Background: an optimization exercise with open tools, aiming at small area. Do not read the settings as production practice.
RTL that was checked went through simulation tests only; none was proved equivalent to the original.
Some runs may be left out. An edit can pass the tests and still lose a function that they never use.
The RTL of runs 13 and 14 was laid out without a check of its function.

==> design.v <==
module mmult(
    input clk,
    input reset_n,
    input enable,
    input [0:9*8-1] A_mat,
    input [0:9*8-1] B_mat,
    output reg valid,
    output [0:9*18-1] C_mat
);
    reg [1:0] cycle;
    reg pubn;
    reg [53:0] rn0, rn1, rn2;
    reg [0:161] cmn;
    assign C_mat = ~(cmn | {162{pubn}});
    wire [0:23] a_row;
    wire [2:0] row_sel = {cycle[1], ~cycle[1] & cycle[0], ~cycle[1] & ~cycle[0]};
    mmult_sel sel (.row_sel(row_sel), .A_mat(A_mat), .a_row(a_row));
    wire [7:0] a0 = a_row[0:7];
    wire [7:0] a1 = a_row[8:15];
    wire [7:0] a2 = a_row[16:23];
    wire [7:0] b00 = B_mat[0:7],   b01 = B_mat[8:15],  b02 = B_mat[16:23];
    wire [7:0] b10 = B_mat[24:31], b11 = B_mat[32:39], b12 = B_mat[40:47];
    wire [7:0] b20 = B_mat[48:55], b21 = B_mat[56:63], b22 = B_mat[64:71];
    wire [9:0] t0, t1, t2;
    mmult_x3 x3_0 (.a(a0), .t(t0));
    mmult_x3 x3_1 (.a(a1), .t(t1));
    mmult_x3 x3_2 (.a(a2), .t(t2));
    wire [17:0] cn0, cn1, cn2;
    wire [3:1] d0_d0_0;
    mmult_digit d0_d0_0_dec (.b(b00[1:0]), .d(d0_d0_0));
    wire d0_p0_0_0 = ~(b00[0] & a0[0]);
    wire d0_p0_0_1;
    mmult_pick3 d0_p0_0_1_s (.d(d0_d0_0), .x({t0[1], a0[0], a0[1]}), .y_n(d0_p0_0_1));
    wire d0_p0_0_2;
    mmult_pick3 d0_p0_0_2_s (.d(d0_d0_0), .x({t0[2], a0[1], a0[2]}), .y_n(d0_p0_0_2));
    wire d0_p0_0_3;
    mmult_pick3 d0_p0_0_3_s (.d(d0_d0_0), .x({t0[3], a0[2], a0[3]}), .y_n(d0_p0_0_3));
    wire d0_p0_0_4;
    mmult_pick3 d0_p0_0_4_s (.d(d0_d0_0), .x({t0[4], a0[3], a0[4]}), .y_n(d0_p0_0_4));
    wire d0_p0_0_5;
    mmult_pick3 d0_p0_0_5_s (.d(d0_d0_0), .x({t0[5], a0[4], a0[5]}), .y_n(d0_p0_0_5));
    wire d0_p0_0_6;
    mmult_pick3 d0_p0_0_6_s (.d(d0_d0_0), .x({t0[6], a0[5], a0[6]}), .y_n(d0_p0_0_6));
    wire d0_p0_0_7;
    mmult_pick3 d0_p0_0_7_s (.d(d0_d0_0), .x({t0[7], a0[6], a0[7]}), .y_n(d0_p0_0_7));
    wire d0_p0_0_8;
    mmult_pick3 d0_p0_0_8_s (.d({d0_d0_0[3:2], 1'b0}), .x({t0[8], a0[7], 1'b0}), .y_n(d0_p0_0_8));
    wire d0_p0_0_9 = ~(d0_d0_0[3] & t0[9]);
    wire [3:1] d0_d0_1;
    mmult_digit d0_d0_1_dec (.b(b00[3:2]), .d(d0_d0_1));
    wire d0_p0_1_0 = ~(b00[2] & a0[0]);
    wire d0_p0_1_1;
    mmult_pick3 d0_p0_1_1_s (.d(d0_d0_1), .x({t0[1], a0[0], a0[1]}), .y_n(d0_p0_1_1));
    wire d0_p0_1_2;
    mmult_pick3 d0_p0_1_2_s (.d(d0_d0_1), .x({t0[2], a0[1], a0[2]}), .y_n(d0_p0_1_2));
    wire d0_p0_1_3;
    mmult_pick3 d0_p0_1_3_s (.d(d0_d0_1), .x({t0[3], a0[2], a0[3]}), .y_n(d0_p0_1_3));
    wire d0_p0_1_4;
    mmult_pick3 d0_p0_1_4_s (.d(d0_d0_1), .x({t0[4], a0[3], a0[4]}), .y_n(d0_p0_1_4));
    wire d0_p0_1_5;
    mmult_pick3 d0_p0_1_5_s (.d(d0_d0_1), .x({t0[5], a0[4], a0[5]}), .y_n(d0_p0_1_5));
    wire d0_p0_1_6;
    mmult_pick3 d0_p0_1_6_s (.d(d0_d0_1), .x({t0[6], a0[5], a0[6]}), .y_n(d0_p0_1_6));
    wire d0_p0_1_7;
    mmult_pick3 d0_p0_1_7_s (.d(d0_d0_1), .x({t0[7], a0[6], a0[7]}), .y_n(d0_p0_1_7));
    wire d0_p0_1_8;
    mmult_pick3 d0_p0_1_8_s (.d({d0_d0_1[3:2], 1'b0}), .x({t0[8], a0[7], 1'b0}), .y_n(d0_p0_1_8));
    wire d0_p0_1_9 = ~(d0_d0_1[3] & t0[9]);
    wire [3:1] d0_d0_2;
    mmult_digit d0_d0_2_dec (.b(b00[5:4]), .d(d0_d0_2));
    wire d0_p0_2_0 = ~(b00[4] & a0[0]);
    wire d0_p0_2_1;
    mmult_pick3 d0_p0_2_1_s (.d(d0_d0_2), .x({t0[1], a0[0], a0[1]}), .y_n(d0_p0_2_1));
    wire d0_p0_2_2;
    mmult_pick3 d0_p0_2_2_s (.d(d0_d0_2), .x({t0[2], a0[1], a0[2]}), .y_n(d0_p0_2_2));
    wire d0_p0_2_3;
    mmult_pick3 d0_p0_2_3_s (.d(d0_d0_2), .x({t0[3], a0[2], a0[3]}), .y_n(d0_p0_2_3));
    wire d0_p0_2_4;
    mmult_pick3 d0_p0_2_4_s (.d(d0_d0_2), .x({t0[4], a0[3], a0[4]}), .y_n(d0_p0_2_4));
    wire d0_p0_2_5;
    mmult_pick3 d0_p0_2_5_s (.d(d0_d0_2), .x({t0[5], a0[4], a0[5]}), .y_n(d0_p0_2_5));
    wire d0_p0_2_6;
    mmult_pick3 d0_p0_2_6_s (.d(d0_d0_2), .x({t0[6], a0[5], a0[6]}), .y_n(d0_p0_2_6));
    wire d0_p0_2_7;
    mmult_pick3 d0_p0_2_7_s (.d(d0_d0_2), .x({t0[7], a0[6], a0[7]}), .y_n(d0_p0_2_7));
    wire d0_p0_2_8;
    mmult_pick3 d0_p0_2_8_s (.d({d0_d0_2[3:2], 1'b0}), .x({t0[8], a0[7], 1'b0}), .y_n(d0_p0_2_8));
    wire d0_p0_2_9 = ~(d0_d0_2[3] & t0[9]);
    wire [3:1] d0_d0_3;
    mmult_digit d0_d0_3_dec (.b(b00[7:6]), .d(d0_d0_3));
    wire d0_p0_3_0 = ~(b00[6] & a0[0]);
    wire d0_p0_3_1;
    mmult_pick3 d0_p0_3_1_s (.d(d0_d0_3), .x({t0[1], a0[0], a0[1]}), .y_n(d0_p0_3_1));
    wire d0_p0_3_2;
    mmult_pick3 d0_p0_3_2_s (.d(d0_d0_3), .x({t0[2], a0[1], a0[2]}), .y_n(d0_p0_3_2));
    wire d0_p0_3_3;
    mmult_pick3 d0_p0_3_3_s (.d(d0_d0_3), .x({t0[3], a0[2], a0[3]}), .y_n(d0_p0_3_3));
    wire d0_p0_3_4;
    mmult_pick3 d0_p0_3_4_s (.d(d0_d0_3), .x({t0[4], a0[3], a0[4]}), .y_n(d0_p0_3_4));
    wire d0_p0_3_5;
    mmult_pick3 d0_p0_3_5_s (.d(d0_d0_3), .x({t0[5], a0[4], a0[5]}), .y_n(d0_p0_3_5));
    wire d0_p0_3_6;
    mmult_pick3 d0_p0_3_6_s (.d(d0_d0_3), .x({t0[6], a0[5], a0[6]}), .y_n(d0_p0_3_6));
    wire d0_p0_3_7;
    mmult_pick3 d0_p0_3_7_s (.d(d0_d0_3), .x({t0[7], a0[6], a0[7]}), .y_n(d0_p0_3_7));
    wire d0_p0_3_8;
    mmult_pick3 d0_p0_3_8_s (.d({d0_d0_3[3:2], 1'b0}), .x({t0[8], a0[7], 1'b0}), .y_n(d0_p0_3_8));
    wire d0_p0_3_9 = ~(d0_d0_3[3] & t0[9]);
    wire [3:1] d0_d1_0;
    mmult_digit d0_d1_0_dec (.b(b10[1:0]), .d(d0_d1_0));
    wire d0_p1_0_0 = ~(b10[0] & a1[0]);
    wire d0_p1_0_1;
    mmult_pick3 d0_p1_0_1_s (.d(d0_d1_0), .x({t1[1], a1[0], a1[1]}), .y_n(d0_p1_0_1));
    wire d0_p1_0_2;
    mmult_pick3 d0_p1_0_2_s (.d(d0_d1_0), .x({t1[2], a1[1], a1[2]}), .y_n(d0_p1_0_2));
    wire d0_p1_0_3;
    mmult_pick3 d0_p1_0_3_s (.d(d0_d1_0), .x({t1[3], a1[2], a1[3]}), .y_n(d0_p1_0_3));
    wire d0_p1_0_4;
    mmult_pick3 d0_p1_0_4_s (.d(d0_d1_0), .x({t1[4], a1[3], a1[4]}), .y_n(d0_p1_0_4));
    wire d0_p1_0_5;
    mmult_pick3 d0_p1_0_5_s (.d(d0_d1_0), .x({t1[5], a1[4], a1[5]}), .y_n(d0_p1_0_5));
    wire d0_p1_0_6;
    mmult_pick3 d0_p1_0_6_s (.d(d0_d1_0), .x({t1[6], a1[5], a1[6]}), .y_n(d0_p1_0_6));
    wire d0_p1_0_7;
    mmult_pick3 d0_p1_0_7_s (.d(d0_d1_0), .x({t1[7], a1[6], a1[7]}), .y_n(d0_p1_0_7));
    wire d0_p1_0_8;
    mmult_pick3 d0_p1_0_8_s (.d({d0_d1_0[3:2], 1'b0}), .x({t1[8], a1[7], 1'b0}), .y_n(d0_p1_0_8));
    wire d0_p1_0_9 = ~(d0_d1_0[3] & t1[9]);
    wire [3:1] d0_d1_1;
    mmult_digit d0_d1_1_dec (.b(b10[3:2]), .d(d0_d1_1));
    wire d0_p1_1_0 = ~(b10[2] & a1[0]);
    wire d0_p1_1_1;
    mmult_pick3 d0_p1_1_1_s (.d(d0_d1_1), .x({t1[1], a1[0], a1[1]}), .y_n(d0_p1_1_1));
    wire d0_p1_1_2;
    mmult_pick3 d0_p1_1_2_s (.d(d0_d1_1), .x({t1[2], a1[1], a1[2]}), .y_n(d0_p1_1_2));
    wire d0_p1_1_3;
    mmult_pick3 d0_p1_1_3_s (.d(d0_d1_1), .x({t1[3], a1[2], a1[3]}), .y_n(d0_p1_1_3));
    wire d0_p1_1_4;
    mmult_pick3 d0_p1_1_4_s (.d(d0_d1_1), .x({t1[4], a1[3], a1[4]}), .y_n(d0_p1_1_4));
    wire d0_p1_1_5;
    mmult_pick3 d0_p1_1_5_s (.d(d0_d1_1), .x({t1[5], a1[4], a1[5]}), .y_n(d0_p1_1_5));
    wire d0_p1_1_6;
    mmult_pick3 d0_p1_1_6_s (.d(d0_d1_1), .x({t1[6], a1[5], a1[6]}), .y_n(d0_p1_1_6));
    wire d0_p1_1_7;
    mmult_pick3 d0_p1_1_7_s (.d(d0_d1_1), .x({t1[7], a1[6], a1[7]}), .y_n(d0_p1_1_7));
    wire d0_p1_1_8;
    mmult_pick3 d0_p1_1_8_s (.d({d0_d1_1[3:2], 1'b0}), .x({t1[8], a1[7], 1'b0}), .y_n(d0_p1_1_8));
    wire d0_p1_1_9 = ~(d0_d1_1[3] & t1[9]);
    wire [3:1] d0_d1_2;
    mmult_digit d0_d1_2_dec (.b(b10[5:4]), .d(d0_d1_2));
    wire d0_p1_2_0 = ~(b10[4] & a1[0]);
    wire d0_p1_2_1;
    mmult_pick3 d0_p1_2_1_s (.d(d0_d1_2), .x({t1[1], a1[0], a1[1]}), .y_n(d0_p1_2_1));
    wire d0_p1_2_2;
    mmult_pick3 d0_p1_2_2_s (.d(d0_d1_2), .x({t1[2], a1[1], a1[2]}), .y_n(d0_p1_2_2));
    wire d0_p1_2_3;
    mmult_pick3 d0_p1_2_3_s (.d(d0_d1_2), .x({t1[3], a1[2], a1[3]}), .y_n(d0_p1_2_3));
    wire d0_p1_2_4;
    mmult_pick3 d0_p1_2_4_s (.d(d0_d1_2), .x({t1[4], a1[3], a1[4]}), .y_n(d0_p1_2_4));
    wire d0_p1_2_5;
    mmult_pick3 d0_p1_2_5_s (.d(d0_d1_2), .x({t1[5], a1[4], a1[5]}), .y_n(d0_p1_2_5));
    wire d0_p1_2_6;
    mmult_pick3 d0_p1_2_6_s (.d(d0_d1_2), .x({t1[6], a1[5], a1[6]}), .y_n(d0_p1_2_6));
    wire d0_p1_2_7;
    mmult_pick3 d0_p1_2_7_s (.d(d0_d1_2), .x({t1[7], a1[6], a1[7]}), .y_n(d0_p1_2_7));
    wire d0_p1_2_8;
    mmult_pick3 d0_p1_2_8_s (.d({d0_d1_2[3:2], 1'b0}), .x({t1[8], a1[7], 1'b0}), .y_n(d0_p1_2_8));
    wire d0_p1_2_9 = ~(d0_d1_2[3] & t1[9]);
    wire [3:1] d0_d1_3;
    mmult_digit d0_d1_3_dec (.b(b10[7:6]), .d(d0_d1_3));
    wire d0_p1_3_0 = ~(b10[6] & a1[0]);
    wire d0_p1_3_1;
    mmult_pick3 d0_p1_3_1_s (.d(d0_d1_3), .x({t1[1], a1[0], a1[1]}), .y_n(d0_p1_3_1));
    wire d0_p1_3_2;
    mmult_pick3 d0_p1_3_2_s (.d(d0_d1_3), .x({t1[2], a1[1], a1[2]}), .y_n(d0_p1_3_2));
    wire d0_p1_3_3;
    mmult_pick3 d0_p1_3_3_s (.d(d0_d1_3), .x({t1[3], a1[2], a1[3]}), .y_n(d0_p1_3_3));
    wire d0_p1_3_4;
    mmult_pick3 d0_p1_3_4_s (.d(d0_d1_3), .x({t1[4], a1[3], a1[4]}), .y_n(d0_p1_3_4));
    wire d0_p1_3_5;
    mmult_pick3 d0_p1_3_5_s (.d(d0_d1_3), .x({t1[5], a1[4], a1[5]}), .y_n(d0_p1_3_5));
    wire d0_p1_3_6;
    mmult_pick3 d0_p1_3_6_s (.d(d0_d1_3), .x({t1[6], a1[5], a1[6]}), .y_n(d0_p1_3_6));
    wire d0_p1_3_7;
    mmult_pick3 d0_p1_3_7_s (.d(d0_d1_3), .x({t1[7], a1[6], a1[7]}), .y_n(d0_p1_3_7));
    wire d0_p1_3_8;
    mmult_pick3 d0_p1_3_8_s (.d({d0_d1_3[3:2], 1'b0}), .x({t1[8], a1[7], 1'b0}), .y_n(d0_p1_3_8));
    wire d0_p1_3_9 = ~(d0_d1_3[3] & t1[9]);
    wire [3:1] d0_d2_0;
    mmult_digit d0_d2_0_dec (.b(b20[1:0]), .d(d0_d2_0));
    wire d0_p2_0_0 = ~(b20[0] & a2[0]);
    wire d0_p2_0_1;
    mmult_pick3 d0_p2_0_1_s (.d(d0_d2_0), .x({t2[1], a2[0], a2[1]}), .y_n(d0_p2_0_1));
    wire d0_p2_0_2;
    mmult_pick3 d0_p2_0_2_s (.d(d0_d2_0), .x({t2[2], a2[1], a2[2]}), .y_n(d0_p2_0_2));
    wire d0_p2_0_3;
    mmult_pick3 d0_p2_0_3_s (.d(d0_d2_0), .x({t2[3], a2[2], a2[3]}), .y_n(d0_p2_0_3));
    wire d0_p2_0_4;
    mmult_pick3 d0_p2_0_4_s (.d(d0_d2_0), .x({t2[4], a2[3], a2[4]}), .y_n(d0_p2_0_4));
    wire d0_p2_0_5;
    mmult_pick3 d0_p2_0_5_s (.d(d0_d2_0), .x({t2[5], a2[4], a2[5]}), .y_n(d0_p2_0_5));
    wire d0_p2_0_6;
    mmult_pick3 d0_p2_0_6_s (.d(d0_d2_0), .x({t2[6], a2[5], a2[6]}), .y_n(d0_p2_0_6));
    wire d0_p2_0_7;
    mmult_pick3 d0_p2_0_7_s (.d(d0_d2_0), .x({t2[7], a2[6], a2[7]}), .y_n(d0_p2_0_7));
    wire d0_p2_0_8;
    mmult_pick3 d0_p2_0_8_s (.d({d0_d2_0[3:2], 1'b0}), .x({t2[8], a2[7], 1'b0}), .y_n(d0_p2_0_8));
    wire d0_p2_0_9 = ~(d0_d2_0[3] & t2[9]);
    wire [3:1] d0_d2_1;
    mmult_digit d0_d2_1_dec (.b(b20[3:2]), .d(d0_d2_1));
    wire d0_p2_1_0 = ~(b20[2] & a2[0]);
    wire d0_p2_1_1;
    mmult_pick3 d0_p2_1_1_s (.d(d0_d2_1), .x({t2[1], a2[0], a2[1]}), .y_n(d0_p2_1_1));
    wire d0_p2_1_2;
    mmult_pick3 d0_p2_1_2_s (.d(d0_d2_1), .x({t2[2], a2[1], a2[2]}), .y_n(d0_p2_1_2));
    wire d0_p2_1_3;
    mmult_pick3 d0_p2_1_3_s (.d(d0_d2_1), .x({t2[3], a2[2], a2[3]}), .y_n(d0_p2_1_3));
    wire d0_p2_1_4;
    mmult_pick3 d0_p2_1_4_s (.d(d0_d2_1), .x({t2[4], a2[3], a2[4]}), .y_n(d0_p2_1_4));
    wire d0_p2_1_5;
    mmult_pick3 d0_p2_1_5_s (.d(d0_d2_1), .x({t2[5], a2[4], a2[5]}), .y_n(d0_p2_1_5));
    wire d0_p2_1_6;
    mmult_pick3 d0_p2_1_6_s (.d(d0_d2_1), .x({t2[6], a2[5], a2[6]}), .y_n(d0_p2_1_6));
    wire d0_p2_1_7;
    mmult_pick3 d0_p2_1_7_s (.d(d0_d2_1), .x({t2[7], a2[6], a2[7]}), .y_n(d0_p2_1_7));
    wire d0_p2_1_8;
    mmult_pick3 d0_p2_1_8_s (.d({d0_d2_1[3:2], 1'b0}), .x({t2[8], a2[7], 1'b0}), .y_n(d0_p2_1_8));
    wire d0_p2_1_9 = ~(d0_d2_1[3] & t2[9]);
    wire [3:1] d0_d2_2;
    mmult_digit d0_d2_2_dec (.b(b20[5:4]), .d(d0_d2_2));
    wire d0_p2_2_0 = ~(b20[4] & a2[0]);
    wire d0_p2_2_1;
    mmult_pick3 d0_p2_2_1_s (.d(d0_d2_2), .x({t2[1], a2[0], a2[1]}), .y_n(d0_p2_2_1));
    wire d0_p2_2_2;
    mmult_pick3 d0_p2_2_2_s (.d(d0_d2_2), .x({t2[2], a2[1], a2[2]}), .y_n(d0_p2_2_2));
    wire d0_p2_2_3;
    mmult_pick3 d0_p2_2_3_s (.d(d0_d2_2), .x({t2[3], a2[2], a2[3]}), .y_n(d0_p2_2_3));
    wire d0_p2_2_4;
    mmult_pick3 d0_p2_2_4_s (.d(d0_d2_2), .x({t2[4], a2[3], a2[4]}), .y_n(d0_p2_2_4));
    wire d0_p2_2_5;
    mmult_pick3 d0_p2_2_5_s (.d(d0_d2_2), .x({t2[5], a2[4], a2[5]}), .y_n(d0_p2_2_5));
    wire d0_p2_2_6;
    mmult_pick3 d0_p2_2_6_s (.d(d0_d2_2), .x({t2[6], a2[5], a2[6]}), .y_n(d0_p2_2_6));
    wire d0_p2_2_7;
    mmult_pick3 d0_p2_2_7_s (.d(d0_d2_2), .x({t2[7], a2[6], a2[7]}), .y_n(d0_p2_2_7));
    wire d0_p2_2_8;
    mmult_pick3 d0_p2_2_8_s (.d({d0_d2_2[3:2], 1'b0}), .x({t2[8], a2[7], 1'b0}), .y_n(d0_p2_2_8));
    wire d0_p2_2_9 = ~(d0_d2_2[3] & t2[9]);
    wire [3:1] d0_d2_3;
    mmult_digit d0_d2_3_dec (.b(b20[7:6]), .d(d0_d2_3));
    wire d0_p2_3_0 = ~(b20[6] & a2[0]);
    wire d0_p2_3_1;
    mmult_pick3 d0_p2_3_1_s (.d(d0_d2_3), .x({t2[1], a2[0], a2[1]}), .y_n(d0_p2_3_1));
    wire d0_p2_3_2;
    mmult_pick3 d0_p2_3_2_s (.d(d0_d2_3), .x({t2[2], a2[1], a2[2]}), .y_n(d0_p2_3_2));
    wire d0_p2_3_3;
    mmult_pick3 d0_p2_3_3_s (.d(d0_d2_3), .x({t2[3], a2[2], a2[3]}), .y_n(d0_p2_3_3));
    wire d0_p2_3_4;
    mmult_pick3 d0_p2_3_4_s (.d(d0_d2_3), .x({t2[4], a2[3], a2[4]}), .y_n(d0_p2_3_4));
    wire d0_p2_3_5;
    mmult_pick3 d0_p2_3_5_s (.d(d0_d2_3), .x({t2[5], a2[4], a2[5]}), .y_n(d0_p2_3_5));
    wire d0_p2_3_6;
    mmult_pick3 d0_p2_3_6_s (.d(d0_d2_3), .x({t2[6], a2[5], a2[6]}), .y_n(d0_p2_3_6));
    wire d0_p2_3_7;
    mmult_pick3 d0_p2_3_7_s (.d(d0_d2_3), .x({t2[7], a2[6], a2[7]}), .y_n(d0_p2_3_7));
    wire d0_p2_3_8;
    mmult_pick3 d0_p2_3_8_s (.d({d0_d2_3[3:2], 1'b0}), .x({t2[8], a2[7], 1'b0}), .y_n(d0_p2_3_8));
    wire d0_p2_3_9 = ~(d0_d2_3[3] & t2[9]);
    wire d0_1, d0_2;
    mmult_fa d0_1_fa (.a(d0_p0_0_0), .b(d0_p1_0_0), .c(d0_p2_0_0), .s(d0_1), .co(d0_2));
    wire d0_3, d0_4;
    mmult_fa d0_3_fa (.a(d0_p0_0_1), .b(d0_p1_0_1), .c(d0_p2_0_1), .s(d0_3), .co(d0_4));
    wire d0_5, d0_6;
    mmult_fa d0_5_fa (.a(d0_p0_1_0), .b(d0_p1_1_0), .c(d0_p2_1_0), .s(d0_5), .co(d0_6));
    wire d0_7, d0_8;
    mmult_fa d0_7_fa (.a(d0_5), .b(d0_4), .c(d0_p0_0_2), .s(d0_7), .co(d0_8));
    wire d0_9, d0_10;
    mmult_fa d0_9_fa (.a(d0_p1_0_2), .b(d0_p2_0_2), .c(d0_7), .s(d0_9), .co(d0_10));
    wire d0_11, d0_12;
    mmult_fa d0_11_fa (.a(d0_p0_1_1), .b(d0_p1_1_1), .c(d0_p2_1_1), .s(d0_11), .co(d0_12));
    wire d0_13, d0_14;
    mmult_fa d0_13_fa (.a(d0_6), .b(d0_11), .c(d0_8), .s(d0_13), .co(d0_14));
    wire d0_15, d0_16;
    mmult_fa d0_15_fa (.a(d0_p0_0_3), .b(d0_p1_0_3), .c(d0_p2_0_3), .s(d0_15), .co(d0_16));
    wire d0_17, d0_18;
    mmult_fa d0_17_fa (.a(d0_13), .b(d0_10), .c(d0_15), .s(d0_17), .co(d0_18));
    wire d0_19, d0_20;
    mmult_fa d0_19_fa (.a(d0_p0_2_0), .b(d0_p1_2_0), .c(d0_p2_2_0), .s(d0_19), .co(d0_20));
    wire d0_21, d0_22;
    mmult_fa d0_21_fa (.a(d0_19), .b(d0_12), .c(d0_p0_1_2), .s(d0_21), .co(d0_22));
    wire d0_23, d0_24;
    mmult_fa d0_23_fa (.a(d0_p1_1_2), .b(d0_p2_1_2), .c(d0_21), .s(d0_23), .co(d0_24));
    wire d0_25, d0_26;
    mmult_fa d0_25_fa (.a(d0_14), .b(d0_p0_0_4), .c(d0_p1_0_4), .s(d0_25), .co(d0_26));
    wire d0_27, d0_28;
    mmult_fa d0_27_fa (.a(d0_p2_0_4), .b(d0_16), .c(d0_23), .s(d0_27), .co(d0_28));
    wire d0_29, d0_30;
    mmult_fa d0_29_fa (.a(d0_18), .b(d0_25), .c(d0_27), .s(d0_29), .co(d0_30));
    wire d0_31, d0_32;
    mmult_fa d0_31_fa (.a(d0_p0_2_1), .b(d0_p1_2_1), .c(d0_p2_2_1), .s(d0_31), .co(d0_32));
    wire d0_33, d0_34;
    mmult_fa d0_33_fa (.a(d0_20), .b(d0_31), .c(d0_22), .s(d0_33), .co(d0_34));
    wire d0_35, d0_36;
    mmult_fa d0_35_fa (.a(d0_p0_1_3), .b(d0_p1_1_3), .c(d0_p2_1_3), .s(d0_35), .co(d0_36));
    wire d0_37, d0_38;
    mmult_fa d0_37_fa (.a(d0_33), .b(d0_24), .c(d0_35), .s(d0_37), .co(d0_38));
    wire d0_39, d0_40;
    mmult_fa d0_39_fa (.a(d0_p0_0_5), .b(d0_p1_0_5), .c(d0_p2_0_5), .s(d0_39), .co(d0_40));
    wire d0_41, d0_42;
    mmult_fa d0_41_fa (.a(d0_26), .b(d0_28), .c(d0_37), .s(d0_41), .co(d0_42));
    wire d0_43, d0_44;
    mmult_fa d0_43_fa (.a(d0_39), .b(d0_30), .c(d0_41), .s(d0_43), .co(d0_44));
    wire d0_45, d0_46;
    mmult_fa d0_45_fa (.a(d0_p0_3_0), .b(d0_p1_3_0), .c(d0_p2_3_0), .s(d0_45), .co(d0_46));
    wire d0_47, d0_48;
    mmult_fa d0_47_fa (.a(d0_45), .b(d0_32), .c(d0_p0_2_2), .s(d0_47), .co(d0_48));
    wire d0_49, d0_50;
    mmult_fa d0_49_fa (.a(d0_p1_2_2), .b(d0_p2_2_2), .c(d0_47), .s(d0_49), .co(d0_50));
    wire d0_51, d0_52;
    mmult_fa d0_51_fa (.a(d0_34), .b(d0_p0_1_4), .c(d0_p1_1_4), .s(d0_51), .co(d0_52));
    wire d0_53, d0_54;
    mmult_fa d0_53_fa (.a(d0_p2_1_4), .b(d0_36), .c(d0_49), .s(d0_53), .co(d0_54));
    wire d0_55, d0_56;
    mmult_fa d0_55_fa (.a(d0_38), .b(d0_51), .c(d0_53), .s(d0_55), .co(d0_56));
    wire d0_57, d0_58;
    mmult_fa d0_57_fa (.a(d0_p0_0_6), .b(d0_p1_0_6), .c(d0_p2_0_6), .s(d0_57), .co(d0_58));
    wire d0_59, d0_60;
    mmult_fa d0_59_fa (.a(d0_40), .b(d0_42), .c(d0_55), .s(d0_59), .co(d0_60));
    wire d0_61, d0_62;
    mmult_fa d0_61_fa (.a(d0_57), .b(d0_44), .c(d0_59), .s(d0_61), .co(d0_62));
    wire d0_63, d0_64;
    mmult_fa d0_63_fa (.a(d0_p0_3_1), .b(d0_p1_3_1), .c(d0_p2_3_1), .s(d0_63), .co(d0_64));
    wire d0_65, d0_66;
    mmult_fa d0_65_fa (.a(d0_46), .b(d0_63), .c(d0_48), .s(d0_65), .co(d0_66));
    wire d0_67, d0_68;
    mmult_fa d0_67_fa (.a(d0_p0_2_3), .b(d0_p1_2_3), .c(d0_p2_2_3), .s(d0_67), .co(d0_68));
    wire d0_69, d0_70;
    mmult_fa d0_69_fa (.a(d0_65), .b(d0_50), .c(d0_67), .s(d0_69), .co(d0_70));
    wire d0_71, d0_72;
    mmult_fa d0_71_fa (.a(d0_p0_1_5), .b(d0_p1_1_5), .c(d0_p2_1_5), .s(d0_71), .co(d0_72));
    wire d0_73, d0_74;
    mmult_fa d0_73_fa (.a(d0_52), .b(d0_54), .c(d0_69), .s(d0_73), .co(d0_74));
    wire d0_75, d0_76;
    mmult_fa d0_75_fa (.a(d0_71), .b(d0_56), .c(d0_73), .s(d0_75), .co(d0_76));
    wire d0_77, d0_78;
    mmult_fa d0_77_fa (.a(d0_p0_0_7), .b(d0_p1_0_7), .c(d0_p2_0_7), .s(d0_77), .co(d0_78));
    wire d0_79, d0_80;
    mmult_fa d0_79_fa (.a(d0_58), .b(d0_60), .c(d0_75), .s(d0_79), .co(d0_80));
    wire d0_81, d0_82;
    mmult_fa d0_81_fa (.a(d0_77), .b(d0_62), .c(d0_79), .s(d0_81), .co(d0_82));
    wire d0_83, d0_84;
    mmult_fa d0_83_fa (.a(d0_64), .b(d0_p0_3_2), .c(d0_p1_3_2), .s(d0_83), .co(d0_84));
    wire d0_85, d0_86;
    mmult_fa d0_85_fa (.a(d0_p2_3_2), .b(d0_83), .c(d0_66), .s(d0_85), .co(d0_86));
    wire d0_87, d0_88;
    mmult_fa d0_87_fa (.a(d0_p0_2_4), .b(d0_p1_2_4), .c(d0_p2_2_4), .s(d0_87), .co(d0_88));
    wire d0_89, d0_90;
    mmult_fa d0_89_fa (.a(d0_68), .b(d0_85), .c(d0_70), .s(d0_89), .co(d0_90));
    wire d0_91, d0_92;
    mmult_fa d0_91_fa (.a(d0_87), .b(d0_p0_1_6), .c(d0_p1_1_6), .s(d0_91), .co(d0_92));
    wire d0_93, d0_94;
    mmult_fa d0_93_fa (.a(d0_p2_1_6), .b(d0_72), .c(d0_74), .s(d0_93), .co(d0_94));
    wire d0_95, d0_96;
    mmult_fa d0_95_fa (.a(d0_89), .b(d0_91), .c(d0_76), .s(d0_95), .co(d0_96));
    wire d0_97, d0_98;
    mmult_fa d0_97_fa (.a(d0_93), .b(d0_p0_0_8), .c(d0_p1_0_8), .s(d0_97), .co(d0_98));
    wire d0_99, d0_100;
    mmult_fa d0_99_fa (.a(d0_p2_0_8), .b(d0_78), .c(d0_80), .s(d0_99), .co(d0_100));
    wire d0_101, d0_102;
    mmult_fa d0_101_fa (.a(d0_95), .b(d0_97), .c(d0_82), .s(d0_101), .co(d0_102));
    wire d0_103, d0_104;
    mmult_fa d0_103_fa (.a(d0_84), .b(d0_p0_3_3), .c(d0_p1_3_3), .s(d0_103), .co(d0_104));
    wire d0_105, d0_106;
    mmult_fa d0_105_fa (.a(d0_p2_3_3), .b(d0_103), .c(d0_p0_2_5), .s(d0_105), .co(d0_106));
    wire d0_107, d0_108;
    mmult_fa d0_107_fa (.a(d0_p1_2_5), .b(d0_p2_2_5), .c(d0_86), .s(d0_107), .co(d0_108));
    wire d0_109, d0_110;
    mmult_fa d0_109_fa (.a(d0_88), .b(d0_105), .c(d0_107), .s(d0_109), .co(d0_110));
    wire d0_111, d0_112;
    mmult_fa d0_111_fa (.a(d0_90), .b(d0_p0_1_7), .c(d0_p1_1_7), .s(d0_111), .co(d0_112));
    wire d0_113, d0_114;
    mmult_fa d0_113_fa (.a(d0_p2_1_7), .b(d0_92), .c(d0_109), .s(d0_113), .co(d0_114));
    wire d0_115, d0_116;
    mmult_fa d0_115_fa (.a(d0_94), .b(d0_p0_0_9), .c(d0_p1_0_9), .s(d0_115), .co(d0_116));
    wire d0_117, d0_118;
    mmult_fa d0_117_fa (.a(d0_p2_0_9), .b(d0_111), .c(d0_113), .s(d0_117), .co(d0_118));
    wire d0_119, d0_120;
    mmult_fa d0_119_fa (.a(d0_96), .b(d0_98), .c(d0_115), .s(d0_119), .co(d0_120));
    wire d0_121, d0_122;
    mmult_fa d0_121_fa (.a(d0_117), .b(d0_100), .c(d0_119), .s(d0_121), .co(d0_122));
    wire d0_123, d0_124;
    mmult_fa d0_123_fa (.a(d0_p0_3_4), .b(d0_p1_3_4), .c(d0_p2_3_4), .s(d0_123), .co(d0_124));
    wire d0_125, d0_126;
    mmult_fa d0_125_fa (.a(d0_104), .b(d0_123), .c(d0_p0_2_6), .s(d0_125), .co(d0_126));
    wire d0_127, d0_128;
    mmult_fa d0_127_fa (.a(d0_p1_2_6), .b(d0_p2_2_6), .c(d0_106), .s(d0_127), .co(d0_128));
    wire d0_129, d0_130;
    mmult_fa d0_129_fa (.a(d0_108), .b(d0_110), .c(d0_125), .s(d0_129), .co(d0_130));
    wire d0_131, d0_132;
    mmult_fa d0_131_fa (.a(d0_127), .b(d0_p0_1_8), .c(d0_p1_1_8), .s(d0_131), .co(d0_132));
    wire d0_133, d0_134;
    mmult_fa d0_133_fa (.a(d0_p2_1_8), .b(d0_112), .c(d0_114), .s(d0_133), .co(d0_134));
    wire d0_135, d0_136;
    mmult_fa d0_135_fa (.a(d0_129), .b(d0_116), .c(d0_131), .s(d0_135), .co(d0_136));
    wire d0_137, d0_138;
    mmult_fa d0_137_fa (.a(d0_118), .b(d0_133), .c(d0_120), .s(d0_137), .co(d0_138));
    wire d0_139, d0_140;
    mmult_fa d0_139_fa (.a(d0_135), .b(d0_122), .c(d0_137), .s(d0_139), .co(d0_140));
    wire d0_141, d0_142;
    mmult_fa d0_141_fa (.a(d0_p0_3_5), .b(d0_p1_3_5), .c(d0_p2_3_5), .s(d0_141), .co(d0_142));
    wire d0_143, d0_144;
    mmult_fa d0_143_fa (.a(d0_124), .b(d0_141), .c(d0_p0_2_7), .s(d0_143), .co(d0_144));
    wire d0_145, d0_146;
    mmult_fa d0_145_fa (.a(d0_p1_2_7), .b(d0_p2_2_7), .c(d0_126), .s(d0_145), .co(d0_146));
    wire d0_147, d0_148;
    mmult_fa d0_147_fa (.a(d0_128), .b(d0_p0_1_9), .c(d0_p1_1_9), .s(d0_147), .co(d0_148));
    wire d0_149, d0_150;
    mmult_fa d0_149_fa (.a(d0_p2_1_9), .b(d0_130), .c(d0_143), .s(d0_149), .co(d0_150));
    wire d0_151, d0_152;
    mmult_fa d0_151_fa (.a(d0_145), .b(d0_132), .c(d0_147), .s(d0_151), .co(d0_152));
    wire d0_153, d0_154;
    mmult_fa d0_153_fa (.a(d0_134), .b(d0_149), .c(d0_136), .s(d0_153), .co(d0_154));
    wire d0_155, d0_156;
    mmult_fa d0_155_fa (.a(d0_151), .b(d0_138), .c(d0_153), .s(d0_155), .co(d0_156));
    wire d0_157, d0_158;
    mmult_fa d0_157_fa (.a(d0_p0_3_6), .b(d0_p1_3_6), .c(d0_p2_3_6), .s(d0_157), .co(d0_158));
    wire d0_159, d0_160;
    mmult_fa d0_159_fa (.a(d0_142), .b(d0_157), .c(d0_p0_2_8), .s(d0_159), .co(d0_160));
    wire d0_161, d0_162;
    mmult_fa d0_161_fa (.a(d0_p1_2_8), .b(d0_p2_2_8), .c(d0_144), .s(d0_161), .co(d0_162));
    wire d0_163, d0_164;
    mmult_fa d0_163_fa (.a(d0_146), .b(d0_148), .c(d0_159), .s(d0_163), .co(d0_164));
    wire d0_165, d0_166;
    mmult_fa d0_165_fa (.a(d0_150), .b(d0_161), .c(d0_152), .s(d0_165), .co(d0_166));
    wire d0_167, d0_168;
    mmult_fa d0_167_fa (.a(d0_163), .b(d0_154), .c(d0_165), .s(d0_167), .co(d0_168));
    wire d0_169, d0_170;
    mmult_fa d0_169_fa (.a(d0_p0_3_7), .b(d0_p1_3_7), .c(d0_p2_3_7), .s(d0_169), .co(d0_170));
    wire d0_171, d0_172;
    mmult_fa d0_171_fa (.a(d0_158), .b(d0_p0_2_9), .c(d0_p1_2_9), .s(d0_171), .co(d0_172));
    wire d0_173, d0_174;
    mmult_fa d0_173_fa (.a(d0_p2_2_9), .b(d0_169), .c(d0_160), .s(d0_173), .co(d0_174));
    wire d0_175, d0_176;
    mmult_fa d0_175_fa (.a(d0_171), .b(d0_162), .c(d0_164), .s(d0_175), .co(d0_176));
    wire d0_177, d0_178;
    mmult_fa d0_177_fa (.a(d0_173), .b(d0_166), .c(d0_175), .s(d0_177), .co(d0_178));
    wire d0_179, d0_180;
    mmult_fa d0_179_fa (.a(d0_p0_3_8), .b(d0_p1_3_8), .c(d0_p2_3_8), .s(d0_179), .co(d0_180));
    wire d0_181, d0_182;
    mmult_fa d0_181_fa (.a(d0_170), .b(d0_172), .c(d0_179), .s(d0_181), .co(d0_182));
    wire d0_183, d0_184;
    mmult_fa d0_183_fa (.a(d0_174), .b(d0_181), .c(d0_176), .s(d0_183), .co(d0_184));
    wire d0_185, d0_186;
    mmult_fa d0_185_fa (.a(d0_p0_3_9), .b(d0_p1_3_9), .c(d0_p2_3_9), .s(d0_185), .co(d0_186));
    wire d0_187, d0_188;
    mmult_fa d0_187_fa (.a(d0_180), .b(d0_185), .c(d0_182), .s(d0_187), .co(d0_188));
    wire d0_189, d0_190;
    mmult_xnor d0_189_x (.a(d0_2), .b(d0_3), .y(d0_189));
    mmult_or d0_190_o (.a(d0_2), .b(d0_3), .y(d0_190));
    wire d0_191, d0_192;
    mmult_xnor d0_191_x (.a(d0_9), .b(d0_190), .y(d0_191));
    mmult_or d0_192_o (.a(d0_9), .b(d0_190), .y(d0_192));
    wire d0_193, d0_194;
    mmult_xnor d0_193_x (.a(d0_17), .b(d0_192), .y(d0_193));
    mmult_or d0_194_o (.a(d0_17), .b(d0_192), .y(d0_194));
    wire d0_195, d0_196;
    mmult_xnor d0_195_x (.a(d0_29), .b(d0_194), .y(d0_195));
    mmult_or d0_196_o (.a(d0_29), .b(d0_194), .y(d0_196));
    wire d0_197, d0_198;
    mmult_xnor d0_197_x (.a(d0_43), .b(d0_196), .y(d0_197));
    mmult_or d0_198_o (.a(d0_43), .b(d0_196), .y(d0_198));
    wire d0_199, d0_200;
    mmult_xnor d0_199_x (.a(d0_61), .b(d0_198), .y(d0_199));
    mmult_or d0_200_o (.a(d0_61), .b(d0_198), .y(d0_200));
    wire d0_201, d0_202;
    mmult_xnor d0_201_x (.a(d0_81), .b(d0_200), .y(d0_201));
    mmult_or d0_202_o (.a(d0_81), .b(d0_200), .y(d0_202));
    wire d0_203, d0_204;
    mmult_fa d0_203_fa (.a(d0_99), .b(d0_101), .c(d0_202), .s(d0_203), .co(d0_204));
    wire d0_205, d0_206;
    mmult_fa d0_205_fa (.a(d0_102), .b(d0_121), .c(d0_204), .s(d0_205), .co(d0_206));
    wire d0_207, d0_208;
    mmult_xnor d0_207_x (.a(d0_139), .b(d0_206), .y(d0_207));
    mmult_or d0_208_o (.a(d0_139), .b(d0_206), .y(d0_208));
    wire d0_209, d0_210;
    mmult_fa d0_209_fa (.a(d0_140), .b(d0_155), .c(d0_208), .s(d0_209), .co(d0_210));
    wire d0_211, d0_212;
    mmult_fa d0_211_fa (.a(d0_156), .b(d0_167), .c(d0_210), .s(d0_211), .co(d0_212));
    wire d0_213, d0_214;
    mmult_xnor d0_213_x (.a(d0_168), .b(d0_177), .y(d0_213));
    mmult_or d0_214_o (.a(d0_168), .b(d0_177), .y(d0_214));
    wire d0_215, d0_216;
    mmult_fa d0_215_fa (.a(d0_178), .b(d0_183), .c(d0_214), .s(d0_215), .co(d0_216));
    wire d0_217, d0_218;
    mmult_fa d0_217_fa (.a(d0_187), .b(d0_184), .c(d0_216), .s(d0_217), .co(d0_218));
    wire d0_219, d0_220;
    mmult_fa d0_219_fa (.a(d0_186), .b(d0_188), .c(d0_218), .s(d0_219), .co(d0_220));
    wire d0_221 = d0_212;
    wire d0_222 = ~(d0_213 ^ d0_221);
    wire d0_223 = d0_213;
    wire d0_224 = d0_212 | d0_223;
    wire d0_225 = ~(d0_215 ^ d0_224);
    wire d0_226 = d0_223 | d0_215;
    wire d0_227 = d0_212 | d0_226;
    wire d0_228 = ~(d0_217 ^ d0_227);
    wire d0_229 = d0_226 | d0_217;
    wire d0_230 = d0_212 | d0_229;
    wire d0_231 = ~(d0_219 ^ d0_230);
    wire d0_232 = d0_229 | d0_219;
    wire d0_233 = d0_212 | d0_232;
    wire d0_234 = ~(d0_220 ^ d0_233);
    wire d0_235 = d0_232 | d0_220;
    assign cn0 = {d0_234, d0_231, d0_228, d0_225, d0_222, d0_211, d0_209, d0_207, d0_205, d0_203, d0_201, d0_199, d0_197, d0_195, d0_193, d0_191, d0_189, d0_1};
    wire [3:1] d1_d0_0;
    mmult_digit d1_d0_0_dec (.b(b01[1:0]), .d(d1_d0_0));
    wire d1_p0_0_0 = ~(b01[0] & a0[0]);
    wire d1_p0_0_1;
    mmult_pick3 d1_p0_0_1_s (.d(d1_d0_0), .x({t0[1], a0[0], a0[1]}), .y_n(d1_p0_0_1));
    wire d1_p0_0_2;
    mmult_pick3 d1_p0_0_2_s (.d(d1_d0_0), .x({t0[2], a0[1], a0[2]}), .y_n(d1_p0_0_2));
    wire d1_p0_0_3;
    mmult_pick3 d1_p0_0_3_s (.d(d1_d0_0), .x({t0[3], a0[2], a0[3]}), .y_n(d1_p0_0_3));
    wire d1_p0_0_4;
    mmult_pick3 d1_p0_0_4_s (.d(d1_d0_0), .x({t0[4], a0[3], a0[4]}), .y_n(d1_p0_0_4));
    wire d1_p0_0_5;
    mmult_pick3 d1_p0_0_5_s (.d(d1_d0_0), .x({t0[5], a0[4], a0[5]}), .y_n(d1_p0_0_5));
    wire d1_p0_0_6;
    mmult_pick3 d1_p0_0_6_s (.d(d1_d0_0), .x({t0[6], a0[5], a0[6]}), .y_n(d1_p0_0_6));
    wire d1_p0_0_7;
    mmult_pick3 d1_p0_0_7_s (.d(d1_d0_0), .x({t0[7], a0[6], a0[7]}), .y_n(d1_p0_0_7));
    wire d1_p0_0_8;
    mmult_pick3 d1_p0_0_8_s (.d({d1_d0_0[3:2], 1'b0}), .x({t0[8], a0[7], 1'b0}), .y_n(d1_p0_0_8));
    wire d1_p0_0_9 = ~(d1_d0_0[3] & t0[9]);
    wire [3:1] d1_d0_1;
    mmult_digit d1_d0_1_dec (.b(b01[3:2]), .d(d1_d0_1));
    wire d1_p0_1_0 = ~(b01[2] & a0[0]);
    wire d1_p0_1_1;
    mmult_pick3 d1_p0_1_1_s (.d(d1_d0_1), .x({t0[1], a0[0], a0[1]}), .y_n(d1_p0_1_1));
    wire d1_p0_1_2;
    mmult_pick3 d1_p0_1_2_s (.d(d1_d0_1), .x({t0[2], a0[1], a0[2]}), .y_n(d1_p0_1_2));
    wire d1_p0_1_3;
    mmult_pick3 d1_p0_1_3_s (.d(d1_d0_1), .x({t0[3], a0[2], a0[3]}), .y_n(d1_p0_1_3));
    wire d1_p0_1_4;
    mmult_pick3 d1_p0_1_4_s (.d(d1_d0_1), .x({t0[4], a0[3], a0[4]}), .y_n(d1_p0_1_4));
    wire d1_p0_1_5;
    mmult_pick3 d1_p0_1_5_s (.d(d1_d0_1), .x({t0[5], a0[4], a0[5]}), .y_n(d1_p0_1_5));
    wire d1_p0_1_6;
    mmult_pick3 d1_p0_1_6_s (.d(d1_d0_1), .x({t0[6], a0[5], a0[6]}), .y_n(d1_p0_1_6));
    wire d1_p0_1_7;
    mmult_pick3 d1_p0_1_7_s (.d(d1_d0_1), .x({t0[7], a0[6], a0[7]}), .y_n(d1_p0_1_7));
    wire d1_p0_1_8;
    mmult_pick3 d1_p0_1_8_s (.d({d1_d0_1[3:2], 1'b0}), .x({t0[8], a0[7], 1'b0}), .y_n(d1_p0_1_8));
    wire d1_p0_1_9 = ~(d1_d0_1[3] & t0[9]);
    wire [3:1] d1_d0_2;
    mmult_digit d1_d0_2_dec (.b(b01[5:4]), .d(d1_d0_2));
    wire d1_p0_2_0 = ~(b01[4] & a0[0]);
    wire d1_p0_2_1;
    mmult_pick3 d1_p0_2_1_s (.d(d1_d0_2), .x({t0[1], a0[0], a0[1]}), .y_n(d1_p0_2_1));
    wire d1_p0_2_2;
    mmult_pick3 d1_p0_2_2_s (.d(d1_d0_2), .x({t0[2], a0[1], a0[2]}), .y_n(d1_p0_2_2));
    wire d1_p0_2_3;
    mmult_pick3 d1_p0_2_3_s (.d(d1_d0_2), .x({t0[3], a0[2], a0[3]}), .y_n(d1_p0_2_3));
    wire d1_p0_2_4;
    mmult_pick3 d1_p0_2_4_s (.d(d1_d0_2), .x({t0[4], a0[3], a0[4]}), .y_n(d1_p0_2_4));
    wire d1_p0_2_5;
    mmult_pick3 d1_p0_2_5_s (.d(d1_d0_2), .x({t0[5], a0[4], a0[5]}), .y_n(d1_p0_2_5));
    wire d1_p0_2_6;
    mmult_pick3 d1_p0_2_6_s (.d(d1_d0_2), .x({t0[6], a0[5], a0[6]}), .y_n(d1_p0_2_6));
    wire d1_p0_2_7;
    mmult_pick3 d1_p0_2_7_s (.d(d1_d0_2), .x({t0[7], a0[6], a0[7]}), .y_n(d1_p0_2_7));
    wire d1_p0_2_8;
    mmult_pick3 d1_p0_2_8_s (.d({d1_d0_2[3:2], 1'b0}), .x({t0[8], a0[7], 1'b0}), .y_n(d1_p0_2_8));
    wire d1_p0_2_9 = ~(d1_d0_2[3] & t0[9]);
    wire [3:1] d1_d0_3;
    mmult_digit d1_d0_3_dec (.b(b01[7:6]), .d(d1_d0_3));
    wire d1_p0_3_0 = ~(b01[6] & a0[0]);
    wire d1_p0_3_1;
    mmult_pick3 d1_p0_3_1_s (.d(d1_d0_3), .x({t0[1], a0[0], a0[1]}), .y_n(d1_p0_3_1));
    wire d1_p0_3_2;
    mmult_pick3 d1_p0_3_2_s (.d(d1_d0_3), .x({t0[2], a0[1], a0[2]}), .y_n(d1_p0_3_2));
    wire d1_p0_3_3;
    mmult_pick3 d1_p0_3_3_s (.d(d1_d0_3), .x({t0[3], a0[2], a0[3]}), .y_n(d1_p0_3_3));
    wire d1_p0_3_4;
    mmult_pick3 d1_p0_3_4_s (.d(d1_d0_3), .x({t0[4], a0[3], a0[4]}), .y_n(d1_p0_3_4));
    wire d1_p0_3_5;
    mmult_pick3 d1_p0_3_5_s (.d(d1_d0_3), .x({t0[5], a0[4], a0[5]}), .y_n(d1_p0_3_5));
    wire d1_p0_3_6;
    mmult_pick3 d1_p0_3_6_s (.d(d1_d0_3), .x({t0[6], a0[5], a0[6]}), .y_n(d1_p0_3_6));
    wire d1_p0_3_7;
    mmult_pick3 d1_p0_3_7_s (.d(d1_d0_3), .x({t0[7], a0[6], a0[7]}), .y_n(d1_p0_3_7));
    wire d1_p0_3_8;
    mmult_pick3 d1_p0_3_8_s (.d({d1_d0_3[3:2], 1'b0}), .x({t0[8], a0[7], 1'b0}), .y_n(d1_p0_3_8));
    wire d1_p0_3_9 = ~(d1_d0_3[3] & t0[9]);
    wire [3:1] d1_d1_0;
    mmult_digit d1_d1_0_dec (.b(b11[1:0]), .d(d1_d1_0));
    wire d1_p1_0_0 = ~(b11[0] & a1[0]);
    wire d1_p1_0_1;
    mmult_pick3 d1_p1_0_1_s (.d(d1_d1_0), .x({t1[1], a1[0], a1[1]}), .y_n(d1_p1_0_1));
    wire d1_p1_0_2;
    mmult_pick3 d1_p1_0_2_s (.d(d1_d1_0), .x({t1[2], a1[1], a1[2]}), .y_n(d1_p1_0_2));
    wire d1_p1_0_3;
    mmult_pick3 d1_p1_0_3_s (.d(d1_d1_0), .x({t1[3], a1[2], a1[3]}), .y_n(d1_p1_0_3));
    wire d1_p1_0_4;
    mmult_pick3 d1_p1_0_4_s (.d(d1_d1_0), .x({t1[4], a1[3], a1[4]}), .y_n(d1_p1_0_4));
    wire d1_p1_0_5;
    mmult_pick3 d1_p1_0_5_s (.d(d1_d1_0), .x({t1[5], a1[4], a1[5]}), .y_n(d1_p1_0_5));
    wire d1_p1_0_6;
    mmult_pick3 d1_p1_0_6_s (.d(d1_d1_0), .x({t1[6], a1[5], a1[6]}), .y_n(d1_p1_0_6));
    wire d1_p1_0_7;
    mmult_pick3 d1_p1_0_7_s (.d(d1_d1_0), .x({t1[7], a1[6], a1[7]}), .y_n(d1_p1_0_7));
    wire d1_p1_0_8;
    mmult_pick3 d1_p1_0_8_s (.d({d1_d1_0[3:2], 1'b0}), .x({t1[8], a1[7], 1'b0}), .y_n(d1_p1_0_8));
    wire d1_p1_0_9 = ~(d1_d1_0[3] & t1[9]);
    wire [3:1] d1_d1_1;
    mmult_digit d1_d1_1_dec (.b(b11[3:2]), .d(d1_d1_1));
    wire d1_p1_1_0 = ~(b11[2] & a1[0]);
    wire d1_p1_1_1;
    mmult_pick3 d1_p1_1_1_s (.d(d1_d1_1), .x({t1[1], a1[0], a1[1]}), .y_n(d1_p1_1_1));
    wire d1_p1_1_2;
    mmult_pick3 d1_p1_1_2_s (.d(d1_d1_1), .x({t1[2], a1[1], a1[2]}), .y_n(d1_p1_1_2));
    wire d1_p1_1_3;
    mmult_pick3 d1_p1_1_3_s (.d(d1_d1_1), .x({t1[3], a1[2], a1[3]}), .y_n(d1_p1_1_3));
    wire d1_p1_1_4;
    mmult_pick3 d1_p1_1_4_s (.d(d1_d1_1), .x({t1[4], a1[3], a1[4]}), .y_n(d1_p1_1_4));
    wire d1_p1_1_5;
    mmult_pick3 d1_p1_1_5_s (.d(d1_d1_1), .x({t1[5], a1[4], a1[5]}), .y_n(d1_p1_1_5));
    wire d1_p1_1_6;
    mmult_pick3 d1_p1_1_6_s (.d(d1_d1_1), .x({t1[6], a1[5], a1[6]}), .y_n(d1_p1_1_6));
    wire d1_p1_1_7;
    mmult_pick3 d1_p1_1_7_s (.d(d1_d1_1), .x({t1[7], a1[6], a1[7]}), .y_n(d1_p1_1_7));
    wire d1_p1_1_8;
    mmult_pick3 d1_p1_1_8_s (.d({d1_d1_1[3:2], 1'b0}), .x({t1[8], a1[7], 1'b0}), .y_n(d1_p1_1_8));
    wire d1_p1_1_9 = ~(d1_d1_1[3] & t1[9]);
    wire [3:1] d1_d1_2;
    mmult_digit d1_d1_2_dec (.b(b11[5:4]), .d(d1_d1_2));
    wire d1_p1_2_0 = ~(b11[4] & a1[0]);
    wire d1_p1_2_1;
    mmult_pick3 d1_p1_2_1_s (.d(d1_d1_2), .x({t1[1], a1[0], a1[1]}), .y_n(d1_p1_2_1));
    wire d1_p1_2_2;
    mmult_pick3 d1_p1_2_2_s (.d(d1_d1_2), .x({t1[2], a1[1], a1[2]}), .y_n(d1_p1_2_2));
    wire d1_p1_2_3;
    mmult_pick3 d1_p1_2_3_s (.d(d1_d1_2), .x({t1[3], a1[2], a1[3]}), .y_n(d1_p1_2_3));
    wire d1_p1_2_4;
    mmult_pick3 d1_p1_2_4_s (.d(d1_d1_2), .x({t1[4], a1[3], a1[4]}), .y_n(d1_p1_2_4));
    wire d1_p1_2_5;
    mmult_pick3 d1_p1_2_5_s (.d(d1_d1_2), .x({t1[5], a1[4], a1[5]}), .y_n(d1_p1_2_5));
    wire d1_p1_2_6;
    mmult_pick3 d1_p1_2_6_s (.d(d1_d1_2), .x({t1[6], a1[5], a1[6]}), .y_n(d1_p1_2_6));
    wire d1_p1_2_7;
    mmult_pick3 d1_p1_2_7_s (.d(d1_d1_2), .x({t1[7], a1[6], a1[7]}), .y_n(d1_p1_2_7));
    wire d1_p1_2_8;
    mmult_pick3 d1_p1_2_8_s (.d({d1_d1_2[3:2], 1'b0}), .x({t1[8], a1[7], 1'b0}), .y_n(d1_p1_2_8));
    wire d1_p1_2_9 = ~(d1_d1_2[3] & t1[9]);
    wire [3:1] d1_d1_3;
    mmult_digit d1_d1_3_dec (.b(b11[7:6]), .d(d1_d1_3));
    wire d1_p1_3_0 = ~(b11[6] & a1[0]);
    wire d1_p1_3_1;
    mmult_pick3 d1_p1_3_1_s (.d(d1_d1_3), .x({t1[1], a1[0], a1[1]}), .y_n(d1_p1_3_1));
    wire d1_p1_3_2;
    mmult_pick3 d1_p1_3_2_s (.d(d1_d1_3), .x({t1[2], a1[1], a1[2]}), .y_n(d1_p1_3_2));
    wire d1_p1_3_3;
    mmult_pick3 d1_p1_3_3_s (.d(d1_d1_3), .x({t1[3], a1[2], a1[3]}), .y_n(d1_p1_3_3));
    wire d1_p1_3_4;
    mmult_pick3 d1_p1_3_4_s (.d(d1_d1_3), .x({t1[4], a1[3], a1[4]}), .y_n(d1_p1_3_4));
    wire d1_p1_3_5;
    mmult_pick3 d1_p1_3_5_s (.d(d1_d1_3), .x({t1[5], a1[4], a1[5]}), .y_n(d1_p1_3_5));
    wire d1_p1_3_6;
    mmult_pick3 d1_p1_3_6_s (.d(d1_d1_3), .x({t1[6], a1[5], a1[6]}), .y_n(d1_p1_3_6));
    wire d1_p1_3_7;
    mmult_pick3 d1_p1_3_7_s (.d(d1_d1_3), .x({t1[7], a1[6], a1[7]}), .y_n(d1_p1_3_7));
    wire d1_p1_3_8;
    mmult_pick3 d1_p1_3_8_s (.d({d1_d1_3[3:2], 1'b0}), .x({t1[8], a1[7], 1'b0}), .y_n(d1_p1_3_8));
    wire d1_p1_3_9 = ~(d1_d1_3[3] & t1[9]);
    wire [3:1] d1_d2_0;
    mmult_digit d1_d2_0_dec (.b(b21[1:0]), .d(d1_d2_0));
    wire d1_p2_0_0 = ~(b21[0] & a2[0]);
    wire d1_p2_0_1;
    mmult_pick3 d1_p2_0_1_s (.d(d1_d2_0), .x({t2[1], a2[0], a2[1]}), .y_n(d1_p2_0_1));
    wire d1_p2_0_2;
    mmult_pick3 d1_p2_0_2_s (.d(d1_d2_0), .x({t2[2], a2[1], a2[2]}), .y_n(d1_p2_0_2));
    wire d1_p2_0_3;
    mmult_pick3 d1_p2_0_3_s (.d(d1_d2_0), .x({t2[3], a2[2], a2[3]}), .y_n(d1_p2_0_3));
    wire d1_p2_0_4;
    mmult_pick3 d1_p2_0_4_s (.d(d1_d2_0), .x({t2[4], a2[3], a2[4]}), .y_n(d1_p2_0_4));
    wire d1_p2_0_5;
    mmult_pick3 d1_p2_0_5_s (.d(d1_d2_0), .x({t2[5], a2[4], a2[5]}), .y_n(d1_p2_0_5));
    wire d1_p2_0_6;
    mmult_pick3 d1_p2_0_6_s (.d(d1_d2_0), .x({t2[6], a2[5], a2[6]}), .y_n(d1_p2_0_6));
    wire d1_p2_0_7;
    mmult_pick3 d1_p2_0_7_s (.d(d1_d2_0), .x({t2[7], a2[6], a2[7]}), .y_n(d1_p2_0_7));
    wire d1_p2_0_8;
    mmult_pick3 d1_p2_0_8_s (.d({d1_d2_0[3:2], 1'b0}), .x({t2[8], a2[7], 1'b0}), .y_n(d1_p2_0_8));
    wire d1_p2_0_9 = ~(d1_d2_0[3] & t2[9]);
    wire [3:1] d1_d2_1;
    mmult_digit d1_d2_1_dec (.b(b21[3:2]), .d(d1_d2_1));
    wire d1_p2_1_0 = ~(b21[2] & a2[0]);
    wire d1_p2_1_1;
    mmult_pick3 d1_p2_1_1_s (.d(d1_d2_1), .x({t2[1], a2[0], a2[1]}), .y_n(d1_p2_1_1));
    wire d1_p2_1_2;
    mmult_pick3 d1_p2_1_2_s (.d(d1_d2_1), .x({t2[2], a2[1], a2[2]}), .y_n(d1_p2_1_2));
    wire d1_p2_1_3;
    mmult_pick3 d1_p2_1_3_s (.d(d1_d2_1), .x({t2[3], a2[2], a2[3]}), .y_n(d1_p2_1_3));
    wire d1_p2_1_4;
    mmult_pick3 d1_p2_1_4_s (.d(d1_d2_1), .x({t2[4], a2[3], a2[4]}), .y_n(d1_p2_1_4));
    wire d1_p2_1_5;
    mmult_pick3 d1_p2_1_5_s (.d(d1_d2_1), .x({t2[5], a2[4], a2[5]}), .y_n(d1_p2_1_5));
    wire d1_p2_1_6;
    mmult_pick3 d1_p2_1_6_s (.d(d1_d2_1), .x({t2[6], a2[5], a2[6]}), .y_n(d1_p2_1_6));
    wire d1_p2_1_7;
    mmult_pick3 d1_p2_1_7_s (.d(d1_d2_1), .x({t2[7], a2[6], a2[7]}), .y_n(d1_p2_1_7));
    wire d1_p2_1_8;
    mmult_pick3 d1_p2_1_8_s (.d({d1_d2_1[3:2], 1'b0}), .x({t2[8], a2[7], 1'b0}), .y_n(d1_p2_1_8));
    wire d1_p2_1_9 = ~(d1_d2_1[3] & t2[9]);
    wire [3:1] d1_d2_2;
    mmult_digit d1_d2_2_dec (.b(b21[5:4]), .d(d1_d2_2));
    wire d1_p2_2_0 = ~(b21[4] & a2[0]);
    wire d1_p2_2_1;
    mmult_pick3 d1_p2_2_1_s (.d(d1_d2_2), .x({t2[1], a2[0], a2[1]}), .y_n(d1_p2_2_1));
    wire d1_p2_2_2;
    mmult_pick3 d1_p2_2_2_s (.d(d1_d2_2), .x({t2[2], a2[1], a2[2]}), .y_n(d1_p2_2_2));
    wire d1_p2_2_3;
    mmult_pick3 d1_p2_2_3_s (.d(d1_d2_2), .x({t2[3], a2[2], a2[3]}), .y_n(d1_p2_2_3));
    wire d1_p2_2_4;
    mmult_pick3 d1_p2_2_4_s (.d(d1_d2_2), .x({t2[4], a2[3], a2[4]}), .y_n(d1_p2_2_4));
    wire d1_p2_2_5;
    mmult_pick3 d1_p2_2_5_s (.d(d1_d2_2), .x({t2[5], a2[4], a2[5]}), .y_n(d1_p2_2_5));
    wire d1_p2_2_6;
    mmult_pick3 d1_p2_2_6_s (.d(d1_d2_2), .x({t2[6], a2[5], a2[6]}), .y_n(d1_p2_2_6));
    wire d1_p2_2_7;
    mmult_pick3 d1_p2_2_7_s (.d(d1_d2_2), .x({t2[7], a2[6], a2[7]}), .y_n(d1_p2_2_7));
    wire d1_p2_2_8;
    mmult_pick3 d1_p2_2_8_s (.d({d1_d2_2[3:2], 1'b0}), .x({t2[8], a2[7], 1'b0}), .y_n(d1_p2_2_8));
    wire d1_p2_2_9 = ~(d1_d2_2[3] & t2[9]);
    wire [3:1] d1_d2_3;
    mmult_digit d1_d2_3_dec (.b(b21[7:6]), .d(d1_d2_3));
    wire d1_p2_3_0 = ~(b21[6] & a2[0]);
    wire d1_p2_3_1;
    mmult_pick3 d1_p2_3_1_s (.d(d1_d2_3), .x({t2[1], a2[0], a2[1]}), .y_n(d1_p2_3_1));
    wire d1_p2_3_2;
    mmult_pick3 d1_p2_3_2_s (.d(d1_d2_3), .x({t2[2], a2[1], a2[2]}), .y_n(d1_p2_3_2));
    wire d1_p2_3_3;
    mmult_pick3 d1_p2_3_3_s (.d(d1_d2_3), .x({t2[3], a2[2], a2[3]}), .y_n(d1_p2_3_3));
    wire d1_p2_3_4;
    mmult_pick3 d1_p2_3_4_s (.d(d1_d2_3), .x({t2[4], a2[3], a2[4]}), .y_n(d1_p2_3_4));
    wire d1_p2_3_5;
    mmult_pick3 d1_p2_3_5_s (.d(d1_d2_3), .x({t2[5], a2[4], a2[5]}), .y_n(d1_p2_3_5));
    wire d1_p2_3_6;
    mmult_pick3 d1_p2_3_6_s (.d(d1_d2_3), .x({t2[6], a2[5], a2[6]}), .y_n(d1_p2_3_6));
    wire d1_p2_3_7;
    mmult_pick3 d1_p2_3_7_s (.d(d1_d2_3), .x({t2[7], a2[6], a2[7]}), .y_n(d1_p2_3_7));
    wire d1_p2_3_8;
    mmult_pick3 d1_p2_3_8_s (.d({d1_d2_3[3:2], 1'b0}), .x({t2[8], a2[7], 1'b0}), .y_n(d1_p2_3_8));
    wire d1_p2_3_9 = ~(d1_d2_3[3] & t2[9]);
    wire d1_1, d1_2;
    mmult_fa d1_1_fa (.a(d1_p0_0_0), .b(d1_p1_0_0), .c(d1_p2_0_0), .s(d1_1), .co(d1_2));
    wire d1_3, d1_4;
    mmult_fa d1_3_fa (.a(d1_p0_0_1), .b(d1_p1_0_1), .c(d1_p2_0_1), .s(d1_3), .co(d1_4));
    wire d1_5, d1_6;
    mmult_fa d1_5_fa (.a(d1_p0_1_0), .b(d1_p1_1_0), .c(d1_p2_1_0), .s(d1_5), .co(d1_6));
    wire d1_7, d1_8;
    mmult_fa d1_7_fa (.a(d1_5), .b(d1_4), .c(d1_p0_0_2), .s(d1_7), .co(d1_8));
    wire d1_9, d1_10;
    mmult_fa d1_9_fa (.a(d1_p1_0_2), .b(d1_p2_0_2), .c(d1_7), .s(d1_9), .co(d1_10));
    wire d1_11, d1_12;
    mmult_fa d1_11_fa (.a(d1_p0_1_1), .b(d1_p1_1_1), .c(d1_p2_1_1), .s(d1_11), .co(d1_12));
    wire d1_13, d1_14;
    mmult_fa d1_13_fa (.a(d1_6), .b(d1_11), .c(d1_8), .s(d1_13), .co(d1_14));
    wire d1_15, d1_16;
    mmult_fa d1_15_fa (.a(d1_p0_0_3), .b(d1_p1_0_3), .c(d1_p2_0_3), .s(d1_15), .co(d1_16));
    wire d1_17, d1_18;
    mmult_fa d1_17_fa (.a(d1_13), .b(d1_10), .c(d1_15), .s(d1_17), .co(d1_18));
    wire d1_19, d1_20;
    mmult_fa d1_19_fa (.a(d1_p0_2_0), .b(d1_p1_2_0), .c(d1_p2_2_0), .s(d1_19), .co(d1_20));
    wire d1_21, d1_22;
    mmult_fa d1_21_fa (.a(d1_19), .b(d1_12), .c(d1_p0_1_2), .s(d1_21), .co(d1_22));
    wire d1_23, d1_24;
    mmult_fa d1_23_fa (.a(d1_p1_1_2), .b(d1_p2_1_2), .c(d1_21), .s(d1_23), .co(d1_24));
    wire d1_25, d1_26;
    mmult_fa d1_25_fa (.a(d1_14), .b(d1_p0_0_4), .c(d1_p1_0_4), .s(d1_25), .co(d1_26));
    wire d1_27, d1_28;
    mmult_fa d1_27_fa (.a(d1_p2_0_4), .b(d1_16), .c(d1_23), .s(d1_27), .co(d1_28));
    wire d1_29, d1_30;
    mmult_fa d1_29_fa (.a(d1_18), .b(d1_25), .c(d1_27), .s(d1_29), .co(d1_30));
    wire d1_31, d1_32;
    mmult_fa d1_31_fa (.a(d1_p0_2_1), .b(d1_p1_2_1), .c(d1_p2_2_1), .s(d1_31), .co(d1_32));
    wire d1_33, d1_34;
    mmult_fa d1_33_fa (.a(d1_20), .b(d1_31), .c(d1_22), .s(d1_33), .co(d1_34));
    wire d1_35, d1_36;
    mmult_fa d1_35_fa (.a(d1_p0_1_3), .b(d1_p1_1_3), .c(d1_p2_1_3), .s(d1_35), .co(d1_36));
    wire d1_37, d1_38;
    mmult_fa d1_37_fa (.a(d1_33), .b(d1_24), .c(d1_35), .s(d1_37), .co(d1_38));
    wire d1_39, d1_40;
    mmult_fa d1_39_fa (.a(d1_p0_0_5), .b(d1_p1_0_5), .c(d1_p2_0_5), .s(d1_39), .co(d1_40));
    wire d1_41, d1_42;
    mmult_fa d1_41_fa (.a(d1_26), .b(d1_28), .c(d1_37), .s(d1_41), .co(d1_42));
    wire d1_43, d1_44;
    mmult_fa d1_43_fa (.a(d1_39), .b(d1_30), .c(d1_41), .s(d1_43), .co(d1_44));
    wire d1_45, d1_46;
    mmult_fa d1_45_fa (.a(d1_p0_3_0), .b(d1_p1_3_0), .c(d1_p2_3_0), .s(d1_45), .co(d1_46));
    wire d1_47, d1_48;
    mmult_fa d1_47_fa (.a(d1_45), .b(d1_32), .c(d1_p0_2_2), .s(d1_47), .co(d1_48));
    wire d1_49, d1_50;
    mmult_fa d1_49_fa (.a(d1_p1_2_2), .b(d1_p2_2_2), .c(d1_47), .s(d1_49), .co(d1_50));
    wire d1_51, d1_52;
    mmult_fa d1_51_fa (.a(d1_34), .b(d1_p0_1_4), .c(d1_p1_1_4), .s(d1_51), .co(d1_52));
    wire d1_53, d1_54;
    mmult_fa d1_53_fa (.a(d1_p2_1_4), .b(d1_36), .c(d1_49), .s(d1_53), .co(d1_54));
    wire d1_55, d1_56;
    mmult_fa d1_55_fa (.a(d1_38), .b(d1_51), .c(d1_53), .s(d1_55), .co(d1_56));
    wire d1_57, d1_58;
    mmult_fa d1_57_fa (.a(d1_p0_0_6), .b(d1_p1_0_6), .c(d1_p2_0_6), .s(d1_57), .co(d1_58));
    wire d1_59, d1_60;
    mmult_fa d1_59_fa (.a(d1_40), .b(d1_42), .c(d1_55), .s(d1_59), .co(d1_60));
    wire d1_61, d1_62;
    mmult_fa d1_61_fa (.a(d1_57), .b(d1_44), .c(d1_59), .s(d1_61), .co(d1_62));
    wire d1_63, d1_64;
    mmult_fa d1_63_fa (.a(d1_p0_3_1), .b(d1_p1_3_1), .c(d1_p2_3_1), .s(d1_63), .co(d1_64));
    wire d1_65, d1_66;
    mmult_fa d1_65_fa (.a(d1_46), .b(d1_63), .c(d1_48), .s(d1_65), .co(d1_66));
    wire d1_67, d1_68;
    mmult_fa d1_67_fa (.a(d1_p0_2_3), .b(d1_p1_2_3), .c(d1_p2_2_3), .s(d1_67), .co(d1_68));
    wire d1_69, d1_70;
    mmult_fa d1_69_fa (.a(d1_65), .b(d1_50), .c(d1_67), .s(d1_69), .co(d1_70));
    wire d1_71, d1_72;
    mmult_fa d1_71_fa (.a(d1_p0_1_5), .b(d1_p1_1_5), .c(d1_p2_1_5), .s(d1_71), .co(d1_72));
    wire d1_73, d1_74;
    mmult_fa d1_73_fa (.a(d1_52), .b(d1_54), .c(d1_69), .s(d1_73), .co(d1_74));
    wire d1_75, d1_76;
    mmult_fa d1_75_fa (.a(d1_71), .b(d1_56), .c(d1_73), .s(d1_75), .co(d1_76));
    wire d1_77, d1_78;
    mmult_fa d1_77_fa (.a(d1_p0_0_7), .b(d1_p1_0_7), .c(d1_p2_0_7), .s(d1_77), .co(d1_78));
    wire d1_79, d1_80;
    mmult_fa d1_79_fa (.a(d1_58), .b(d1_60), .c(d1_75), .s(d1_79), .co(d1_80));
    wire d1_81, d1_82;
    mmult_fa d1_81_fa (.a(d1_77), .b(d1_62), .c(d1_79), .s(d1_81), .co(d1_82));
    wire d1_83, d1_84;
    mmult_fa d1_83_fa (.a(d1_64), .b(d1_p0_3_2), .c(d1_p1_3_2), .s(d1_83), .co(d1_84));
    wire d1_85, d1_86;
    mmult_fa d1_85_fa (.a(d1_p2_3_2), .b(d1_83), .c(d1_66), .s(d1_85), .co(d1_86));
    wire d1_87, d1_88;
    mmult_fa d1_87_fa (.a(d1_p0_2_4), .b(d1_p1_2_4), .c(d1_p2_2_4), .s(d1_87), .co(d1_88));
    wire d1_89, d1_90;
    mmult_fa d1_89_fa (.a(d1_68), .b(d1_85), .c(d1_70), .s(d1_89), .co(d1_90));
    wire d1_91, d1_92;
    mmult_fa d1_91_fa (.a(d1_87), .b(d1_p0_1_6), .c(d1_p1_1_6), .s(d1_91), .co(d1_92));
    wire d1_93, d1_94;
    mmult_fa d1_93_fa (.a(d1_p2_1_6), .b(d1_72), .c(d1_74), .s(d1_93), .co(d1_94));
    wire d1_95, d1_96;
    mmult_fa d1_95_fa (.a(d1_89), .b(d1_91), .c(d1_76), .s(d1_95), .co(d1_96));
    wire d1_97, d1_98;
    mmult_fa d1_97_fa (.a(d1_93), .b(d1_p0_0_8), .c(d1_p1_0_8), .s(d1_97), .co(d1_98));
    wire d1_99, d1_100;
    mmult_fa d1_99_fa (.a(d1_p2_0_8), .b(d1_78), .c(d1_80), .s(d1_99), .co(d1_100));
    wire d1_101, d1_102;
    mmult_fa d1_101_fa (.a(d1_95), .b(d1_97), .c(d1_82), .s(d1_101), .co(d1_102));
    wire d1_103, d1_104;
    mmult_fa d1_103_fa (.a(d1_84), .b(d1_p0_3_3), .c(d1_p1_3_3), .s(d1_103), .co(d1_104));
    wire d1_105, d1_106;
    mmult_fa d1_105_fa (.a(d1_p2_3_3), .b(d1_103), .c(d1_p0_2_5), .s(d1_105), .co(d1_106));
    wire d1_107, d1_108;
    mmult_fa d1_107_fa (.a(d1_p1_2_5), .b(d1_p2_2_5), .c(d1_86), .s(d1_107), .co(d1_108));
    wire d1_109, d1_110;
    mmult_fa d1_109_fa (.a(d1_88), .b(d1_105), .c(d1_107), .s(d1_109), .co(d1_110));
    wire d1_111, d1_112;
    mmult_fa d1_111_fa (.a(d1_90), .b(d1_p0_1_7), .c(d1_p1_1_7), .s(d1_111), .co(d1_112));
    wire d1_113, d1_114;
    mmult_fa d1_113_fa (.a(d1_p2_1_7), .b(d1_92), .c(d1_109), .s(d1_113), .co(d1_114));
    wire d1_115, d1_116;
    mmult_fa d1_115_fa (.a(d1_94), .b(d1_p0_0_9), .c(d1_p1_0_9), .s(d1_115), .co(d1_116));
    wire d1_117, d1_118;
    mmult_fa d1_117_fa (.a(d1_p2_0_9), .b(d1_111), .c(d1_113), .s(d1_117), .co(d1_118));
    wire d1_119, d1_120;
    mmult_fa d1_119_fa (.a(d1_96), .b(d1_98), .c(d1_115), .s(d1_119), .co(d1_120));
    wire d1_121, d1_122;
    mmult_fa d1_121_fa (.a(d1_117), .b(d1_100), .c(d1_119), .s(d1_121), .co(d1_122));
    wire d1_123, d1_124;
    mmult_fa d1_123_fa (.a(d1_p0_3_4), .b(d1_p1_3_4), .c(d1_p2_3_4), .s(d1_123), .co(d1_124));
    wire d1_125, d1_126;
    mmult_fa d1_125_fa (.a(d1_104), .b(d1_123), .c(d1_p0_2_6), .s(d1_125), .co(d1_126));
    wire d1_127, d1_128;
    mmult_fa d1_127_fa (.a(d1_p1_2_6), .b(d1_p2_2_6), .c(d1_106), .s(d1_127), .co(d1_128));
    wire d1_129, d1_130;
    mmult_fa d1_129_fa (.a(d1_108), .b(d1_110), .c(d1_125), .s(d1_129), .co(d1_130));
    wire d1_131, d1_132;
    mmult_fa d1_131_fa (.a(d1_127), .b(d1_p0_1_8), .c(d1_p1_1_8), .s(d1_131), .co(d1_132));
    wire d1_133, d1_134;
    mmult_fa d1_133_fa (.a(d1_p2_1_8), .b(d1_112), .c(d1_114), .s(d1_133), .co(d1_134));
    wire d1_135, d1_136;
    mmult_fa d1_135_fa (.a(d1_129), .b(d1_116), .c(d1_131), .s(d1_135), .co(d1_136));
    wire d1_137, d1_138;
    mmult_fa d1_137_fa (.a(d1_118), .b(d1_133), .c(d1_120), .s(d1_137), .co(d1_138));
    wire d1_139, d1_140;
    mmult_fa d1_139_fa (.a(d1_135), .b(d1_122), .c(d1_137), .s(d1_139), .co(d1_140));
    wire d1_141, d1_142;
    mmult_fa d1_141_fa (.a(d1_p0_3_5), .b(d1_p1_3_5), .c(d1_p2_3_5), .s(d1_141), .co(d1_142));
    wire d1_143, d1_144;
    mmult_fa d1_143_fa (.a(d1_124), .b(d1_141), .c(d1_p0_2_7), .s(d1_143), .co(d1_144));
    wire d1_145, d1_146;
    mmult_fa d1_145_fa (.a(d1_p1_2_7), .b(d1_p2_2_7), .c(d1_126), .s(d1_145), .co(d1_146));
    wire d1_147, d1_148;
    mmult_fa d1_147_fa (.a(d1_128), .b(d1_p0_1_9), .c(d1_p1_1_9), .s(d1_147), .co(d1_148));
    wire d1_149, d1_150;
    mmult_fa d1_149_fa (.a(d1_p2_1_9), .b(d1_130), .c(d1_143), .s(d1_149), .co(d1_150));
    wire d1_151, d1_152;
    mmult_fa d1_151_fa (.a(d1_145), .b(d1_132), .c(d1_147), .s(d1_151), .co(d1_152));
    wire d1_153, d1_154;
    mmult_fa d1_153_fa (.a(d1_134), .b(d1_149), .c(d1_136), .s(d1_153), .co(d1_154));
    wire d1_155, d1_156;
    mmult_fa d1_155_fa (.a(d1_151), .b(d1_138), .c(d1_153), .s(d1_155), .co(d1_156));
    wire d1_157, d1_158;
    mmult_fa d1_157_fa (.a(d1_p0_3_6), .b(d1_p1_3_6), .c(d1_p2_3_6), .s(d1_157), .co(d1_158));
    wire d1_159, d1_160;
    mmult_fa d1_159_fa (.a(d1_142), .b(d1_157), .c(d1_p0_2_8), .s(d1_159), .co(d1_160));
    wire d1_161, d1_162;
    mmult_fa d1_161_fa (.a(d1_p1_2_8), .b(d1_p2_2_8), .c(d1_144), .s(d1_161), .co(d1_162));
    wire d1_163, d1_164;
    mmult_fa d1_163_fa (.a(d1_146), .b(d1_148), .c(d1_159), .s(d1_163), .co(d1_164));
    wire d1_165, d1_166;
    mmult_fa d1_165_fa (.a(d1_150), .b(d1_161), .c(d1_152), .s(d1_165), .co(d1_166));
    wire d1_167, d1_168;
    mmult_fa d1_167_fa (.a(d1_163), .b(d1_154), .c(d1_165), .s(d1_167), .co(d1_168));
    wire d1_169, d1_170;
    mmult_fa d1_169_fa (.a(d1_p0_3_7), .b(d1_p1_3_7), .c(d1_p2_3_7), .s(d1_169), .co(d1_170));
    wire d1_171, d1_172;
    mmult_fa d1_171_fa (.a(d1_158), .b(d1_p0_2_9), .c(d1_p1_2_9), .s(d1_171), .co(d1_172));
    wire d1_173, d1_174;
    mmult_fa d1_173_fa (.a(d1_p2_2_9), .b(d1_169), .c(d1_160), .s(d1_173), .co(d1_174));
    wire d1_175, d1_176;
    mmult_fa d1_175_fa (.a(d1_171), .b(d1_162), .c(d1_164), .s(d1_175), .co(d1_176));
    wire d1_177, d1_178;
    mmult_fa d1_177_fa (.a(d1_173), .b(d1_166), .c(d1_175), .s(d1_177), .co(d1_178));
    wire d1_179, d1_180;
    mmult_fa d1_179_fa (.a(d1_p0_3_8), .b(d1_p1_3_8), .c(d1_p2_3_8), .s(d1_179), .co(d1_180));
    wire d1_181, d1_182;
    mmult_fa d1_181_fa (.a(d1_170), .b(d1_172), .c(d1_179), .s(d1_181), .co(d1_182));
    wire d1_183, d1_184;
    mmult_fa d1_183_fa (.a(d1_174), .b(d1_181), .c(d1_176), .s(d1_183), .co(d1_184));
    wire d1_185, d1_186;
    mmult_fa d1_185_fa (.a(d1_p0_3_9), .b(d1_p1_3_9), .c(d1_p2_3_9), .s(d1_185), .co(d1_186));
    wire d1_187, d1_188;
    mmult_fa d1_187_fa (.a(d1_180), .b(d1_185), .c(d1_182), .s(d1_187), .co(d1_188));
    wire d1_189, d1_190;
    mmult_xnor d1_189_x (.a(d1_2), .b(d1_3), .y(d1_189));
    mmult_or d1_190_o (.a(d1_2), .b(d1_3), .y(d1_190));
    wire d1_191, d1_192;
    mmult_xnor d1_191_x (.a(d1_9), .b(d1_190), .y(d1_191));
    mmult_or d1_192_o (.a(d1_9), .b(d1_190), .y(d1_192));
    wire d1_193, d1_194;
    mmult_xnor d1_193_x (.a(d1_17), .b(d1_192), .y(d1_193));
    mmult_or d1_194_o (.a(d1_17), .b(d1_192), .y(d1_194));
    wire d1_195, d1_196;
    mmult_xnor d1_195_x (.a(d1_29), .b(d1_194), .y(d1_195));
    mmult_or d1_196_o (.a(d1_29), .b(d1_194), .y(d1_196));
    wire d1_197, d1_198;
    mmult_xnor d1_197_x (.a(d1_43), .b(d1_196), .y(d1_197));
    mmult_or d1_198_o (.a(d1_43), .b(d1_196), .y(d1_198));
    wire d1_199, d1_200;
    mmult_xnor d1_199_x (.a(d1_61), .b(d1_198), .y(d1_199));
    mmult_or d1_200_o (.a(d1_61), .b(d1_198), .y(d1_200));
    wire d1_201, d1_202;
    mmult_xnor d1_201_x (.a(d1_81), .b(d1_200), .y(d1_201));
    mmult_or d1_202_o (.a(d1_81), .b(d1_200), .y(d1_202));
    wire d1_203, d1_204;
    mmult_fa d1_203_fa (.a(d1_99), .b(d1_101), .c(d1_202), .s(d1_203), .co(d1_204));
    wire d1_205, d1_206;
    mmult_fa d1_205_fa (.a(d1_102), .b(d1_121), .c(d1_204), .s(d1_205), .co(d1_206));
    wire d1_207, d1_208;
    mmult_xnor d1_207_x (.a(d1_139), .b(d1_206), .y(d1_207));
    mmult_or d1_208_o (.a(d1_139), .b(d1_206), .y(d1_208));
    wire d1_209, d1_210;
    mmult_fa d1_209_fa (.a(d1_140), .b(d1_155), .c(d1_208), .s(d1_209), .co(d1_210));
    wire d1_211, d1_212;
    mmult_fa d1_211_fa (.a(d1_156), .b(d1_167), .c(d1_210), .s(d1_211), .co(d1_212));
    wire d1_213, d1_214;
    mmult_xnor d1_213_x (.a(d1_168), .b(d1_177), .y(d1_213));
    mmult_or d1_214_o (.a(d1_168), .b(d1_177), .y(d1_214));
    wire d1_215, d1_216;
    mmult_fa d1_215_fa (.a(d1_178), .b(d1_183), .c(d1_214), .s(d1_215), .co(d1_216));
    wire d1_217, d1_218;
    mmult_fa d1_217_fa (.a(d1_187), .b(d1_184), .c(d1_216), .s(d1_217), .co(d1_218));
    wire d1_219, d1_220;
    mmult_fa d1_219_fa (.a(d1_186), .b(d1_188), .c(d1_218), .s(d1_219), .co(d1_220));
    wire d1_221 = d1_212;
    wire d1_222 = ~(d1_213 ^ d1_221);
    wire d1_223 = d1_213;
    wire d1_224 = d1_212 | d1_223;
    wire d1_225 = ~(d1_215 ^ d1_224);
    wire d1_226 = d1_223 | d1_215;
    wire d1_227 = d1_212 | d1_226;
    wire d1_228 = ~(d1_217 ^ d1_227);
    wire d1_229 = d1_226 | d1_217;
    wire d1_230 = d1_212 | d1_229;
    wire d1_231 = ~(d1_219 ^ d1_230);
    wire d1_232 = d1_229 | d1_219;
    wire d1_233 = d1_212 | d1_232;
    wire d1_234 = ~(d1_220 ^ d1_233);
    wire d1_235 = d1_232 | d1_220;
    assign cn1 = {d1_234, d1_231, d1_228, d1_225, d1_222, d1_211, d1_209, d1_207, d1_205, d1_203, d1_201, d1_199, d1_197, d1_195, d1_193, d1_191, d1_189, d1_1};
    wire [3:1] d2_d0_0;
    mmult_digit d2_d0_0_dec (.b(b02[1:0]), .d(d2_d0_0));
    wire d2_p0_0_0 = ~(b02[0] & a0[0]);
    wire d2_p0_0_1;
    mmult_pick3 d2_p0_0_1_s (.d(d2_d0_0), .x({t0[1], a0[0], a0[1]}), .y_n(d2_p0_0_1));
    wire d2_p0_0_2;
    mmult_pick3 d2_p0_0_2_s (.d(d2_d0_0), .x({t0[2], a0[1], a0[2]}), .y_n(d2_p0_0_2));
    wire d2_p0_0_3;
    mmult_pick3 d2_p0_0_3_s (.d(d2_d0_0), .x({t0[3], a0[2], a0[3]}), .y_n(d2_p0_0_3));
    wire d2_p0_0_4;
    mmult_pick3 d2_p0_0_4_s (.d(d2_d0_0), .x({t0[4], a0[3], a0[4]}), .y_n(d2_p0_0_4));
    wire d2_p0_0_5;
    mmult_pick3 d2_p0_0_5_s (.d(d2_d0_0), .x({t0[5], a0[4], a0[5]}), .y_n(d2_p0_0_5));
    wire d2_p0_0_6;
    mmult_pick3 d2_p0_0_6_s (.d(d2_d0_0), .x({t0[6], a0[5], a0[6]}), .y_n(d2_p0_0_6));
    wire d2_p0_0_7;
    mmult_pick3 d2_p0_0_7_s (.d(d2_d0_0), .x({t0[7], a0[6], a0[7]}), .y_n(d2_p0_0_7));
    wire d2_p0_0_8;
    mmult_pick3 d2_p0_0_8_s (.d({d2_d0_0[3:2], 1'b0}), .x({t0[8], a0[7], 1'b0}), .y_n(d2_p0_0_8));
    wire d2_p0_0_9 = ~(d2_d0_0[3] & t0[9]);
    wire [3:1] d2_d0_1;
    mmult_digit d2_d0_1_dec (.b(b02[3:2]), .d(d2_d0_1));
    wire d2_p0_1_0 = ~(b02[2] & a0[0]);
    wire d2_p0_1_1;
    mmult_pick3 d2_p0_1_1_s (.d(d2_d0_1), .x({t0[1], a0[0], a0[1]}), .y_n(d2_p0_1_1));
    wire d2_p0_1_2;
    mmult_pick3 d2_p0_1_2_s (.d(d2_d0_1), .x({t0[2], a0[1], a0[2]}), .y_n(d2_p0_1_2));
    wire d2_p0_1_3;
    mmult_pick3 d2_p0_1_3_s (.d(d2_d0_1), .x({t0[3], a0[2], a0[3]}), .y_n(d2_p0_1_3));
    wire d2_p0_1_4;
    mmult_pick3 d2_p0_1_4_s (.d(d2_d0_1), .x({t0[4], a0[3], a0[4]}), .y_n(d2_p0_1_4));
    wire d2_p0_1_5;
    mmult_pick3 d2_p0_1_5_s (.d(d2_d0_1), .x({t0[5], a0[4], a0[5]}), .y_n(d2_p0_1_5));
    wire d2_p0_1_6;
    mmult_pick3 d2_p0_1_6_s (.d(d2_d0_1), .x({t0[6], a0[5], a0[6]}), .y_n(d2_p0_1_6));
    wire d2_p0_1_7;
    mmult_pick3 d2_p0_1_7_s (.d(d2_d0_1), .x({t0[7], a0[6], a0[7]}), .y_n(d2_p0_1_7));
    wire d2_p0_1_8;
    mmult_pick3 d2_p0_1_8_s (.d({d2_d0_1[3:2], 1'b0}), .x({t0[8], a0[7], 1'b0}), .y_n(d2_p0_1_8));
    wire d2_p0_1_9 = ~(d2_d0_1[3] & t0[9]);
    wire [3:1] d2_d0_2;
    mmult_digit d2_d0_2_dec (.b(b02[5:4]), .d(d2_d0_2));
    wire d2_p0_2_0 = ~(b02[4] & a0[0]);
    wire d2_p0_2_1;
    mmult_pick3 d2_p0_2_1_s (.d(d2_d0_2), .x({t0[1], a0[0], a0[1]}), .y_n(d2_p0_2_1));
    wire d2_p0_2_2;
    mmult_pick3 d2_p0_2_2_s (.d(d2_d0_2), .x({t0[2], a0[1], a0[2]}), .y_n(d2_p0_2_2));
    wire d2_p0_2_3;
    mmult_pick3 d2_p0_2_3_s (.d(d2_d0_2), .x({t0[3], a0[2], a0[3]}), .y_n(d2_p0_2_3));
    wire d2_p0_2_4;
    mmult_pick3 d2_p0_2_4_s (.d(d2_d0_2), .x({t0[4], a0[3], a0[4]}), .y_n(d2_p0_2_4));
    wire d2_p0_2_5;
    mmult_pick3 d2_p0_2_5_s (.d(d2_d0_2), .x({t0[5], a0[4], a0[5]}), .y_n(d2_p0_2_5));
    wire d2_p0_2_6;
    mmult_pick3 d2_p0_2_6_s (.d(d2_d0_2), .x({t0[6], a0[5], a0[6]}), .y_n(d2_p0_2_6));
    wire d2_p0_2_7;
    mmult_pick3 d2_p0_2_7_s (.d(d2_d0_2), .x({t0[7], a0[6], a0[7]}), .y_n(d2_p0_2_7));
    wire d2_p0_2_8;
    mmult_pick3 d2_p0_2_8_s (.d({d2_d0_2[3:2], 1'b0}), .x({t0[8], a0[7], 1'b0}), .y_n(d2_p0_2_8));
    wire d2_p0_2_9 = ~(d2_d0_2[3] & t0[9]);
    wire [3:1] d2_d0_3;
    mmult_digit d2_d0_3_dec (.b(b02[7:6]), .d(d2_d0_3));
    wire d2_p0_3_0 = ~(b02[6] & a0[0]);
    wire d2_p0_3_1;
    mmult_pick3 d2_p0_3_1_s (.d(d2_d0_3), .x({t0[1], a0[0], a0[1]}), .y_n(d2_p0_3_1));
    wire d2_p0_3_2;
    mmult_pick3 d2_p0_3_2_s (.d(d2_d0_3), .x({t0[2], a0[1], a0[2]}), .y_n(d2_p0_3_2));
    wire d2_p0_3_3;
    mmult_pick3 d2_p0_3_3_s (.d(d2_d0_3), .x({t0[3], a0[2], a0[3]}), .y_n(d2_p0_3_3));
    wire d2_p0_3_4;
    mmult_pick3 d2_p0_3_4_s (.d(d2_d0_3), .x({t0[4], a0[3], a0[4]}), .y_n(d2_p0_3_4));
    wire d2_p0_3_5;
    mmult_pick3 d2_p0_3_5_s (.d(d2_d0_3), .x({t0[5], a0[4], a0[5]}), .y_n(d2_p0_3_5));
    wire d2_p0_3_6;
    mmult_pick3 d2_p0_3_6_s (.d(d2_d0_3), .x({t0[6], a0[5], a0[6]}), .y_n(d2_p0_3_6));
    wire d2_p0_3_7;
    mmult_pick3 d2_p0_3_7_s (.d(d2_d0_3), .x({t0[7], a0[6], a0[7]}), .y_n(d2_p0_3_7));
    wire d2_p0_3_8;
    mmult_pick3 d2_p0_3_8_s (.d({d2_d0_3[3:2], 1'b0}), .x({t0[8], a0[7], 1'b0}), .y_n(d2_p0_3_8));
    wire d2_p0_3_9 = ~(d2_d0_3[3] & t0[9]);
    wire [3:1] d2_d1_0;
    mmult_digit d2_d1_0_dec (.b(b12[1:0]), .d(d2_d1_0));
    wire d2_p1_0_0 = ~(b12[0] & a1[0]);
    wire d2_p1_0_1;
    mmult_pick3 d2_p1_0_1_s (.d(d2_d1_0), .x({t1[1], a1[0], a1[1]}), .y_n(d2_p1_0_1));
    wire d2_p1_0_2;
    mmult_pick3 d2_p1_0_2_s (.d(d2_d1_0), .x({t1[2], a1[1], a1[2]}), .y_n(d2_p1_0_2));
    wire d2_p1_0_3;
    mmult_pick3 d2_p1_0_3_s (.d(d2_d1_0), .x({t1[3], a1[2], a1[3]}), .y_n(d2_p1_0_3));
    wire d2_p1_0_4;
    mmult_pick3 d2_p1_0_4_s (.d(d2_d1_0), .x({t1[4], a1[3], a1[4]}), .y_n(d2_p1_0_4));
    wire d2_p1_0_5;
    mmult_pick3 d2_p1_0_5_s (.d(d2_d1_0), .x({t1[5], a1[4], a1[5]}), .y_n(d2_p1_0_5));
    wire d2_p1_0_6;
    mmult_pick3 d2_p1_0_6_s (.d(d2_d1_0), .x({t1[6], a1[5], a1[6]}), .y_n(d2_p1_0_6));
    wire d2_p1_0_7;
    mmult_pick3 d2_p1_0_7_s (.d(d2_d1_0), .x({t1[7], a1[6], a1[7]}), .y_n(d2_p1_0_7));
    wire d2_p1_0_8;
    mmult_pick3 d2_p1_0_8_s (.d({d2_d1_0[3:2], 1'b0}), .x({t1[8], a1[7], 1'b0}), .y_n(d2_p1_0_8));
    wire d2_p1_0_9 = ~(d2_d1_0[3] & t1[9]);
    wire [3:1] d2_d1_1;
    mmult_digit d2_d1_1_dec (.b(b12[3:2]), .d(d2_d1_1));
    wire d2_p1_1_0 = ~(b12[2] & a1[0]);
    wire d2_p1_1_1;
    mmult_pick3 d2_p1_1_1_s (.d(d2_d1_1), .x({t1[1], a1[0], a1[1]}), .y_n(d2_p1_1_1));
    wire d2_p1_1_2;
    mmult_pick3 d2_p1_1_2_s (.d(d2_d1_1), .x({t1[2], a1[1], a1[2]}), .y_n(d2_p1_1_2));
    wire d2_p1_1_3;
    mmult_pick3 d2_p1_1_3_s (.d(d2_d1_1), .x({t1[3], a1[2], a1[3]}), .y_n(d2_p1_1_3));
    wire d2_p1_1_4;
    mmult_pick3 d2_p1_1_4_s (.d(d2_d1_1), .x({t1[4], a1[3], a1[4]}), .y_n(d2_p1_1_4));
    wire d2_p1_1_5;
    mmult_pick3 d2_p1_1_5_s (.d(d2_d1_1), .x({t1[5], a1[4], a1[5]}), .y_n(d2_p1_1_5));
    wire d2_p1_1_6;
    mmult_pick3 d2_p1_1_6_s (.d(d2_d1_1), .x({t1[6], a1[5], a1[6]}), .y_n(d2_p1_1_6));
    wire d2_p1_1_7;
    mmult_pick3 d2_p1_1_7_s (.d(d2_d1_1), .x({t1[7], a1[6], a1[7]}), .y_n(d2_p1_1_7));
    wire d2_p1_1_8;
    mmult_pick3 d2_p1_1_8_s (.d({d2_d1_1[3:2], 1'b0}), .x({t1[8], a1[7], 1'b0}), .y_n(d2_p1_1_8));
    wire d2_p1_1_9 = ~(d2_d1_1[3] & t1[9]);
    wire [3:1] d2_d1_2;
    mmult_digit d2_d1_2_dec (.b(b12[5:4]), .d(d2_d1_2));
    wire d2_p1_2_0 = ~(b12[4] & a1[0]);
    wire d2_p1_2_1;
    mmult_pick3 d2_p1_2_1_s (.d(d2_d1_2), .x({t1[1], a1[0], a1[1]}), .y_n(d2_p1_2_1));
    wire d2_p1_2_2;
    mmult_pick3 d2_p1_2_2_s (.d(d2_d1_2), .x({t1[2], a1[1], a1[2]}), .y_n(d2_p1_2_2));
    wire d2_p1_2_3;
    mmult_pick3 d2_p1_2_3_s (.d(d2_d1_2), .x({t1[3], a1[2], a1[3]}), .y_n(d2_p1_2_3));
    wire d2_p1_2_4;
    mmult_pick3 d2_p1_2_4_s (.d(d2_d1_2), .x({t1[4], a1[3], a1[4]}), .y_n(d2_p1_2_4));
    wire d2_p1_2_5;
    mmult_pick3 d2_p1_2_5_s (.d(d2_d1_2), .x({t1[5], a1[4], a1[5]}), .y_n(d2_p1_2_5));
    wire d2_p1_2_6;
    mmult_pick3 d2_p1_2_6_s (.d(d2_d1_2), .x({t1[6], a1[5], a1[6]}), .y_n(d2_p1_2_6));
    wire d2_p1_2_7;
    mmult_pick3 d2_p1_2_7_s (.d(d2_d1_2), .x({t1[7], a1[6], a1[7]}), .y_n(d2_p1_2_7));
    wire d2_p1_2_8;
    mmult_pick3 d2_p1_2_8_s (.d({d2_d1_2[3:2], 1'b0}), .x({t1[8], a1[7], 1'b0}), .y_n(d2_p1_2_8));
    wire d2_p1_2_9 = ~(d2_d1_2[3] & t1[9]);
    wire [3:1] d2_d1_3;
    mmult_digit d2_d1_3_dec (.b(b12[7:6]), .d(d2_d1_3));
    wire d2_p1_3_0 = ~(b12[6] & a1[0]);
    wire d2_p1_3_1;
    mmult_pick3 d2_p1_3_1_s (.d(d2_d1_3), .x({t1[1], a1[0], a1[1]}), .y_n(d2_p1_3_1));
    wire d2_p1_3_2;
    mmult_pick3 d2_p1_3_2_s (.d(d2_d1_3), .x({t1[2], a1[1], a1[2]}), .y_n(d2_p1_3_2));
    wire d2_p1_3_3;
    mmult_pick3 d2_p1_3_3_s (.d(d2_d1_3), .x({t1[3], a1[2], a1[3]}), .y_n(d2_p1_3_3));
    wire d2_p1_3_4;
    mmult_pick3 d2_p1_3_4_s (.d(d2_d1_3), .x({t1[4], a1[3], a1[4]}), .y_n(d2_p1_3_4));
    wire d2_p1_3_5;
    mmult_pick3 d2_p1_3_5_s (.d(d2_d1_3), .x({t1[5], a1[4], a1[5]}), .y_n(d2_p1_3_5));
    wire d2_p1_3_6;
    mmult_pick3 d2_p1_3_6_s (.d(d2_d1_3), .x({t1[6], a1[5], a1[6]}), .y_n(d2_p1_3_6));
    wire d2_p1_3_7;
    mmult_pick3 d2_p1_3_7_s (.d(d2_d1_3), .x({t1[7], a1[6], a1[7]}), .y_n(d2_p1_3_7));
    wire d2_p1_3_8;
    mmult_pick3 d2_p1_3_8_s (.d({d2_d1_3[3:2], 1'b0}), .x({t1[8], a1[7], 1'b0}), .y_n(d2_p1_3_8));
    wire d2_p1_3_9 = ~(d2_d1_3[3] & t1[9]);
    wire [3:1] d2_d2_0;
    mmult_digit d2_d2_0_dec (.b(b22[1:0]), .d(d2_d2_0));
    wire d2_p2_0_0 = ~(b22[0] & a2[0]);
    wire d2_p2_0_1;
    mmult_pick3 d2_p2_0_1_s (.d(d2_d2_0), .x({t2[1], a2[0], a2[1]}), .y_n(d2_p2_0_1));
    wire d2_p2_0_2;
    mmult_pick3 d2_p2_0_2_s (.d(d2_d2_0), .x({t2[2], a2[1], a2[2]}), .y_n(d2_p2_0_2));
    wire d2_p2_0_3;
    mmult_pick3 d2_p2_0_3_s (.d(d2_d2_0), .x({t2[3], a2[2], a2[3]}), .y_n(d2_p2_0_3));
    wire d2_p2_0_4;
    mmult_pick3 d2_p2_0_4_s (.d(d2_d2_0), .x({t2[4], a2[3], a2[4]}), .y_n(d2_p2_0_4));
    wire d2_p2_0_5;
    mmult_pick3 d2_p2_0_5_s (.d(d2_d2_0), .x({t2[5], a2[4], a2[5]}), .y_n(d2_p2_0_5));
    wire d2_p2_0_6;
    mmult_pick3 d2_p2_0_6_s (.d(d2_d2_0), .x({t2[6], a2[5], a2[6]}), .y_n(d2_p2_0_6));
    wire d2_p2_0_7;
    mmult_pick3 d2_p2_0_7_s (.d(d2_d2_0), .x({t2[7], a2[6], a2[7]}), .y_n(d2_p2_0_7));
    wire d2_p2_0_8;
    mmult_pick3 d2_p2_0_8_s (.d({d2_d2_0[3:2], 1'b0}), .x({t2[8], a2[7], 1'b0}), .y_n(d2_p2_0_8));
    wire d2_p2_0_9 = ~(d2_d2_0[3] & t2[9]);
    wire [3:1] d2_d2_1;
    mmult_digit d2_d2_1_dec (.b(b22[3:2]), .d(d2_d2_1));
    wire d2_p2_1_0 = ~(b22[2] & a2[0]);
    wire d2_p2_1_1;
    mmult_pick3 d2_p2_1_1_s (.d(d2_d2_1), .x({t2[1], a2[0], a2[1]}), .y_n(d2_p2_1_1));
    wire d2_p2_1_2;
    mmult_pick3 d2_p2_1_2_s (.d(d2_d2_1), .x({t2[2], a2[1], a2[2]}), .y_n(d2_p2_1_2));
    wire d2_p2_1_3;
    mmult_pick3 d2_p2_1_3_s (.d(d2_d2_1), .x({t2[3], a2[2], a2[3]}), .y_n(d2_p2_1_3));
    wire d2_p2_1_4;
    mmult_pick3 d2_p2_1_4_s (.d(d2_d2_1), .x({t2[4], a2[3], a2[4]}), .y_n(d2_p2_1_4));
    wire d2_p2_1_5;
    mmult_pick3 d2_p2_1_5_s (.d(d2_d2_1), .x({t2[5], a2[4], a2[5]}), .y_n(d2_p2_1_5));
    wire d2_p2_1_6;
    mmult_pick3 d2_p2_1_6_s (.d(d2_d2_1), .x({t2[6], a2[5], a2[6]}), .y_n(d2_p2_1_6));
    wire d2_p2_1_7;
    mmult_pick3 d2_p2_1_7_s (.d(d2_d2_1), .x({t2[7], a2[6], a2[7]}), .y_n(d2_p2_1_7));
    wire d2_p2_1_8;
    mmult_pick3 d2_p2_1_8_s (.d({d2_d2_1[3:2], 1'b0}), .x({t2[8], a2[7], 1'b0}), .y_n(d2_p2_1_8));
    wire d2_p2_1_9 = ~(d2_d2_1[3] & t2[9]);
    wire [3:1] d2_d2_2;
    mmult_digit d2_d2_2_dec (.b(b22[5:4]), .d(d2_d2_2));
    wire d2_p2_2_0 = ~(b22[4] & a2[0]);
    wire d2_p2_2_1;
    mmult_pick3 d2_p2_2_1_s (.d(d2_d2_2), .x({t2[1], a2[0], a2[1]}), .y_n(d2_p2_2_1));
    wire d2_p2_2_2;
    mmult_pick3 d2_p2_2_2_s (.d(d2_d2_2), .x({t2[2], a2[1], a2[2]}), .y_n(d2_p2_2_2));
    wire d2_p2_2_3;
    mmult_pick3 d2_p2_2_3_s (.d(d2_d2_2), .x({t2[3], a2[2], a2[3]}), .y_n(d2_p2_2_3));
    wire d2_p2_2_4;
    mmult_pick3 d2_p2_2_4_s (.d(d2_d2_2), .x({t2[4], a2[3], a2[4]}), .y_n(d2_p2_2_4));
    wire d2_p2_2_5;
    mmult_pick3 d2_p2_2_5_s (.d(d2_d2_2), .x({t2[5], a2[4], a2[5]}), .y_n(d2_p2_2_5));
    wire d2_p2_2_6;
    mmult_pick3 d2_p2_2_6_s (.d(d2_d2_2), .x({t2[6], a2[5], a2[6]}), .y_n(d2_p2_2_6));
    wire d2_p2_2_7;
    mmult_pick3 d2_p2_2_7_s (.d(d2_d2_2), .x({t2[7], a2[6], a2[7]}), .y_n(d2_p2_2_7));
    wire d2_p2_2_8;
    mmult_pick3 d2_p2_2_8_s (.d({d2_d2_2[3:2], 1'b0}), .x({t2[8], a2[7], 1'b0}), .y_n(d2_p2_2_8));
    wire d2_p2_2_9 = ~(d2_d2_2[3] & t2[9]);
    wire [3:1] d2_d2_3;
    mmult_digit d2_d2_3_dec (.b(b22[7:6]), .d(d2_d2_3));
    wire d2_p2_3_0 = ~(b22[6] & a2[0]);
    wire d2_p2_3_1;
    mmult_pick3 d2_p2_3_1_s (.d(d2_d2_3), .x({t2[1], a2[0], a2[1]}), .y_n(d2_p2_3_1));
    wire d2_p2_3_2;
    mmult_pick3 d2_p2_3_2_s (.d(d2_d2_3), .x({t2[2], a2[1], a2[2]}), .y_n(d2_p2_3_2));
    wire d2_p2_3_3;
    mmult_pick3 d2_p2_3_3_s (.d(d2_d2_3), .x({t2[3], a2[2], a2[3]}), .y_n(d2_p2_3_3));
    wire d2_p2_3_4;
    mmult_pick3 d2_p2_3_4_s (.d(d2_d2_3), .x({t2[4], a2[3], a2[4]}), .y_n(d2_p2_3_4));
    wire d2_p2_3_5;
    mmult_pick3 d2_p2_3_5_s (.d(d2_d2_3), .x({t2[5], a2[4], a2[5]}), .y_n(d2_p2_3_5));
    wire d2_p2_3_6;
    mmult_pick3 d2_p2_3_6_s (.d(d2_d2_3), .x({t2[6], a2[5], a2[6]}), .y_n(d2_p2_3_6));
    wire d2_p2_3_7;
    mmult_pick3 d2_p2_3_7_s (.d(d2_d2_3), .x({t2[7], a2[6], a2[7]}), .y_n(d2_p2_3_7));
    wire d2_p2_3_8;
    mmult_pick3 d2_p2_3_8_s (.d({d2_d2_3[3:2], 1'b0}), .x({t2[8], a2[7], 1'b0}), .y_n(d2_p2_3_8));
    wire d2_p2_3_9 = ~(d2_d2_3[3] & t2[9]);
    wire d2_1, d2_2;
    mmult_fa d2_1_fa (.a(d2_p0_0_0), .b(d2_p1_0_0), .c(d2_p2_0_0), .s(d2_1), .co(d2_2));
    wire d2_3, d2_4;
    mmult_fa d2_3_fa (.a(d2_p0_0_1), .b(d2_p1_0_1), .c(d2_p2_0_1), .s(d2_3), .co(d2_4));
    wire d2_5, d2_6;
    mmult_fa d2_5_fa (.a(d2_p0_1_0), .b(d2_p1_1_0), .c(d2_p2_1_0), .s(d2_5), .co(d2_6));
    wire d2_7, d2_8;
    mmult_fa d2_7_fa (.a(d2_5), .b(d2_4), .c(d2_p0_0_2), .s(d2_7), .co(d2_8));
    wire d2_9, d2_10;
    mmult_fa d2_9_fa (.a(d2_p1_0_2), .b(d2_p2_0_2), .c(d2_7), .s(d2_9), .co(d2_10));
    wire d2_11, d2_12;
    mmult_fa d2_11_fa (.a(d2_p0_1_1), .b(d2_p1_1_1), .c(d2_p2_1_1), .s(d2_11), .co(d2_12));
    wire d2_13, d2_14;
    mmult_fa d2_13_fa (.a(d2_6), .b(d2_11), .c(d2_8), .s(d2_13), .co(d2_14));
    wire d2_15, d2_16;
    mmult_fa d2_15_fa (.a(d2_p0_0_3), .b(d2_p1_0_3), .c(d2_p2_0_3), .s(d2_15), .co(d2_16));
    wire d2_17, d2_18;
    mmult_fa d2_17_fa (.a(d2_13), .b(d2_10), .c(d2_15), .s(d2_17), .co(d2_18));
    wire d2_19, d2_20;
    mmult_fa d2_19_fa (.a(d2_p0_2_0), .b(d2_p1_2_0), .c(d2_p2_2_0), .s(d2_19), .co(d2_20));
    wire d2_21, d2_22;
    mmult_fa d2_21_fa (.a(d2_19), .b(d2_12), .c(d2_p0_1_2), .s(d2_21), .co(d2_22));
    wire d2_23, d2_24;
    mmult_fa d2_23_fa (.a(d2_p1_1_2), .b(d2_p2_1_2), .c(d2_21), .s(d2_23), .co(d2_24));
    wire d2_25, d2_26;
    mmult_fa d2_25_fa (.a(d2_14), .b(d2_p0_0_4), .c(d2_p1_0_4), .s(d2_25), .co(d2_26));
    wire d2_27, d2_28;
    mmult_fa d2_27_fa (.a(d2_p2_0_4), .b(d2_16), .c(d2_23), .s(d2_27), .co(d2_28));
    wire d2_29, d2_30;
    mmult_fa d2_29_fa (.a(d2_18), .b(d2_25), .c(d2_27), .s(d2_29), .co(d2_30));
    wire d2_31, d2_32;
    mmult_fa d2_31_fa (.a(d2_p0_2_1), .b(d2_p1_2_1), .c(d2_p2_2_1), .s(d2_31), .co(d2_32));
    wire d2_33, d2_34;
    mmult_fa d2_33_fa (.a(d2_20), .b(d2_31), .c(d2_22), .s(d2_33), .co(d2_34));
    wire d2_35, d2_36;
    mmult_fa d2_35_fa (.a(d2_p0_1_3), .b(d2_p1_1_3), .c(d2_p2_1_3), .s(d2_35), .co(d2_36));
    wire d2_37, d2_38;
    mmult_fa d2_37_fa (.a(d2_33), .b(d2_24), .c(d2_35), .s(d2_37), .co(d2_38));
    wire d2_39, d2_40;
    mmult_fa d2_39_fa (.a(d2_p0_0_5), .b(d2_p1_0_5), .c(d2_p2_0_5), .s(d2_39), .co(d2_40));
    wire d2_41, d2_42;
    mmult_fa d2_41_fa (.a(d2_26), .b(d2_28), .c(d2_37), .s(d2_41), .co(d2_42));
    wire d2_43, d2_44;
    mmult_fa d2_43_fa (.a(d2_39), .b(d2_30), .c(d2_41), .s(d2_43), .co(d2_44));
    wire d2_45, d2_46;
    mmult_fa d2_45_fa (.a(d2_p0_3_0), .b(d2_p1_3_0), .c(d2_p2_3_0), .s(d2_45), .co(d2_46));
    wire d2_47, d2_48;
    mmult_fa d2_47_fa (.a(d2_45), .b(d2_32), .c(d2_p0_2_2), .s(d2_47), .co(d2_48));
    wire d2_49, d2_50;
    mmult_fa d2_49_fa (.a(d2_p1_2_2), .b(d2_p2_2_2), .c(d2_47), .s(d2_49), .co(d2_50));
    wire d2_51, d2_52;
    mmult_fa d2_51_fa (.a(d2_34), .b(d2_p0_1_4), .c(d2_p1_1_4), .s(d2_51), .co(d2_52));
    wire d2_53, d2_54;
    mmult_fa d2_53_fa (.a(d2_p2_1_4), .b(d2_36), .c(d2_49), .s(d2_53), .co(d2_54));
    wire d2_55, d2_56;
    mmult_fa d2_55_fa (.a(d2_38), .b(d2_51), .c(d2_53), .s(d2_55), .co(d2_56));
    wire d2_57, d2_58;
    mmult_fa d2_57_fa (.a(d2_p0_0_6), .b(d2_p1_0_6), .c(d2_p2_0_6), .s(d2_57), .co(d2_58));
    wire d2_59, d2_60;
    mmult_fa d2_59_fa (.a(d2_40), .b(d2_42), .c(d2_55), .s(d2_59), .co(d2_60));
    wire d2_61, d2_62;
    mmult_fa d2_61_fa (.a(d2_57), .b(d2_44), .c(d2_59), .s(d2_61), .co(d2_62));
    wire d2_63, d2_64;
    mmult_fa d2_63_fa (.a(d2_p0_3_1), .b(d2_p1_3_1), .c(d2_p2_3_1), .s(d2_63), .co(d2_64));
    wire d2_65, d2_66;
    mmult_fa d2_65_fa (.a(d2_46), .b(d2_63), .c(d2_48), .s(d2_65), .co(d2_66));
    wire d2_67, d2_68;
    mmult_fa d2_67_fa (.a(d2_p0_2_3), .b(d2_p1_2_3), .c(d2_p2_2_3), .s(d2_67), .co(d2_68));
    wire d2_69, d2_70;
    mmult_fa d2_69_fa (.a(d2_65), .b(d2_50), .c(d2_67), .s(d2_69), .co(d2_70));
    wire d2_71, d2_72;
    mmult_fa d2_71_fa (.a(d2_p0_1_5), .b(d2_p1_1_5), .c(d2_p2_1_5), .s(d2_71), .co(d2_72));
    wire d2_73, d2_74;
    mmult_fa d2_73_fa (.a(d2_52), .b(d2_54), .c(d2_69), .s(d2_73), .co(d2_74));
    wire d2_75, d2_76;
    mmult_fa d2_75_fa (.a(d2_71), .b(d2_56), .c(d2_73), .s(d2_75), .co(d2_76));
    wire d2_77, d2_78;
    mmult_fa d2_77_fa (.a(d2_p0_0_7), .b(d2_p1_0_7), .c(d2_p2_0_7), .s(d2_77), .co(d2_78));
    wire d2_79, d2_80;
    mmult_fa d2_79_fa (.a(d2_58), .b(d2_60), .c(d2_75), .s(d2_79), .co(d2_80));
    wire d2_81, d2_82;
    mmult_fa d2_81_fa (.a(d2_77), .b(d2_62), .c(d2_79), .s(d2_81), .co(d2_82));
    wire d2_83, d2_84;
    mmult_fa d2_83_fa (.a(d2_64), .b(d2_p0_3_2), .c(d2_p1_3_2), .s(d2_83), .co(d2_84));
    wire d2_85, d2_86;
    mmult_fa d2_85_fa (.a(d2_p2_3_2), .b(d2_83), .c(d2_66), .s(d2_85), .co(d2_86));
    wire d2_87, d2_88;
    mmult_fa d2_87_fa (.a(d2_p0_2_4), .b(d2_p1_2_4), .c(d2_p2_2_4), .s(d2_87), .co(d2_88));
    wire d2_89, d2_90;
    mmult_fa d2_89_fa (.a(d2_68), .b(d2_85), .c(d2_70), .s(d2_89), .co(d2_90));
    wire d2_91, d2_92;
    mmult_fa d2_91_fa (.a(d2_87), .b(d2_p0_1_6), .c(d2_p1_1_6), .s(d2_91), .co(d2_92));
    wire d2_93, d2_94;
    mmult_fa d2_93_fa (.a(d2_p2_1_6), .b(d2_72), .c(d2_74), .s(d2_93), .co(d2_94));
    wire d2_95, d2_96;
    mmult_fa d2_95_fa (.a(d2_89), .b(d2_91), .c(d2_76), .s(d2_95), .co(d2_96));
    wire d2_97, d2_98;
    mmult_fa d2_97_fa (.a(d2_93), .b(d2_p0_0_8), .c(d2_p1_0_8), .s(d2_97), .co(d2_98));
    wire d2_99, d2_100;
    mmult_fa d2_99_fa (.a(d2_p2_0_8), .b(d2_78), .c(d2_80), .s(d2_99), .co(d2_100));
    wire d2_101, d2_102;
    mmult_fa d2_101_fa (.a(d2_95), .b(d2_97), .c(d2_82), .s(d2_101), .co(d2_102));
    wire d2_103, d2_104;
    mmult_fa d2_103_fa (.a(d2_84), .b(d2_p0_3_3), .c(d2_p1_3_3), .s(d2_103), .co(d2_104));
    wire d2_105, d2_106;
    mmult_fa d2_105_fa (.a(d2_p2_3_3), .b(d2_103), .c(d2_p0_2_5), .s(d2_105), .co(d2_106));
    wire d2_107, d2_108;
    mmult_fa d2_107_fa (.a(d2_p1_2_5), .b(d2_p2_2_5), .c(d2_86), .s(d2_107), .co(d2_108));
    wire d2_109, d2_110;
    mmult_fa d2_109_fa (.a(d2_88), .b(d2_105), .c(d2_107), .s(d2_109), .co(d2_110));
    wire d2_111, d2_112;
    mmult_fa d2_111_fa (.a(d2_90), .b(d2_p0_1_7), .c(d2_p1_1_7), .s(d2_111), .co(d2_112));
    wire d2_113, d2_114;
    mmult_fa d2_113_fa (.a(d2_p2_1_7), .b(d2_92), .c(d2_109), .s(d2_113), .co(d2_114));
    wire d2_115, d2_116;
    mmult_fa d2_115_fa (.a(d2_94), .b(d2_p0_0_9), .c(d2_p1_0_9), .s(d2_115), .co(d2_116));
    wire d2_117, d2_118;
    mmult_fa d2_117_fa (.a(d2_p2_0_9), .b(d2_111), .c(d2_113), .s(d2_117), .co(d2_118));
    wire d2_119, d2_120;
    mmult_fa d2_119_fa (.a(d2_96), .b(d2_98), .c(d2_115), .s(d2_119), .co(d2_120));
    wire d2_121, d2_122;
    mmult_fa d2_121_fa (.a(d2_117), .b(d2_100), .c(d2_119), .s(d2_121), .co(d2_122));
    wire d2_123, d2_124;
    mmult_fa d2_123_fa (.a(d2_p0_3_4), .b(d2_p1_3_4), .c(d2_p2_3_4), .s(d2_123), .co(d2_124));
    wire d2_125, d2_126;
    mmult_fa d2_125_fa (.a(d2_104), .b(d2_123), .c(d2_p0_2_6), .s(d2_125), .co(d2_126));
    wire d2_127, d2_128;
    mmult_fa d2_127_fa (.a(d2_p1_2_6), .b(d2_p2_2_6), .c(d2_106), .s(d2_127), .co(d2_128));
    wire d2_129, d2_130;
    mmult_fa d2_129_fa (.a(d2_108), .b(d2_110), .c(d2_125), .s(d2_129), .co(d2_130));
    wire d2_131, d2_132;
    mmult_fa d2_131_fa (.a(d2_127), .b(d2_p0_1_8), .c(d2_p1_1_8), .s(d2_131), .co(d2_132));
    wire d2_133, d2_134;
    mmult_fa d2_133_fa (.a(d2_p2_1_8), .b(d2_112), .c(d2_114), .s(d2_133), .co(d2_134));
    wire d2_135, d2_136;
    mmult_fa d2_135_fa (.a(d2_129), .b(d2_116), .c(d2_131), .s(d2_135), .co(d2_136));
    wire d2_137, d2_138;
    mmult_fa d2_137_fa (.a(d2_118), .b(d2_133), .c(d2_120), .s(d2_137), .co(d2_138));
    wire d2_139, d2_140;
    mmult_fa d2_139_fa (.a(d2_135), .b(d2_122), .c(d2_137), .s(d2_139), .co(d2_140));
    wire d2_141, d2_142;
    mmult_fa d2_141_fa (.a(d2_p0_3_5), .b(d2_p1_3_5), .c(d2_p2_3_5), .s(d2_141), .co(d2_142));
    wire d2_143, d2_144;
    mmult_fa d2_143_fa (.a(d2_124), .b(d2_141), .c(d2_p0_2_7), .s(d2_143), .co(d2_144));
    wire d2_145, d2_146;
    mmult_fa d2_145_fa (.a(d2_p1_2_7), .b(d2_p2_2_7), .c(d2_126), .s(d2_145), .co(d2_146));
    wire d2_147, d2_148;
    mmult_fa d2_147_fa (.a(d2_128), .b(d2_p0_1_9), .c(d2_p1_1_9), .s(d2_147), .co(d2_148));
    wire d2_149, d2_150;
    mmult_fa d2_149_fa (.a(d2_p2_1_9), .b(d2_130), .c(d2_143), .s(d2_149), .co(d2_150));
    wire d2_151, d2_152;
    mmult_fa d2_151_fa (.a(d2_145), .b(d2_132), .c(d2_147), .s(d2_151), .co(d2_152));
    wire d2_153, d2_154;
    mmult_fa d2_153_fa (.a(d2_134), .b(d2_149), .c(d2_136), .s(d2_153), .co(d2_154));
    wire d2_155, d2_156;
    mmult_fa d2_155_fa (.a(d2_151), .b(d2_138), .c(d2_153), .s(d2_155), .co(d2_156));
    wire d2_157, d2_158;
    mmult_fa d2_157_fa (.a(d2_p0_3_6), .b(d2_p1_3_6), .c(d2_p2_3_6), .s(d2_157), .co(d2_158));
    wire d2_159, d2_160;
    mmult_fa d2_159_fa (.a(d2_142), .b(d2_157), .c(d2_p0_2_8), .s(d2_159), .co(d2_160));
    wire d2_161, d2_162;
    mmult_fa d2_161_fa (.a(d2_p1_2_8), .b(d2_p2_2_8), .c(d2_144), .s(d2_161), .co(d2_162));
    wire d2_163, d2_164;
    mmult_fa d2_163_fa (.a(d2_146), .b(d2_148), .c(d2_159), .s(d2_163), .co(d2_164));
    wire d2_165, d2_166;
    mmult_fa d2_165_fa (.a(d2_150), .b(d2_161), .c(d2_152), .s(d2_165), .co(d2_166));
    wire d2_167, d2_168;
    mmult_fa d2_167_fa (.a(d2_163), .b(d2_154), .c(d2_165), .s(d2_167), .co(d2_168));
    wire d2_169, d2_170;
    mmult_fa d2_169_fa (.a(d2_p0_3_7), .b(d2_p1_3_7), .c(d2_p2_3_7), .s(d2_169), .co(d2_170));
    wire d2_171, d2_172;
    mmult_fa d2_171_fa (.a(d2_158), .b(d2_p0_2_9), .c(d2_p1_2_9), .s(d2_171), .co(d2_172));
    wire d2_173, d2_174;
    mmult_fa d2_173_fa (.a(d2_p2_2_9), .b(d2_169), .c(d2_160), .s(d2_173), .co(d2_174));
    wire d2_175, d2_176;
    mmult_fa d2_175_fa (.a(d2_171), .b(d2_162), .c(d2_164), .s(d2_175), .co(d2_176));
    wire d2_177, d2_178;
    mmult_fa d2_177_fa (.a(d2_173), .b(d2_166), .c(d2_175), .s(d2_177), .co(d2_178));
    wire d2_179, d2_180;
    mmult_fa d2_179_fa (.a(d2_p0_3_8), .b(d2_p1_3_8), .c(d2_p2_3_8), .s(d2_179), .co(d2_180));
    wire d2_181, d2_182;
    mmult_fa d2_181_fa (.a(d2_170), .b(d2_172), .c(d2_179), .s(d2_181), .co(d2_182));
    wire d2_183, d2_184;
    mmult_fa d2_183_fa (.a(d2_174), .b(d2_181), .c(d2_176), .s(d2_183), .co(d2_184));
    wire d2_185, d2_186;
    mmult_fa d2_185_fa (.a(d2_p0_3_9), .b(d2_p1_3_9), .c(d2_p2_3_9), .s(d2_185), .co(d2_186));
    wire d2_187, d2_188;
    mmult_fa d2_187_fa (.a(d2_180), .b(d2_185), .c(d2_182), .s(d2_187), .co(d2_188));
    wire d2_189, d2_190;
    mmult_xnor d2_189_x (.a(d2_2), .b(d2_3), .y(d2_189));
    mmult_or d2_190_o (.a(d2_2), .b(d2_3), .y(d2_190));
    wire d2_191, d2_192;
    mmult_xnor d2_191_x (.a(d2_9), .b(d2_190), .y(d2_191));
    mmult_or d2_192_o (.a(d2_9), .b(d2_190), .y(d2_192));
    wire d2_193, d2_194;
    mmult_xnor d2_193_x (.a(d2_17), .b(d2_192), .y(d2_193));
    mmult_or d2_194_o (.a(d2_17), .b(d2_192), .y(d2_194));
    wire d2_195, d2_196;
    mmult_xnor d2_195_x (.a(d2_29), .b(d2_194), .y(d2_195));
    mmult_or d2_196_o (.a(d2_29), .b(d2_194), .y(d2_196));
    wire d2_197, d2_198;
    mmult_xnor d2_197_x (.a(d2_43), .b(d2_196), .y(d2_197));
    mmult_or d2_198_o (.a(d2_43), .b(d2_196), .y(d2_198));
    wire d2_199, d2_200;
    mmult_xnor d2_199_x (.a(d2_61), .b(d2_198), .y(d2_199));
    mmult_or d2_200_o (.a(d2_61), .b(d2_198), .y(d2_200));
    wire d2_201, d2_202;
    mmult_xnor d2_201_x (.a(d2_81), .b(d2_200), .y(d2_201));
    mmult_or d2_202_o (.a(d2_81), .b(d2_200), .y(d2_202));
    wire d2_203, d2_204;
    mmult_fa d2_203_fa (.a(d2_99), .b(d2_101), .c(d2_202), .s(d2_203), .co(d2_204));
    wire d2_205, d2_206;
    mmult_fa d2_205_fa (.a(d2_102), .b(d2_121), .c(d2_204), .s(d2_205), .co(d2_206));
    wire d2_207, d2_208;
    mmult_xnor d2_207_x (.a(d2_139), .b(d2_206), .y(d2_207));
    mmult_or d2_208_o (.a(d2_139), .b(d2_206), .y(d2_208));
    wire d2_209, d2_210;
    mmult_fa d2_209_fa (.a(d2_140), .b(d2_155), .c(d2_208), .s(d2_209), .co(d2_210));
    wire d2_211, d2_212;
    mmult_fa d2_211_fa (.a(d2_156), .b(d2_167), .c(d2_210), .s(d2_211), .co(d2_212));
    wire d2_213, d2_214;
    mmult_xnor d2_213_x (.a(d2_168), .b(d2_177), .y(d2_213));
    mmult_or d2_214_o (.a(d2_168), .b(d2_177), .y(d2_214));
    wire d2_215, d2_216;
    mmult_fa d2_215_fa (.a(d2_178), .b(d2_183), .c(d2_214), .s(d2_215), .co(d2_216));
    wire d2_217, d2_218;
    mmult_fa d2_217_fa (.a(d2_187), .b(d2_184), .c(d2_216), .s(d2_217), .co(d2_218));
    wire d2_219, d2_220;
    mmult_fa d2_219_fa (.a(d2_186), .b(d2_188), .c(d2_218), .s(d2_219), .co(d2_220));
    wire d2_221 = d2_212;
    wire d2_222 = ~(d2_213 ^ d2_221);
    wire d2_223 = d2_213;
    wire d2_224 = d2_212 | d2_223;
    wire d2_225 = ~(d2_215 ^ d2_224);
    wire d2_226 = d2_223 | d2_215;
    wire d2_227 = d2_212 | d2_226;
    wire d2_228 = ~(d2_217 ^ d2_227);
    wire d2_229 = d2_226 | d2_217;
    wire d2_230 = d2_212 | d2_229;
    wire d2_231 = ~(d2_219 ^ d2_230);
    wire d2_232 = d2_229 | d2_219;
    wire d2_233 = d2_212 | d2_232;
    wire d2_234 = ~(d2_220 ^ d2_233);
    wire d2_235 = d2_232 | d2_220;
    assign cn2 = {d2_234, d2_231, d2_228, d2_225, d2_222, d2_211, d2_209, d2_207, d2_205, d2_203, d2_201, d2_199, d2_197, d2_195, d2_193, d2_191, d2_189, d2_1};
    always @(posedge clk) begin
        if (enable) begin
            rn0 <= rn1;
            rn1 <= rn2;
            rn2 <= {cn0, cn1, cn2};
        end
    end
    always @(posedge clk) begin
        if (enable && cycle == 2'd3)
            cmn <= {rn0, rn1, rn2};
    end
    always @(posedge clk or negedge reset_n) begin
        if (!reset_n) begin
            valid <= 1'b0;
            pubn <= 1'b1;
            cycle <= 2'd0;
        end else if (enable) begin
            cycle <= cycle + 2'd1;
            if (cycle == 2'd3) begin
                valid <= 1'b1;
                pubn <= 1'b0;
            end
        end else begin
            valid <= 1'b0;
        end
    end
endmodule
module mmult_sel(
    input [2:0] row_sel,
    input [0:71] A_mat,
    output [0:23] a_row
);
    assign a_row = ({24{row_sel[0]}} & A_mat[0:23]) | ({24{row_sel[1]}} & A_mat[24:47]) |
                   ({24{row_sel[2]}} & A_mat[48:71]);
endmodule
module mmult_digit(
    input [1:0] b,
    output [3:1] d
);
    wire [1:0] b_n;
    mmult_inv i0 (.a(b[0]), .y(b_n[0]));
    mmult_inv i1 (.a(b[1]), .y(b_n[1]));
    mmult_nor2 g1 (.a(b_n[0]), .b(b[1]), .y(d[1]));
    mmult_nor2 g2 (.a(b[0]), .b(b_n[1]), .y(d[2]));
    mmult_nor2 g3 (.a(b_n[0]), .b(b_n[1]), .y(d[3]));
endmodule
module mmult_inv(
    input a,
    output y
);
    assign y = ~a;
endmodule
module mmult_nor2(
    input a,
    input b,
    output y
);
    assign y = ~(a | b);
endmodule
module mmult_pick3(
    input [3:1] d,
    input [3:1] x,
    output y_n
);
    assign y_n = ~((d[1] & x[1]) | (d[2] & x[2]) | (d[3] & x[3]));
endmodule
module mmult_x3(
    input [7:0] a,
    output [9:0] t
);
    wire [8:1] c;
    assign t[0] = a[0];
    mmult_ha h1 (.a(a[1]), .b(a[0]), .s(t[1]), .co(c[1]));
    genvar i;
    generate
        for (i = 2; i <= 7; i = i + 1) begin : g
            mmult_fa f (.a(a[i]), .b(a[i-1]), .c(c[i-1]), .s(t[i]), .co(c[i]));
        end
    endgenerate
    mmult_ha h8 (.a(a[7]), .b(c[7]), .s(t[8]), .co(c[8]));
    assign t[9] = c[8];
endmodule
module mmult_ha(
    input a,
    input b,
    output s,
    output co
);
    assign s = a ^ b;
    assign co = a & b;
endmodule
module mmult_xnor(
    input a,
    input b,
    output y
);
    assign y = ~(a ^ b);
endmodule
module mmult_or(
    input a,
    input b,
    output y
);
    assign y = a | b;
endmodule
module mmult_fa(
    input a,
    input b,
    input c,
    output s,
    output co
);
    assign s = a ^ b ^ c;
    assign co = (a & b) | (c & (a ^ b));
endmodule
==> flow/run.sh <==
#!/bin/bash
# The standard layout (standard.sh, unchanged synthesis), with:
#  - the port buffers made of the smallest buffer (buf_1) instead of clkdlybuf4s50_1,
#  - a clock tree of smaller buffers (clkbuf_4/clkbuf_8) and without dummy loads.
set -euo pipefail
export BUFFER_PORTS_ARGS="-buffer_cell sky130_fd_sc_hd__buf_1"
export CTS_ARGS="-sink_clustering_enable -repair_clock_nets -buf_list {sky130_fd_sc_hd__clkbuf_4 sky130_fd_sc_hd__clkbuf_8} -dont_use_dummy_load"
bash standard.sh finish > standard.log 2>&1
==> standard.sh <==
#!/bin/bash
# synth_recipe.tcl (not shown) runs the flow's synth.tcl, then flattens the netlist and writes it again
# the make line also repeats each setting of config.mk as NAME=value (left out here)
make -C /OpenROAD-flow-scripts/flow DESIGN_CONFIG=/design/flow/config.mk WORK_HOME=/design/flow/orfs CLKGATE_MAP_FILE= SYNTH_SCRIPT=/design/flow/synth_recipe.tcl "${@:-finish}"
==> config.mk <==
export PLATFORM = sky130hd
export DESIGN_NAME = mmult
export DESIGN_NICKNAME = mmult
export VERILOG_FILES = /design/flow/design.v
export SDC_FILE = /design/flow/constraint.sdc
export NUM_CORES = 4
export LEC_CHECK = 0
export CAP_MARGIN = 20
export CORE_MARGIN = 2
export CORE_UTILIZATION = 40
export SLEW_MARGIN = 20
export SYNTH_HIERARCHICAL = 1
==> constraint.sdc <==
create_clock -name core_clock -period 10.0 [get_ports {clk}]
set_input_delay 2.0000 -clock core_clock [delete_from_list [all_inputs] [get_ports {clk}]]
set_output_delay 2.0000 -clock core_clock [all_outputs]
set_load 0.01 [all_outputs]
### Wires at chosen ports, followed through buffers, run 1

Drawn at 2 px/um.
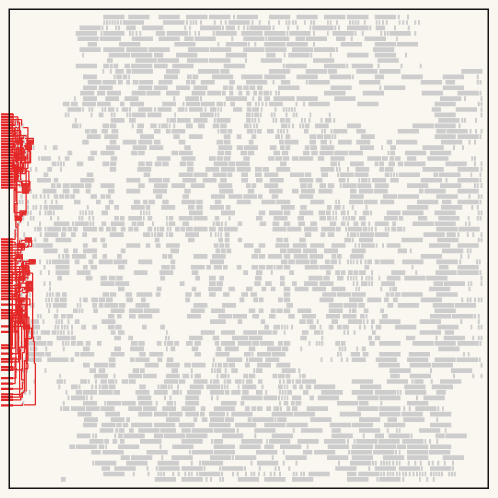
- A_mat: red (direction input; edge left; end cells 24; wire 1,620 um)
I/O pin count: 310
IO buf count: 309

### Clock routing, run 1

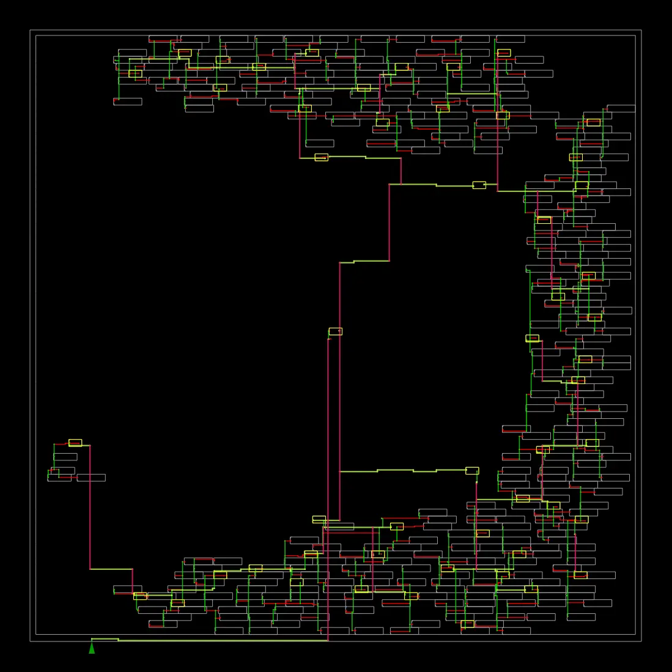
Worst-Skew Late Latency: 620 ps
Clock Sinks: 328
clock buffers: 52
CTS Buf Count: 52

==> impl_results.md, run 1 <==
* Layout area overhead at 22.6%
* WP data arrival at around 10,000 ps
* Min cycle time layout at a little under 10,000 ps
* Setup TNS Final at 0 ps
* Slew Limit Fails at 0
* Critical Path RT at 10,320 ps
* Die area at 57,000 um2
* First-pass GRT wire length at around 110 mm
* Number of global-route vias before repair at 18,100
* DRC Markers at 0
* Core Region at 54,800 um2
* Hold Crit Class: flip-flop to flip-flop
* Ys Warns at 7
* Global route overflow at 0
* DR vias/cell at 6.04
* Routability congestion estimate at 0.964
* Final Cell Area at 27,000 um2
* R2R depth at 25
* Ratio of final minimum period to clock period at between 90% and 100%
* Rows at 86
* Dpl ws at -543 ps
* Utilization after layout at around half
* Crit path launch type: input pin
* Worst-Margin Slew at 1070 ps
* Die X-Extent at 239 um
* CTS root buf: clkbuf_8
* Detail Placement HPWL at between 50 and 60 mm
* Antenna viol nets, final at 0
* DR iter-0 viols at 4,020
* WL final at 75.6 mm
* Clock transition at path regs at around 60 ps
* Outcome: timing/DRC/antenna clean
* Die Y at 239 um
* Final Hold Violating Endpoints at 0
* Max cap viols at 0
* RSZ-0062 raised after global routing: true
* Max FO, Critical Path at 8
* Critical path type: input pin to flip-flop
* CP Capture Type: flip-flop
* Final setup violating endpoints at 0
* Syn avg cell area at between 10 and 15 um2
* Clock buffer depth at 3
* Fill count at just under 5,000
* H-tree depth at 2
### Placement by cell class, run 1

Drawn at 2 px/um. Fill, decap, tap and diode cells in gray.
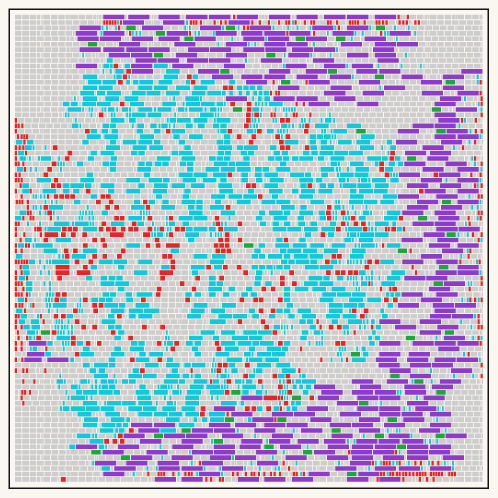
- remaining buffers and delay cells: red (cells 573; share of their area 12%)
- remaining logic cells: cyan (cells 1,250; share of their area 47%)
- clock-net drivers: green (cells 52; share of their area 2.7%)
- registers: purple (cells 328; share of their area 38%)

## run 1: per-layer routing
metal / GRT usage [%] / up-vias / part of all wire (%) / routed length [um]
met4: 10.3 / 0 / 3.8 / 2880
met1: 35.3 / 8701 / 39 / 29100
li1: - / 7344 / - / -
met3: 7.26 / 208 / 13 / 9510
met2: 40.5 / 1306 / 45 / 34100
met5: 0 / - / 0 / 0
## run 1: critical path: stages
cell and delay (ps):
buf_1 70, a222oi_1 420, inv_2 110, ha_4 260, buf_12 150, buf_4 190
a222oi_1 600, fa_2 340, fa_1 420, fa_2 380, fa_1 580, fa_1 460
fa_1 560, fa_1 450, fa_2 400, fa_1 500, fa_2 360, fa_2 340
or2_1 250, fa_2 350, fa_2 440, nor4_4 250, nand2_1 110, xnor2_1 130
## run 1: repair_timing
action,4_1_cts,5_1_grt
endpoints found under the setup margin,0,9
setup buffers,0,2
resized for setup,0,17
## run 1: flip-flops by register name, summed over array words and instances (netlist names)
register	cells
rn1	54
cycle	2
rn0	54
valid	1
pubn	1
cmn	162
rn2	54
## run 1: final cells by class
class,instances,area (um2),share of cell area [%]
Clock buffer,52,716,2.65
Timing Repair Buffer,573,3250,12.0
Inverter,110,413,1.53
Multi-Input combinational cell,1140,11900,44.2
Tap cell,704,881,3.26
Sequential cell,328,9830,36.4
Antenna cell,2,5.00,0.0185
## run 1: final timing paths
| check | startpoint | end | slack, ps |
|---|---|---|---|
| hold / removal | rn0[51] | cmn[2] | 410 |
| setup / recovery | A_mat[14] | rn2[53] | 200 |
| hold reg to reg | rn0[51] | cmn[2] | 410 |
| max in group asynchronous | reset_n | pubn | 8500 |
| setup reg to reg | cycle[0] | rn2[53] | 610 |
| min in group asynchronous | reset_n | cycle[0] | 1250 |
==> run 2: too many edits to list; what changed since run 1 <==
design.v: 1598 -> 1654 lines; modules unchanged: 9
  mmult: edited, 1510 -> 1519 lines
  mmult_pick2: new, 7 lines
  mmult_x3: edited, 16 -> 34 lines
  mmult_ao21: new, 8 lines
  mmult_and2: new, 7 lines
  mmult_xor2: new, 7 lines
==> module mmult_and2 as of run 2 <==
module mmult_and2(
    input a,
    input b,
    output y
);
    assign y = a & b;
endmodule
==> module mmult_xor2 as of run 2 <==
module mmult_xor2(
    input a,
    input b,
    output y
);
    assign y = a ^ b;
endmodule
==> module mmult_x3 as of run 2 <==
module mmult_x3(
    input [7:0] a,
    output [9:0] t
);
    wire [7:1] g, p;
    genvar i;
    generate
        for (i = 1; i <= 7; i = i + 1) begin : gp
            mmult_ha h (.a(a[i]), .b(a[i-1]), .s(p[i]), .co(g[i]));
        end
    endgenerate
    wire g21, g43, g65, g75, g41, g31, g51, g61, g71, p43, p65, p75;
    mmult_ao21 c21 (.a(g[2]), .b(p[2]), .c(g[1]), .y(g21));
    mmult_ao21 c43 (.a(g[4]), .b(p[4]), .c(g[3]), .y(g43));
    mmult_ao21 c65 (.a(g[6]), .b(p[6]), .c(g[5]), .y(g65));
    mmult_ao21 c75 (.a(g[7]), .b(p[7]), .c(g65), .y(g75));
    mmult_ao21 c41 (.a(g43), .b(p43), .c(g21), .y(g41));
    mmult_ao21 c31 (.a(g[3]), .b(p[3]), .c(g21), .y(g31));
    mmult_ao21 c51 (.a(g[5]), .b(p[5]), .c(g41), .y(g51));
    mmult_ao21 c61 (.a(g65), .b(p65), .c(g41), .y(g61));
    mmult_ao21 c71 (.a(g75), .b(p75), .c(g41), .y(g71));
    mmult_and2 q43 (.a(p[4]), .b(p[3]), .y(p43));
    mmult_and2 q65 (.a(p[6]), .b(p[5]), .y(p65));
    mmult_and2 q75 (.a(p[7]), .b(p65), .y(p75));
    wire [8:2] c = {g71, g61, g51, g41, g31, g21, g[1]};
    assign t[0] = a[0];
    assign t[1] = p[1];
    mmult_ha s8 (.a(a[7]), .b(c[8]), .s(t[8]), .co(t[9]));
    generate
        for (i = 2; i <= 7; i = i + 1) begin : sum
            mmult_xor2 x (.a(p[i]), .b(c[i]), .y(t[i]));
        end
    endgenerate
endmodule
==> module mmult_pick2 as of run 2 <==
module mmult_pick2(
    input [3:2] d,
    input [3:2] x,
    output y_n
);
    assign y_n = ~((d[2] & x[2]) | (d[3] & x[3]));
endmodule
==> module mmult_ao21 as of run 2 <==
module mmult_ao21(
    input a,
    input b,
    input c,
    output y
);
    assign y = a | (b & c);
endmodule
==> flow/run.sh (replaced) <==
#!/bin/bash
# The standard layout (standard.sh, unchanged synthesis), with:
#  - the port buffers made of the smallest buffer (buf_1) instead of clkdlybuf4s50_1,
#  - a clock tree of smaller buffers (clkbuf_4/clkbuf_8), sink clusters of up to 20
#    flip-flops, and no dummy loads.
set -euo pipefail
export BUFFER_PORTS_ARGS="-buffer_cell sky130_fd_sc_hd__buf_1"
export CTS_ARGS="-sink_clustering_enable -repair_clock_nets -buf_list {sky130_fd_sc_hd__clkbuf_4 sky130_fd_sc_hd__clkbuf_8} -sink_clustering_size 20 -sink_clustering_max_diameter 80 -dont_use_dummy_load"
bash standard.sh finish > standard.log 2>&1
### Wires at chosen ports, followed through buffers, run 2

Drawn at 2 px/um.
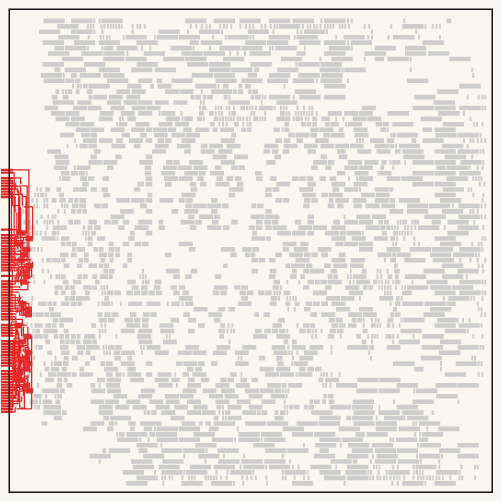
- A_mat: red (direction input; edge left; end cells 24; wire 1,360 um)

### Metal 4, run 2

Drawn at 2 px/um. Supply wires on this layer in gray.
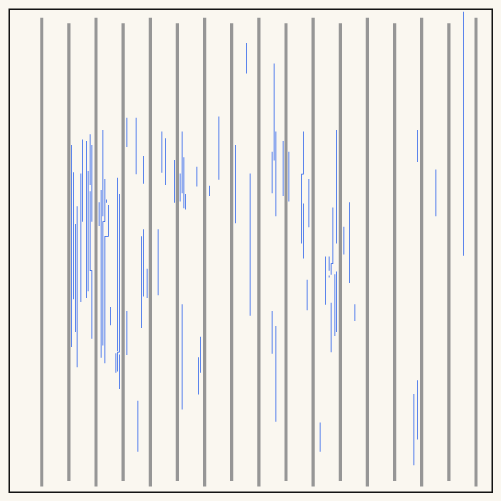
- wire length on this layer: 2,680 um
- main direction: vertical
DR vias: 16,900
WL final: 73.7 mm

==> run 2 against run 1 <==
  * Hold slack improved by 0.80 ps
  * Sequential share of layout area is 1.6 points higher
  * Highest routed layer is now met5
  * Core utilization is 2.5 points lower
  * Largest cell class unchanged
  * Still clean on timing, DRC and antenna
  * Non-clock buffer count down 116
  * Maximum frequency increased by 6.6%
  * Global-route usage down 1.2 points
  * Critical path type unchanged
  * First-iteration DRC count fell by 16%
==> impl_results.md, run 2 <==
* Outcome: timing/DRC/antenna clean
* DR vias/cell at 6.06
* CTS Buf Count at 22
* Setup TNS Final at 0 ps
* First-pass GRT wire length at between 100 and 150 mm
* Ratio of final minimum period to clock period at about 92%
* Clock transition at path regs at ~110 ps
* Critical Path Sink: rn2[53]
* Max FFs per register at roughly 160
* CP peak stage delay at 580 ps
* IO buf count at between 300 and 400
* Die Y at around 240 um
* Rows at 86
* Number of global-route vias before repair at 17,100
* Postcts setup bufs at 0
* R2R depth at 23
* Clock Sinks at 328
* Hold Crit Class: flip-flop to flip-flop
* WP data arrival at 9550 ps
* Core Region at 55,200 um2
* Multi-input gate area at approximately 12,000 um2
* Register area at 9830 um2
* Fill count at around 5,000
* I/O pin count at 310
* Crit path depth at 21
* Max FO, Critical Path at 5
* Setup crit start: A_mat[6]
* Die X-Extent at approximately 240 um
* CP Capture Type: flip-flop
* Largest register by flop count: cmn
* Critical path, cell by cell: buf_1 > a222oi_1 > inv_1 > ha_1 > buf_4 > a222oi_1 > fa_1 > fa_1 > fa_1 > fa_1 > fa_1 > fa_1 > fa_1 > or2_1 > fa_1 > fa_1 > or2_1 > fa_1 > or4_4 > nor3_2 > xor2_1
* Cell mode on critical path: fa_1
* Critical path's slowest cell: a222oi_1
* Syn avg cell area at 14.0 um2
* CP top delay family: adder cells
* Routability congestion estimate at 0.922
* Worst-Margin Slew at 1100 ps
* Layout area overhead at 15.4%
* Crit path launch type: input pin
* Worst-Skew Late Latency at 610 ps
* Antenna viol nets, final at 0
* Critical Path RT at ~10,000 ps
* Final setup violating endpoints at 0
* Die area at 58,000 um2
* H-tree depth at 1
* Min cycle time layout at 9190 ps
* Worst Path Buf+Inv at 3
* Detail Placement HPWL at 53.0 mm
### Placement by cell class, run 2

Drawn at 2 px/um. Fill, decap, tap and diode cells in gray.
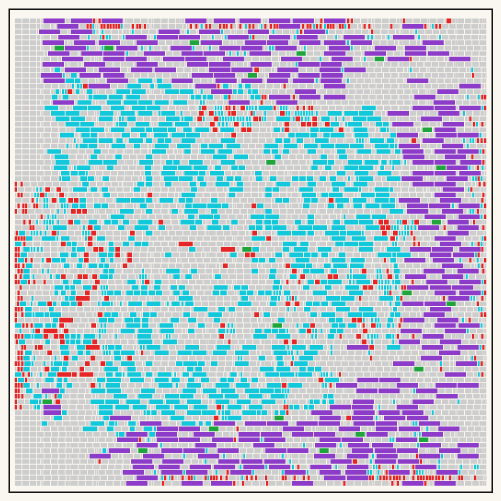
- remaining logic cells: cyan (cells 1,236; share of their area 50%)
- registers: purple (cells 328; share of their area 39%)
- remaining buffers and delay cells: red (cells 457; share of their area 9.5%)
- clock-net drivers: green (cells 22; share of their area 1.2%)

### Met1 routing, run 2

Drawn at 3 px/um. Supply wires on this layer in gray.
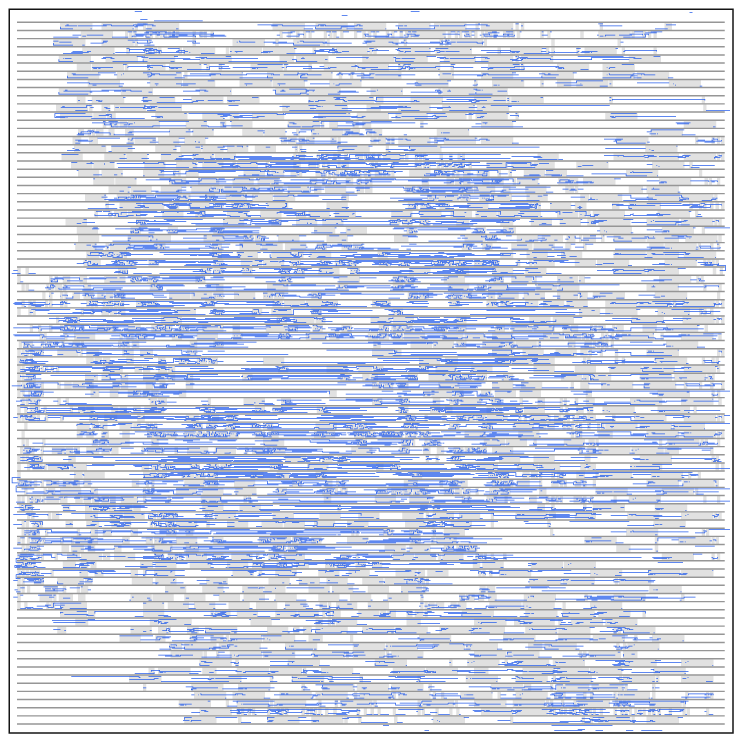
- wire length on this layer: 29.4 mm
- main direction: horizontal

==> run 2: metrics by stage <==
stage	setup WS, ps	instance area [um2]	utilization (%)	instances
global route	579	25900	46.9	2792
CTS	800	25900	46.9	2791
detailed placement	166	25600	46.3	2769
floorplan	599	22400	-	1597
global placement	-34.7	25600	46.3	2769
finish	809	25900	46.9	2793
==> run 2: worst min-delay path by stage <==
stage,startpoint,endpoint,slack [ps]
6_report,rn0[46],cmn[7],410
5_1_grt,rn2[5],cmn[156],400
4_1_cts,rn2[7],rn1[7],400
3_5_place_dp,rn0[34],cmn[19],400
3_3_place_gp,rn0[7],cmn[46],400
2_1_floorplan,rn0[53],cmn[0],400
==> run 2: area by class of cell <==
cell class | count | share of cell area (%)
flip-flops and latches | 328 | 38.0
multi-input cells | 1129 | 46.5
well taps | 748 | 3.62
inverters | 107 | 1.55
diodes | 2 | 0.0193
clock buffers | 22 | 1.17
repair buffers | 457 | 9.18
==> run 2: worst register-to-register path: stages (launching register included) <==
cell and delay (ps):
dfrtp_1 320, buf_4 260, inv_1 110, ha_1 460, a222oi_1 450, inv_1 150, ha_1 430, buf_4 210
a222oi_1 580, fa_1 550, fa_1 510, fa_1 570, fa_1 440, fa_1 410, fa_1 380, fa_1 470
or2_1 240, fa_1 380, fa_1 410, or2_1 260, fa_1 430, or4_4 470, nor3_2 150, xor2_1 100
==> run 2: routing by layer <==
| layer | part of all wire (%) | track usage, % | up-vias | wire length [um] |
|---|---|---|---|---|
| li1 | - | - | 7129 | - |
| met1 | 40 | 34.5 | 8512 | 29400 |
| met2 | 46 | 39.1 | 1106 | 33600 |
| met3 | 11 | 6.14 | 163 | 7870 |
| met4 | 3.6 | 8.16 | 6 | 2680 |
| met5 | 0.11 | 0 | - | 80 |
==> run 3, diff against run 2 <==
==> flow/run.sh (replaced) <==
#!/bin/bash
# The standard layout (standard.sh, unchanged synthesis), with:
#  - the port buffers made of the smallest buffer (buf_1) instead of clkdlybuf4s50_1,
#  - a clock tree of smaller buffers (clkbuf_4/clkbuf_8), sink clusters of up to 16
#    flip-flops, and no dummy loads.
set -euo pipefail
export BUFFER_PORTS_ARGS="-buffer_cell sky130_fd_sc_hd__buf_1"
export CTS_ARGS="-sink_clustering_enable -repair_clock_nets -buf_list {sky130_fd_sc_hd__clkbuf_4 sky130_fd_sc_hd__clkbuf_8} -sink_clustering_size 16 -sink_clustering_max_diameter 60 -dont_use_dummy_load"
bash standard.sh finish > standard.log 2>&1
### Clock routing, run 3

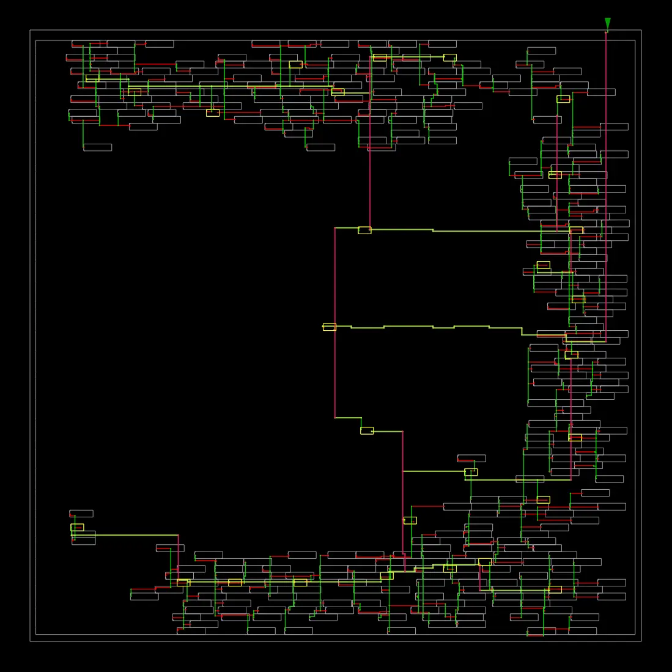
CTS Buf Count: 28
Worst-Skew Late Latency: 600 ps

### Placement by cell class, run 3

Drawn at 2 px/um. Fill, decap, tap and diode cells in gray.
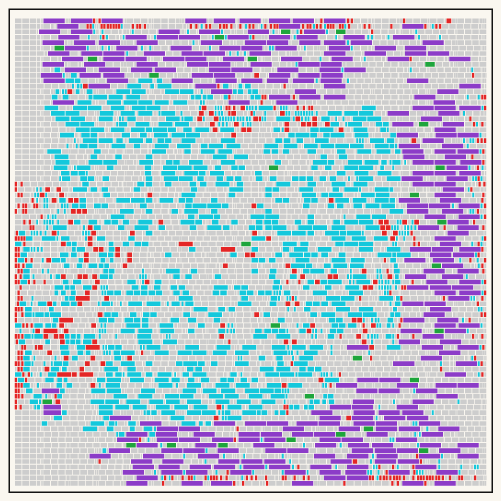
- registers: purple (cells 328; share of their area 39%)
- remaining buffers and delay cells: red (cells 457; share of their area 9.5%)
- remaining logic cells: cyan (cells 1,236; share of their area 50%)
- clock-net drivers: green (cells 28; share of their area 1.5%)

==> run 3 against run 2 <==
  * Via count increased by 0.35%
  * Maximum frequency down 0.26%
  * Final cell count is 0.21% higher
  * Critical path type unchanged
  * First-iteration DRC count fell by 5.6%
  * Critical endpoint unchanged
  * Hold slack lost 17 ps
  * Wire length about the same
==> impl_results.md, run 3 <==
* Core Region at 55,200 um2
* Dpl ws at 166 ps
* Placed cells at approximately 2,800
* H-tree depth at 1
* Critical hold path startpoint: rn2[9]
* DR vias at 17,000
* Clock transition at path regs at 90 ps
* Critical path type: input pin to flip-flop
* Slew Limit Fails at 0
* Routability congestion estimate at between 0.9 and 1
* Final setup violating endpoints at 0
* Rows at 86
* DR vias/cell at 6.06
* Clock buffer depth at 3
* PostCTS Resize Cnt at 0
* Clock Sinks at between 300 and 400
* Layout area overhead at 15.8%
* Multi-input gate area at between 10,000 and 15,000 um2
* Worst-Margin Slew at around 1100 ps
* DR iter-0 viols at 3,172
* WL final at 73.7 mm
* Number of global-route vias before repair at 17,200
* Die X-Extent at approximately 240 um
* WP data arrival at 9550 ps
* Outcome: timing/DRC/antenna clean
### Wires at chosen ports, followed through buffers, run 3

Drawn at 2 px/um.
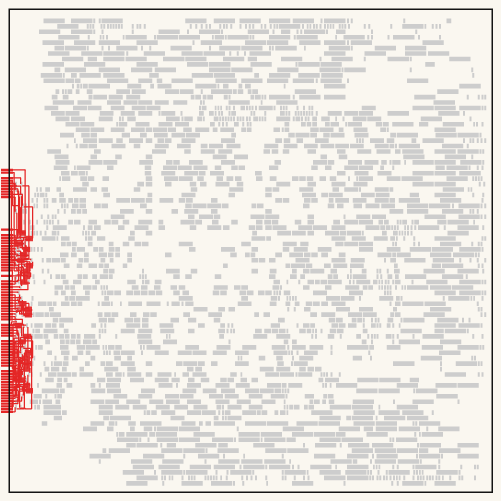
- A_mat: red (direction input; edge left; end cells 24; wire 1,340 um)

### Met1 routing, run 3

Drawn at 3 px/um. Supply wires on this layer in gray.
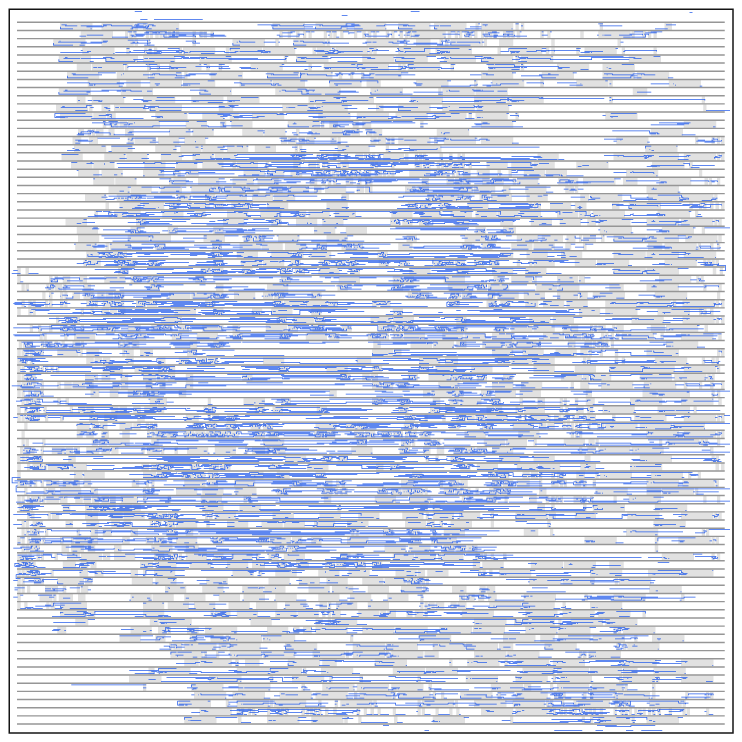
- nets with wire on the layer: 2,191
- share of all routed wire: 40%

run 3: metrics by stage:
| step | area (um2) | util [%] | TNS (ps) | hold slack (ps) |
|---|---|---|---|---|
| floorplan | 22400 | - | 0 | 400 |
| global placement | 25600 | 46.3 | -67.9 | 400 |
| detailed placement | 25600 | 46.3 | 0 | 405 |
| CTS | 26000 | 47.0 | 0 | 388 |
| global route | 26000 | 47.0 | 0 | 395 |
| finish | 26000 | 47.0 | 0 | 389 |
run 3: worst max-delay path, delay by kind of cell:
family                   cells  cell delay [ps]
AO/OA/AOI/OAI                2              920
buffers and inverters        3              440
AND/OR/NAND/NOR              4             1110
XOR/XNOR                     1              100
adder cells (fa/ha/maj)     11             4980
run 3: per-layer routing:
layer	vias to the layer above	share of wire [%]	global-route usage (%)
met5	-	0.14	0
met1	8575	40	34.4
met3	134	11	6.14
met2	1120	46	39.2
li1	7140	-	-
met4	6	3.4	8.29
run 3: layout make-up:
class,count,area share [%]
Multi-Input combinational cell,1129,46.3
Sequential cell,328,37.9
Timing Repair Buffer,457,9.15
Tap cell,748,3.60
Inverter,107,1.55
Clock buffer,28,1.48
Antenna cell,2,0.0193
run 3: final timing paths:
kind / end / depth (start not counted)
max: rn2[53] / 21
min: cmn[152] / 0
max reg2reg: rn2[53] / 23
min reg2reg: cmn[152] / 0
max in group asynchronous: pubn / 1
min in group asynchronous: valid / 1
==> run 4, diff against run 3 <==
--- a/design.v
+++ b/design.v
@@ -1530,23 +1530,7 @@
     output [3:1] d
 );
-    wire [1:0] b_n;
-    mmult_inv i0 (.a(b[0]), .y(b_n[0]));
-    mmult_inv i1 (.a(b[1]), .y(b_n[1]));
-    mmult_nor2 g1 (.a(b_n[0]), .b(b[1]), .y(d[1]));
-    mmult_nor2 g2 (.a(b[0]), .b(b_n[1]), .y(d[2]));
-    mmult_nor2 g3 (.a(b_n[0]), .b(b_n[1]), .y(d[3]));
-endmodule
-module mmult_inv(
-    input a,
-    output y
-);
-    assign y = ~a;
-endmodule
-module mmult_nor2(
-    input a,
-    input b,
-    output y
-);
-    assign y = ~(a | b);
+    assign d[1] = b[0] & ~b[1];
+    assign d[2] = ~b[0] & b[1];
+    assign d[3] = b[0] & b[1];
 endmodule
 module mmult_pick3(
--- a/config.mk
+++ b/config.mk
@@ -8,5 +8,5 @@
 export CAP_MARGIN = 20
 export CORE_MARGIN = 2
-export CORE_UTILIZATION = 40
+export CORE_UTILIZATION = 50
 export SLEW_MARGIN = 20
 export SYNTH_HIERARCHICAL = 1
### Wires at chosen ports, followed through buffers, run 4

Drawn at 2 px/um.
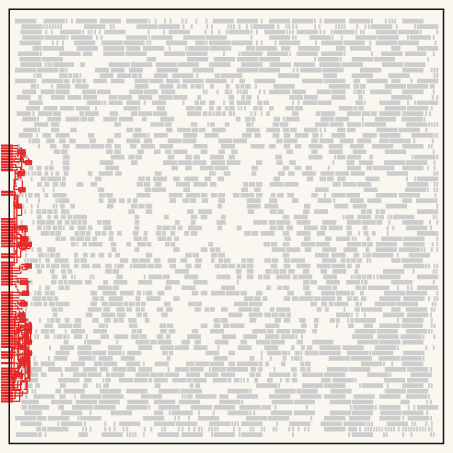
- A_mat: red (direction input; edge left; end cells 24; wire 1,070 um)

### Clock routing, run 4

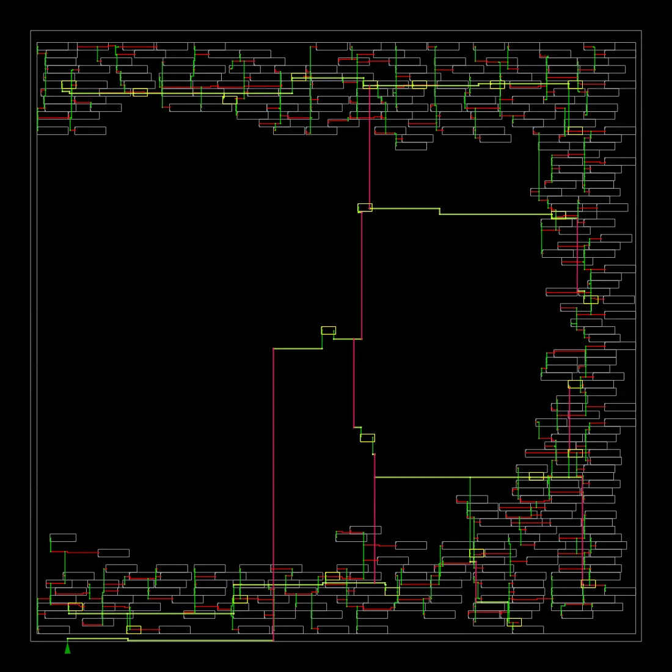
Worst-Skew Late Latency: 580 ps

==> run 4 against run 3 <==
  * Still clean on timing, DRC and antenna
  * Largest cell class unchanged
  * Critical path depth up 2
  * Final cell count down 9.3%
  * Synthesized cell count down 4.5%
  * Synthesized area up 0.60%
==> impl_results.md, run 4 <==
* Final Hold Violating Endpoints at 0
* Wire length per cell at ~28 um
* DR vias/cell at about 6.5
* Setup TNS Final at 0 ps
* H-tree depth at 1
* WP data arrival at 9820 ps
* Postcts setup bufs at 0
* Routability congestion estimate at 0.966
* Die Y at 216 um
* Largest register by flop count: cmn
* DRC Markers at 0
* Setup crit start: A_mat[21]
* Critical path type: input pin to flip-flop
* Slew Limit Fails at 0
* Critical path's slowest cell: xor2_1
* Layout area overhead at 13.7%
* Min Hold Slack at 400 ps
* Layout cell share with drive strength beyond 1 at 13.5%
* PostCTS Resize Cnt at 0
* Critical Path RT at slightly above 10,000 ps
* Worst-Margin Slew at 1190 ps
* DR iter-0 viols at 3,261
* Antenna viol nets, final at 0
* Max FFs per register at 162
* Clock buffer depth at 3
* Crit path launch type: input pin
* Min cycle time layout at ~9500 ps
* Detail Placement HPWL at a little over 50 mm
* Number of global-route vias before repair at 17,400
* CTS root buf: clkbuf_8
* Clock transition at path regs at 100 ps
* First-pass GRT wire length at 104 mm
* Clock Sinks at 328
* Hold Crit Class: flip-flop to flip-flop
* CTS Buf Count at 25
* Ys Warns at 7
* IO buf count at a little over 300
* CP peak stage delay at 940 ps
* Global route overflow at 0
* Die area at 46,800 um2
* Worst r2r src: cycle[0]
* Critical path, cell by cell: buf_1 > a222oi_1 > buf_4 > inv_1 > ha_1 > a21o_1 > xor2_1 > a222oi_1 > fa_1 > fa_1 > fa_1 > fa_1 > fa_1 > fa_1 > or2_1 > fa_1 > fa_1 > or2_1 > fa_1 > nor4_1 > nand2_1 > xnor2_1 > buf_4
* Fmax at about 110 MHz
* Outcome: timing/DRC/antenna clean
* CP Capture Type: flip-flop
* Max FO, Critical Path at 8
* Syn avg cell area at 14.8 um2
* RSZ-0062 raised after global routing: false
* Max cap viols at 0
* Final setup violating endpoints at 0
* Placed Instance Area at 25,300 um2
* Critical hold path startpoint: rn0[50]
* Ratio of final minimum period to clock period at between 90% and 100%
### Placement by cell class, run 4

Drawn at 2 px/um. Fill, decap, tap and diode cells in gray.
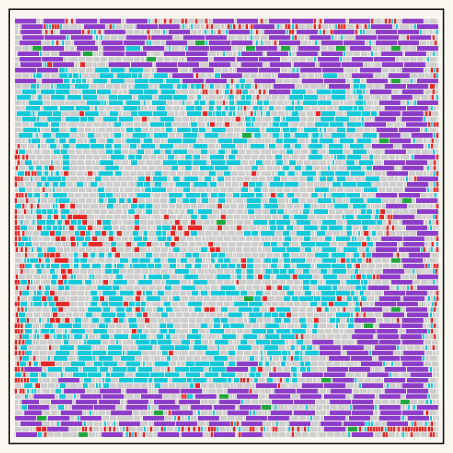
- clock-net drivers: green (cells 25; share of their area 1.4%)
- remaining buffers and delay cells: red (cells 430; share of their area 8.6%)
- remaining logic cells: cyan (cells 1,164; share of their area 50%)
- registers: purple (cells 328; share of their area 40%)
Final Cell Area: 25,600 um2
utilization after layout: 57.7%
Rows: 77
Core Region: 44,400 um2

### Met1 routing, run 4

Drawn at 4 px/um. Supply wires on this layer in gray.
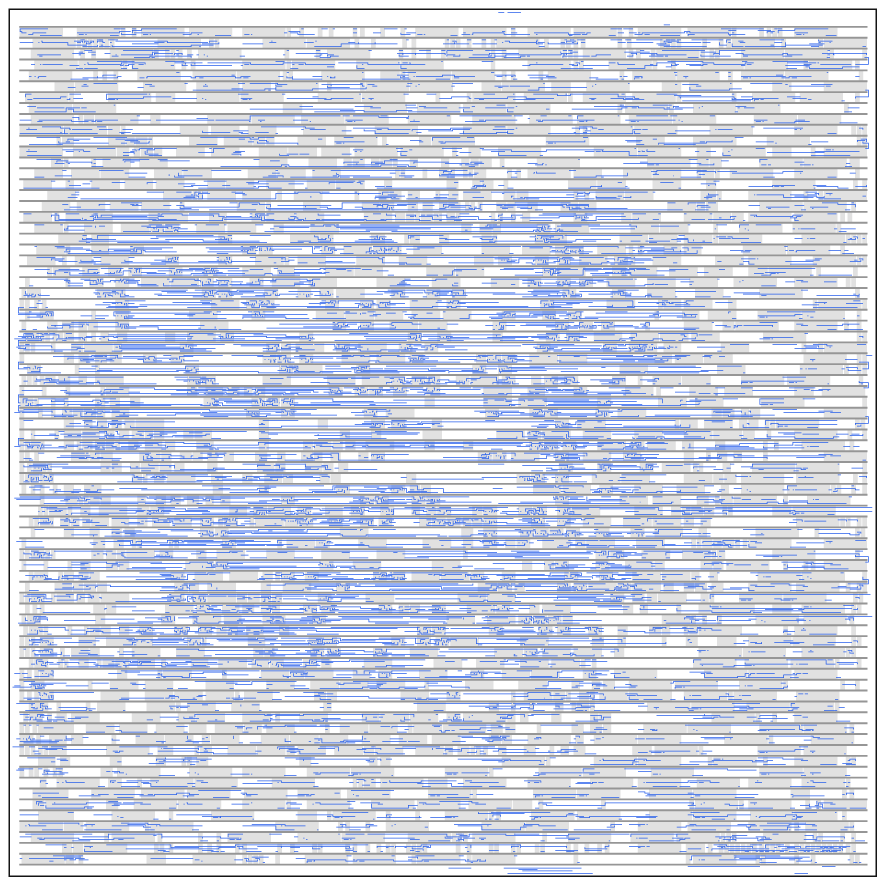
- wire length on this layer: 26.9 mm
- main direction: horizontal
- nets with wire on the layer: 2,100
DR vias: 16,600
WL final: 70.6 mm
M1 GR Usage: 40.7%

run 4: cell count changes in the layout (fill, tap and decap cells not counted), sizes merged:
cell / delta
diode: -1
clkbuf: -3
inv: -72
and2: +36
nor2b: +36
and2b: +36
nor2: -108
buf: -27
run 4: worst paths after layout:
check                                to  slack [ps]  cells past startpoint
worst max-delay path            rn2[35]         510                     23
worst min-delay path             cmn[3]         400                      0
worst max register to register  rn2[35]         940                     24
worst min register to register   cmn[3]         400                      0
max in group asynchronous          pubn        8470                      1
min in group asynchronous         valid        1270                      1
run 4: stage by stage:
step,std cells,setup slack (ps)
detailed placement,2514,28.2
global route,2540,264
global placement,2514,-12.8
CTS,2539,625
finish,2540,511
floorplan,1525,599
run 4: layout make-up:
cell class | count | area (um2)
antenna | 1 | 2.50
fill | 3685 | 18800
sequential | 328 | 9830
tap | 592 | 741
inverter | 35 | 131
timing repair buffer | 430 | 2150
multi-input combinational | 1129 | 12400
clock buffer | 25 | 344
run 4: routing by layer:
| layer | track usage (%) | vias up | part of all wire (%) |
|---|---|---|---|
| li1 | - | 6943 | - |
| met1 | 40.7 | 8296 | 38 |
| met2 | 47.5 | 1205 | 46 |
| met3 | 6.82 | 190 | 12 |
| met4 | 10.7 | 0 | 3.9 |
| met5 | 0 | - | 0 |
run 4: critical path: cells and delay by family:
| kind | cells | cell delay, ps |
|---|---|---|
| adders and majority gates | 10 | 4330 |
| xor gates and xnor gates | 2 | 1090 |
| and+or+nand+nor | 4 | 1070 |
| AOI/OAI and AO/OA | 3 | 850 |
| buffers and inverters | 4 | 470 |
==> run 5, diff against run 4 <==
--- a/config.mk
+++ b/config.mk
@@ -8,5 +8,5 @@
 export CAP_MARGIN = 20
 export CORE_MARGIN = 2
-export CORE_UTILIZATION = 50
+export CORE_UTILIZATION = 40
 export SLEW_MARGIN = 20
 export SYNTH_HIERARCHICAL = 1
### Placement by cell class, run 5

Drawn at 2 px/um. Fill, decap, tap and diode cells in gray.
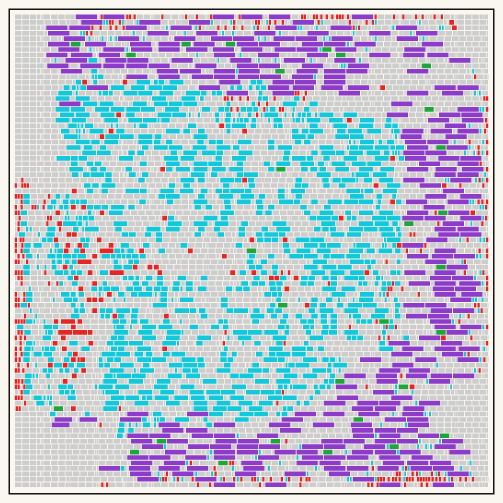
- remaining logic cells: cyan (cells 1,164; share of their area 51%)
- clock-net drivers: green (cells 29; share of their area 1.6%)
- remaining buffers and delay cells: red (cells 400; share of their area 7.8%)
- registers: purple (cells 328; share of their area 40%)

### Met1 routing, run 5

Drawn at 3 px/um. Supply wires on this layer in gray.
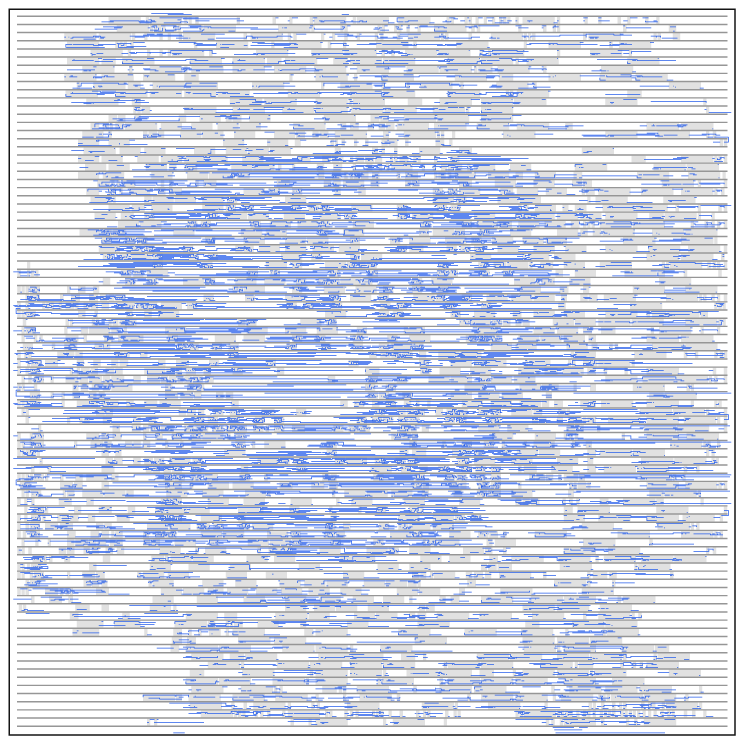
- wire length on this layer: 28.8 mm
- share of all routed wire: 40%
- nets with wire on the layer: 2,122
- main direction: horizontal

==> run 5 against run 4 <==
  * Core utilization down 12 points
  * Hold slack worse by 15 ps
  * Sequential cell count unchanged
  * Largest cell class unchanged
==> impl_results.md, run 5 <==
* Max cap viols at 0
* Max FFs per register at 162
* Clock buffer depth at 3
* Utilization after layout at 45.8%
* WP data arrival at about 9600 ps
* Layout cell share with drive strength beyond 1 at 12.2%
* Critical path's slowest cell: xor2_1
* Final Cell Area at between 20,000 and 30,000 um2
* Ys Warns at 7
* CTS root buf: clkbuf_8
* IO buf count at 309
* Slew Limit Fails at 0
* Largest register by flop count: cmn
* Global route overflow at 0
* DR vias at 16,400
* Die Y at 241 um
* Placed cells at between 2,000 and 3,000
* Crit path launch type: input pin
* DRC Markers at 0
* Cell mode on critical path: fa_1
* Syn avg cell area at 14.8 um2
* Die area at 58,300 um2
* CP peak stage delay at 830 ps
* Fmax at between 100 and 150 MHz
* Rows at 87
* Wire length per cell at 27.1 um
* Detail Placement HPWL at 52.5 mm
* RSZ-0062 raised after global routing: false
* Layout area overhead at 13.8%
* Worst-Margin Slew at 1050 ps
* Core Region at ~56,000 um2
* I/O pin count at 310
* CTS Buf Count at 29
* Critical Path RT at about 10,000 ps
* Clock Sinks at about 330
* Worst-Skew Late Latency at between 600 and 700 ps
* WL final at 72.7 mm
* CP Capture Type: flip-flop
* Outcome: timing/DRC/antenna clean
* H-tree depth at 1
* Min Hold Slack at 386 ps
* Final Hold Violating Endpoints at 0
* Die X-Extent at between 200 and 250 um
* Final setup violating endpoints at 0
* CP top delay family: adder cells
* Antenna viol nets, final at 0
### Wires at chosen ports, followed through buffers, run 5

Drawn at 2 px/um.
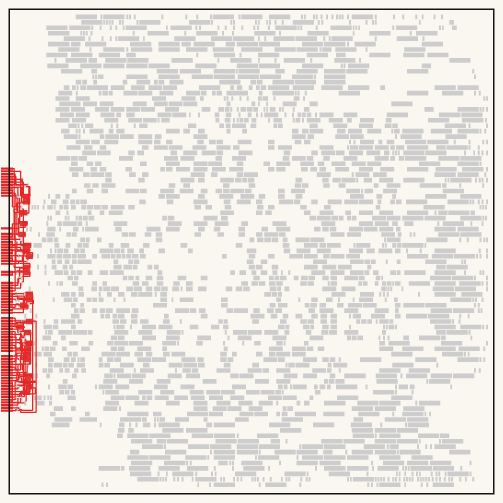
- A_mat: red (direction input; edge left; end cells 24; wire 1,220 um)

### Metal 4, run 5

Drawn at 2 px/um. Supply wires on this layer in gray.
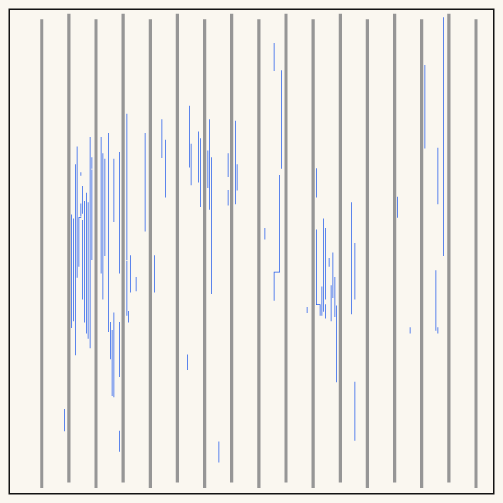
- main direction: vertical
- nets with wire on the layer: 51

-- run 5: final cells by class --
class | count | area (um2)
multi-input combinational | 1129 | 12400
clock buffer | 29 | 399
sequential | 328 | 9830
antenna | 5 | 12.5
timing repair buffer | 400 | 1920
inverter | 35 | 131
tap | 756 | 946
fill | 5171 | 30400
-- run 5: final timing paths --
check	startpoint	to	slack [ps]	cells after the start
setup / recovery	A_mat[5]	rn2[17]	780	22
hold / removal	rn2[10]	cmn[151]	390	0
setup reg to reg	cycle[1]	rn2[17]	1040	24
hold reg to reg	rn2[10]	cmn[151]	390	0
max in group asynchronous	reset_n	pubn	8510	1
min in group asynchronous	reset_n	valid	1230	1
-- run 5: worst register-to-register path: cells and delay by family (launching register included) --
kind	cells	cell delay [ps]
buffers and inverters	3	540
AND/OR/NAND/NOR	4	1210
flip-flops	1	310
adder cells (fa/ha/maj)	10	4450
XOR/XNOR	2	910
AO/OA/AOI/OAI	5	1360
-- run 5: routing by layer --
layer  up-vias  GRT usage (%)  wire [um]
li1       6896              -          -
met1      8297           34.0      28800
met2      1061           38.4      33100
met3       163           5.98       8200
met4         4           8.72       2550
met5         -              0         28
-- run 5: through the flow --
stage          setup slack, ps
2_1_floorplan              599
4_1_cts                    891
6_report                   779
3_3_place_gp               274
5_1_grt                    446
3_5_place_dp               231
==> run 6, diff against run 5 <==
--- a/flow/run.sh
+++ b/flow/run.sh
@@ -6,4 +6,4 @@
 set -euo pipefail
 export BUFFER_PORTS_ARGS="-buffer_cell sky130_fd_sc_hd__buf_1"
-export CTS_ARGS="-sink_clustering_enable -repair_clock_nets -buf_list {sky130_fd_sc_hd__clkbuf_4 sky130_fd_sc_hd__clkbuf_8} -sink_clustering_size 16 -sink_clustering_max_diameter 60 -dont_use_dummy_load"
+export CTS_ARGS="-sink_clustering_enable -repair_clock_nets -buf_list {sky130_fd_sc_hd__clkbuf_4} -sink_clustering_size 12 -sink_clustering_max_diameter 50 -dont_use_dummy_load"
 bash standard.sh finish > standard.log 2>&1
### Clock routing, run 6

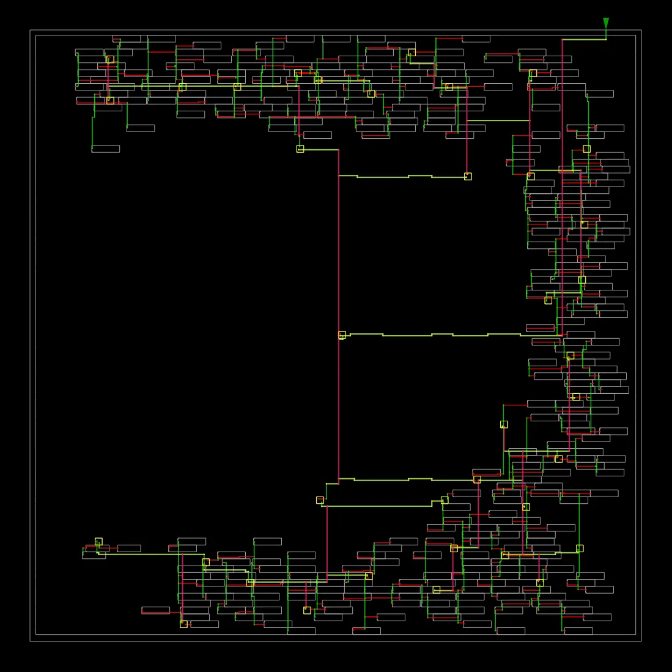
seq_cells: 328
CTS Buf Count: 37
Worst-Skew Late Latency: 730 ps

### Placement by cell class, run 6

Drawn at 2 px/um. Fill, decap, tap and diode cells in gray.
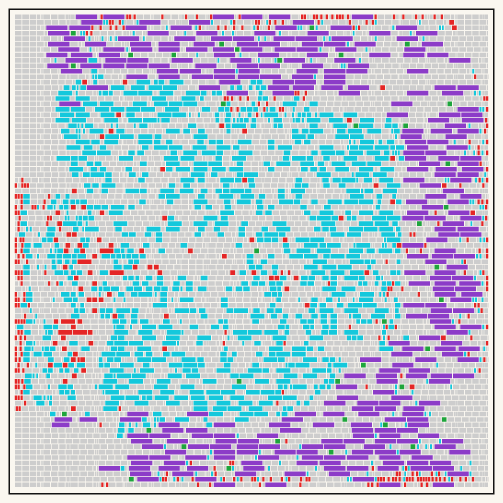
- clock-net drivers: green (cells 37; share of their area 1.1%)
- remaining buffers and delay cells: red (cells 400; share of their area 7.8%)
- remaining logic cells: cyan (cells 1,164; share of their area 51%)
- registers: purple (cells 328; share of their area 40%)

==> run 6 against run 5 <==
  * Hold slack lost 27 ps
  * Final cell count grew 0.30%
  * Die area stayed put
  * Wire length increased by 0.20%
  * First-iteration DRC count down 0.17%
  * Worst setup slack improved by 150 ps
  * Critical path type unchanged
  * Highest routed layer unchanged
==> impl_results.md, run 6 <==
* Outcome: timing/DRC/antenna clean
* Largest register by flop count: cmn
* Worst Path Buf+Inv at 4
* Critical path type: input pin to flip-flop
* IO buf count at 309
* Fmax at 110 MHz
* CP Capture Type: flip-flop
* PostCTS Resize Cnt at 0
* Rows at 87
* Critical path's slowest cell: xor2_1
* Slew Limit Fails at 0
* CP peak stage delay at 870 ps
* Cell mode on critical path: fa_1
* Setup ws final at 926 ps
* WP data arrival at 9470 ps
* Postcts setup bufs at 0
* Critical Path RT at about 10,000 ps
* Multi-input gate area at 12,400 um2
* DR vias/cell at between 6 and 7
* Syn avg cell area at 14.8 um2
* Hold Crit Class: flip-flop to flip-flop
* Max cap viols at 0
* Max FFs per register at 162
* Die Y at 241 um
* Routability congestion estimate at 0.915
* Final setup violating endpoints at 0
* CP top delay family: adder cells
* Clock transition at path regs at 110 ps
* Critical path, cell by cell: buf_1 > a222oi_1 > inv_1 > ha_1 > a21o_1 > a21o_1 > xor2_1 > buf_4 > a222oi_1 > fa_1 > fa_1 > fa_1 > fa_1 > fa_1 > or2_1 > fa_1 > fa_1 > or2_1 > fa_1 > nor4_1 > buf_4 > nand2b_1 > xnor2_1
* Die X-Extent at 241 um
* Register area at 9830 um2
* Crit path launch type: input pin
* Dpl ws at between 200 and 250 ps
* Wire length per cell at 27.1 um
* Ratio of final minimum period to clock period at 90.7%
* Antenna viol nets, final at 0
* Clock Sinks at 328
### Wires at chosen ports, followed through buffers, run 6

Drawn at 2 px/um.
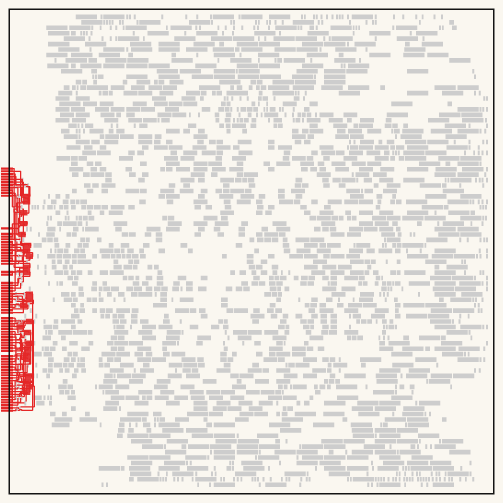
- A_mat: red (direction input; edge left; end cells 24; wire 1,200 um)

### Met1 routing, run 6

Drawn at 3 px/um. Supply wires on this layer in gray.
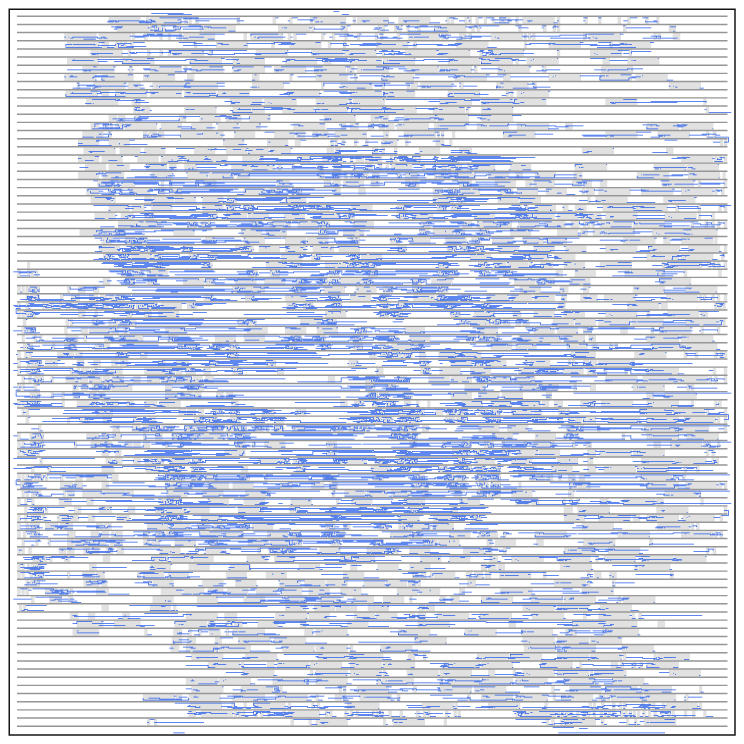
- longest straight run: 154 um
- main direction: horizontal
WL final: 72.8 mm
DR vias: 16,600

[run 6: final cells by class]
type	instances	share of cell area, %
Antenna cell	5	0.0490
Sequential cell	328	38.5
Timing Repair Buffer	400	7.52
Multi-Input combinational cell	1129	48.6
Tap cell	756	3.70
Clock buffer	37	1.09
Inverter	35	0.514
[run 6: stage by stage]
stage          cell area, um2  cells  util (%)  hold slack [ps]
4_1_cts                 25500   2685      45.5              363
2_1_floorplan           22600   1525         -              400
3_5_place_dp            25300   2648      45.0              405
6_report                25500   2690      45.6              359
3_3_place_gp            25300   2648      45.0              400
5_1_grt                 25500   2688      45.6              365
[run 6: final timing paths]
check	startpoint	end	slack, ps	cells after the start
worst max-delay path	A_mat[21]	rn2[34]	930	23
worst min-delay path	rn2[36]	cmn[125]	360	0
worst max register to register	cycle[1]	rn2[34]	1100	25
worst min register to register	rn2[36]	cmn[125]	360	0
max in group asynchronous	reset_n	pubn	8570	1
min in group asynchronous	reset_n	valid	1190	1
[run 6: metal layers]
layer  vias up  part of all wire [%]  wire, um  track usage (%)
met5         -                 0.032        23                0
met2      1139                    45     33100             38.5
li1       6922                     -         -                -
met1      8330                    39     28300             34.0
met4         4                   4.1      2960             9.60
met3       176                    12      8430             6.31
==> run 7, diff against run 6 <==
==> flow/run.sh (replaced) <==
#!/bin/bash
# The standard layout (standard.sh, unchanged synthesis), with:
#  - the port buffers made of the smallest buffer (buf_1) instead of clkdlybuf4s50_1,
#  - a clock tree of smaller buffers (clkbuf_4/clkbuf_8), sink clusters of up to 18
#    flip-flops, and no dummy loads.
set -euo pipefail
export BUFFER_PORTS_ARGS="-buffer_cell sky130_fd_sc_hd__buf_1"
export CTS_ARGS="-sink_clustering_enable -repair_clock_nets -buf_list {sky130_fd_sc_hd__clkbuf_4 sky130_fd_sc_hd__clkbuf_8} -sink_clustering_size 18 -sink_clustering_max_diameter 70 -dont_use_dummy_load"
bash standard.sh finish > standard.log 2>&1
--- a/config.mk
+++ b/config.mk
@@ -8,5 +8,5 @@
 export CAP_MARGIN = 20
 export CORE_MARGIN = 2
-export CORE_UTILIZATION = 40
+export CORE_UTILIZATION = 50
 export SLEW_MARGIN = 20
 export SYNTH_HIERARCHICAL = 1
### Metal 4, run 7

Drawn at 3 px/um. Supply wires on this layer in gray.
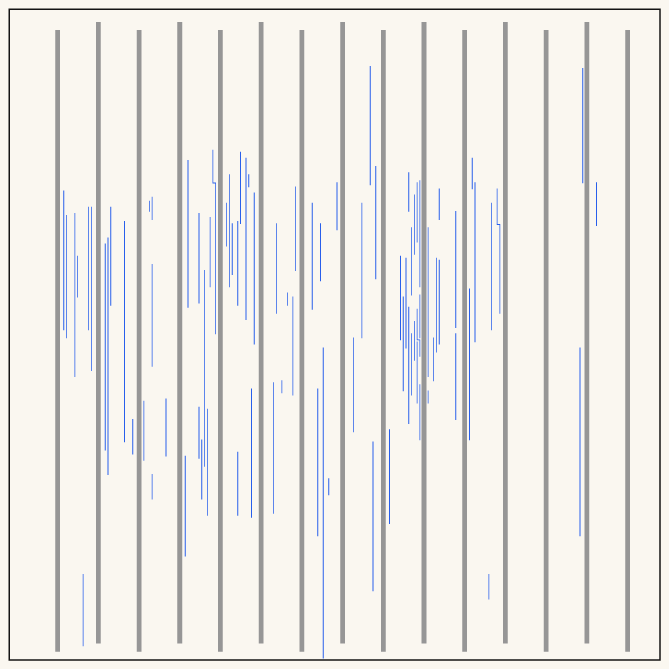
- share of all routed wire: 3.9%
- wire length on this layer: 2,730 um

### Wires at chosen ports, followed through buffers, run 7

Drawn at 2 px/um.
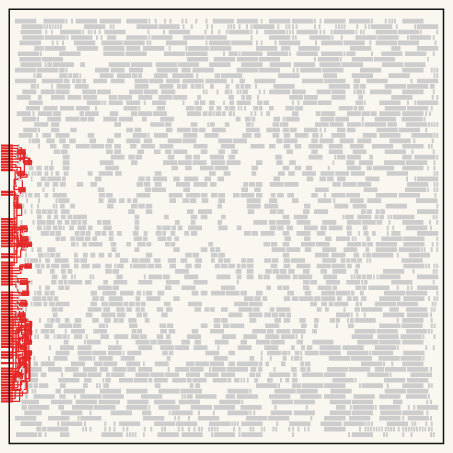
- A_mat: red (direction input; edge left; end cells 24; wire 1,070 um)

==> run 7 against run 6 <==
  * Wire length decreased by 3.0%
  * Clock skew decreased by 40 ps
  * Synthesized area unchanged
==> impl_results.md, run 7 <==
* Outcome: timing/DRC/antenna clean
* Ratio of final minimum period to clock period at between 90% and 100%
* Layout cell share with drive strength beyond 1 at between 10% and 20%
* Ys Warns at 7
* Critical path type: input pin to flip-flop
* Cell mode on critical path: fa_1
* H-tree depth at 1
* IO buf count at 309
* First-pass GRT wire length at 104 mm
* Global route overflow at 0
* Number of global-route vias before repair at 17,400
* Hold path cells at 0
* Rows at 77
* Critical Path RT at 10,320 ps
* Max FO, Critical Path at 8
* DR vias/cell at roughly 6.6
* CTS root buf: clkbuf_8
* CP peak stage delay at 970 ps
* Postcts setup bufs at 0
* Placed cells at 2,514
* Hold Crit Class: flip-flop to flip-flop
* I/O pin count at 310
* Slew Limit Fails at 0
* Antenna viol nets, final at 0
* Multi-input gate area at 12,400 um2
* Detail Placement HPWL at 51.5 mm
### Met1 routing, run 7

Drawn at 4 px/um. Supply wires on this layer in gray.
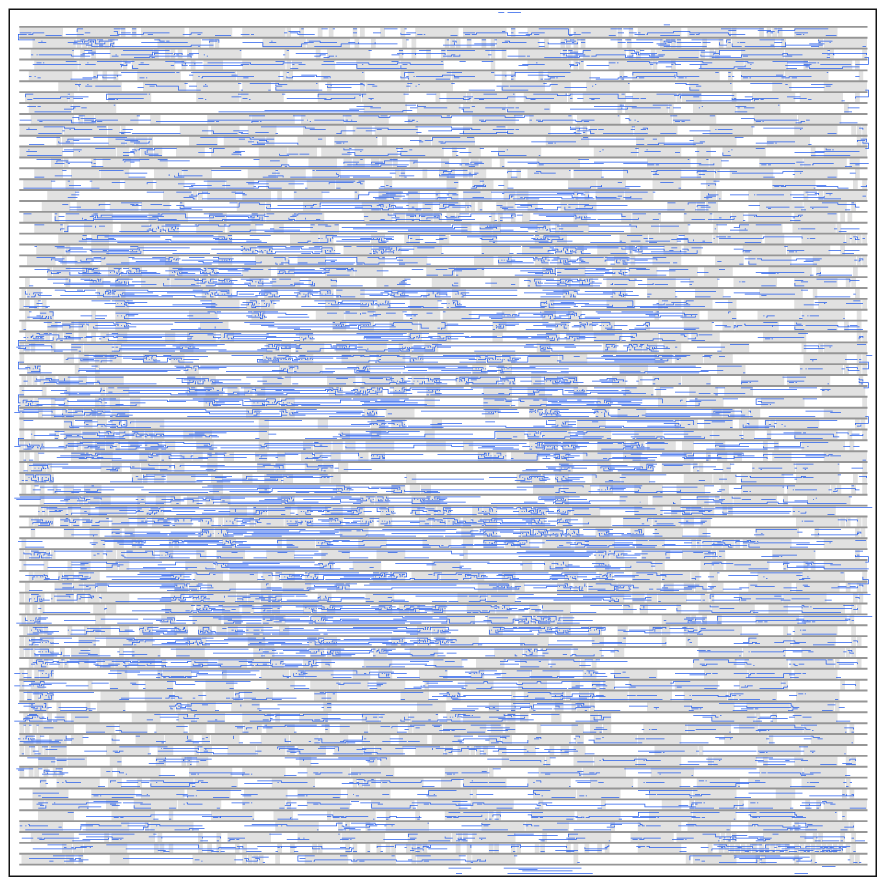
- main direction: horizontal
- wire length on this layer: 27.3 mm
- share of all routed wire: 39%

### Clock routing, run 7

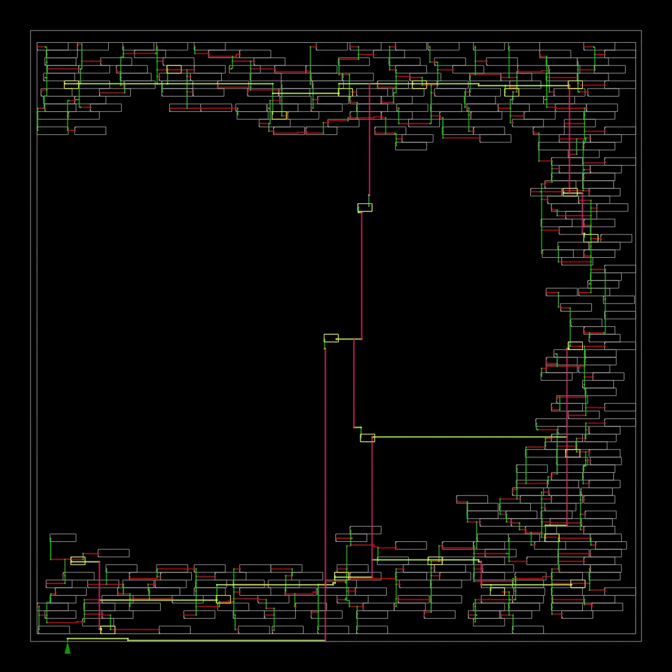
Worst-Skew Late Latency: 590 ps
clock buffers: 22
CTS Buf Count: 22
Clock Skews: 53.8 ps

-- run 7: worst max-delay path: cells and delay by family --
kind | cells | cell delay (ps)
AOI/OAI and AO/OA | 3 | 860
xor gates and xnor gates | 2 | 1120
adders and majority gates | 10 | 4330
buffers and inverters | 4 | 460
and+or+nand+nor | 4 | 1070
-- run 7: metal layers --
metal / vias to the layer above / routed length [um] / global-route usage, %
met1: 8385 / 27300 / 40.8
met3: 192 / 8060 / 6.71
met2: 1164 / 32600 / 47.4
met5: - / 0 / 0
met4: 0 / 2730 / 10.9
li1: 6942 / - / -
-- run 7: stage by stage --
stage / instance area, um2
5_1_grt: 25600
6_report: 25600
3_3_place_gp: 25300
3_5_place_dp: 25300
2_1_floorplan: 22600
4_1_cts: 25600
-- run 7: how the worst max path moves through the flow --
stage	startpoint	to	slack [ps]
after floorplan	A_mat[5]	rn2[17]	600
after global placement	A_mat[6]	rn2[16]	-10
after detailed placement	A_mat[14]	rn2[35]	30
after CTS	A_mat[14]	rn2[35]	620
after global routing	A_mat[14]	rn2[35]	250
final	A_mat[21]	rn2[35]	460
-- run 7: cell type report --
cell class	count	share of cell area, %
Inverter	35	0.513
Multi-Input combinational cell	1129	48.6
Clock buffer	22	1.18
Tap cell	592	2.89
Antenna cell	1	0.00978
Timing Repair Buffer	430	8.39
Sequential cell	328	38.4
==> run 8, diff against run 7 <==
==> flow/run.sh (replaced) <==
#!/bin/bash
# The standard layout (standard.sh, unchanged synthesis), with:
#  - the port buffers made of the smallest buffer (buf_1) instead of clkdlybuf4s50_1,
#  - a clock tree of smaller buffers (clkbuf_4/clkbuf_8) and without dummy loads.
set -euo pipefail
export BUFFER_PORTS_ARGS="-buffer_cell sky130_fd_sc_hd__buf_1"
export CTS_ARGS="-sink_clustering_enable -repair_clock_nets -buf_list {sky130_fd_sc_hd__clkbuf_4 sky130_fd_sc_hd__clkbuf_8} -dont_use_dummy_load"
bash standard.sh finish > standard.log 2>&1
--- a/config.mk
+++ b/config.mk
@@ -8,5 +8,5 @@
 export CAP_MARGIN = 20
 export CORE_MARGIN = 2
-export CORE_UTILIZATION = 50
+export CORE_UTILIZATION = 40
 export SLEW_MARGIN = 20
 export SYNTH_HIERARCHICAL = 1
### Clock routing, run 8

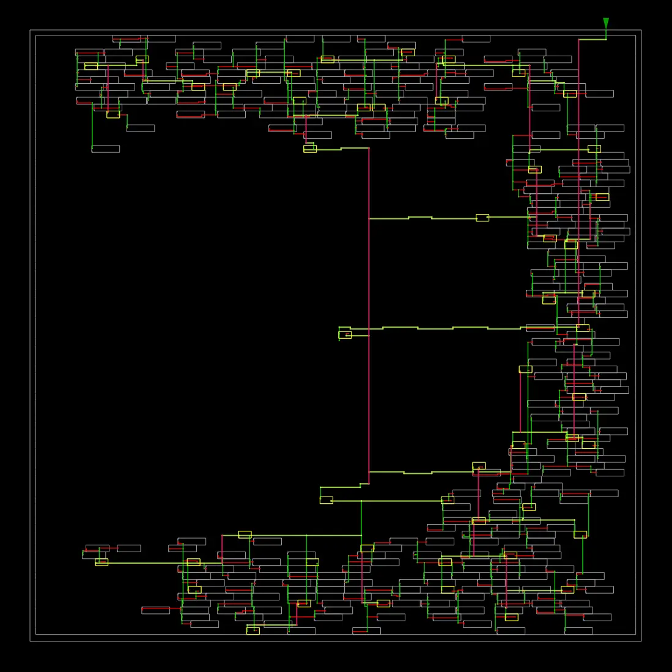
clock buffers: 52
Clock Skews: 63.2 ps

### Met1 routing, run 8

Drawn at 3 px/um. Supply wires on this layer in gray.
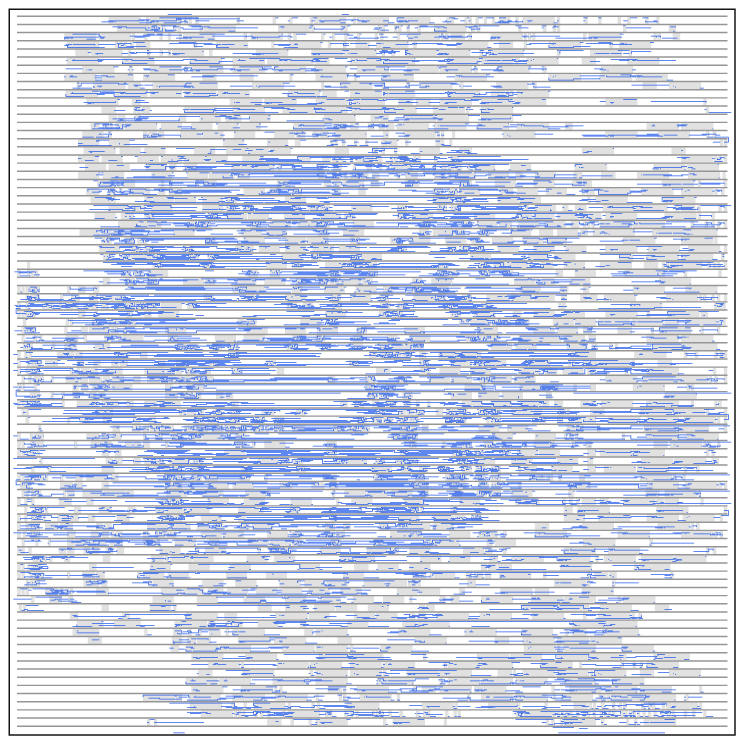
- longest straight run: 135 um
- main direction: horizontal
- share of all routed wire: 40%
- nets with wire on the layer: 2,149
DR vias: 16,600
M1 GR Usage: 34.0%
WL final: 73.0 mm

==> run 8 against run 7 <==
  * Non-clock buffer count fell by 30
  * Clock-buffer cell count is 30 higher
  * Sequential share of layout area is 0.57 points lower
  * Still clean on timing, DRC and antenna
  * First-iteration DRC count is 3.3% lower
  * Critical path type unchanged
==> impl_results.md, run 8 <==
* Hold path cells at 0
* Fmax at 109 MHz
* Clock transition at path regs at about 60 ps
* IO buf count at a little over 300
* Worst r2r src: cycle[1]
* Outcome: timing/DRC/antenna clean
* Largest register by flop count: cmn
* Syn avg cell area at 14.8 um2
* Ys Warns at 7
* Worst reg2reg endpoint: rn2[53]
* Die X-Extent at 241 um
* First-pass GRT wire length at about 110 mm
* Setup TNS Final at 0 ps
* Placed cells at 2,648
* Fill count at 5,149
* Critical path type: input pin to flip-flop
* Antenna viol nets, final at 0
* Ratio of final minimum period to clock period at 91.8%
* Max FFs per register at 162
* Die Y at 241 um
* CTS root buf: clkbuf_8
* Final Hold Violating Endpoints at 0
* Critical path's slowest cell: xor2_1
* Clock Sinks at 328
* Global route overflow at 0
* Rows at 87
* Core Region at ~56,000 um2
* FF-to-FF setup slack at 1080 ps
* CP peak stage delay at just under 800 ps
* CP Capture Type: flip-flop
* PostCTS Resize Cnt at 0
* Slew Limit Fails at 0
* H-tree depth at 2
* Clock buffer depth at 3
* Min cycle time layout at 9180 ps
* Utilization after layout at between 40% and 50%
* RSZ-0062 raised after global routing: false
* Detail Placement HPWL at 52.5 mm
* Postcts setup bufs at 0
* Layout Cells excl Fill at around 2,700
* CTS Buf Count at 52
* Critical hold path startpoint: rn0[7]
* Final setup violating endpoints at 0
* Worst-Margin Slew at ~1100 ps
* Layout cell share with drive strength beyond 1 at 13.3%
* Routability congestion estimate at just over 0.9
### Placement by cell class, run 8

Drawn at 2 px/um. Fill, decap, tap and diode cells in gray.
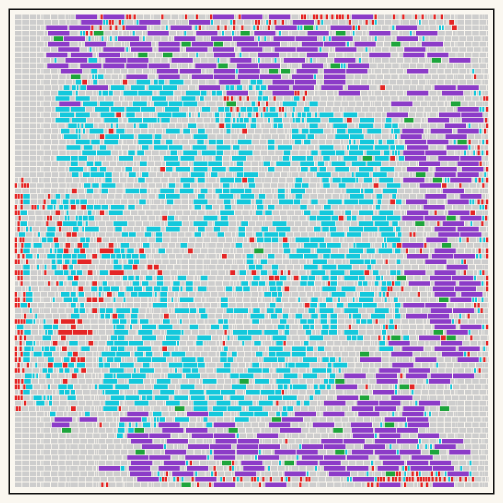
- clock-net drivers: green (cells 52; share of their area 2.9%)
- remaining buffers and delay cells: red (cells 400; share of their area 7.7%)
- registers: purple (cells 328; share of their area 39%)
- remaining logic cells: cyan (cells 1,164; share of their area 50%)

### Wires at chosen ports, followed through buffers, run 8

Drawn at 2 px/um.
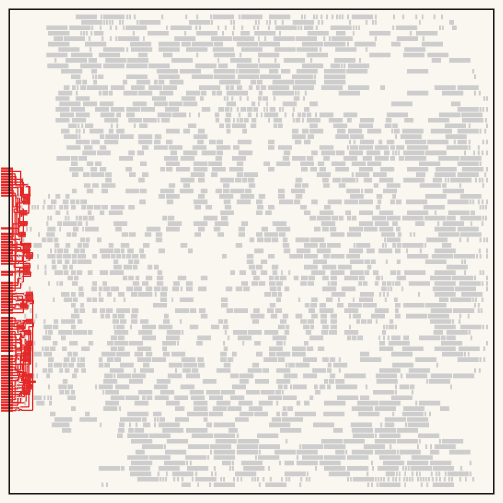
- A_mat: red (direction input; edge left; end cells 24; wire 1,200 um)

run 8: worst max-delay path by stage:
stage | startpoint | slack (ps) | endpoint
floorplan | A_mat[5] | 600 | rn2[17]
global placement | A_mat[14] | 270 | rn2[16]
detailed placement | A_mat[14] | 230 | rn2[17]
CTS | A_mat[5] | 870 | rn2[35]
global route | A_mat[5] | 430 | rn2[35]
finish | A_mat[5] | 820 | rn2[35]
run 8: stage by stage:
stage	area (um2)	setup slack, ps
after floorplan	22600	599
after global placement	25300	274
after detailed placement	25300	231
after CTS	26000	865
after global routing	26000	427
final	26000	815
run 8: cell type report:
type	count	area, um2	share of cell area, %
antenna	4	10.0	0.0385
clock buffer	52	716	2.76
inverter	35	131	0.506
multi-input combinational	1129	12400	47.8
sequential	328	9830	37.9
tap	756	946	3.64
timing repair buffer	400	1920	7.40
run 8: routing by layer:
metal  GRT usage [%]  routed length (um)
met3            6.52                8320
met2            38.6               33100
met5               0                  23
met4            9.37                2630
met1            34.0               28900
run 8: critical path, delay by kind of cell:
kind / cells / cell delay, ps
adders and majority gates: 9 / 3930
buffers and inverters: 4 / 620
xor gates and xnor gates: 2 / 930
AOI/OAI and AO/OA: 5 / 1080
and+or+nand+nor: 4 / 980
==> run 9, diff against run 8 <==
==> flow/run.sh (replaced) <==
#!/bin/bash
# The standard layout (standard.sh, unchanged synthesis), with:
#  - the port buffers made of the smallest buffer (buf_1) instead of clkdlybuf4s50_1,
#  - a clock tree of clkbuf_4 only, sink clusters of up to 10 flip-flops, and no dummy loads.
set -euo pipefail
export BUFFER_PORTS_ARGS="-buffer_cell sky130_fd_sc_hd__buf_1"
export CTS_ARGS="-sink_clustering_enable -repair_clock_nets -buf_list {sky130_fd_sc_hd__clkbuf_4} -sink_clustering_size 10 -sink_clustering_max_diameter 45 -dont_use_dummy_load"
bash standard.sh finish > standard.log 2>&1
### Clock routing, run 9

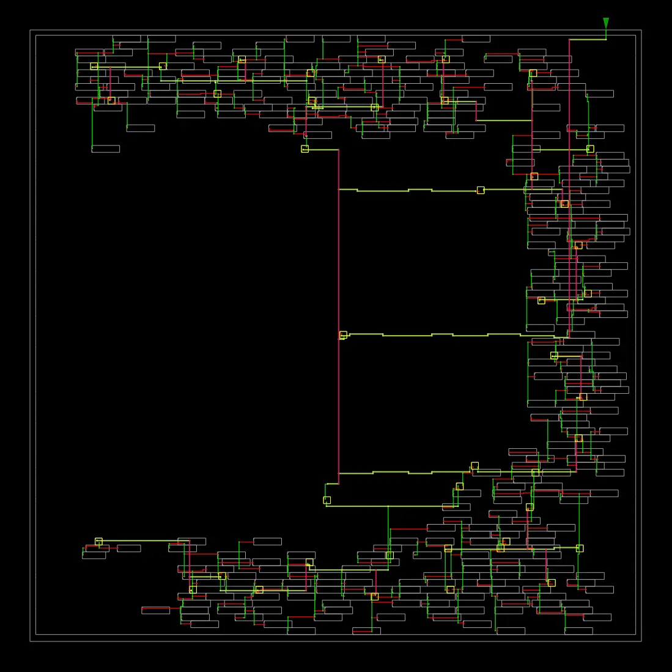
clock buffers: 42
Worst-Skew Late Latency: 720 ps
Clock Skews: 66.0 ps

### Met1 routing, run 9

Drawn at 3 px/um. Supply wires on this layer in gray.
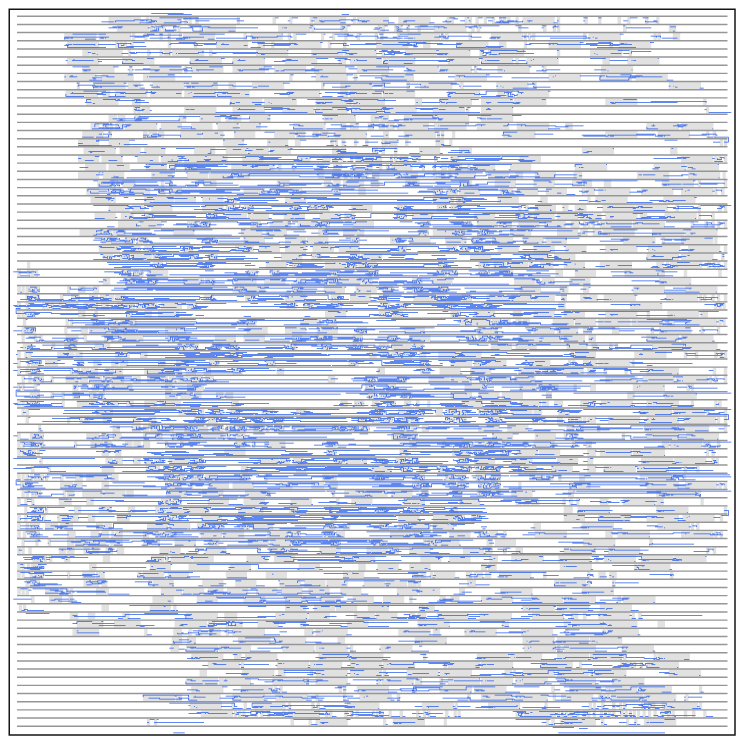
- share of all routed wire: 39%
- nets with wire on the layer: 2,150
- longest straight run: 154 um
- main direction: horizontal
- wire length on this layer: 28.7 mm

==> run 9 against run 8 <==
  * Critical path depth unchanged
  * Synthesized area stayed put
  * Worst setup slack improved by 100 ps
  * Sequential cell count unchanged
  * Clock skew up 2.8 ps
  * Design area is 1.5% lower
  * Sequential share of layout area grew 0.58 points
  * Critical path type unchanged
==> impl_results.md, run 9 <==
* Setup TNS Final at 0 ps
* Hold Crit Class: flip-flop to flip-flop
* Critical path type: input pin to flip-flop
* PostCTS Resize Cnt at 0
* Critical Path RT at ~10,000 ps
* Ys Warns at 7
* Core Region at 56,100 um2
* Outcome: timing/DRC/antenna clean
* DR vias/cell at 6.13
* CTS Buf Count at 42
* Dpl ws at 231 ps
* DR iter-0 viols at 3,487
* Wire length per cell at 27.0 um
* IO buf count at approximately 310
* DR vias at 16,500
* RSZ-0062 raised after global routing: false
* Postcts setup bufs at 0
* WL final at 72.9 mm
* Clock buffer depth at 3
* Antenna viol nets, final at 0
* WP data arrival at 9520 ps
* Number of global-route vias before repair at 17,000
* CP Capture Type: flip-flop
* Fmax at about 110 MHz
* Utilization after layout at 45.6%
* Die Y at 241 um
* Max FFs per register at 162
* Slew Limit Fails at 0
* Worst-Margin Slew at 1080 ps
* Ratio of final minimum period to clock period at between 90 and 100%
* Global route overflow at 0
* Crit path launch type: input pin
* CP peak stage delay at 780 ps
* CTS root buf: clkbuf_4
* Die area at 58,300 um2
* Syn avg cell area at 14.8 um2
* Die X-Extent at 241 um
* Max FO, Critical Path at 7
* Critical path's slowest cell: xor2_1
* First-pass GRT wire length at 106 mm
* Routability congestion estimate at roughly 0.91
* H-tree depth at 2
* Critical path, cell by cell: buf_1 > a222oi_1 > inv_1 > ha_1 > a21o_1 > a21o_1 > a21o_1 > xor2_1 > buf_4 > a222oi_1 > fa_1 > fa_1 > fa_1 > fa_1 > fa_1 > or2_1 > fa_1 > fa_1 > or2_1 > fa_1 > nor4_1 > buf_4 > nand2b_1 > xnor2_1
* Clock transition at path regs at 110 ps
* Final setup violating endpoints at 0
* Worst Path Buf+Inv at 4
* I/O pin count at 310
* Final Hold Violating Endpoints at 0
* Layout area overhead at 13.4%
* Rows at 87
### Wires at chosen ports, followed through buffers, run 9

Drawn at 2 px/um.
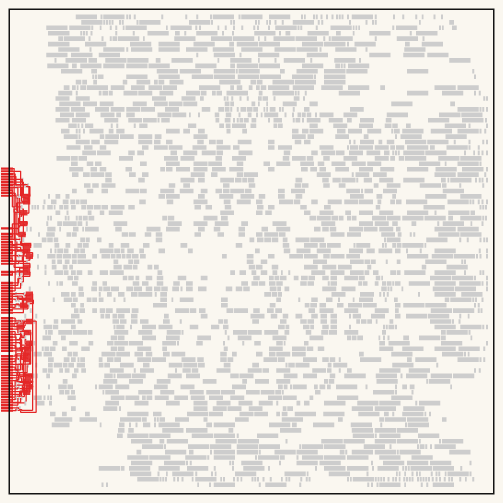
- A_mat: red (direction input; edge left; end cells 24; wire 1,200 um)

### Metal 4, run 9

Drawn at 2 px/um. Supply wires on this layer in gray.
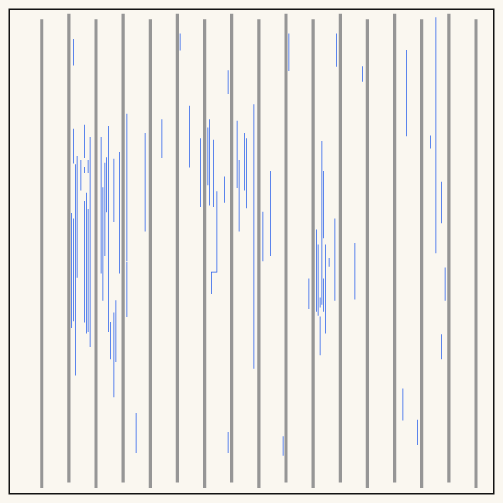
- share of all routed wire: 3.5%
- wire length on this layer: 2,570 um

run 9: routing by layer:
| layer | global-route usage (%) | vias up | wire length, um |
|---|---|---|---|
| met4 | 9.50 | 2 | 2570 |
| met3 | 6.40 | 160 | 8290 |
| met1 | 34.0 | 8311 | 28700 |
| met2 | 38.5 | 1123 | 33300 |
| met5 | 0 | - | 14 |
| li1 | - | 6936 | - |
run 9: metrics by stage:
| stage | hold WS, ps | instances | instance area, um2 |
|---|---|---|---|
| floorplan | 400 | 1525 | 22600 |
| global placement | 400 | 2648 | 25300 |
| detailed placement | 405 | 2648 | 25300 |
| CTS | 396 | 2690 | 25600 |
| global route | 407 | 2694 | 25600 |
| finish | 378 | 2697 | 25600 |
run 9: final cells by class:
type | instances | area, um2
multi-input cells | 1129 | 12400
well taps | 756 | 946
inverters | 35 | 131
diodes | 7 | 17.5
clock buffers | 42 | 315
repair buffers | 400 | 1920
fillers | 5182 | 30500
flip-flops and latches | 328 | 9830
run 9: worst register-to-register path, cell delays in order (launching register included):
cell and delay [ps]:
dfrtp_1 320, buf_4 260, inv_1 120, ha_1 460, a222oi_1 450, inv_1 150
ha_1 340, a21o_1 230, a21o_1 230, a21o_1 190, xor2_1 780, buf_4 260
a222oi_1 90, fa_1 530, fa_1 450, fa_1 500, fa_1 420, fa_1 500
or2_1 250, fa_1 380, fa_1 400, or2_1 250, fa_1 420, nor4_1 370
buf_4 180, nand2b_1 60, xnor2_1 130
run 9: worst paths after layout:
check / slack (ps) / start / depth (start not counted) / endpoint
setup reg to reg: 1080 / cycle[1] / 26 / rn2[34]
setup / recovery: 920 / A_mat[5] / 24 / rn2[34]
hold reg to reg: 380 / rn2[36] / 0 / cmn[125]
min in group asynchronous: 1180 / reset_n / 1 / valid
max in group asynchronous: 8630 / reset_n / 1 / cycle[0]
hold / removal: 380 / rn2[36] / 0 / cmn[125]
==> run 10, diff against run 9 <==
--- a/flow/run.sh
+++ b/flow/run.sh
@@ -6,3 +6,6 @@
 export BUFFER_PORTS_ARGS="-buffer_cell sky130_fd_sc_hd__buf_1"
 export CTS_ARGS="-sink_clustering_enable -repair_clock_nets -buf_list {sky130_fd_sc_hd__clkbuf_4} -sink_clustering_size 10 -sink_clustering_max_diameter 45 -dont_use_dummy_load"
+netlist=$PWD/orfs/results/sky130hd/mmult/base/1_2_yosys.v
+bash standard.sh "$netlist" > synth.log 2>&1
+sed -i 's/\bsky130_fd_sc_hd__a22oi_2\b/sky130_fd_sc_hd__a22oi_1/' "$netlist"
 bash standard.sh finish > standard.log 2>&1
### Wires at chosen ports, followed through buffers, run 10

Drawn at 2 px/um.
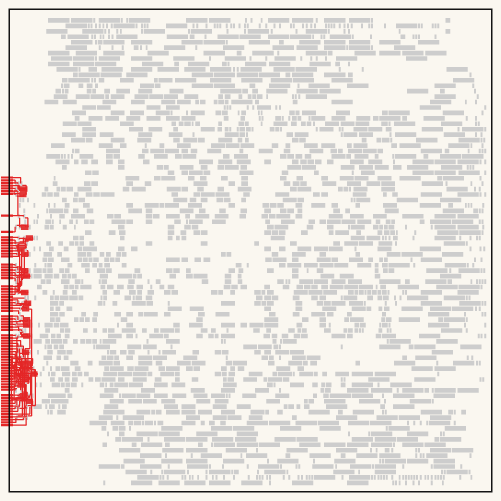
- A_mat: red (direction input; edge left; end cells 24; wire 1,110 um)

### Clock routing, run 10

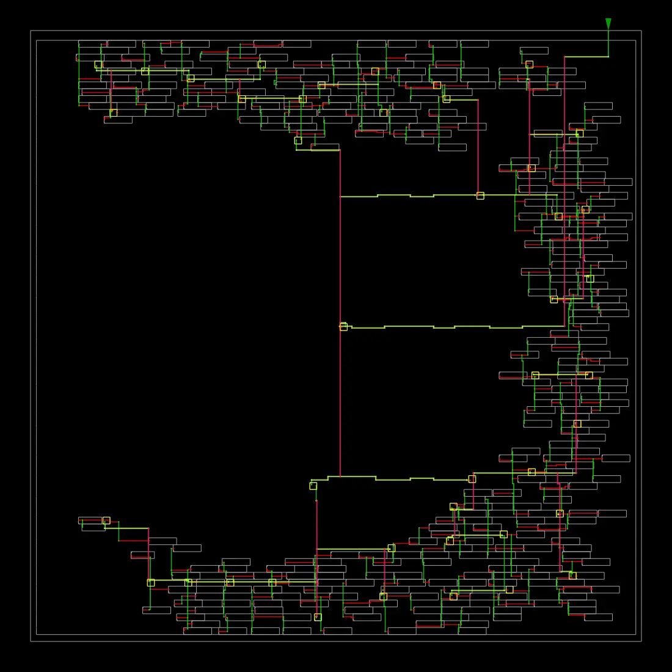
Clock Skews: 82.5 ps
clock buffers: 43
CTS Buf Count: 43
Worst-Skew Late Latency: 730 ps

==> run 10 against run 9 <==
  * Worst setup slack worse by 180 ps
  * Sequential share of layout area grew 0.28 points
  * Wire length grew 0.73%
  * Sequential cell count is the same
  * Maximum frequency fell by 2.0%
==> impl_results.md, run 10 <==
* Max cap viols at 0
* Ratio of final minimum period to clock period at approximately 93%
* Utilization after layout at 46.0%
* Max FO, Critical Path at 10
* Worst reg2reg endpoint: rn2[17]
* CTS root buf: clkbuf_4
* Worst-Margin Slew at about 1100 ps
* Clock transition at path regs at 100 ps
* Setup TNS Final at 0 ps
* Postcts setup bufs at 0
* Max FFs per register at roughly 160
* Min cycle time layout at 9270 ps
* Critical hold path startpoint: rn2[36]
* Outcome: timing/DRC/antenna clean
* Clock Sinks at 328
* Critical path, cell by cell: buf_1 > a222oi_1 > inv_1 > ha_1 > a21o_1 > a21o_1 > xor2_2 > a222oi_1 > fa_1 > fa_1 > fa_1 > fa_1 > fa_1 > fa_1 > or2_1 > fa_1 > fa_1 > or2_1 > fa_1 > or4_4 > nor3_2 > xor2_1
* Die area at 57,800 um2
* Final Hold Violating Endpoints at 0
* Cell mode on critical path: fa_1
* Final setup violating endpoints at 0
* Detail Placement HPWL at ~53 mm
* Crit path launch type: input pin
* R2R depth at 23
* Layout cell share with drive strength beyond 1 at a little under an eighth
* Hold Crit Class: flip-flop to flip-flop
* Worst Hold End: cmn[125]
* DR vias/cell at roughly 6.2
* CP Capture Type: flip-flop
* Syn avg cell area at between 10 and 15 um2
* DR vias at 16,700
* I/O pin count at a little over 300
* CP top delay family: adder cells
* Worst r2r src: cycle[0]
* Fmax at about 110 MHz
* Routability congestion estimate at 0.920
* Critical path's slowest cell: xor2_2
* IO buf count at 309
* Antenna viol nets, final at 0
* CP peak stage delay at about 800 ps
* Core Region at 55,200 um2
* Largest register by flop count: cmn
* Rows at 86
* WP data arrival at between 9000 and 10,000 ps
* PostCTS Resize Cnt at 0
* Layout area overhead at 13.5%
* Global route overflow at 0
* Wire length per cell at 27.3 um
### Placement by cell class, run 10

Drawn at 2 px/um. Fill, decap, tap and diode cells in gray.
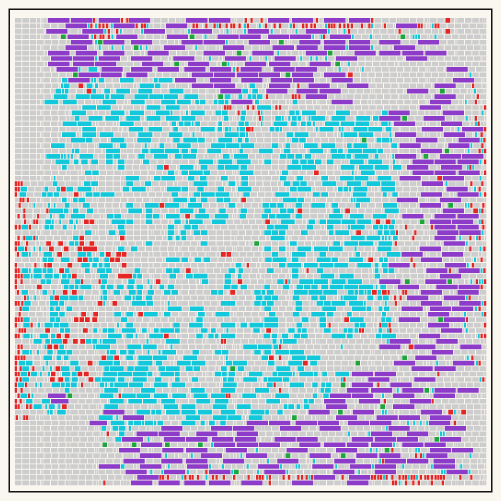
- remaining logic cells: cyan (cells 1,164; share of their area 51%)
- remaining buffers and delay cells: red (cells 405; share of their area 7.8%)
- registers: purple (cells 328; share of their area 40%)
- clock-net drivers: green (cells 43; share of their area 1.3%)

### Met1 routing, run 10

Drawn at 3 px/um. Supply wires on this layer in gray.
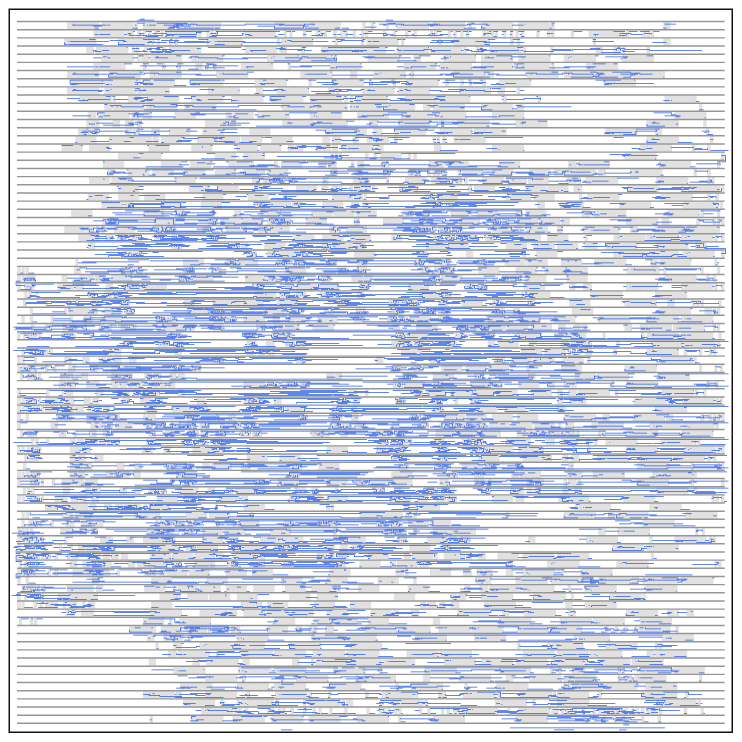
- share of all routed wire: 39%
- main direction: horizontal

==> run 10: how the worst max path moves through the flow <==
stage / start / to / slack (ps) / cells after the start
final: A_mat[6] / rn2[17] / 730 / 22
after CTS: A_mat[23] / rn2[52] / 840 / 21
after floorplan: A_mat[5] / rn2[17] / 600 / 21
after detailed placement: A_mat[6] / rn2[17] / 90 / 22
after global routing: A_mat[13] / rn2[35] / 480 / 25
after global placement: A_mat[6] / rn2[17] / -170 / 22
==> run 10: layer usage <==
metal  GRT usage (%)  vias up  part of all wire [%]
met4            11.7        2                   4.5
li1                -     6959                     -
met2            37.5     1162                    45
met5               0        -                 0.012
met1            34.8     8365                    39
met3            6.36      193                    12
==> run 10: per-stage QoR <==
| stage | setup slack [ps] | std cells | hold WS, ps |
|---|---|---|---|
| global route | 479 | 2692 | 376 |
| global placement | -165 | 2645 | 400 |
| floorplan | 599 | 1525 | 400 |
| finish | 733 | 2694 | 385 |
| detailed placement | 93.9 | 2645 | 405 |
| CTS | 839 | 2688 | 376 |
==> run 10: cell type report <==
class	instances	area (um2)
fill	5014	29800
multi-input combinational	1129	12300
sequential	328	9830
timing repair buffer	405	1910
tap	748	936
clock buffer	43	323
inverter	35	131
antenna	6	15.0
==> run 11, diff against run 10 <==
--- a/flow/run.sh
+++ b/flow/run.sh
@@ -1,4 +1,7 @@
 #!/bin/bash
 # The standard layout (standard.sh, unchanged synthesis), with:
+#  - cell sizes in the synthesized netlist reduced before placement (same functions, pins
+#    and registers): the 36 a22oi_2 gates that drive one adder input each, and the and2_2
+#    and and2b_2 gates of the digit decoders, to their _1 sizes,
 #  - the port buffers made of the smallest buffer (buf_1) instead of clkdlybuf4s50_1,
 #  - a clock tree of clkbuf_4 only, sink clusters of up to 10 flip-flops, and no dummy loads.
@@ -8,4 +11,6 @@
 netlist=$PWD/orfs/results/sky130hd/mmult/base/1_2_yosys.v
 bash standard.sh "$netlist" > synth.log 2>&1
-sed -i 's/\bsky130_fd_sc_hd__a22oi_2\b/sky130_fd_sc_hd__a22oi_1/' "$netlist"
+sed -i -e 's/\bsky130_fd_sc_hd__a22oi_2\b/sky130_fd_sc_hd__a22oi_1/' \
+       -e 's/\bsky130_fd_sc_hd__and2_2\b/sky130_fd_sc_hd__and2_1/' \
+       -e 's/\bsky130_fd_sc_hd__and2b_2\b/sky130_fd_sc_hd__and2b_1/' "$netlist"
 bash standard.sh finish > standard.log 2>&1
### Wires at chosen ports, followed through buffers, run 11

Drawn at 2 px/um.
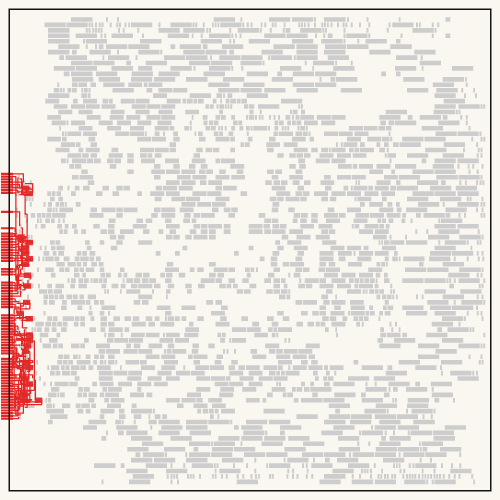
- A_mat: red (direction input; edge left; end cells 24; wire 1,250 um)

### Metal 4, run 11

Drawn at 2 px/um. Supply wires on this layer in gray.
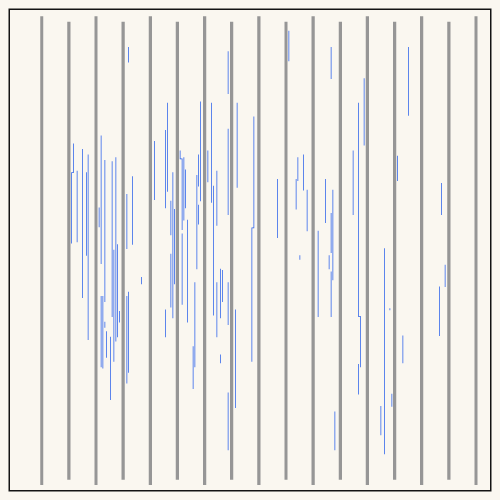
- main direction: vertical
- longest straight run: 107 um
- share of all routed wire: 4.1%
- wire length on this layer: 2,940 um

==> run 11 against run 10 <==
  * Largest cell class unchanged
  * Non-clock buffer count rose by 3
  * Clock skew rose by 37 ps
  * Critical path type unchanged
  * Critical endpoint is now rn2[53]
  * Maximum frequency rose by 1.1%
  * Still clean
==> impl_results.md, run 11 <==
* Clock buffer depth at 3
* H-tree depth at 2
* DR vias/cell at 6.18
* Core Region at 55,100 um2
* Met2 Wirelength at 32.5 mm
* Die Y at 240 um
* Rows at 86
* Outcome: timing/DRC/antenna clean
* Largest register by flop count: cmn
* Syn avg cell area at about 15 um2
* Die area at 57,600 um2
* Ys Warns at 7
* Routability congestion estimate at 0.915
* Final Hold Violating Endpoints at 0
* I/O pin count at 310
* Layout area overhead at 13.8%
* Detail Placement HPWL at 52.3 mm
* Clock transition at path regs at 100 ps
* Fill count at 5,135
* Antenna viol nets, final at 0
* Max FO, Critical Path at 10
* Clock Sinks at 328
* WL final at 72.5 mm
* RSZ-0062 raised after global routing: false
* Slew Limit Fails at 0
### Met1 routing, run 11

Drawn at 3 px/um. Supply wires on this layer in gray.
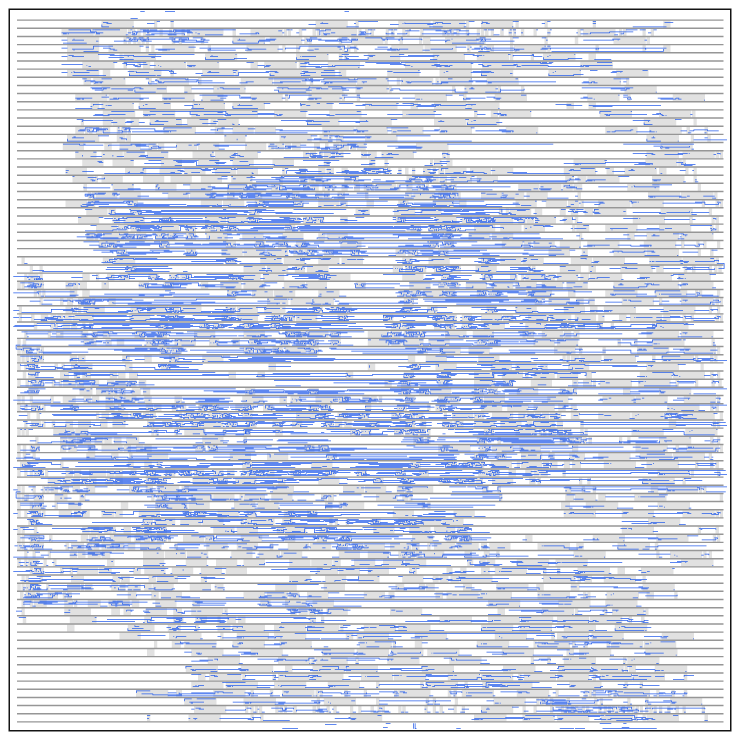
- wire length on this layer: 28.1 mm
- main direction: horizontal
- longest straight run: 92.0 um
- nets with wire on the layer: 2,143
- share of all routed wire: 39%

### Clock routing, run 11

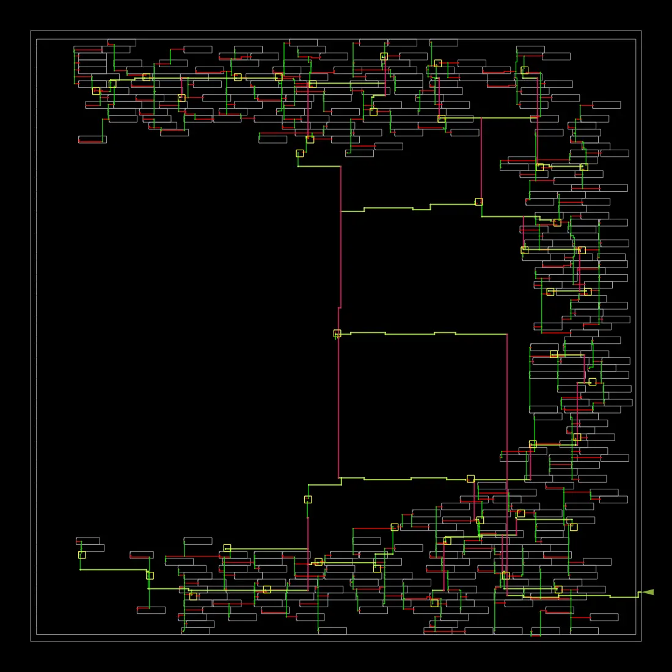
Clock Skews: 119 ps
clock buffers: 44

[run 11: worst paths after layout]
| check | startpoint | endpoint | slack (ps) | depth (start not counted) |
|---|---|---|---|---|
| max in group asynchronous | reset_n | pubn | 8550 | 1 |
| min reg2reg | rn2[10] | rn1[10] | 370 | 0 |
| min | rn2[10] | rn1[10] | 370 | 0 |
| max reg2reg | cycle[0] | rn2[53] | 1240 | 23 |
| max | A_mat[6] | rn2[53] | 830 | 22 |
| min in group asynchronous | reset_n | valid | 1190 | 1 |
[run 11: worst max-delay path: stages]
cell,delay (ps)
buf_1,70
a222oi_1,350
inv_1,160
ha_1,560
buf_4,250
buf_4,140
a222oi_1,490
fa_1,520
fa_1,430
fa_1,410
fa_1,530
fa_1,420
fa_1,380
fa_1,470
or2_1,240
fa_1,390
fa_1,410
or2_1,270
fa_1,430
or4_4,470
nor3_2,140
xor2_1,80
[run 11: area by class of cell]
class | instances | area share, %
tap | 748 | 3.69
antenna | 6 | 0.0592
timing repair buffer | 408 | 7.72
multi-input combinational | 1129 | 47.9
inverter | 35 | 0.518
sequential | 328 | 38.8
clock buffer | 44 | 1.30
[run 11: routing by layer]
metal / vias to the layer above / GRT usage [%]
li1: 6966 / -
met1: 8307 / 33.9
met4: 6 / 10.9
met5: - / 0
met2: 1209 / 37.8
met3: 193 / 6.79
[run 11: per-stage QoR]
step                      cell area [um2]  hold WS, ps
after floorplan                     22300          400
after global placement              25000          400
after detailed placement            25000          405
after CTS                           25300          377
after global routing                25400          376
final                               25400          375
==> run 12, diff against run 11 <==
==> flow/run.sh (replaced) <==
#!/bin/bash
# The standard layout (standard.sh, unchanged synthesis), with:
#  - cell sizes in the synthesized netlist adjusted before placement (same functions, pins
#    and registers): the 36 a22oi_2 gates, each driving one adder input, downsized to
#    a22oi_1; every inv_1 and or2_1 upsized to inv_2 and or2_2, which take the same area
#    (the inverters drive the selected row of A, which fans out to about 26 gates),
#  - the port buffers made of the smallest buffer (buf_1) instead of clkdlybuf4s50_1,
#  - a clock tree of clkbuf_4 only, sink clusters of up to 10 flip-flops, and no dummy loads.
set -euo pipefail
export BUFFER_PORTS_ARGS="-buffer_cell sky130_fd_sc_hd__buf_1"
export CTS_ARGS="-sink_clustering_enable -repair_clock_nets -buf_list {sky130_fd_sc_hd__clkbuf_4} -sink_clustering_size 10 -sink_clustering_max_diameter 45 -dont_use_dummy_load"
netlist=$PWD/orfs/results/sky130hd/mmult/base/1_2_yosys.v
bash standard.sh "$netlist" > synth.log 2>&1
sed -i -e 's/\bsky130_fd_sc_hd__a22oi_2\b/sky130_fd_sc_hd__a22oi_1/' \
       -e 's/\bsky130_fd_sc_hd__inv_1\b/sky130_fd_sc_hd__inv_2/' \
       -e 's/\bsky130_fd_sc_hd__or2_1\b/sky130_fd_sc_hd__or2_2/' "$netlist"
bash standard.sh finish > standard.log 2>&1
### Wires at chosen ports, followed through buffers, run 12

Drawn at 2 px/um.
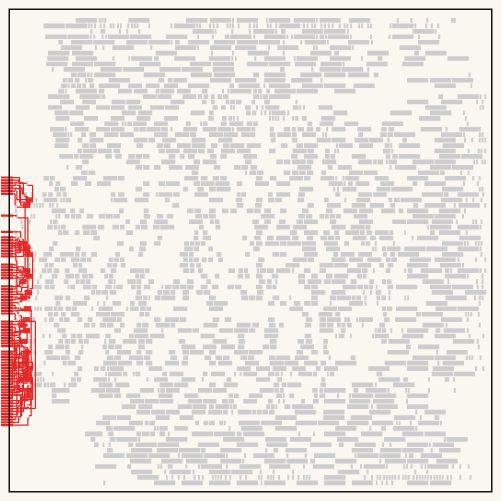
- A_mat: red (direction input; edge left; end cells 24; wire 1,230 um)

### Metal 4, run 12

Drawn at 2 px/um. Supply wires on this layer in gray.
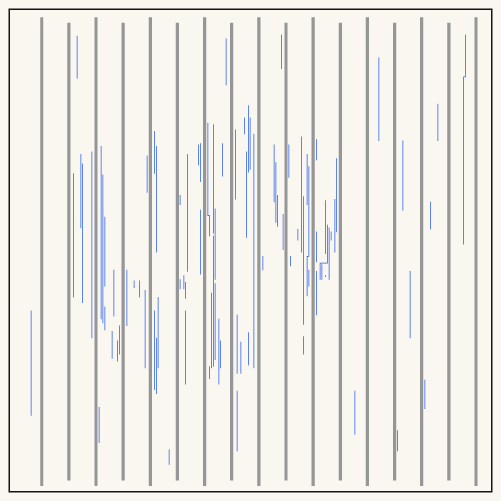
- main direction: vertical
- nets with wire on the layer: 68
- share of all routed wire: 3.7%
- wire length on this layer: 2,690 um
- longest straight run: 117 um

==> run 12 against run 11 <==
  * Still clean
  * Non-clock buffer count up 21
  * Critical path depth up 1
  * Die area up 0.40%
  * Clock skew down 5.9 ps
  * Via count up 0.55%
  * Sequential share of layout area down 0.35 points
==> impl_results.md, run 12 <==
* Die Y at 241 um
* Largest register by flop count: cmn
* DRC Markers at 0
* Layout area overhead at 14.4%
* Max cap viols at 0
* Die X-Extent at 241 um
* Core Region at approximately 55,000 um2
* H-tree depth at 2
* Dpl ws at -94.7 ps
* Clock Sinks at 328
* Outcome: timing/DRC/antenna clean
* I/O pin count at just over 300
* DR iter-0 viols at 3,696
* Layout cell share with drive strength beyond 1 at 15.5%
* Max FFs per register at 162
* Ys Warns at 7
* Clock buffer depth at 3
* DR vias/cell at 6.18
* PostCTS Resize Cnt at 0
* Routability congestion estimate at approximately 0.92
* Fill count at 5,053
* RSZ-0062 raised after global routing: false
* Layout Cells excl Fill at 2,716
* Hold Crit Class: flip-flop to flip-flop
* Register area at 9830 um2
* IO buf count at 309
* Placed cells at 2,669
* Worst-Margin Slew at 1180 ps
### Met1 routing, run 12

Drawn at 3 px/um. Supply wires on this layer in gray.
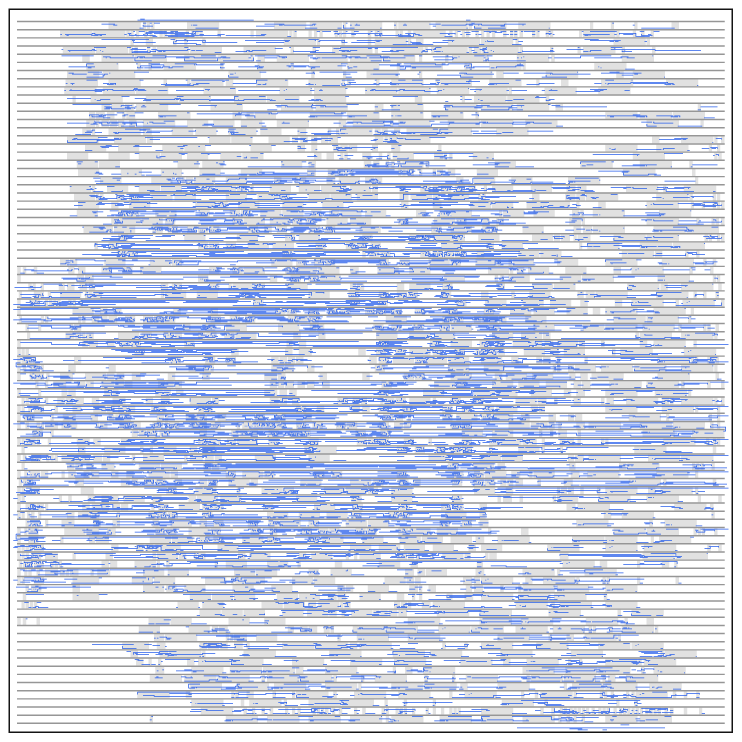
- share of all routed wire: 39%
- nets with wire on the layer: 2,155
M1 GR Usage: 34.3%
DR vias: 16,800
WL final: 72.9 mm

### Clock routing, run 12

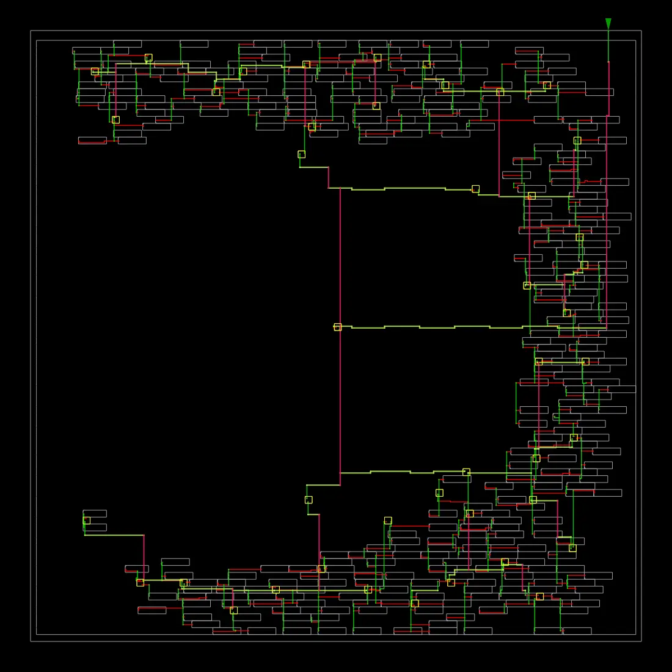
CTS Buf Count: 44
Clock Skews: 113 ps

## run 12: changes by cell type in the layout (fill, tap and decap cells not counted), sizes merged
cell and change:
diode -3, buf +21
## run 12: area by class of cell
type / count / share of cell area, %
multi-input cells: 1129 / 47.8
diodes: 3 / 0.0293
clock buffers: 44 / 1.29
repair buffers: 429 / 8.26
flip-flops and latches: 328 / 38.4
inverters: 35 / 0.513
well taps: 748 / 3.66
## run 12: layer usage
metal	GRT usage [%]	vias up	wire, um
met5	0	-	26
met4	9.45	4	2680
met3	6.39	197	8500
met2	38.5	1209	33000
met1	34.3	8362	28600
li1	-	7000	-
## run 12: through the flow
stage	area (um2)	TNS, ps
final	25600	0
after global routing	25600	0
after CTS	25600	0
after detailed placement	25300	-230
after global placement	25300	0
after floorplan	22400	0
## run 12: path summary, 6_finish.rpt
path / startpoint / endpoint
max: A_mat[5] / rn2[52]
min: rn0[46] / cmn[7]
max reg2reg: cycle[1] / rn2[52]
min reg2reg: rn0[46] / cmn[7]
max in group asynchronous: reset_n / cycle[1]
min in group asynchronous: reset_n / valid
## run 12: worst max-delay path, stage by stage
cell and delay [ps]:
buf_1 70, a222oi_1 400, inv_2 100, ha_1 340, a21o_1 230, a21o_1 230, xor2_1 870, buf_4 290
a222oi_1 120, fa_1 550, fa_1 440, fa_1 480, fa_1 410, fa_1 380, fa_1 450, or2_2 290
fa_1 380, fa_1 390, or2_2 320, fa_1 400, or4_4 470, nor2_1 130, xor2_1 70
==> run 13, diff against run 12 <==
--- a/design.v
+++ b/design.v
@@ -1552,64 +1552,5 @@
     output [9:0] t
 );
-    wire [7:1] g, p;
-    genvar i;
-    generate
-        for (i = 1; i <= 7; i = i + 1) begin : gp
-            mmult_ha h (.a(a[i]), .b(a[i-1]), .s(p[i]), .co(g[i]));
-        end
-    endgenerate
-    wire g21, g43, g65, g75, g41, g31, g51, g61, g71, p43, p65, p75;
-    mmult_ao21 c21 (.a(g[2]), .b(p[2]), .c(g[1]), .y(g21));
-    mmult_ao21 c43 (.a(g[4]), .b(p[4]), .c(g[3]), .y(g43));
-    mmult_ao21 c65 (.a(g[6]), .b(p[6]), .c(g[5]), .y(g65));
-    mmult_ao21 c75 (.a(g[7]), .b(p[7]), .c(g65), .y(g75));
-    mmult_ao21 c41 (.a(g43), .b(p43), .c(g21), .y(g41));
-    mmult_ao21 c31 (.a(g[3]), .b(p[3]), .c(g21), .y(g31));
-    mmult_ao21 c51 (.a(g[5]), .b(p[5]), .c(g41), .y(g51));
-    mmult_ao21 c61 (.a(g65), .b(p65), .c(g41), .y(g61));
-    mmult_ao21 c71 (.a(g75), .b(p75), .c(g41), .y(g71));
-    mmult_and2 q43 (.a(p[4]), .b(p[3]), .y(p43));
-    mmult_and2 q65 (.a(p[6]), .b(p[5]), .y(p65));
-    mmult_and2 q75 (.a(p[7]), .b(p65), .y(p75));
-    wire [8:2] c = {g71, g61, g51, g41, g31, g21, g[1]};
-    assign t[0] = a[0];
-    assign t[1] = p[1];
-    mmult_ha s8 (.a(a[7]), .b(c[8]), .s(t[8]), .co(t[9]));
-    generate
-        for (i = 2; i <= 7; i = i + 1) begin : sum
-            mmult_xor2 x (.a(p[i]), .b(c[i]), .y(t[i]));
-        end
-    endgenerate
-endmodule
-module mmult_ao21(
-    input a,
-    input b,
-    input c,
-    output y
-);
-    assign y = a | (b & c);
-endmodule
-module mmult_and2(
-    input a,
-    input b,
-    output y
-);
-    assign y = a & b;
-endmodule
-module mmult_xor2(
-    input a,
-    input b,
-    output y
-);
-    assign y = a ^ b;
-endmodule
-module mmult_ha(
-    input a,
-    input b,
-    output s,
-    output co
-);
-    assign s = a ^ b;
-    assign co = a & b;
+    assign t = {1'b0, a, 1'b0} + {2'b0, a};
 endmodule
 module mmult_xnor(
==> flow/run.sh (replaced) <==
#!/bin/bash
# The standard layout (standard.sh, unchanged synthesis), with:
#  - the port buffers made of the smallest buffer (buf_1) instead of clkdlybuf4s50_1,
#  - power recovery after global routing (downsizes gates on paths with slack to spare).
set -euo pipefail
export BUFFER_PORTS_ARGS="-buffer_cell sky130_fd_sc_hd__buf_1"
bash standard.sh RECOVER_POWER=100 finish > standard.log 2>&1
### Clock routing, run 13

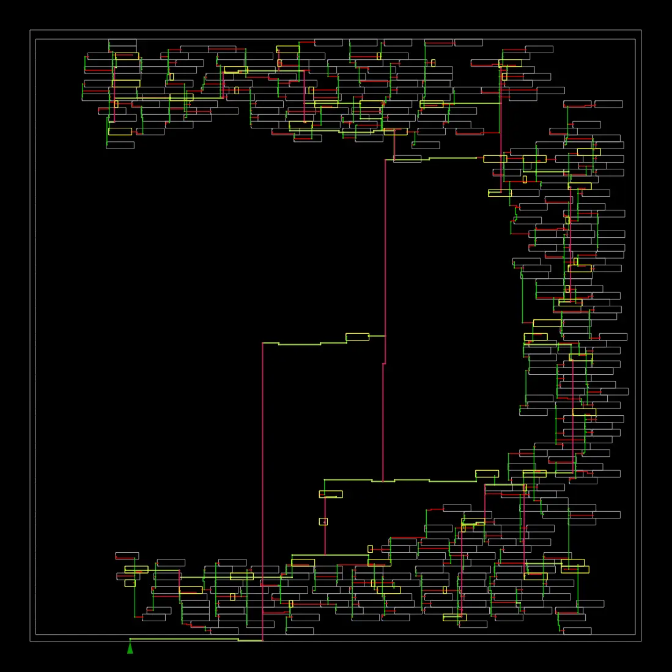
CTS Buf Count: 34
clock buffers: 45
Worst-Skew Late Latency: 530 ps

### Met1 routing, run 13

Drawn at 3 px/um. Supply wires on this layer in gray.
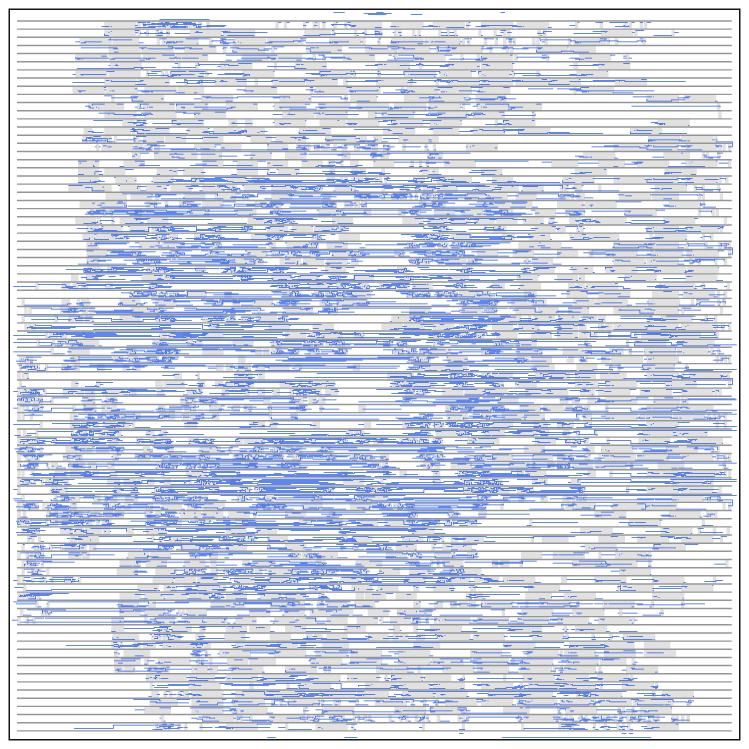
- wire length on this layer: 29.3 mm
- longest straight run: 136 um
- main direction: horizontal
- share of all routed wire: 39%
- nets with wire on the layer: 2,192

==> run 13 against run 12 <==
  * The layout now fails its checks (capacitance limit, slew limit)
  * Register-to-register slack worse by 70 ps
  * Sequential cell count stayed put
  * Sequential share of layout area is 1.8 points lower
  * Via count is 3.1% higher
  * Clock-buffer cell count is 1 higher
  * Global-route usage hardly changed
  * Hold slack better by 26 ps
  * Worst setup slack worse by 99 ps
  * Wire length is 2.4% higher
  * Critical path type unchanged
  * Highest routed layer is now met4
==> impl_results.md, run 13 <==
* Outcome: finished with violations
* Violated checks: capacitance limit, slew limit
* Dpl ws at approximately 4.7 ps
* Hold Crit Class: flip-flop to flip-flop
* Syn avg cell area at 14.6 um2
* Worst-Margin Slew at 3850 ps
* R2R depth at 25
* WL final at 74.6 mm
* I/O pin count at 310
* Worst Hold End: cmn[7]
* Antenna viol nets, final at 0
* Worst reg2reg endpoint: rn2[53]
* IO buf count at 309
* Final Hold Violating Endpoints at 0
* Clock buffer depth at 3
* Max cap viols at 8
* Max FFs per register at 162
* Min cycle time layout at between 9000 and 10,000 ps
* Hold path cells at 0
* Worst r2r src: cycle[1]
* Slew Limit Fails at 506
* Layout Cells excl Fill at 2,792
* Max FO, Critical Path at 8
* Ratio of final minimum period to clock period at approximately 96%
* Clock Sinks at 328
* Core Region at 56,400 um2
* DR vias at 17,300
* Routability congestion estimate at ~0.94
* Utilization after layout at 47.5%
* Critical hold path startpoint: rn0[46]
* Multi-input gate area at 12,700 um2
* Clock Skews at 23.0 ps
* Largest register by flop count: cmn
* Critical Path RT at 10,260 ps
* Fill count at 5,187
* Detail Placement HPWL at between 50 and 60 mm
* Ys Warns at 7
* DR iter-0 viols at 3,621
* CP Capture Type: flip-flop
* First-pass GRT wire length at around 110 mm
* Postcts setup bufs at 0
* Register area at 9830 um2
* Die X-Extent at 243 um
* Placed Instance Area at 25,800 um2
* FF-to-FF setup slack at 700 ps
* Setup ws final at 443 ps
* Global route overflow at 0
* Layout cell share with drive strength beyond 1 at 13.9%
* Critical path type: input pin to flip-flop
* Die Y at 243 um
* Clock transition at path regs at ~60 ps
* RSZ-0062 raised after global routing: false
* PostCTS Resize Cnt at 0
* CTS root buf: clkbuf_16
* Crit path launch type: input pin
* Wire length per cell at between 20 and 30 um
* Min Hold Slack at 405 ps
### Wires at chosen ports, followed through buffers, run 13

Drawn at 2 px/um.
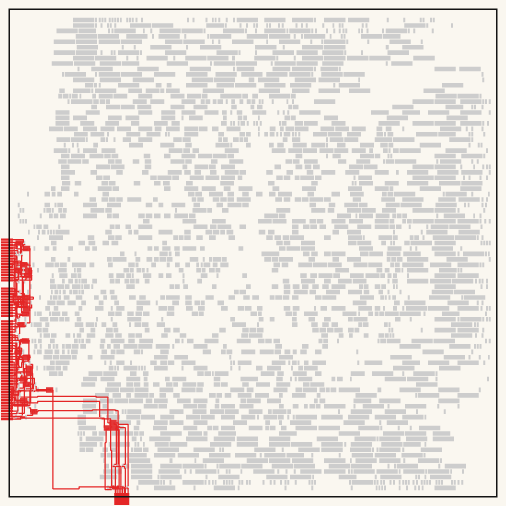
- A_mat: red (direction input; edge 64 left, 8 bottom; end cells 24; wire 1,600 um)

### Placement by cell class, run 13

Drawn at 2 px/um. Fill, decap, tap and diode cells in gray.
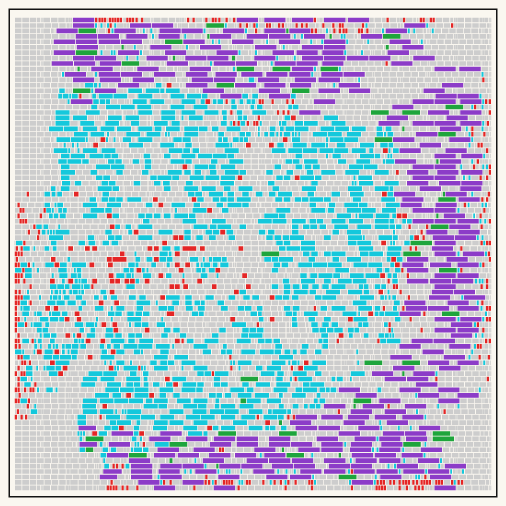
- registers: purple (cells 328; share of their area 38%)
- remaining buffers and delay cells: red (cells 435; share of their area 8.1%)
- remaining logic cells: cyan (cells 1,212; share of their area 50%)
- clock drivers and dummy loads: green (cells 59; share of their area 4.1%)

==> run 13: routing by layer <==
metal  vias up  track usage [%]  part of all wire (%)
met5         -                0                     0
li1       7197                -                     -
met4         0             8.86                   3.6
met1      8640             33.9                    39
met3       203             6.58                    12
met2      1247             39.1                    45
==> run 13: layout make-up <==
cell class	count	share of cell area, %
diodes	2	0.0187
clock buffers	45	3.41
clock inverters	14	0.555
inverters	50	0.700
multi-input cells	1162	47.3
flip-flops and latches	328	36.7
well taps	756	3.53
repair buffers	435	7.85
==> run 13: through the flow <==
stage          TNS, ps
2_1_floorplan        0
6_report             0
4_1_cts              0
3_5_place_dp         0
5_1_grt              0
3_3_place_gp      -910
==> run 13: worst max-delay path by stage <==
| stage | start | to | slack (ps) | depth (start not counted) |
|---|---|---|---|---|
| after global routing | A_mat[7] | rn2[17] | 60 | 23 |
| after detailed placement | A_mat[7] | rn2[17] | 5 | 23 |
| after CTS | A_mat[7] | rn2[17] | 550 | 23 |
| after global placement | A_mat[15] | rn2[17] | -200 | 21 |
| final | A_mat[7] | rn2[53] | 440 | 23 |
| after floorplan | A_mat[6] | rn2[17] | 410 | 22 |
==> run 13: worst max-delay path, cell delays in order <==
cell      delay [ps]
buf_1             70
a222oi_1         320
inv_1            100
ha_1             250
fa_1             400
a21oi_1          230
o21bai_1         110
xor2_1           820
a222oi_1         280
fa_1             580
fa_1             450
fa_1             470
fa_1             410
fa_1             380
fa_1             450
or2_0            230
fa_1             390
fa_1             390
or2_0            250
fa_1             410
or4_1            510
nor3_1           220
xor2_1            90
==> run 14, diff against run 13 <==
==> flow/run.sh (replaced) <==
#!/bin/bash
# The standard layout (standard.sh, unchanged synthesis), with:
#  - the port buffers made of the smallest buffer (buf_1) instead of clkdlybuf4s50_1,
#  - power recovery after global routing (downsizes gates on paths with slack to spare),
#  - a clock tree of smaller buffers and without dummy loads.
set -euo pipefail
export BUFFER_PORTS_ARGS="-buffer_cell sky130_fd_sc_hd__buf_1"
export CTS_ARGS="-sink_clustering_enable -repair_clock_nets -buf_list {sky130_fd_sc_hd__clkbuf_4 sky130_fd_sc_hd__clkbuf_8} -dont_use_dummy_load"
bash standard.sh RECOVER_POWER=100 finish > standard.log 2>&1
### Met1 routing, run 14

Drawn at 3 px/um. Supply wires on this layer in gray.
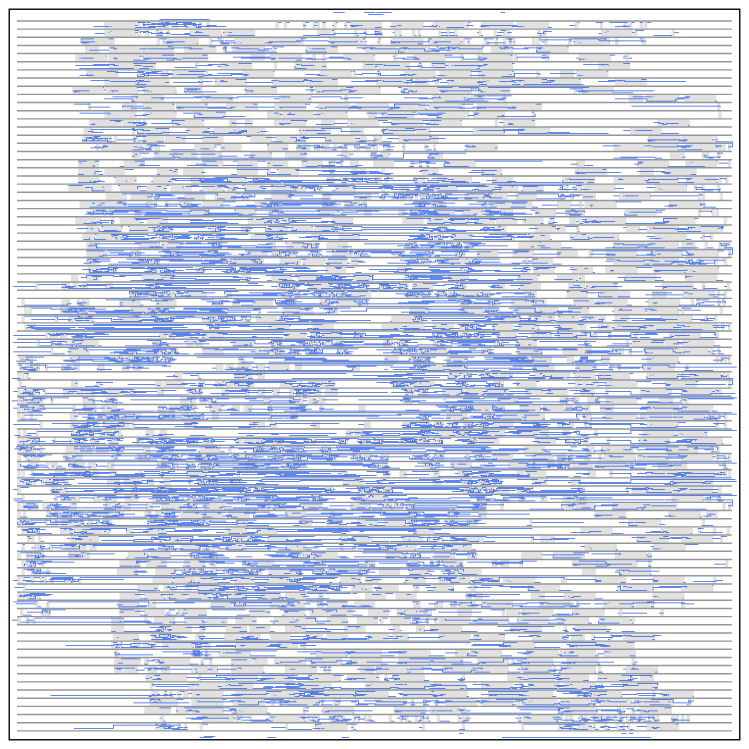
- wire length on this layer: 29.5 mm
- share of all routed wire: 39%
- main direction: horizontal
- nets with wire on the layer: 2,219
WL final: 74.9 mm
M1 GR Usage: 33.4%
DR vias: 17,200

### Wires at chosen ports, followed through buffers, run 14

Drawn at 2 px/um.
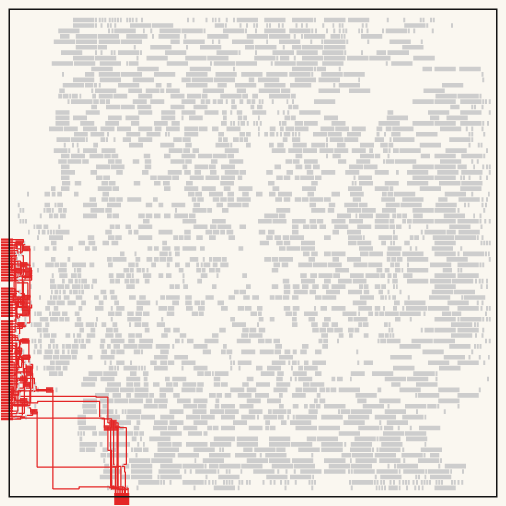
- A_mat: red (direction input; edge 64 left, 8 bottom; end cells 24; wire 1,590 um)

==> run 14 against run 13 <==
  * The layout still fails its checks (capacitance limit, slew limit)
  * Maximum frequency is 0.25% higher
  * Clock-buffer cell count up 6
  * Sequential share of layout area is 0.49 points higher
  * Critical path type unchanged
  * Highest routed layer unchanged
  * Global-route usage is essentially flat
==> impl_results.md, run 14 <==
* DR iter-0 viols at around 3,600
* RSZ-0062 raised after global routing: false
* Fmax at between 100 and 150 MHz
* Clock transition at path regs at 50 ps
* Crit path launch type: input pin
* CTS root buf: clkbuf_8
* Ys Warns at 7
* Outcome: finished with violations
* DR vias/cell at 6.17
* Global route overflow at 0
* Max FO, Critical Path at 8
* Number of global-route vias before repair at 17,900
* Antenna viol nets, final at 0
* Max cap viols at 8
* Violated checks: capacitance limit, slew limit
* First-pass GRT wire length at 111 mm
* Layout Cells excl Fill at 2,789
* Max FFs per register at roughly 160
* Cell mode on critical path: fa_1
* CP Capture Type: flip-flop
* Critical path's slowest cell: xor2_1
* Postcts setup bufs at 0
* Min cycle time layout at around 9500 ps
* Hold path cells at 0
* Worst-Margin Slew at 3880 ps
* DRC Markers at 0
* Final Cell Area at 26,500 um2
* Ratio of final minimum period to clock period at a little over nine tenths
* Clock Sinks at between 300 and 400
* IO buf count at 309
* WP data arrival at approximately 9900 ps
* Routability congestion estimate at 0.938
* Syn avg cell area at 14.6 um2
* Placed Instance Area at around 26,000 um2
* Critical path type: input pin to flip-flop
* Detail Placement HPWL at 55.3 mm
* Slew Limit Fails at 506
* Layout area overhead at 15.8%
* Dpl ws at 4.72 ps
* Setup ws final at around 470 ps
* Die area at between 50,000 and 60,000 um2
### Clock routing, run 14

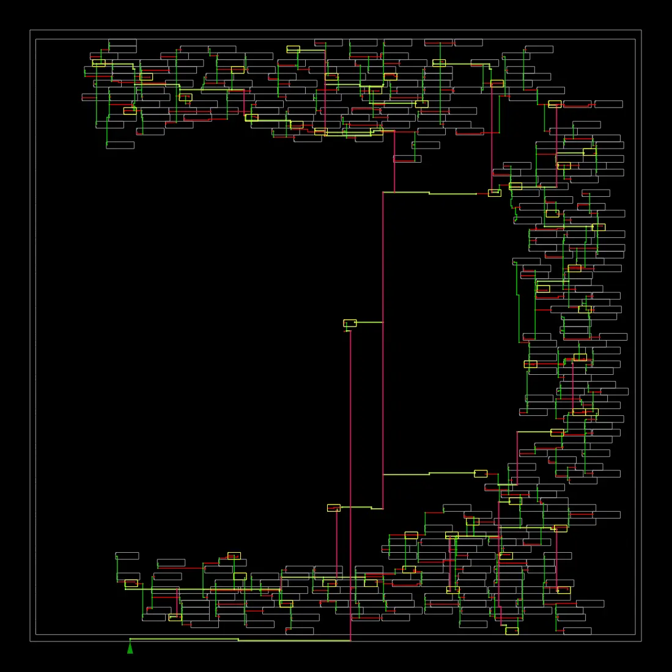
clock buffers: 51
Clock Skews: 74.1 ps
CTS Buf Count: 51

### Placement by cell class, run 14

Drawn at 2 px/um. Fill, decap, tap and diode cells in gray.
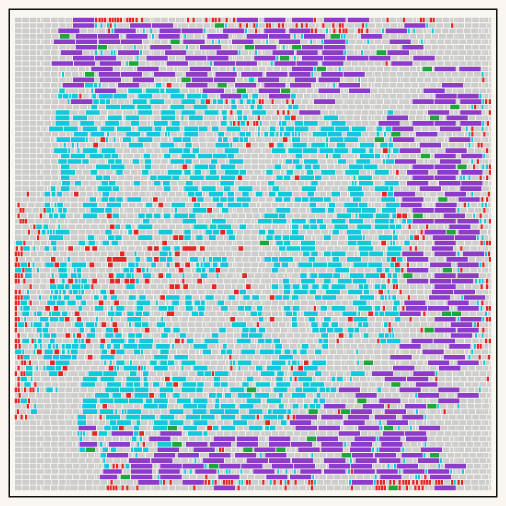
- remaining logic cells: cyan (cells 1,212; share of their area 50%)
- clock-net drivers: green (cells 51; share of their area 2.8%)
- registers: purple (cells 328; share of their area 39%)
- remaining buffers and delay cells: red (cells 435; share of their area 8.3%)

[run 14: metrics by stage]
step / hold WS, ps / util, % / setup TNS, ps
2_1_floorplan: 400 / - / 0
3_3_place_gp: 401 / 45.7 / -910
3_5_place_dp: 405 / 45.7 / 0
4_1_cts: 364 / 47.0 / 0
5_1_grt: 382 / 46.9 / 0
6_report: 371 / 46.9 / 0
[run 14: cell type report]
class | count | area share, %
Tap cell | 756 | 3.58
Antenna cell | 7 | 0.0662
Multi-Input combinational cell | 1162 | 47.9
Clock buffer | 51 | 2.65
Sequential cell | 328 | 37.2
Inverter | 50 | 0.709
Timing Repair Buffer | 435 | 7.96
[run 14: path summary, 6_finish.rpt]
check / slack [ps] / from / end
max reg2reg: 690 / cycle[1] / rn2[17]
min: 370 / rn0[46] / cmn[7]
min in group asynchronous: 1290 / reset_n / valid
max: 470 / A_mat[6] / rn2[17]
min reg2reg: 370 / rn0[46] / cmn[7]
max in group asynchronous: 8480 / reset_n / pubn
[run 14: critical path: cells and delay by family]
kind	cells	cell delay (ps)
AND/OR/NAND/NOR	4	1240
XOR/XNOR	2	890
buffers and inverters	2	170
adder cells (fa/ha/maj)	11	4600
AO/OA/AOI/OAI	4	940
[run 14: layer usage]
metal | vias up | part of all wire, % | GRT usage, %
met5 | - | 0 | 0
met4 | 0 | 3.5 | 9.80
li1 | 7213 | - | -
met1 | 8602 | 39 | 33.4
met2 | 1198 | 45 | 38.9
met3 | 186 | 12 | 7.05

## Gallery

Placement by cell class.
Drawn at 2 px/um. Fill, decap, tap and diode cells in gray.
image #1
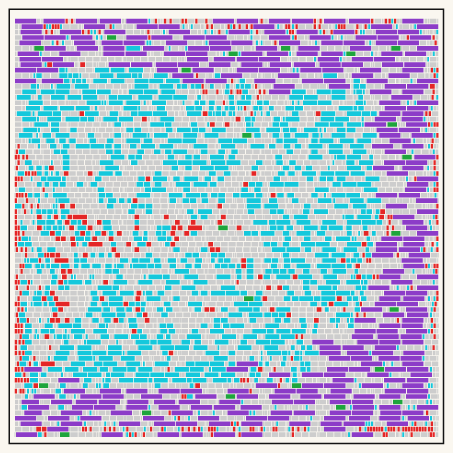
image #2
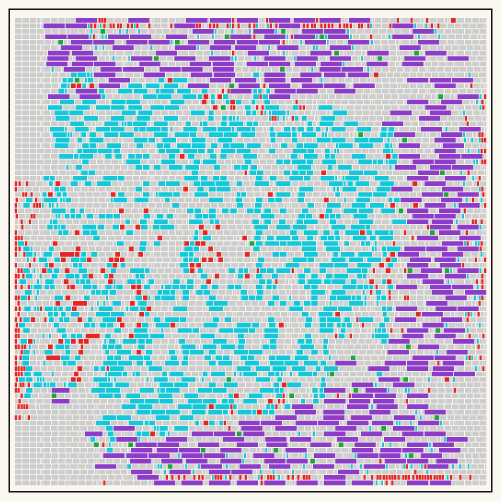
| from | picture |
|---|---|
| run 12 | image #2 |
| run 7 | image #1 |


==> screenshots <==
Metal 4.
picture 1
Drawn at 3 px/um. Supply wires on this layer in gray.
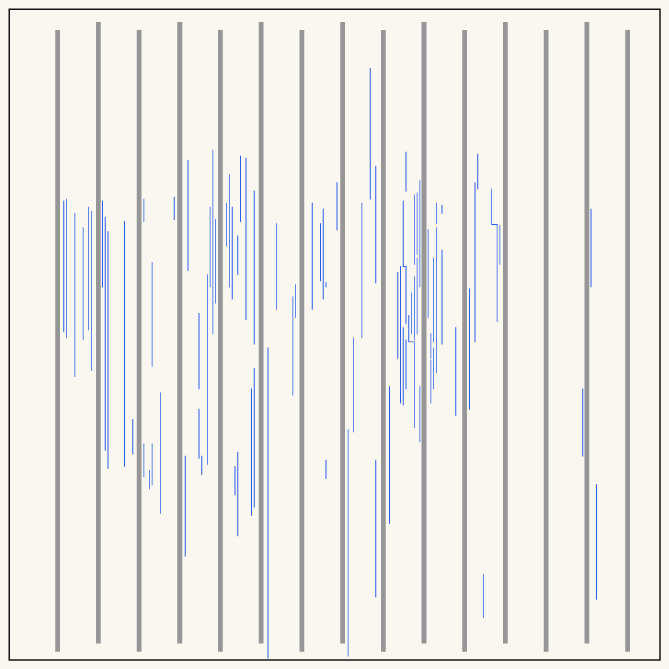
picture 2
Drawn at 2 px/um. Supply wires on this layer in gray.
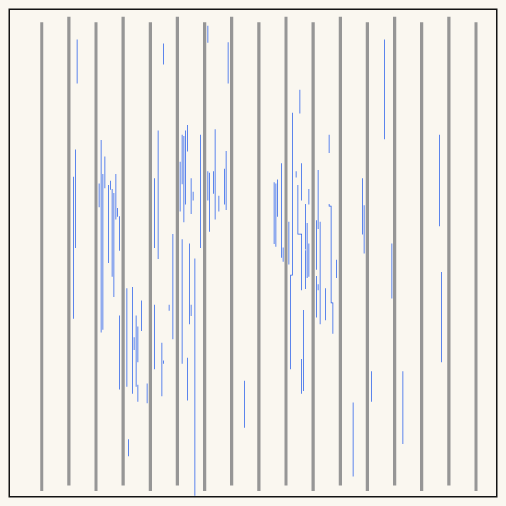
picture 3
Drawn at 2 px/um. Supply wires on this layer in gray.
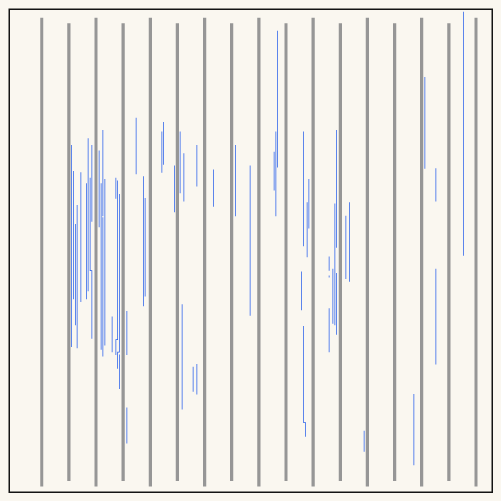
picture 4
Drawn at 2 px/um. Supply wires on this layer in gray.
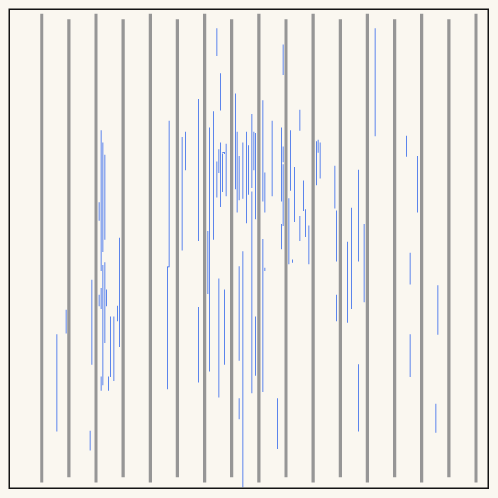
| from | picture |
|---|---|
| run 4 | picture 1 |
| run 1 | picture 4 |
| run 13 | picture 2 |
| run 3 | picture 3 |
- smallest die: picture 1

## re-timing with driven ports
How much do the figures lean on ideal ports? The routed layouts below were timed once more, with nothing changed but the port constraints.
Step 1, drivers: a clkbuf_16 drives clk and a buf_2 each remaining input, both assumed.
Step 2, shift: input delay + t, output delay - t, t = (earliest + latest rising clock arrival at the registers) / 2. This alone moves slack from input paths to output paths.
Three values: ideal, step 1, step 2; two values: the first two.
run | t, ns | slack for setup (ns) | slew at the worst register clock pin (ns) | pins driven straight from the clock port
run 1 | 0.639 | 0.204 / 0.236 / -0.403 | 0.06 / 0.06 | 1
run 2 | 0.630 | 0.809 / 0.843 / 0.213 | 0.12 / 0.12 | 1
run 3 | 0.631 | 0.785 / 0.819 / 0.188 | 0.10 / 0.10 | 1
run 4 | 0.619 | 0.511 / 0.540 / -0.080 | 0.10 / 0.10 | 1
run 5 | 0.643 | 0.779 / 0.814 / 0.171 | 0.10 / 0.10 | 1
run 6 | 0.743 | 0.926 / 0.961 / 0.218 | 0.12 / 0.12 | 1
run 7 | 0.609 | 0.459 / 0.484 / -0.125 | 0.11 / 0.11 | 1
run 8 | 0.645 | 0.815 / 0.849 / 0.204 | 0.06 / 0.06 | 1
run 9 | 0.742 | 0.917 / 0.951 / 0.208 | 0.11 / 0.11 | 1
run 10 | 0.740 | 0.733 / 0.763 / 0.024 | 0.11 / 0.11 | 1
run 11 | 0.747 | 0.832 / 0.868 / 0.121 | 0.11 / 0.11 | 1
run 12 | 0.742 | 0.542 / 0.577 / -0.165 | 0.10 / 0.10 | 1
run 13 | 0.575 | 0.443 / 0.473 / -0.103 | 0.06 / 0.06 | 1
run 14 | 0.630 | 0.467 / 0.497 / -0.133 | 0.06 / 0.06 | 1
The setup slack of run 11, which loses most, moves by +0.036 ns with the drivers and by -0.711 ns with both steps.
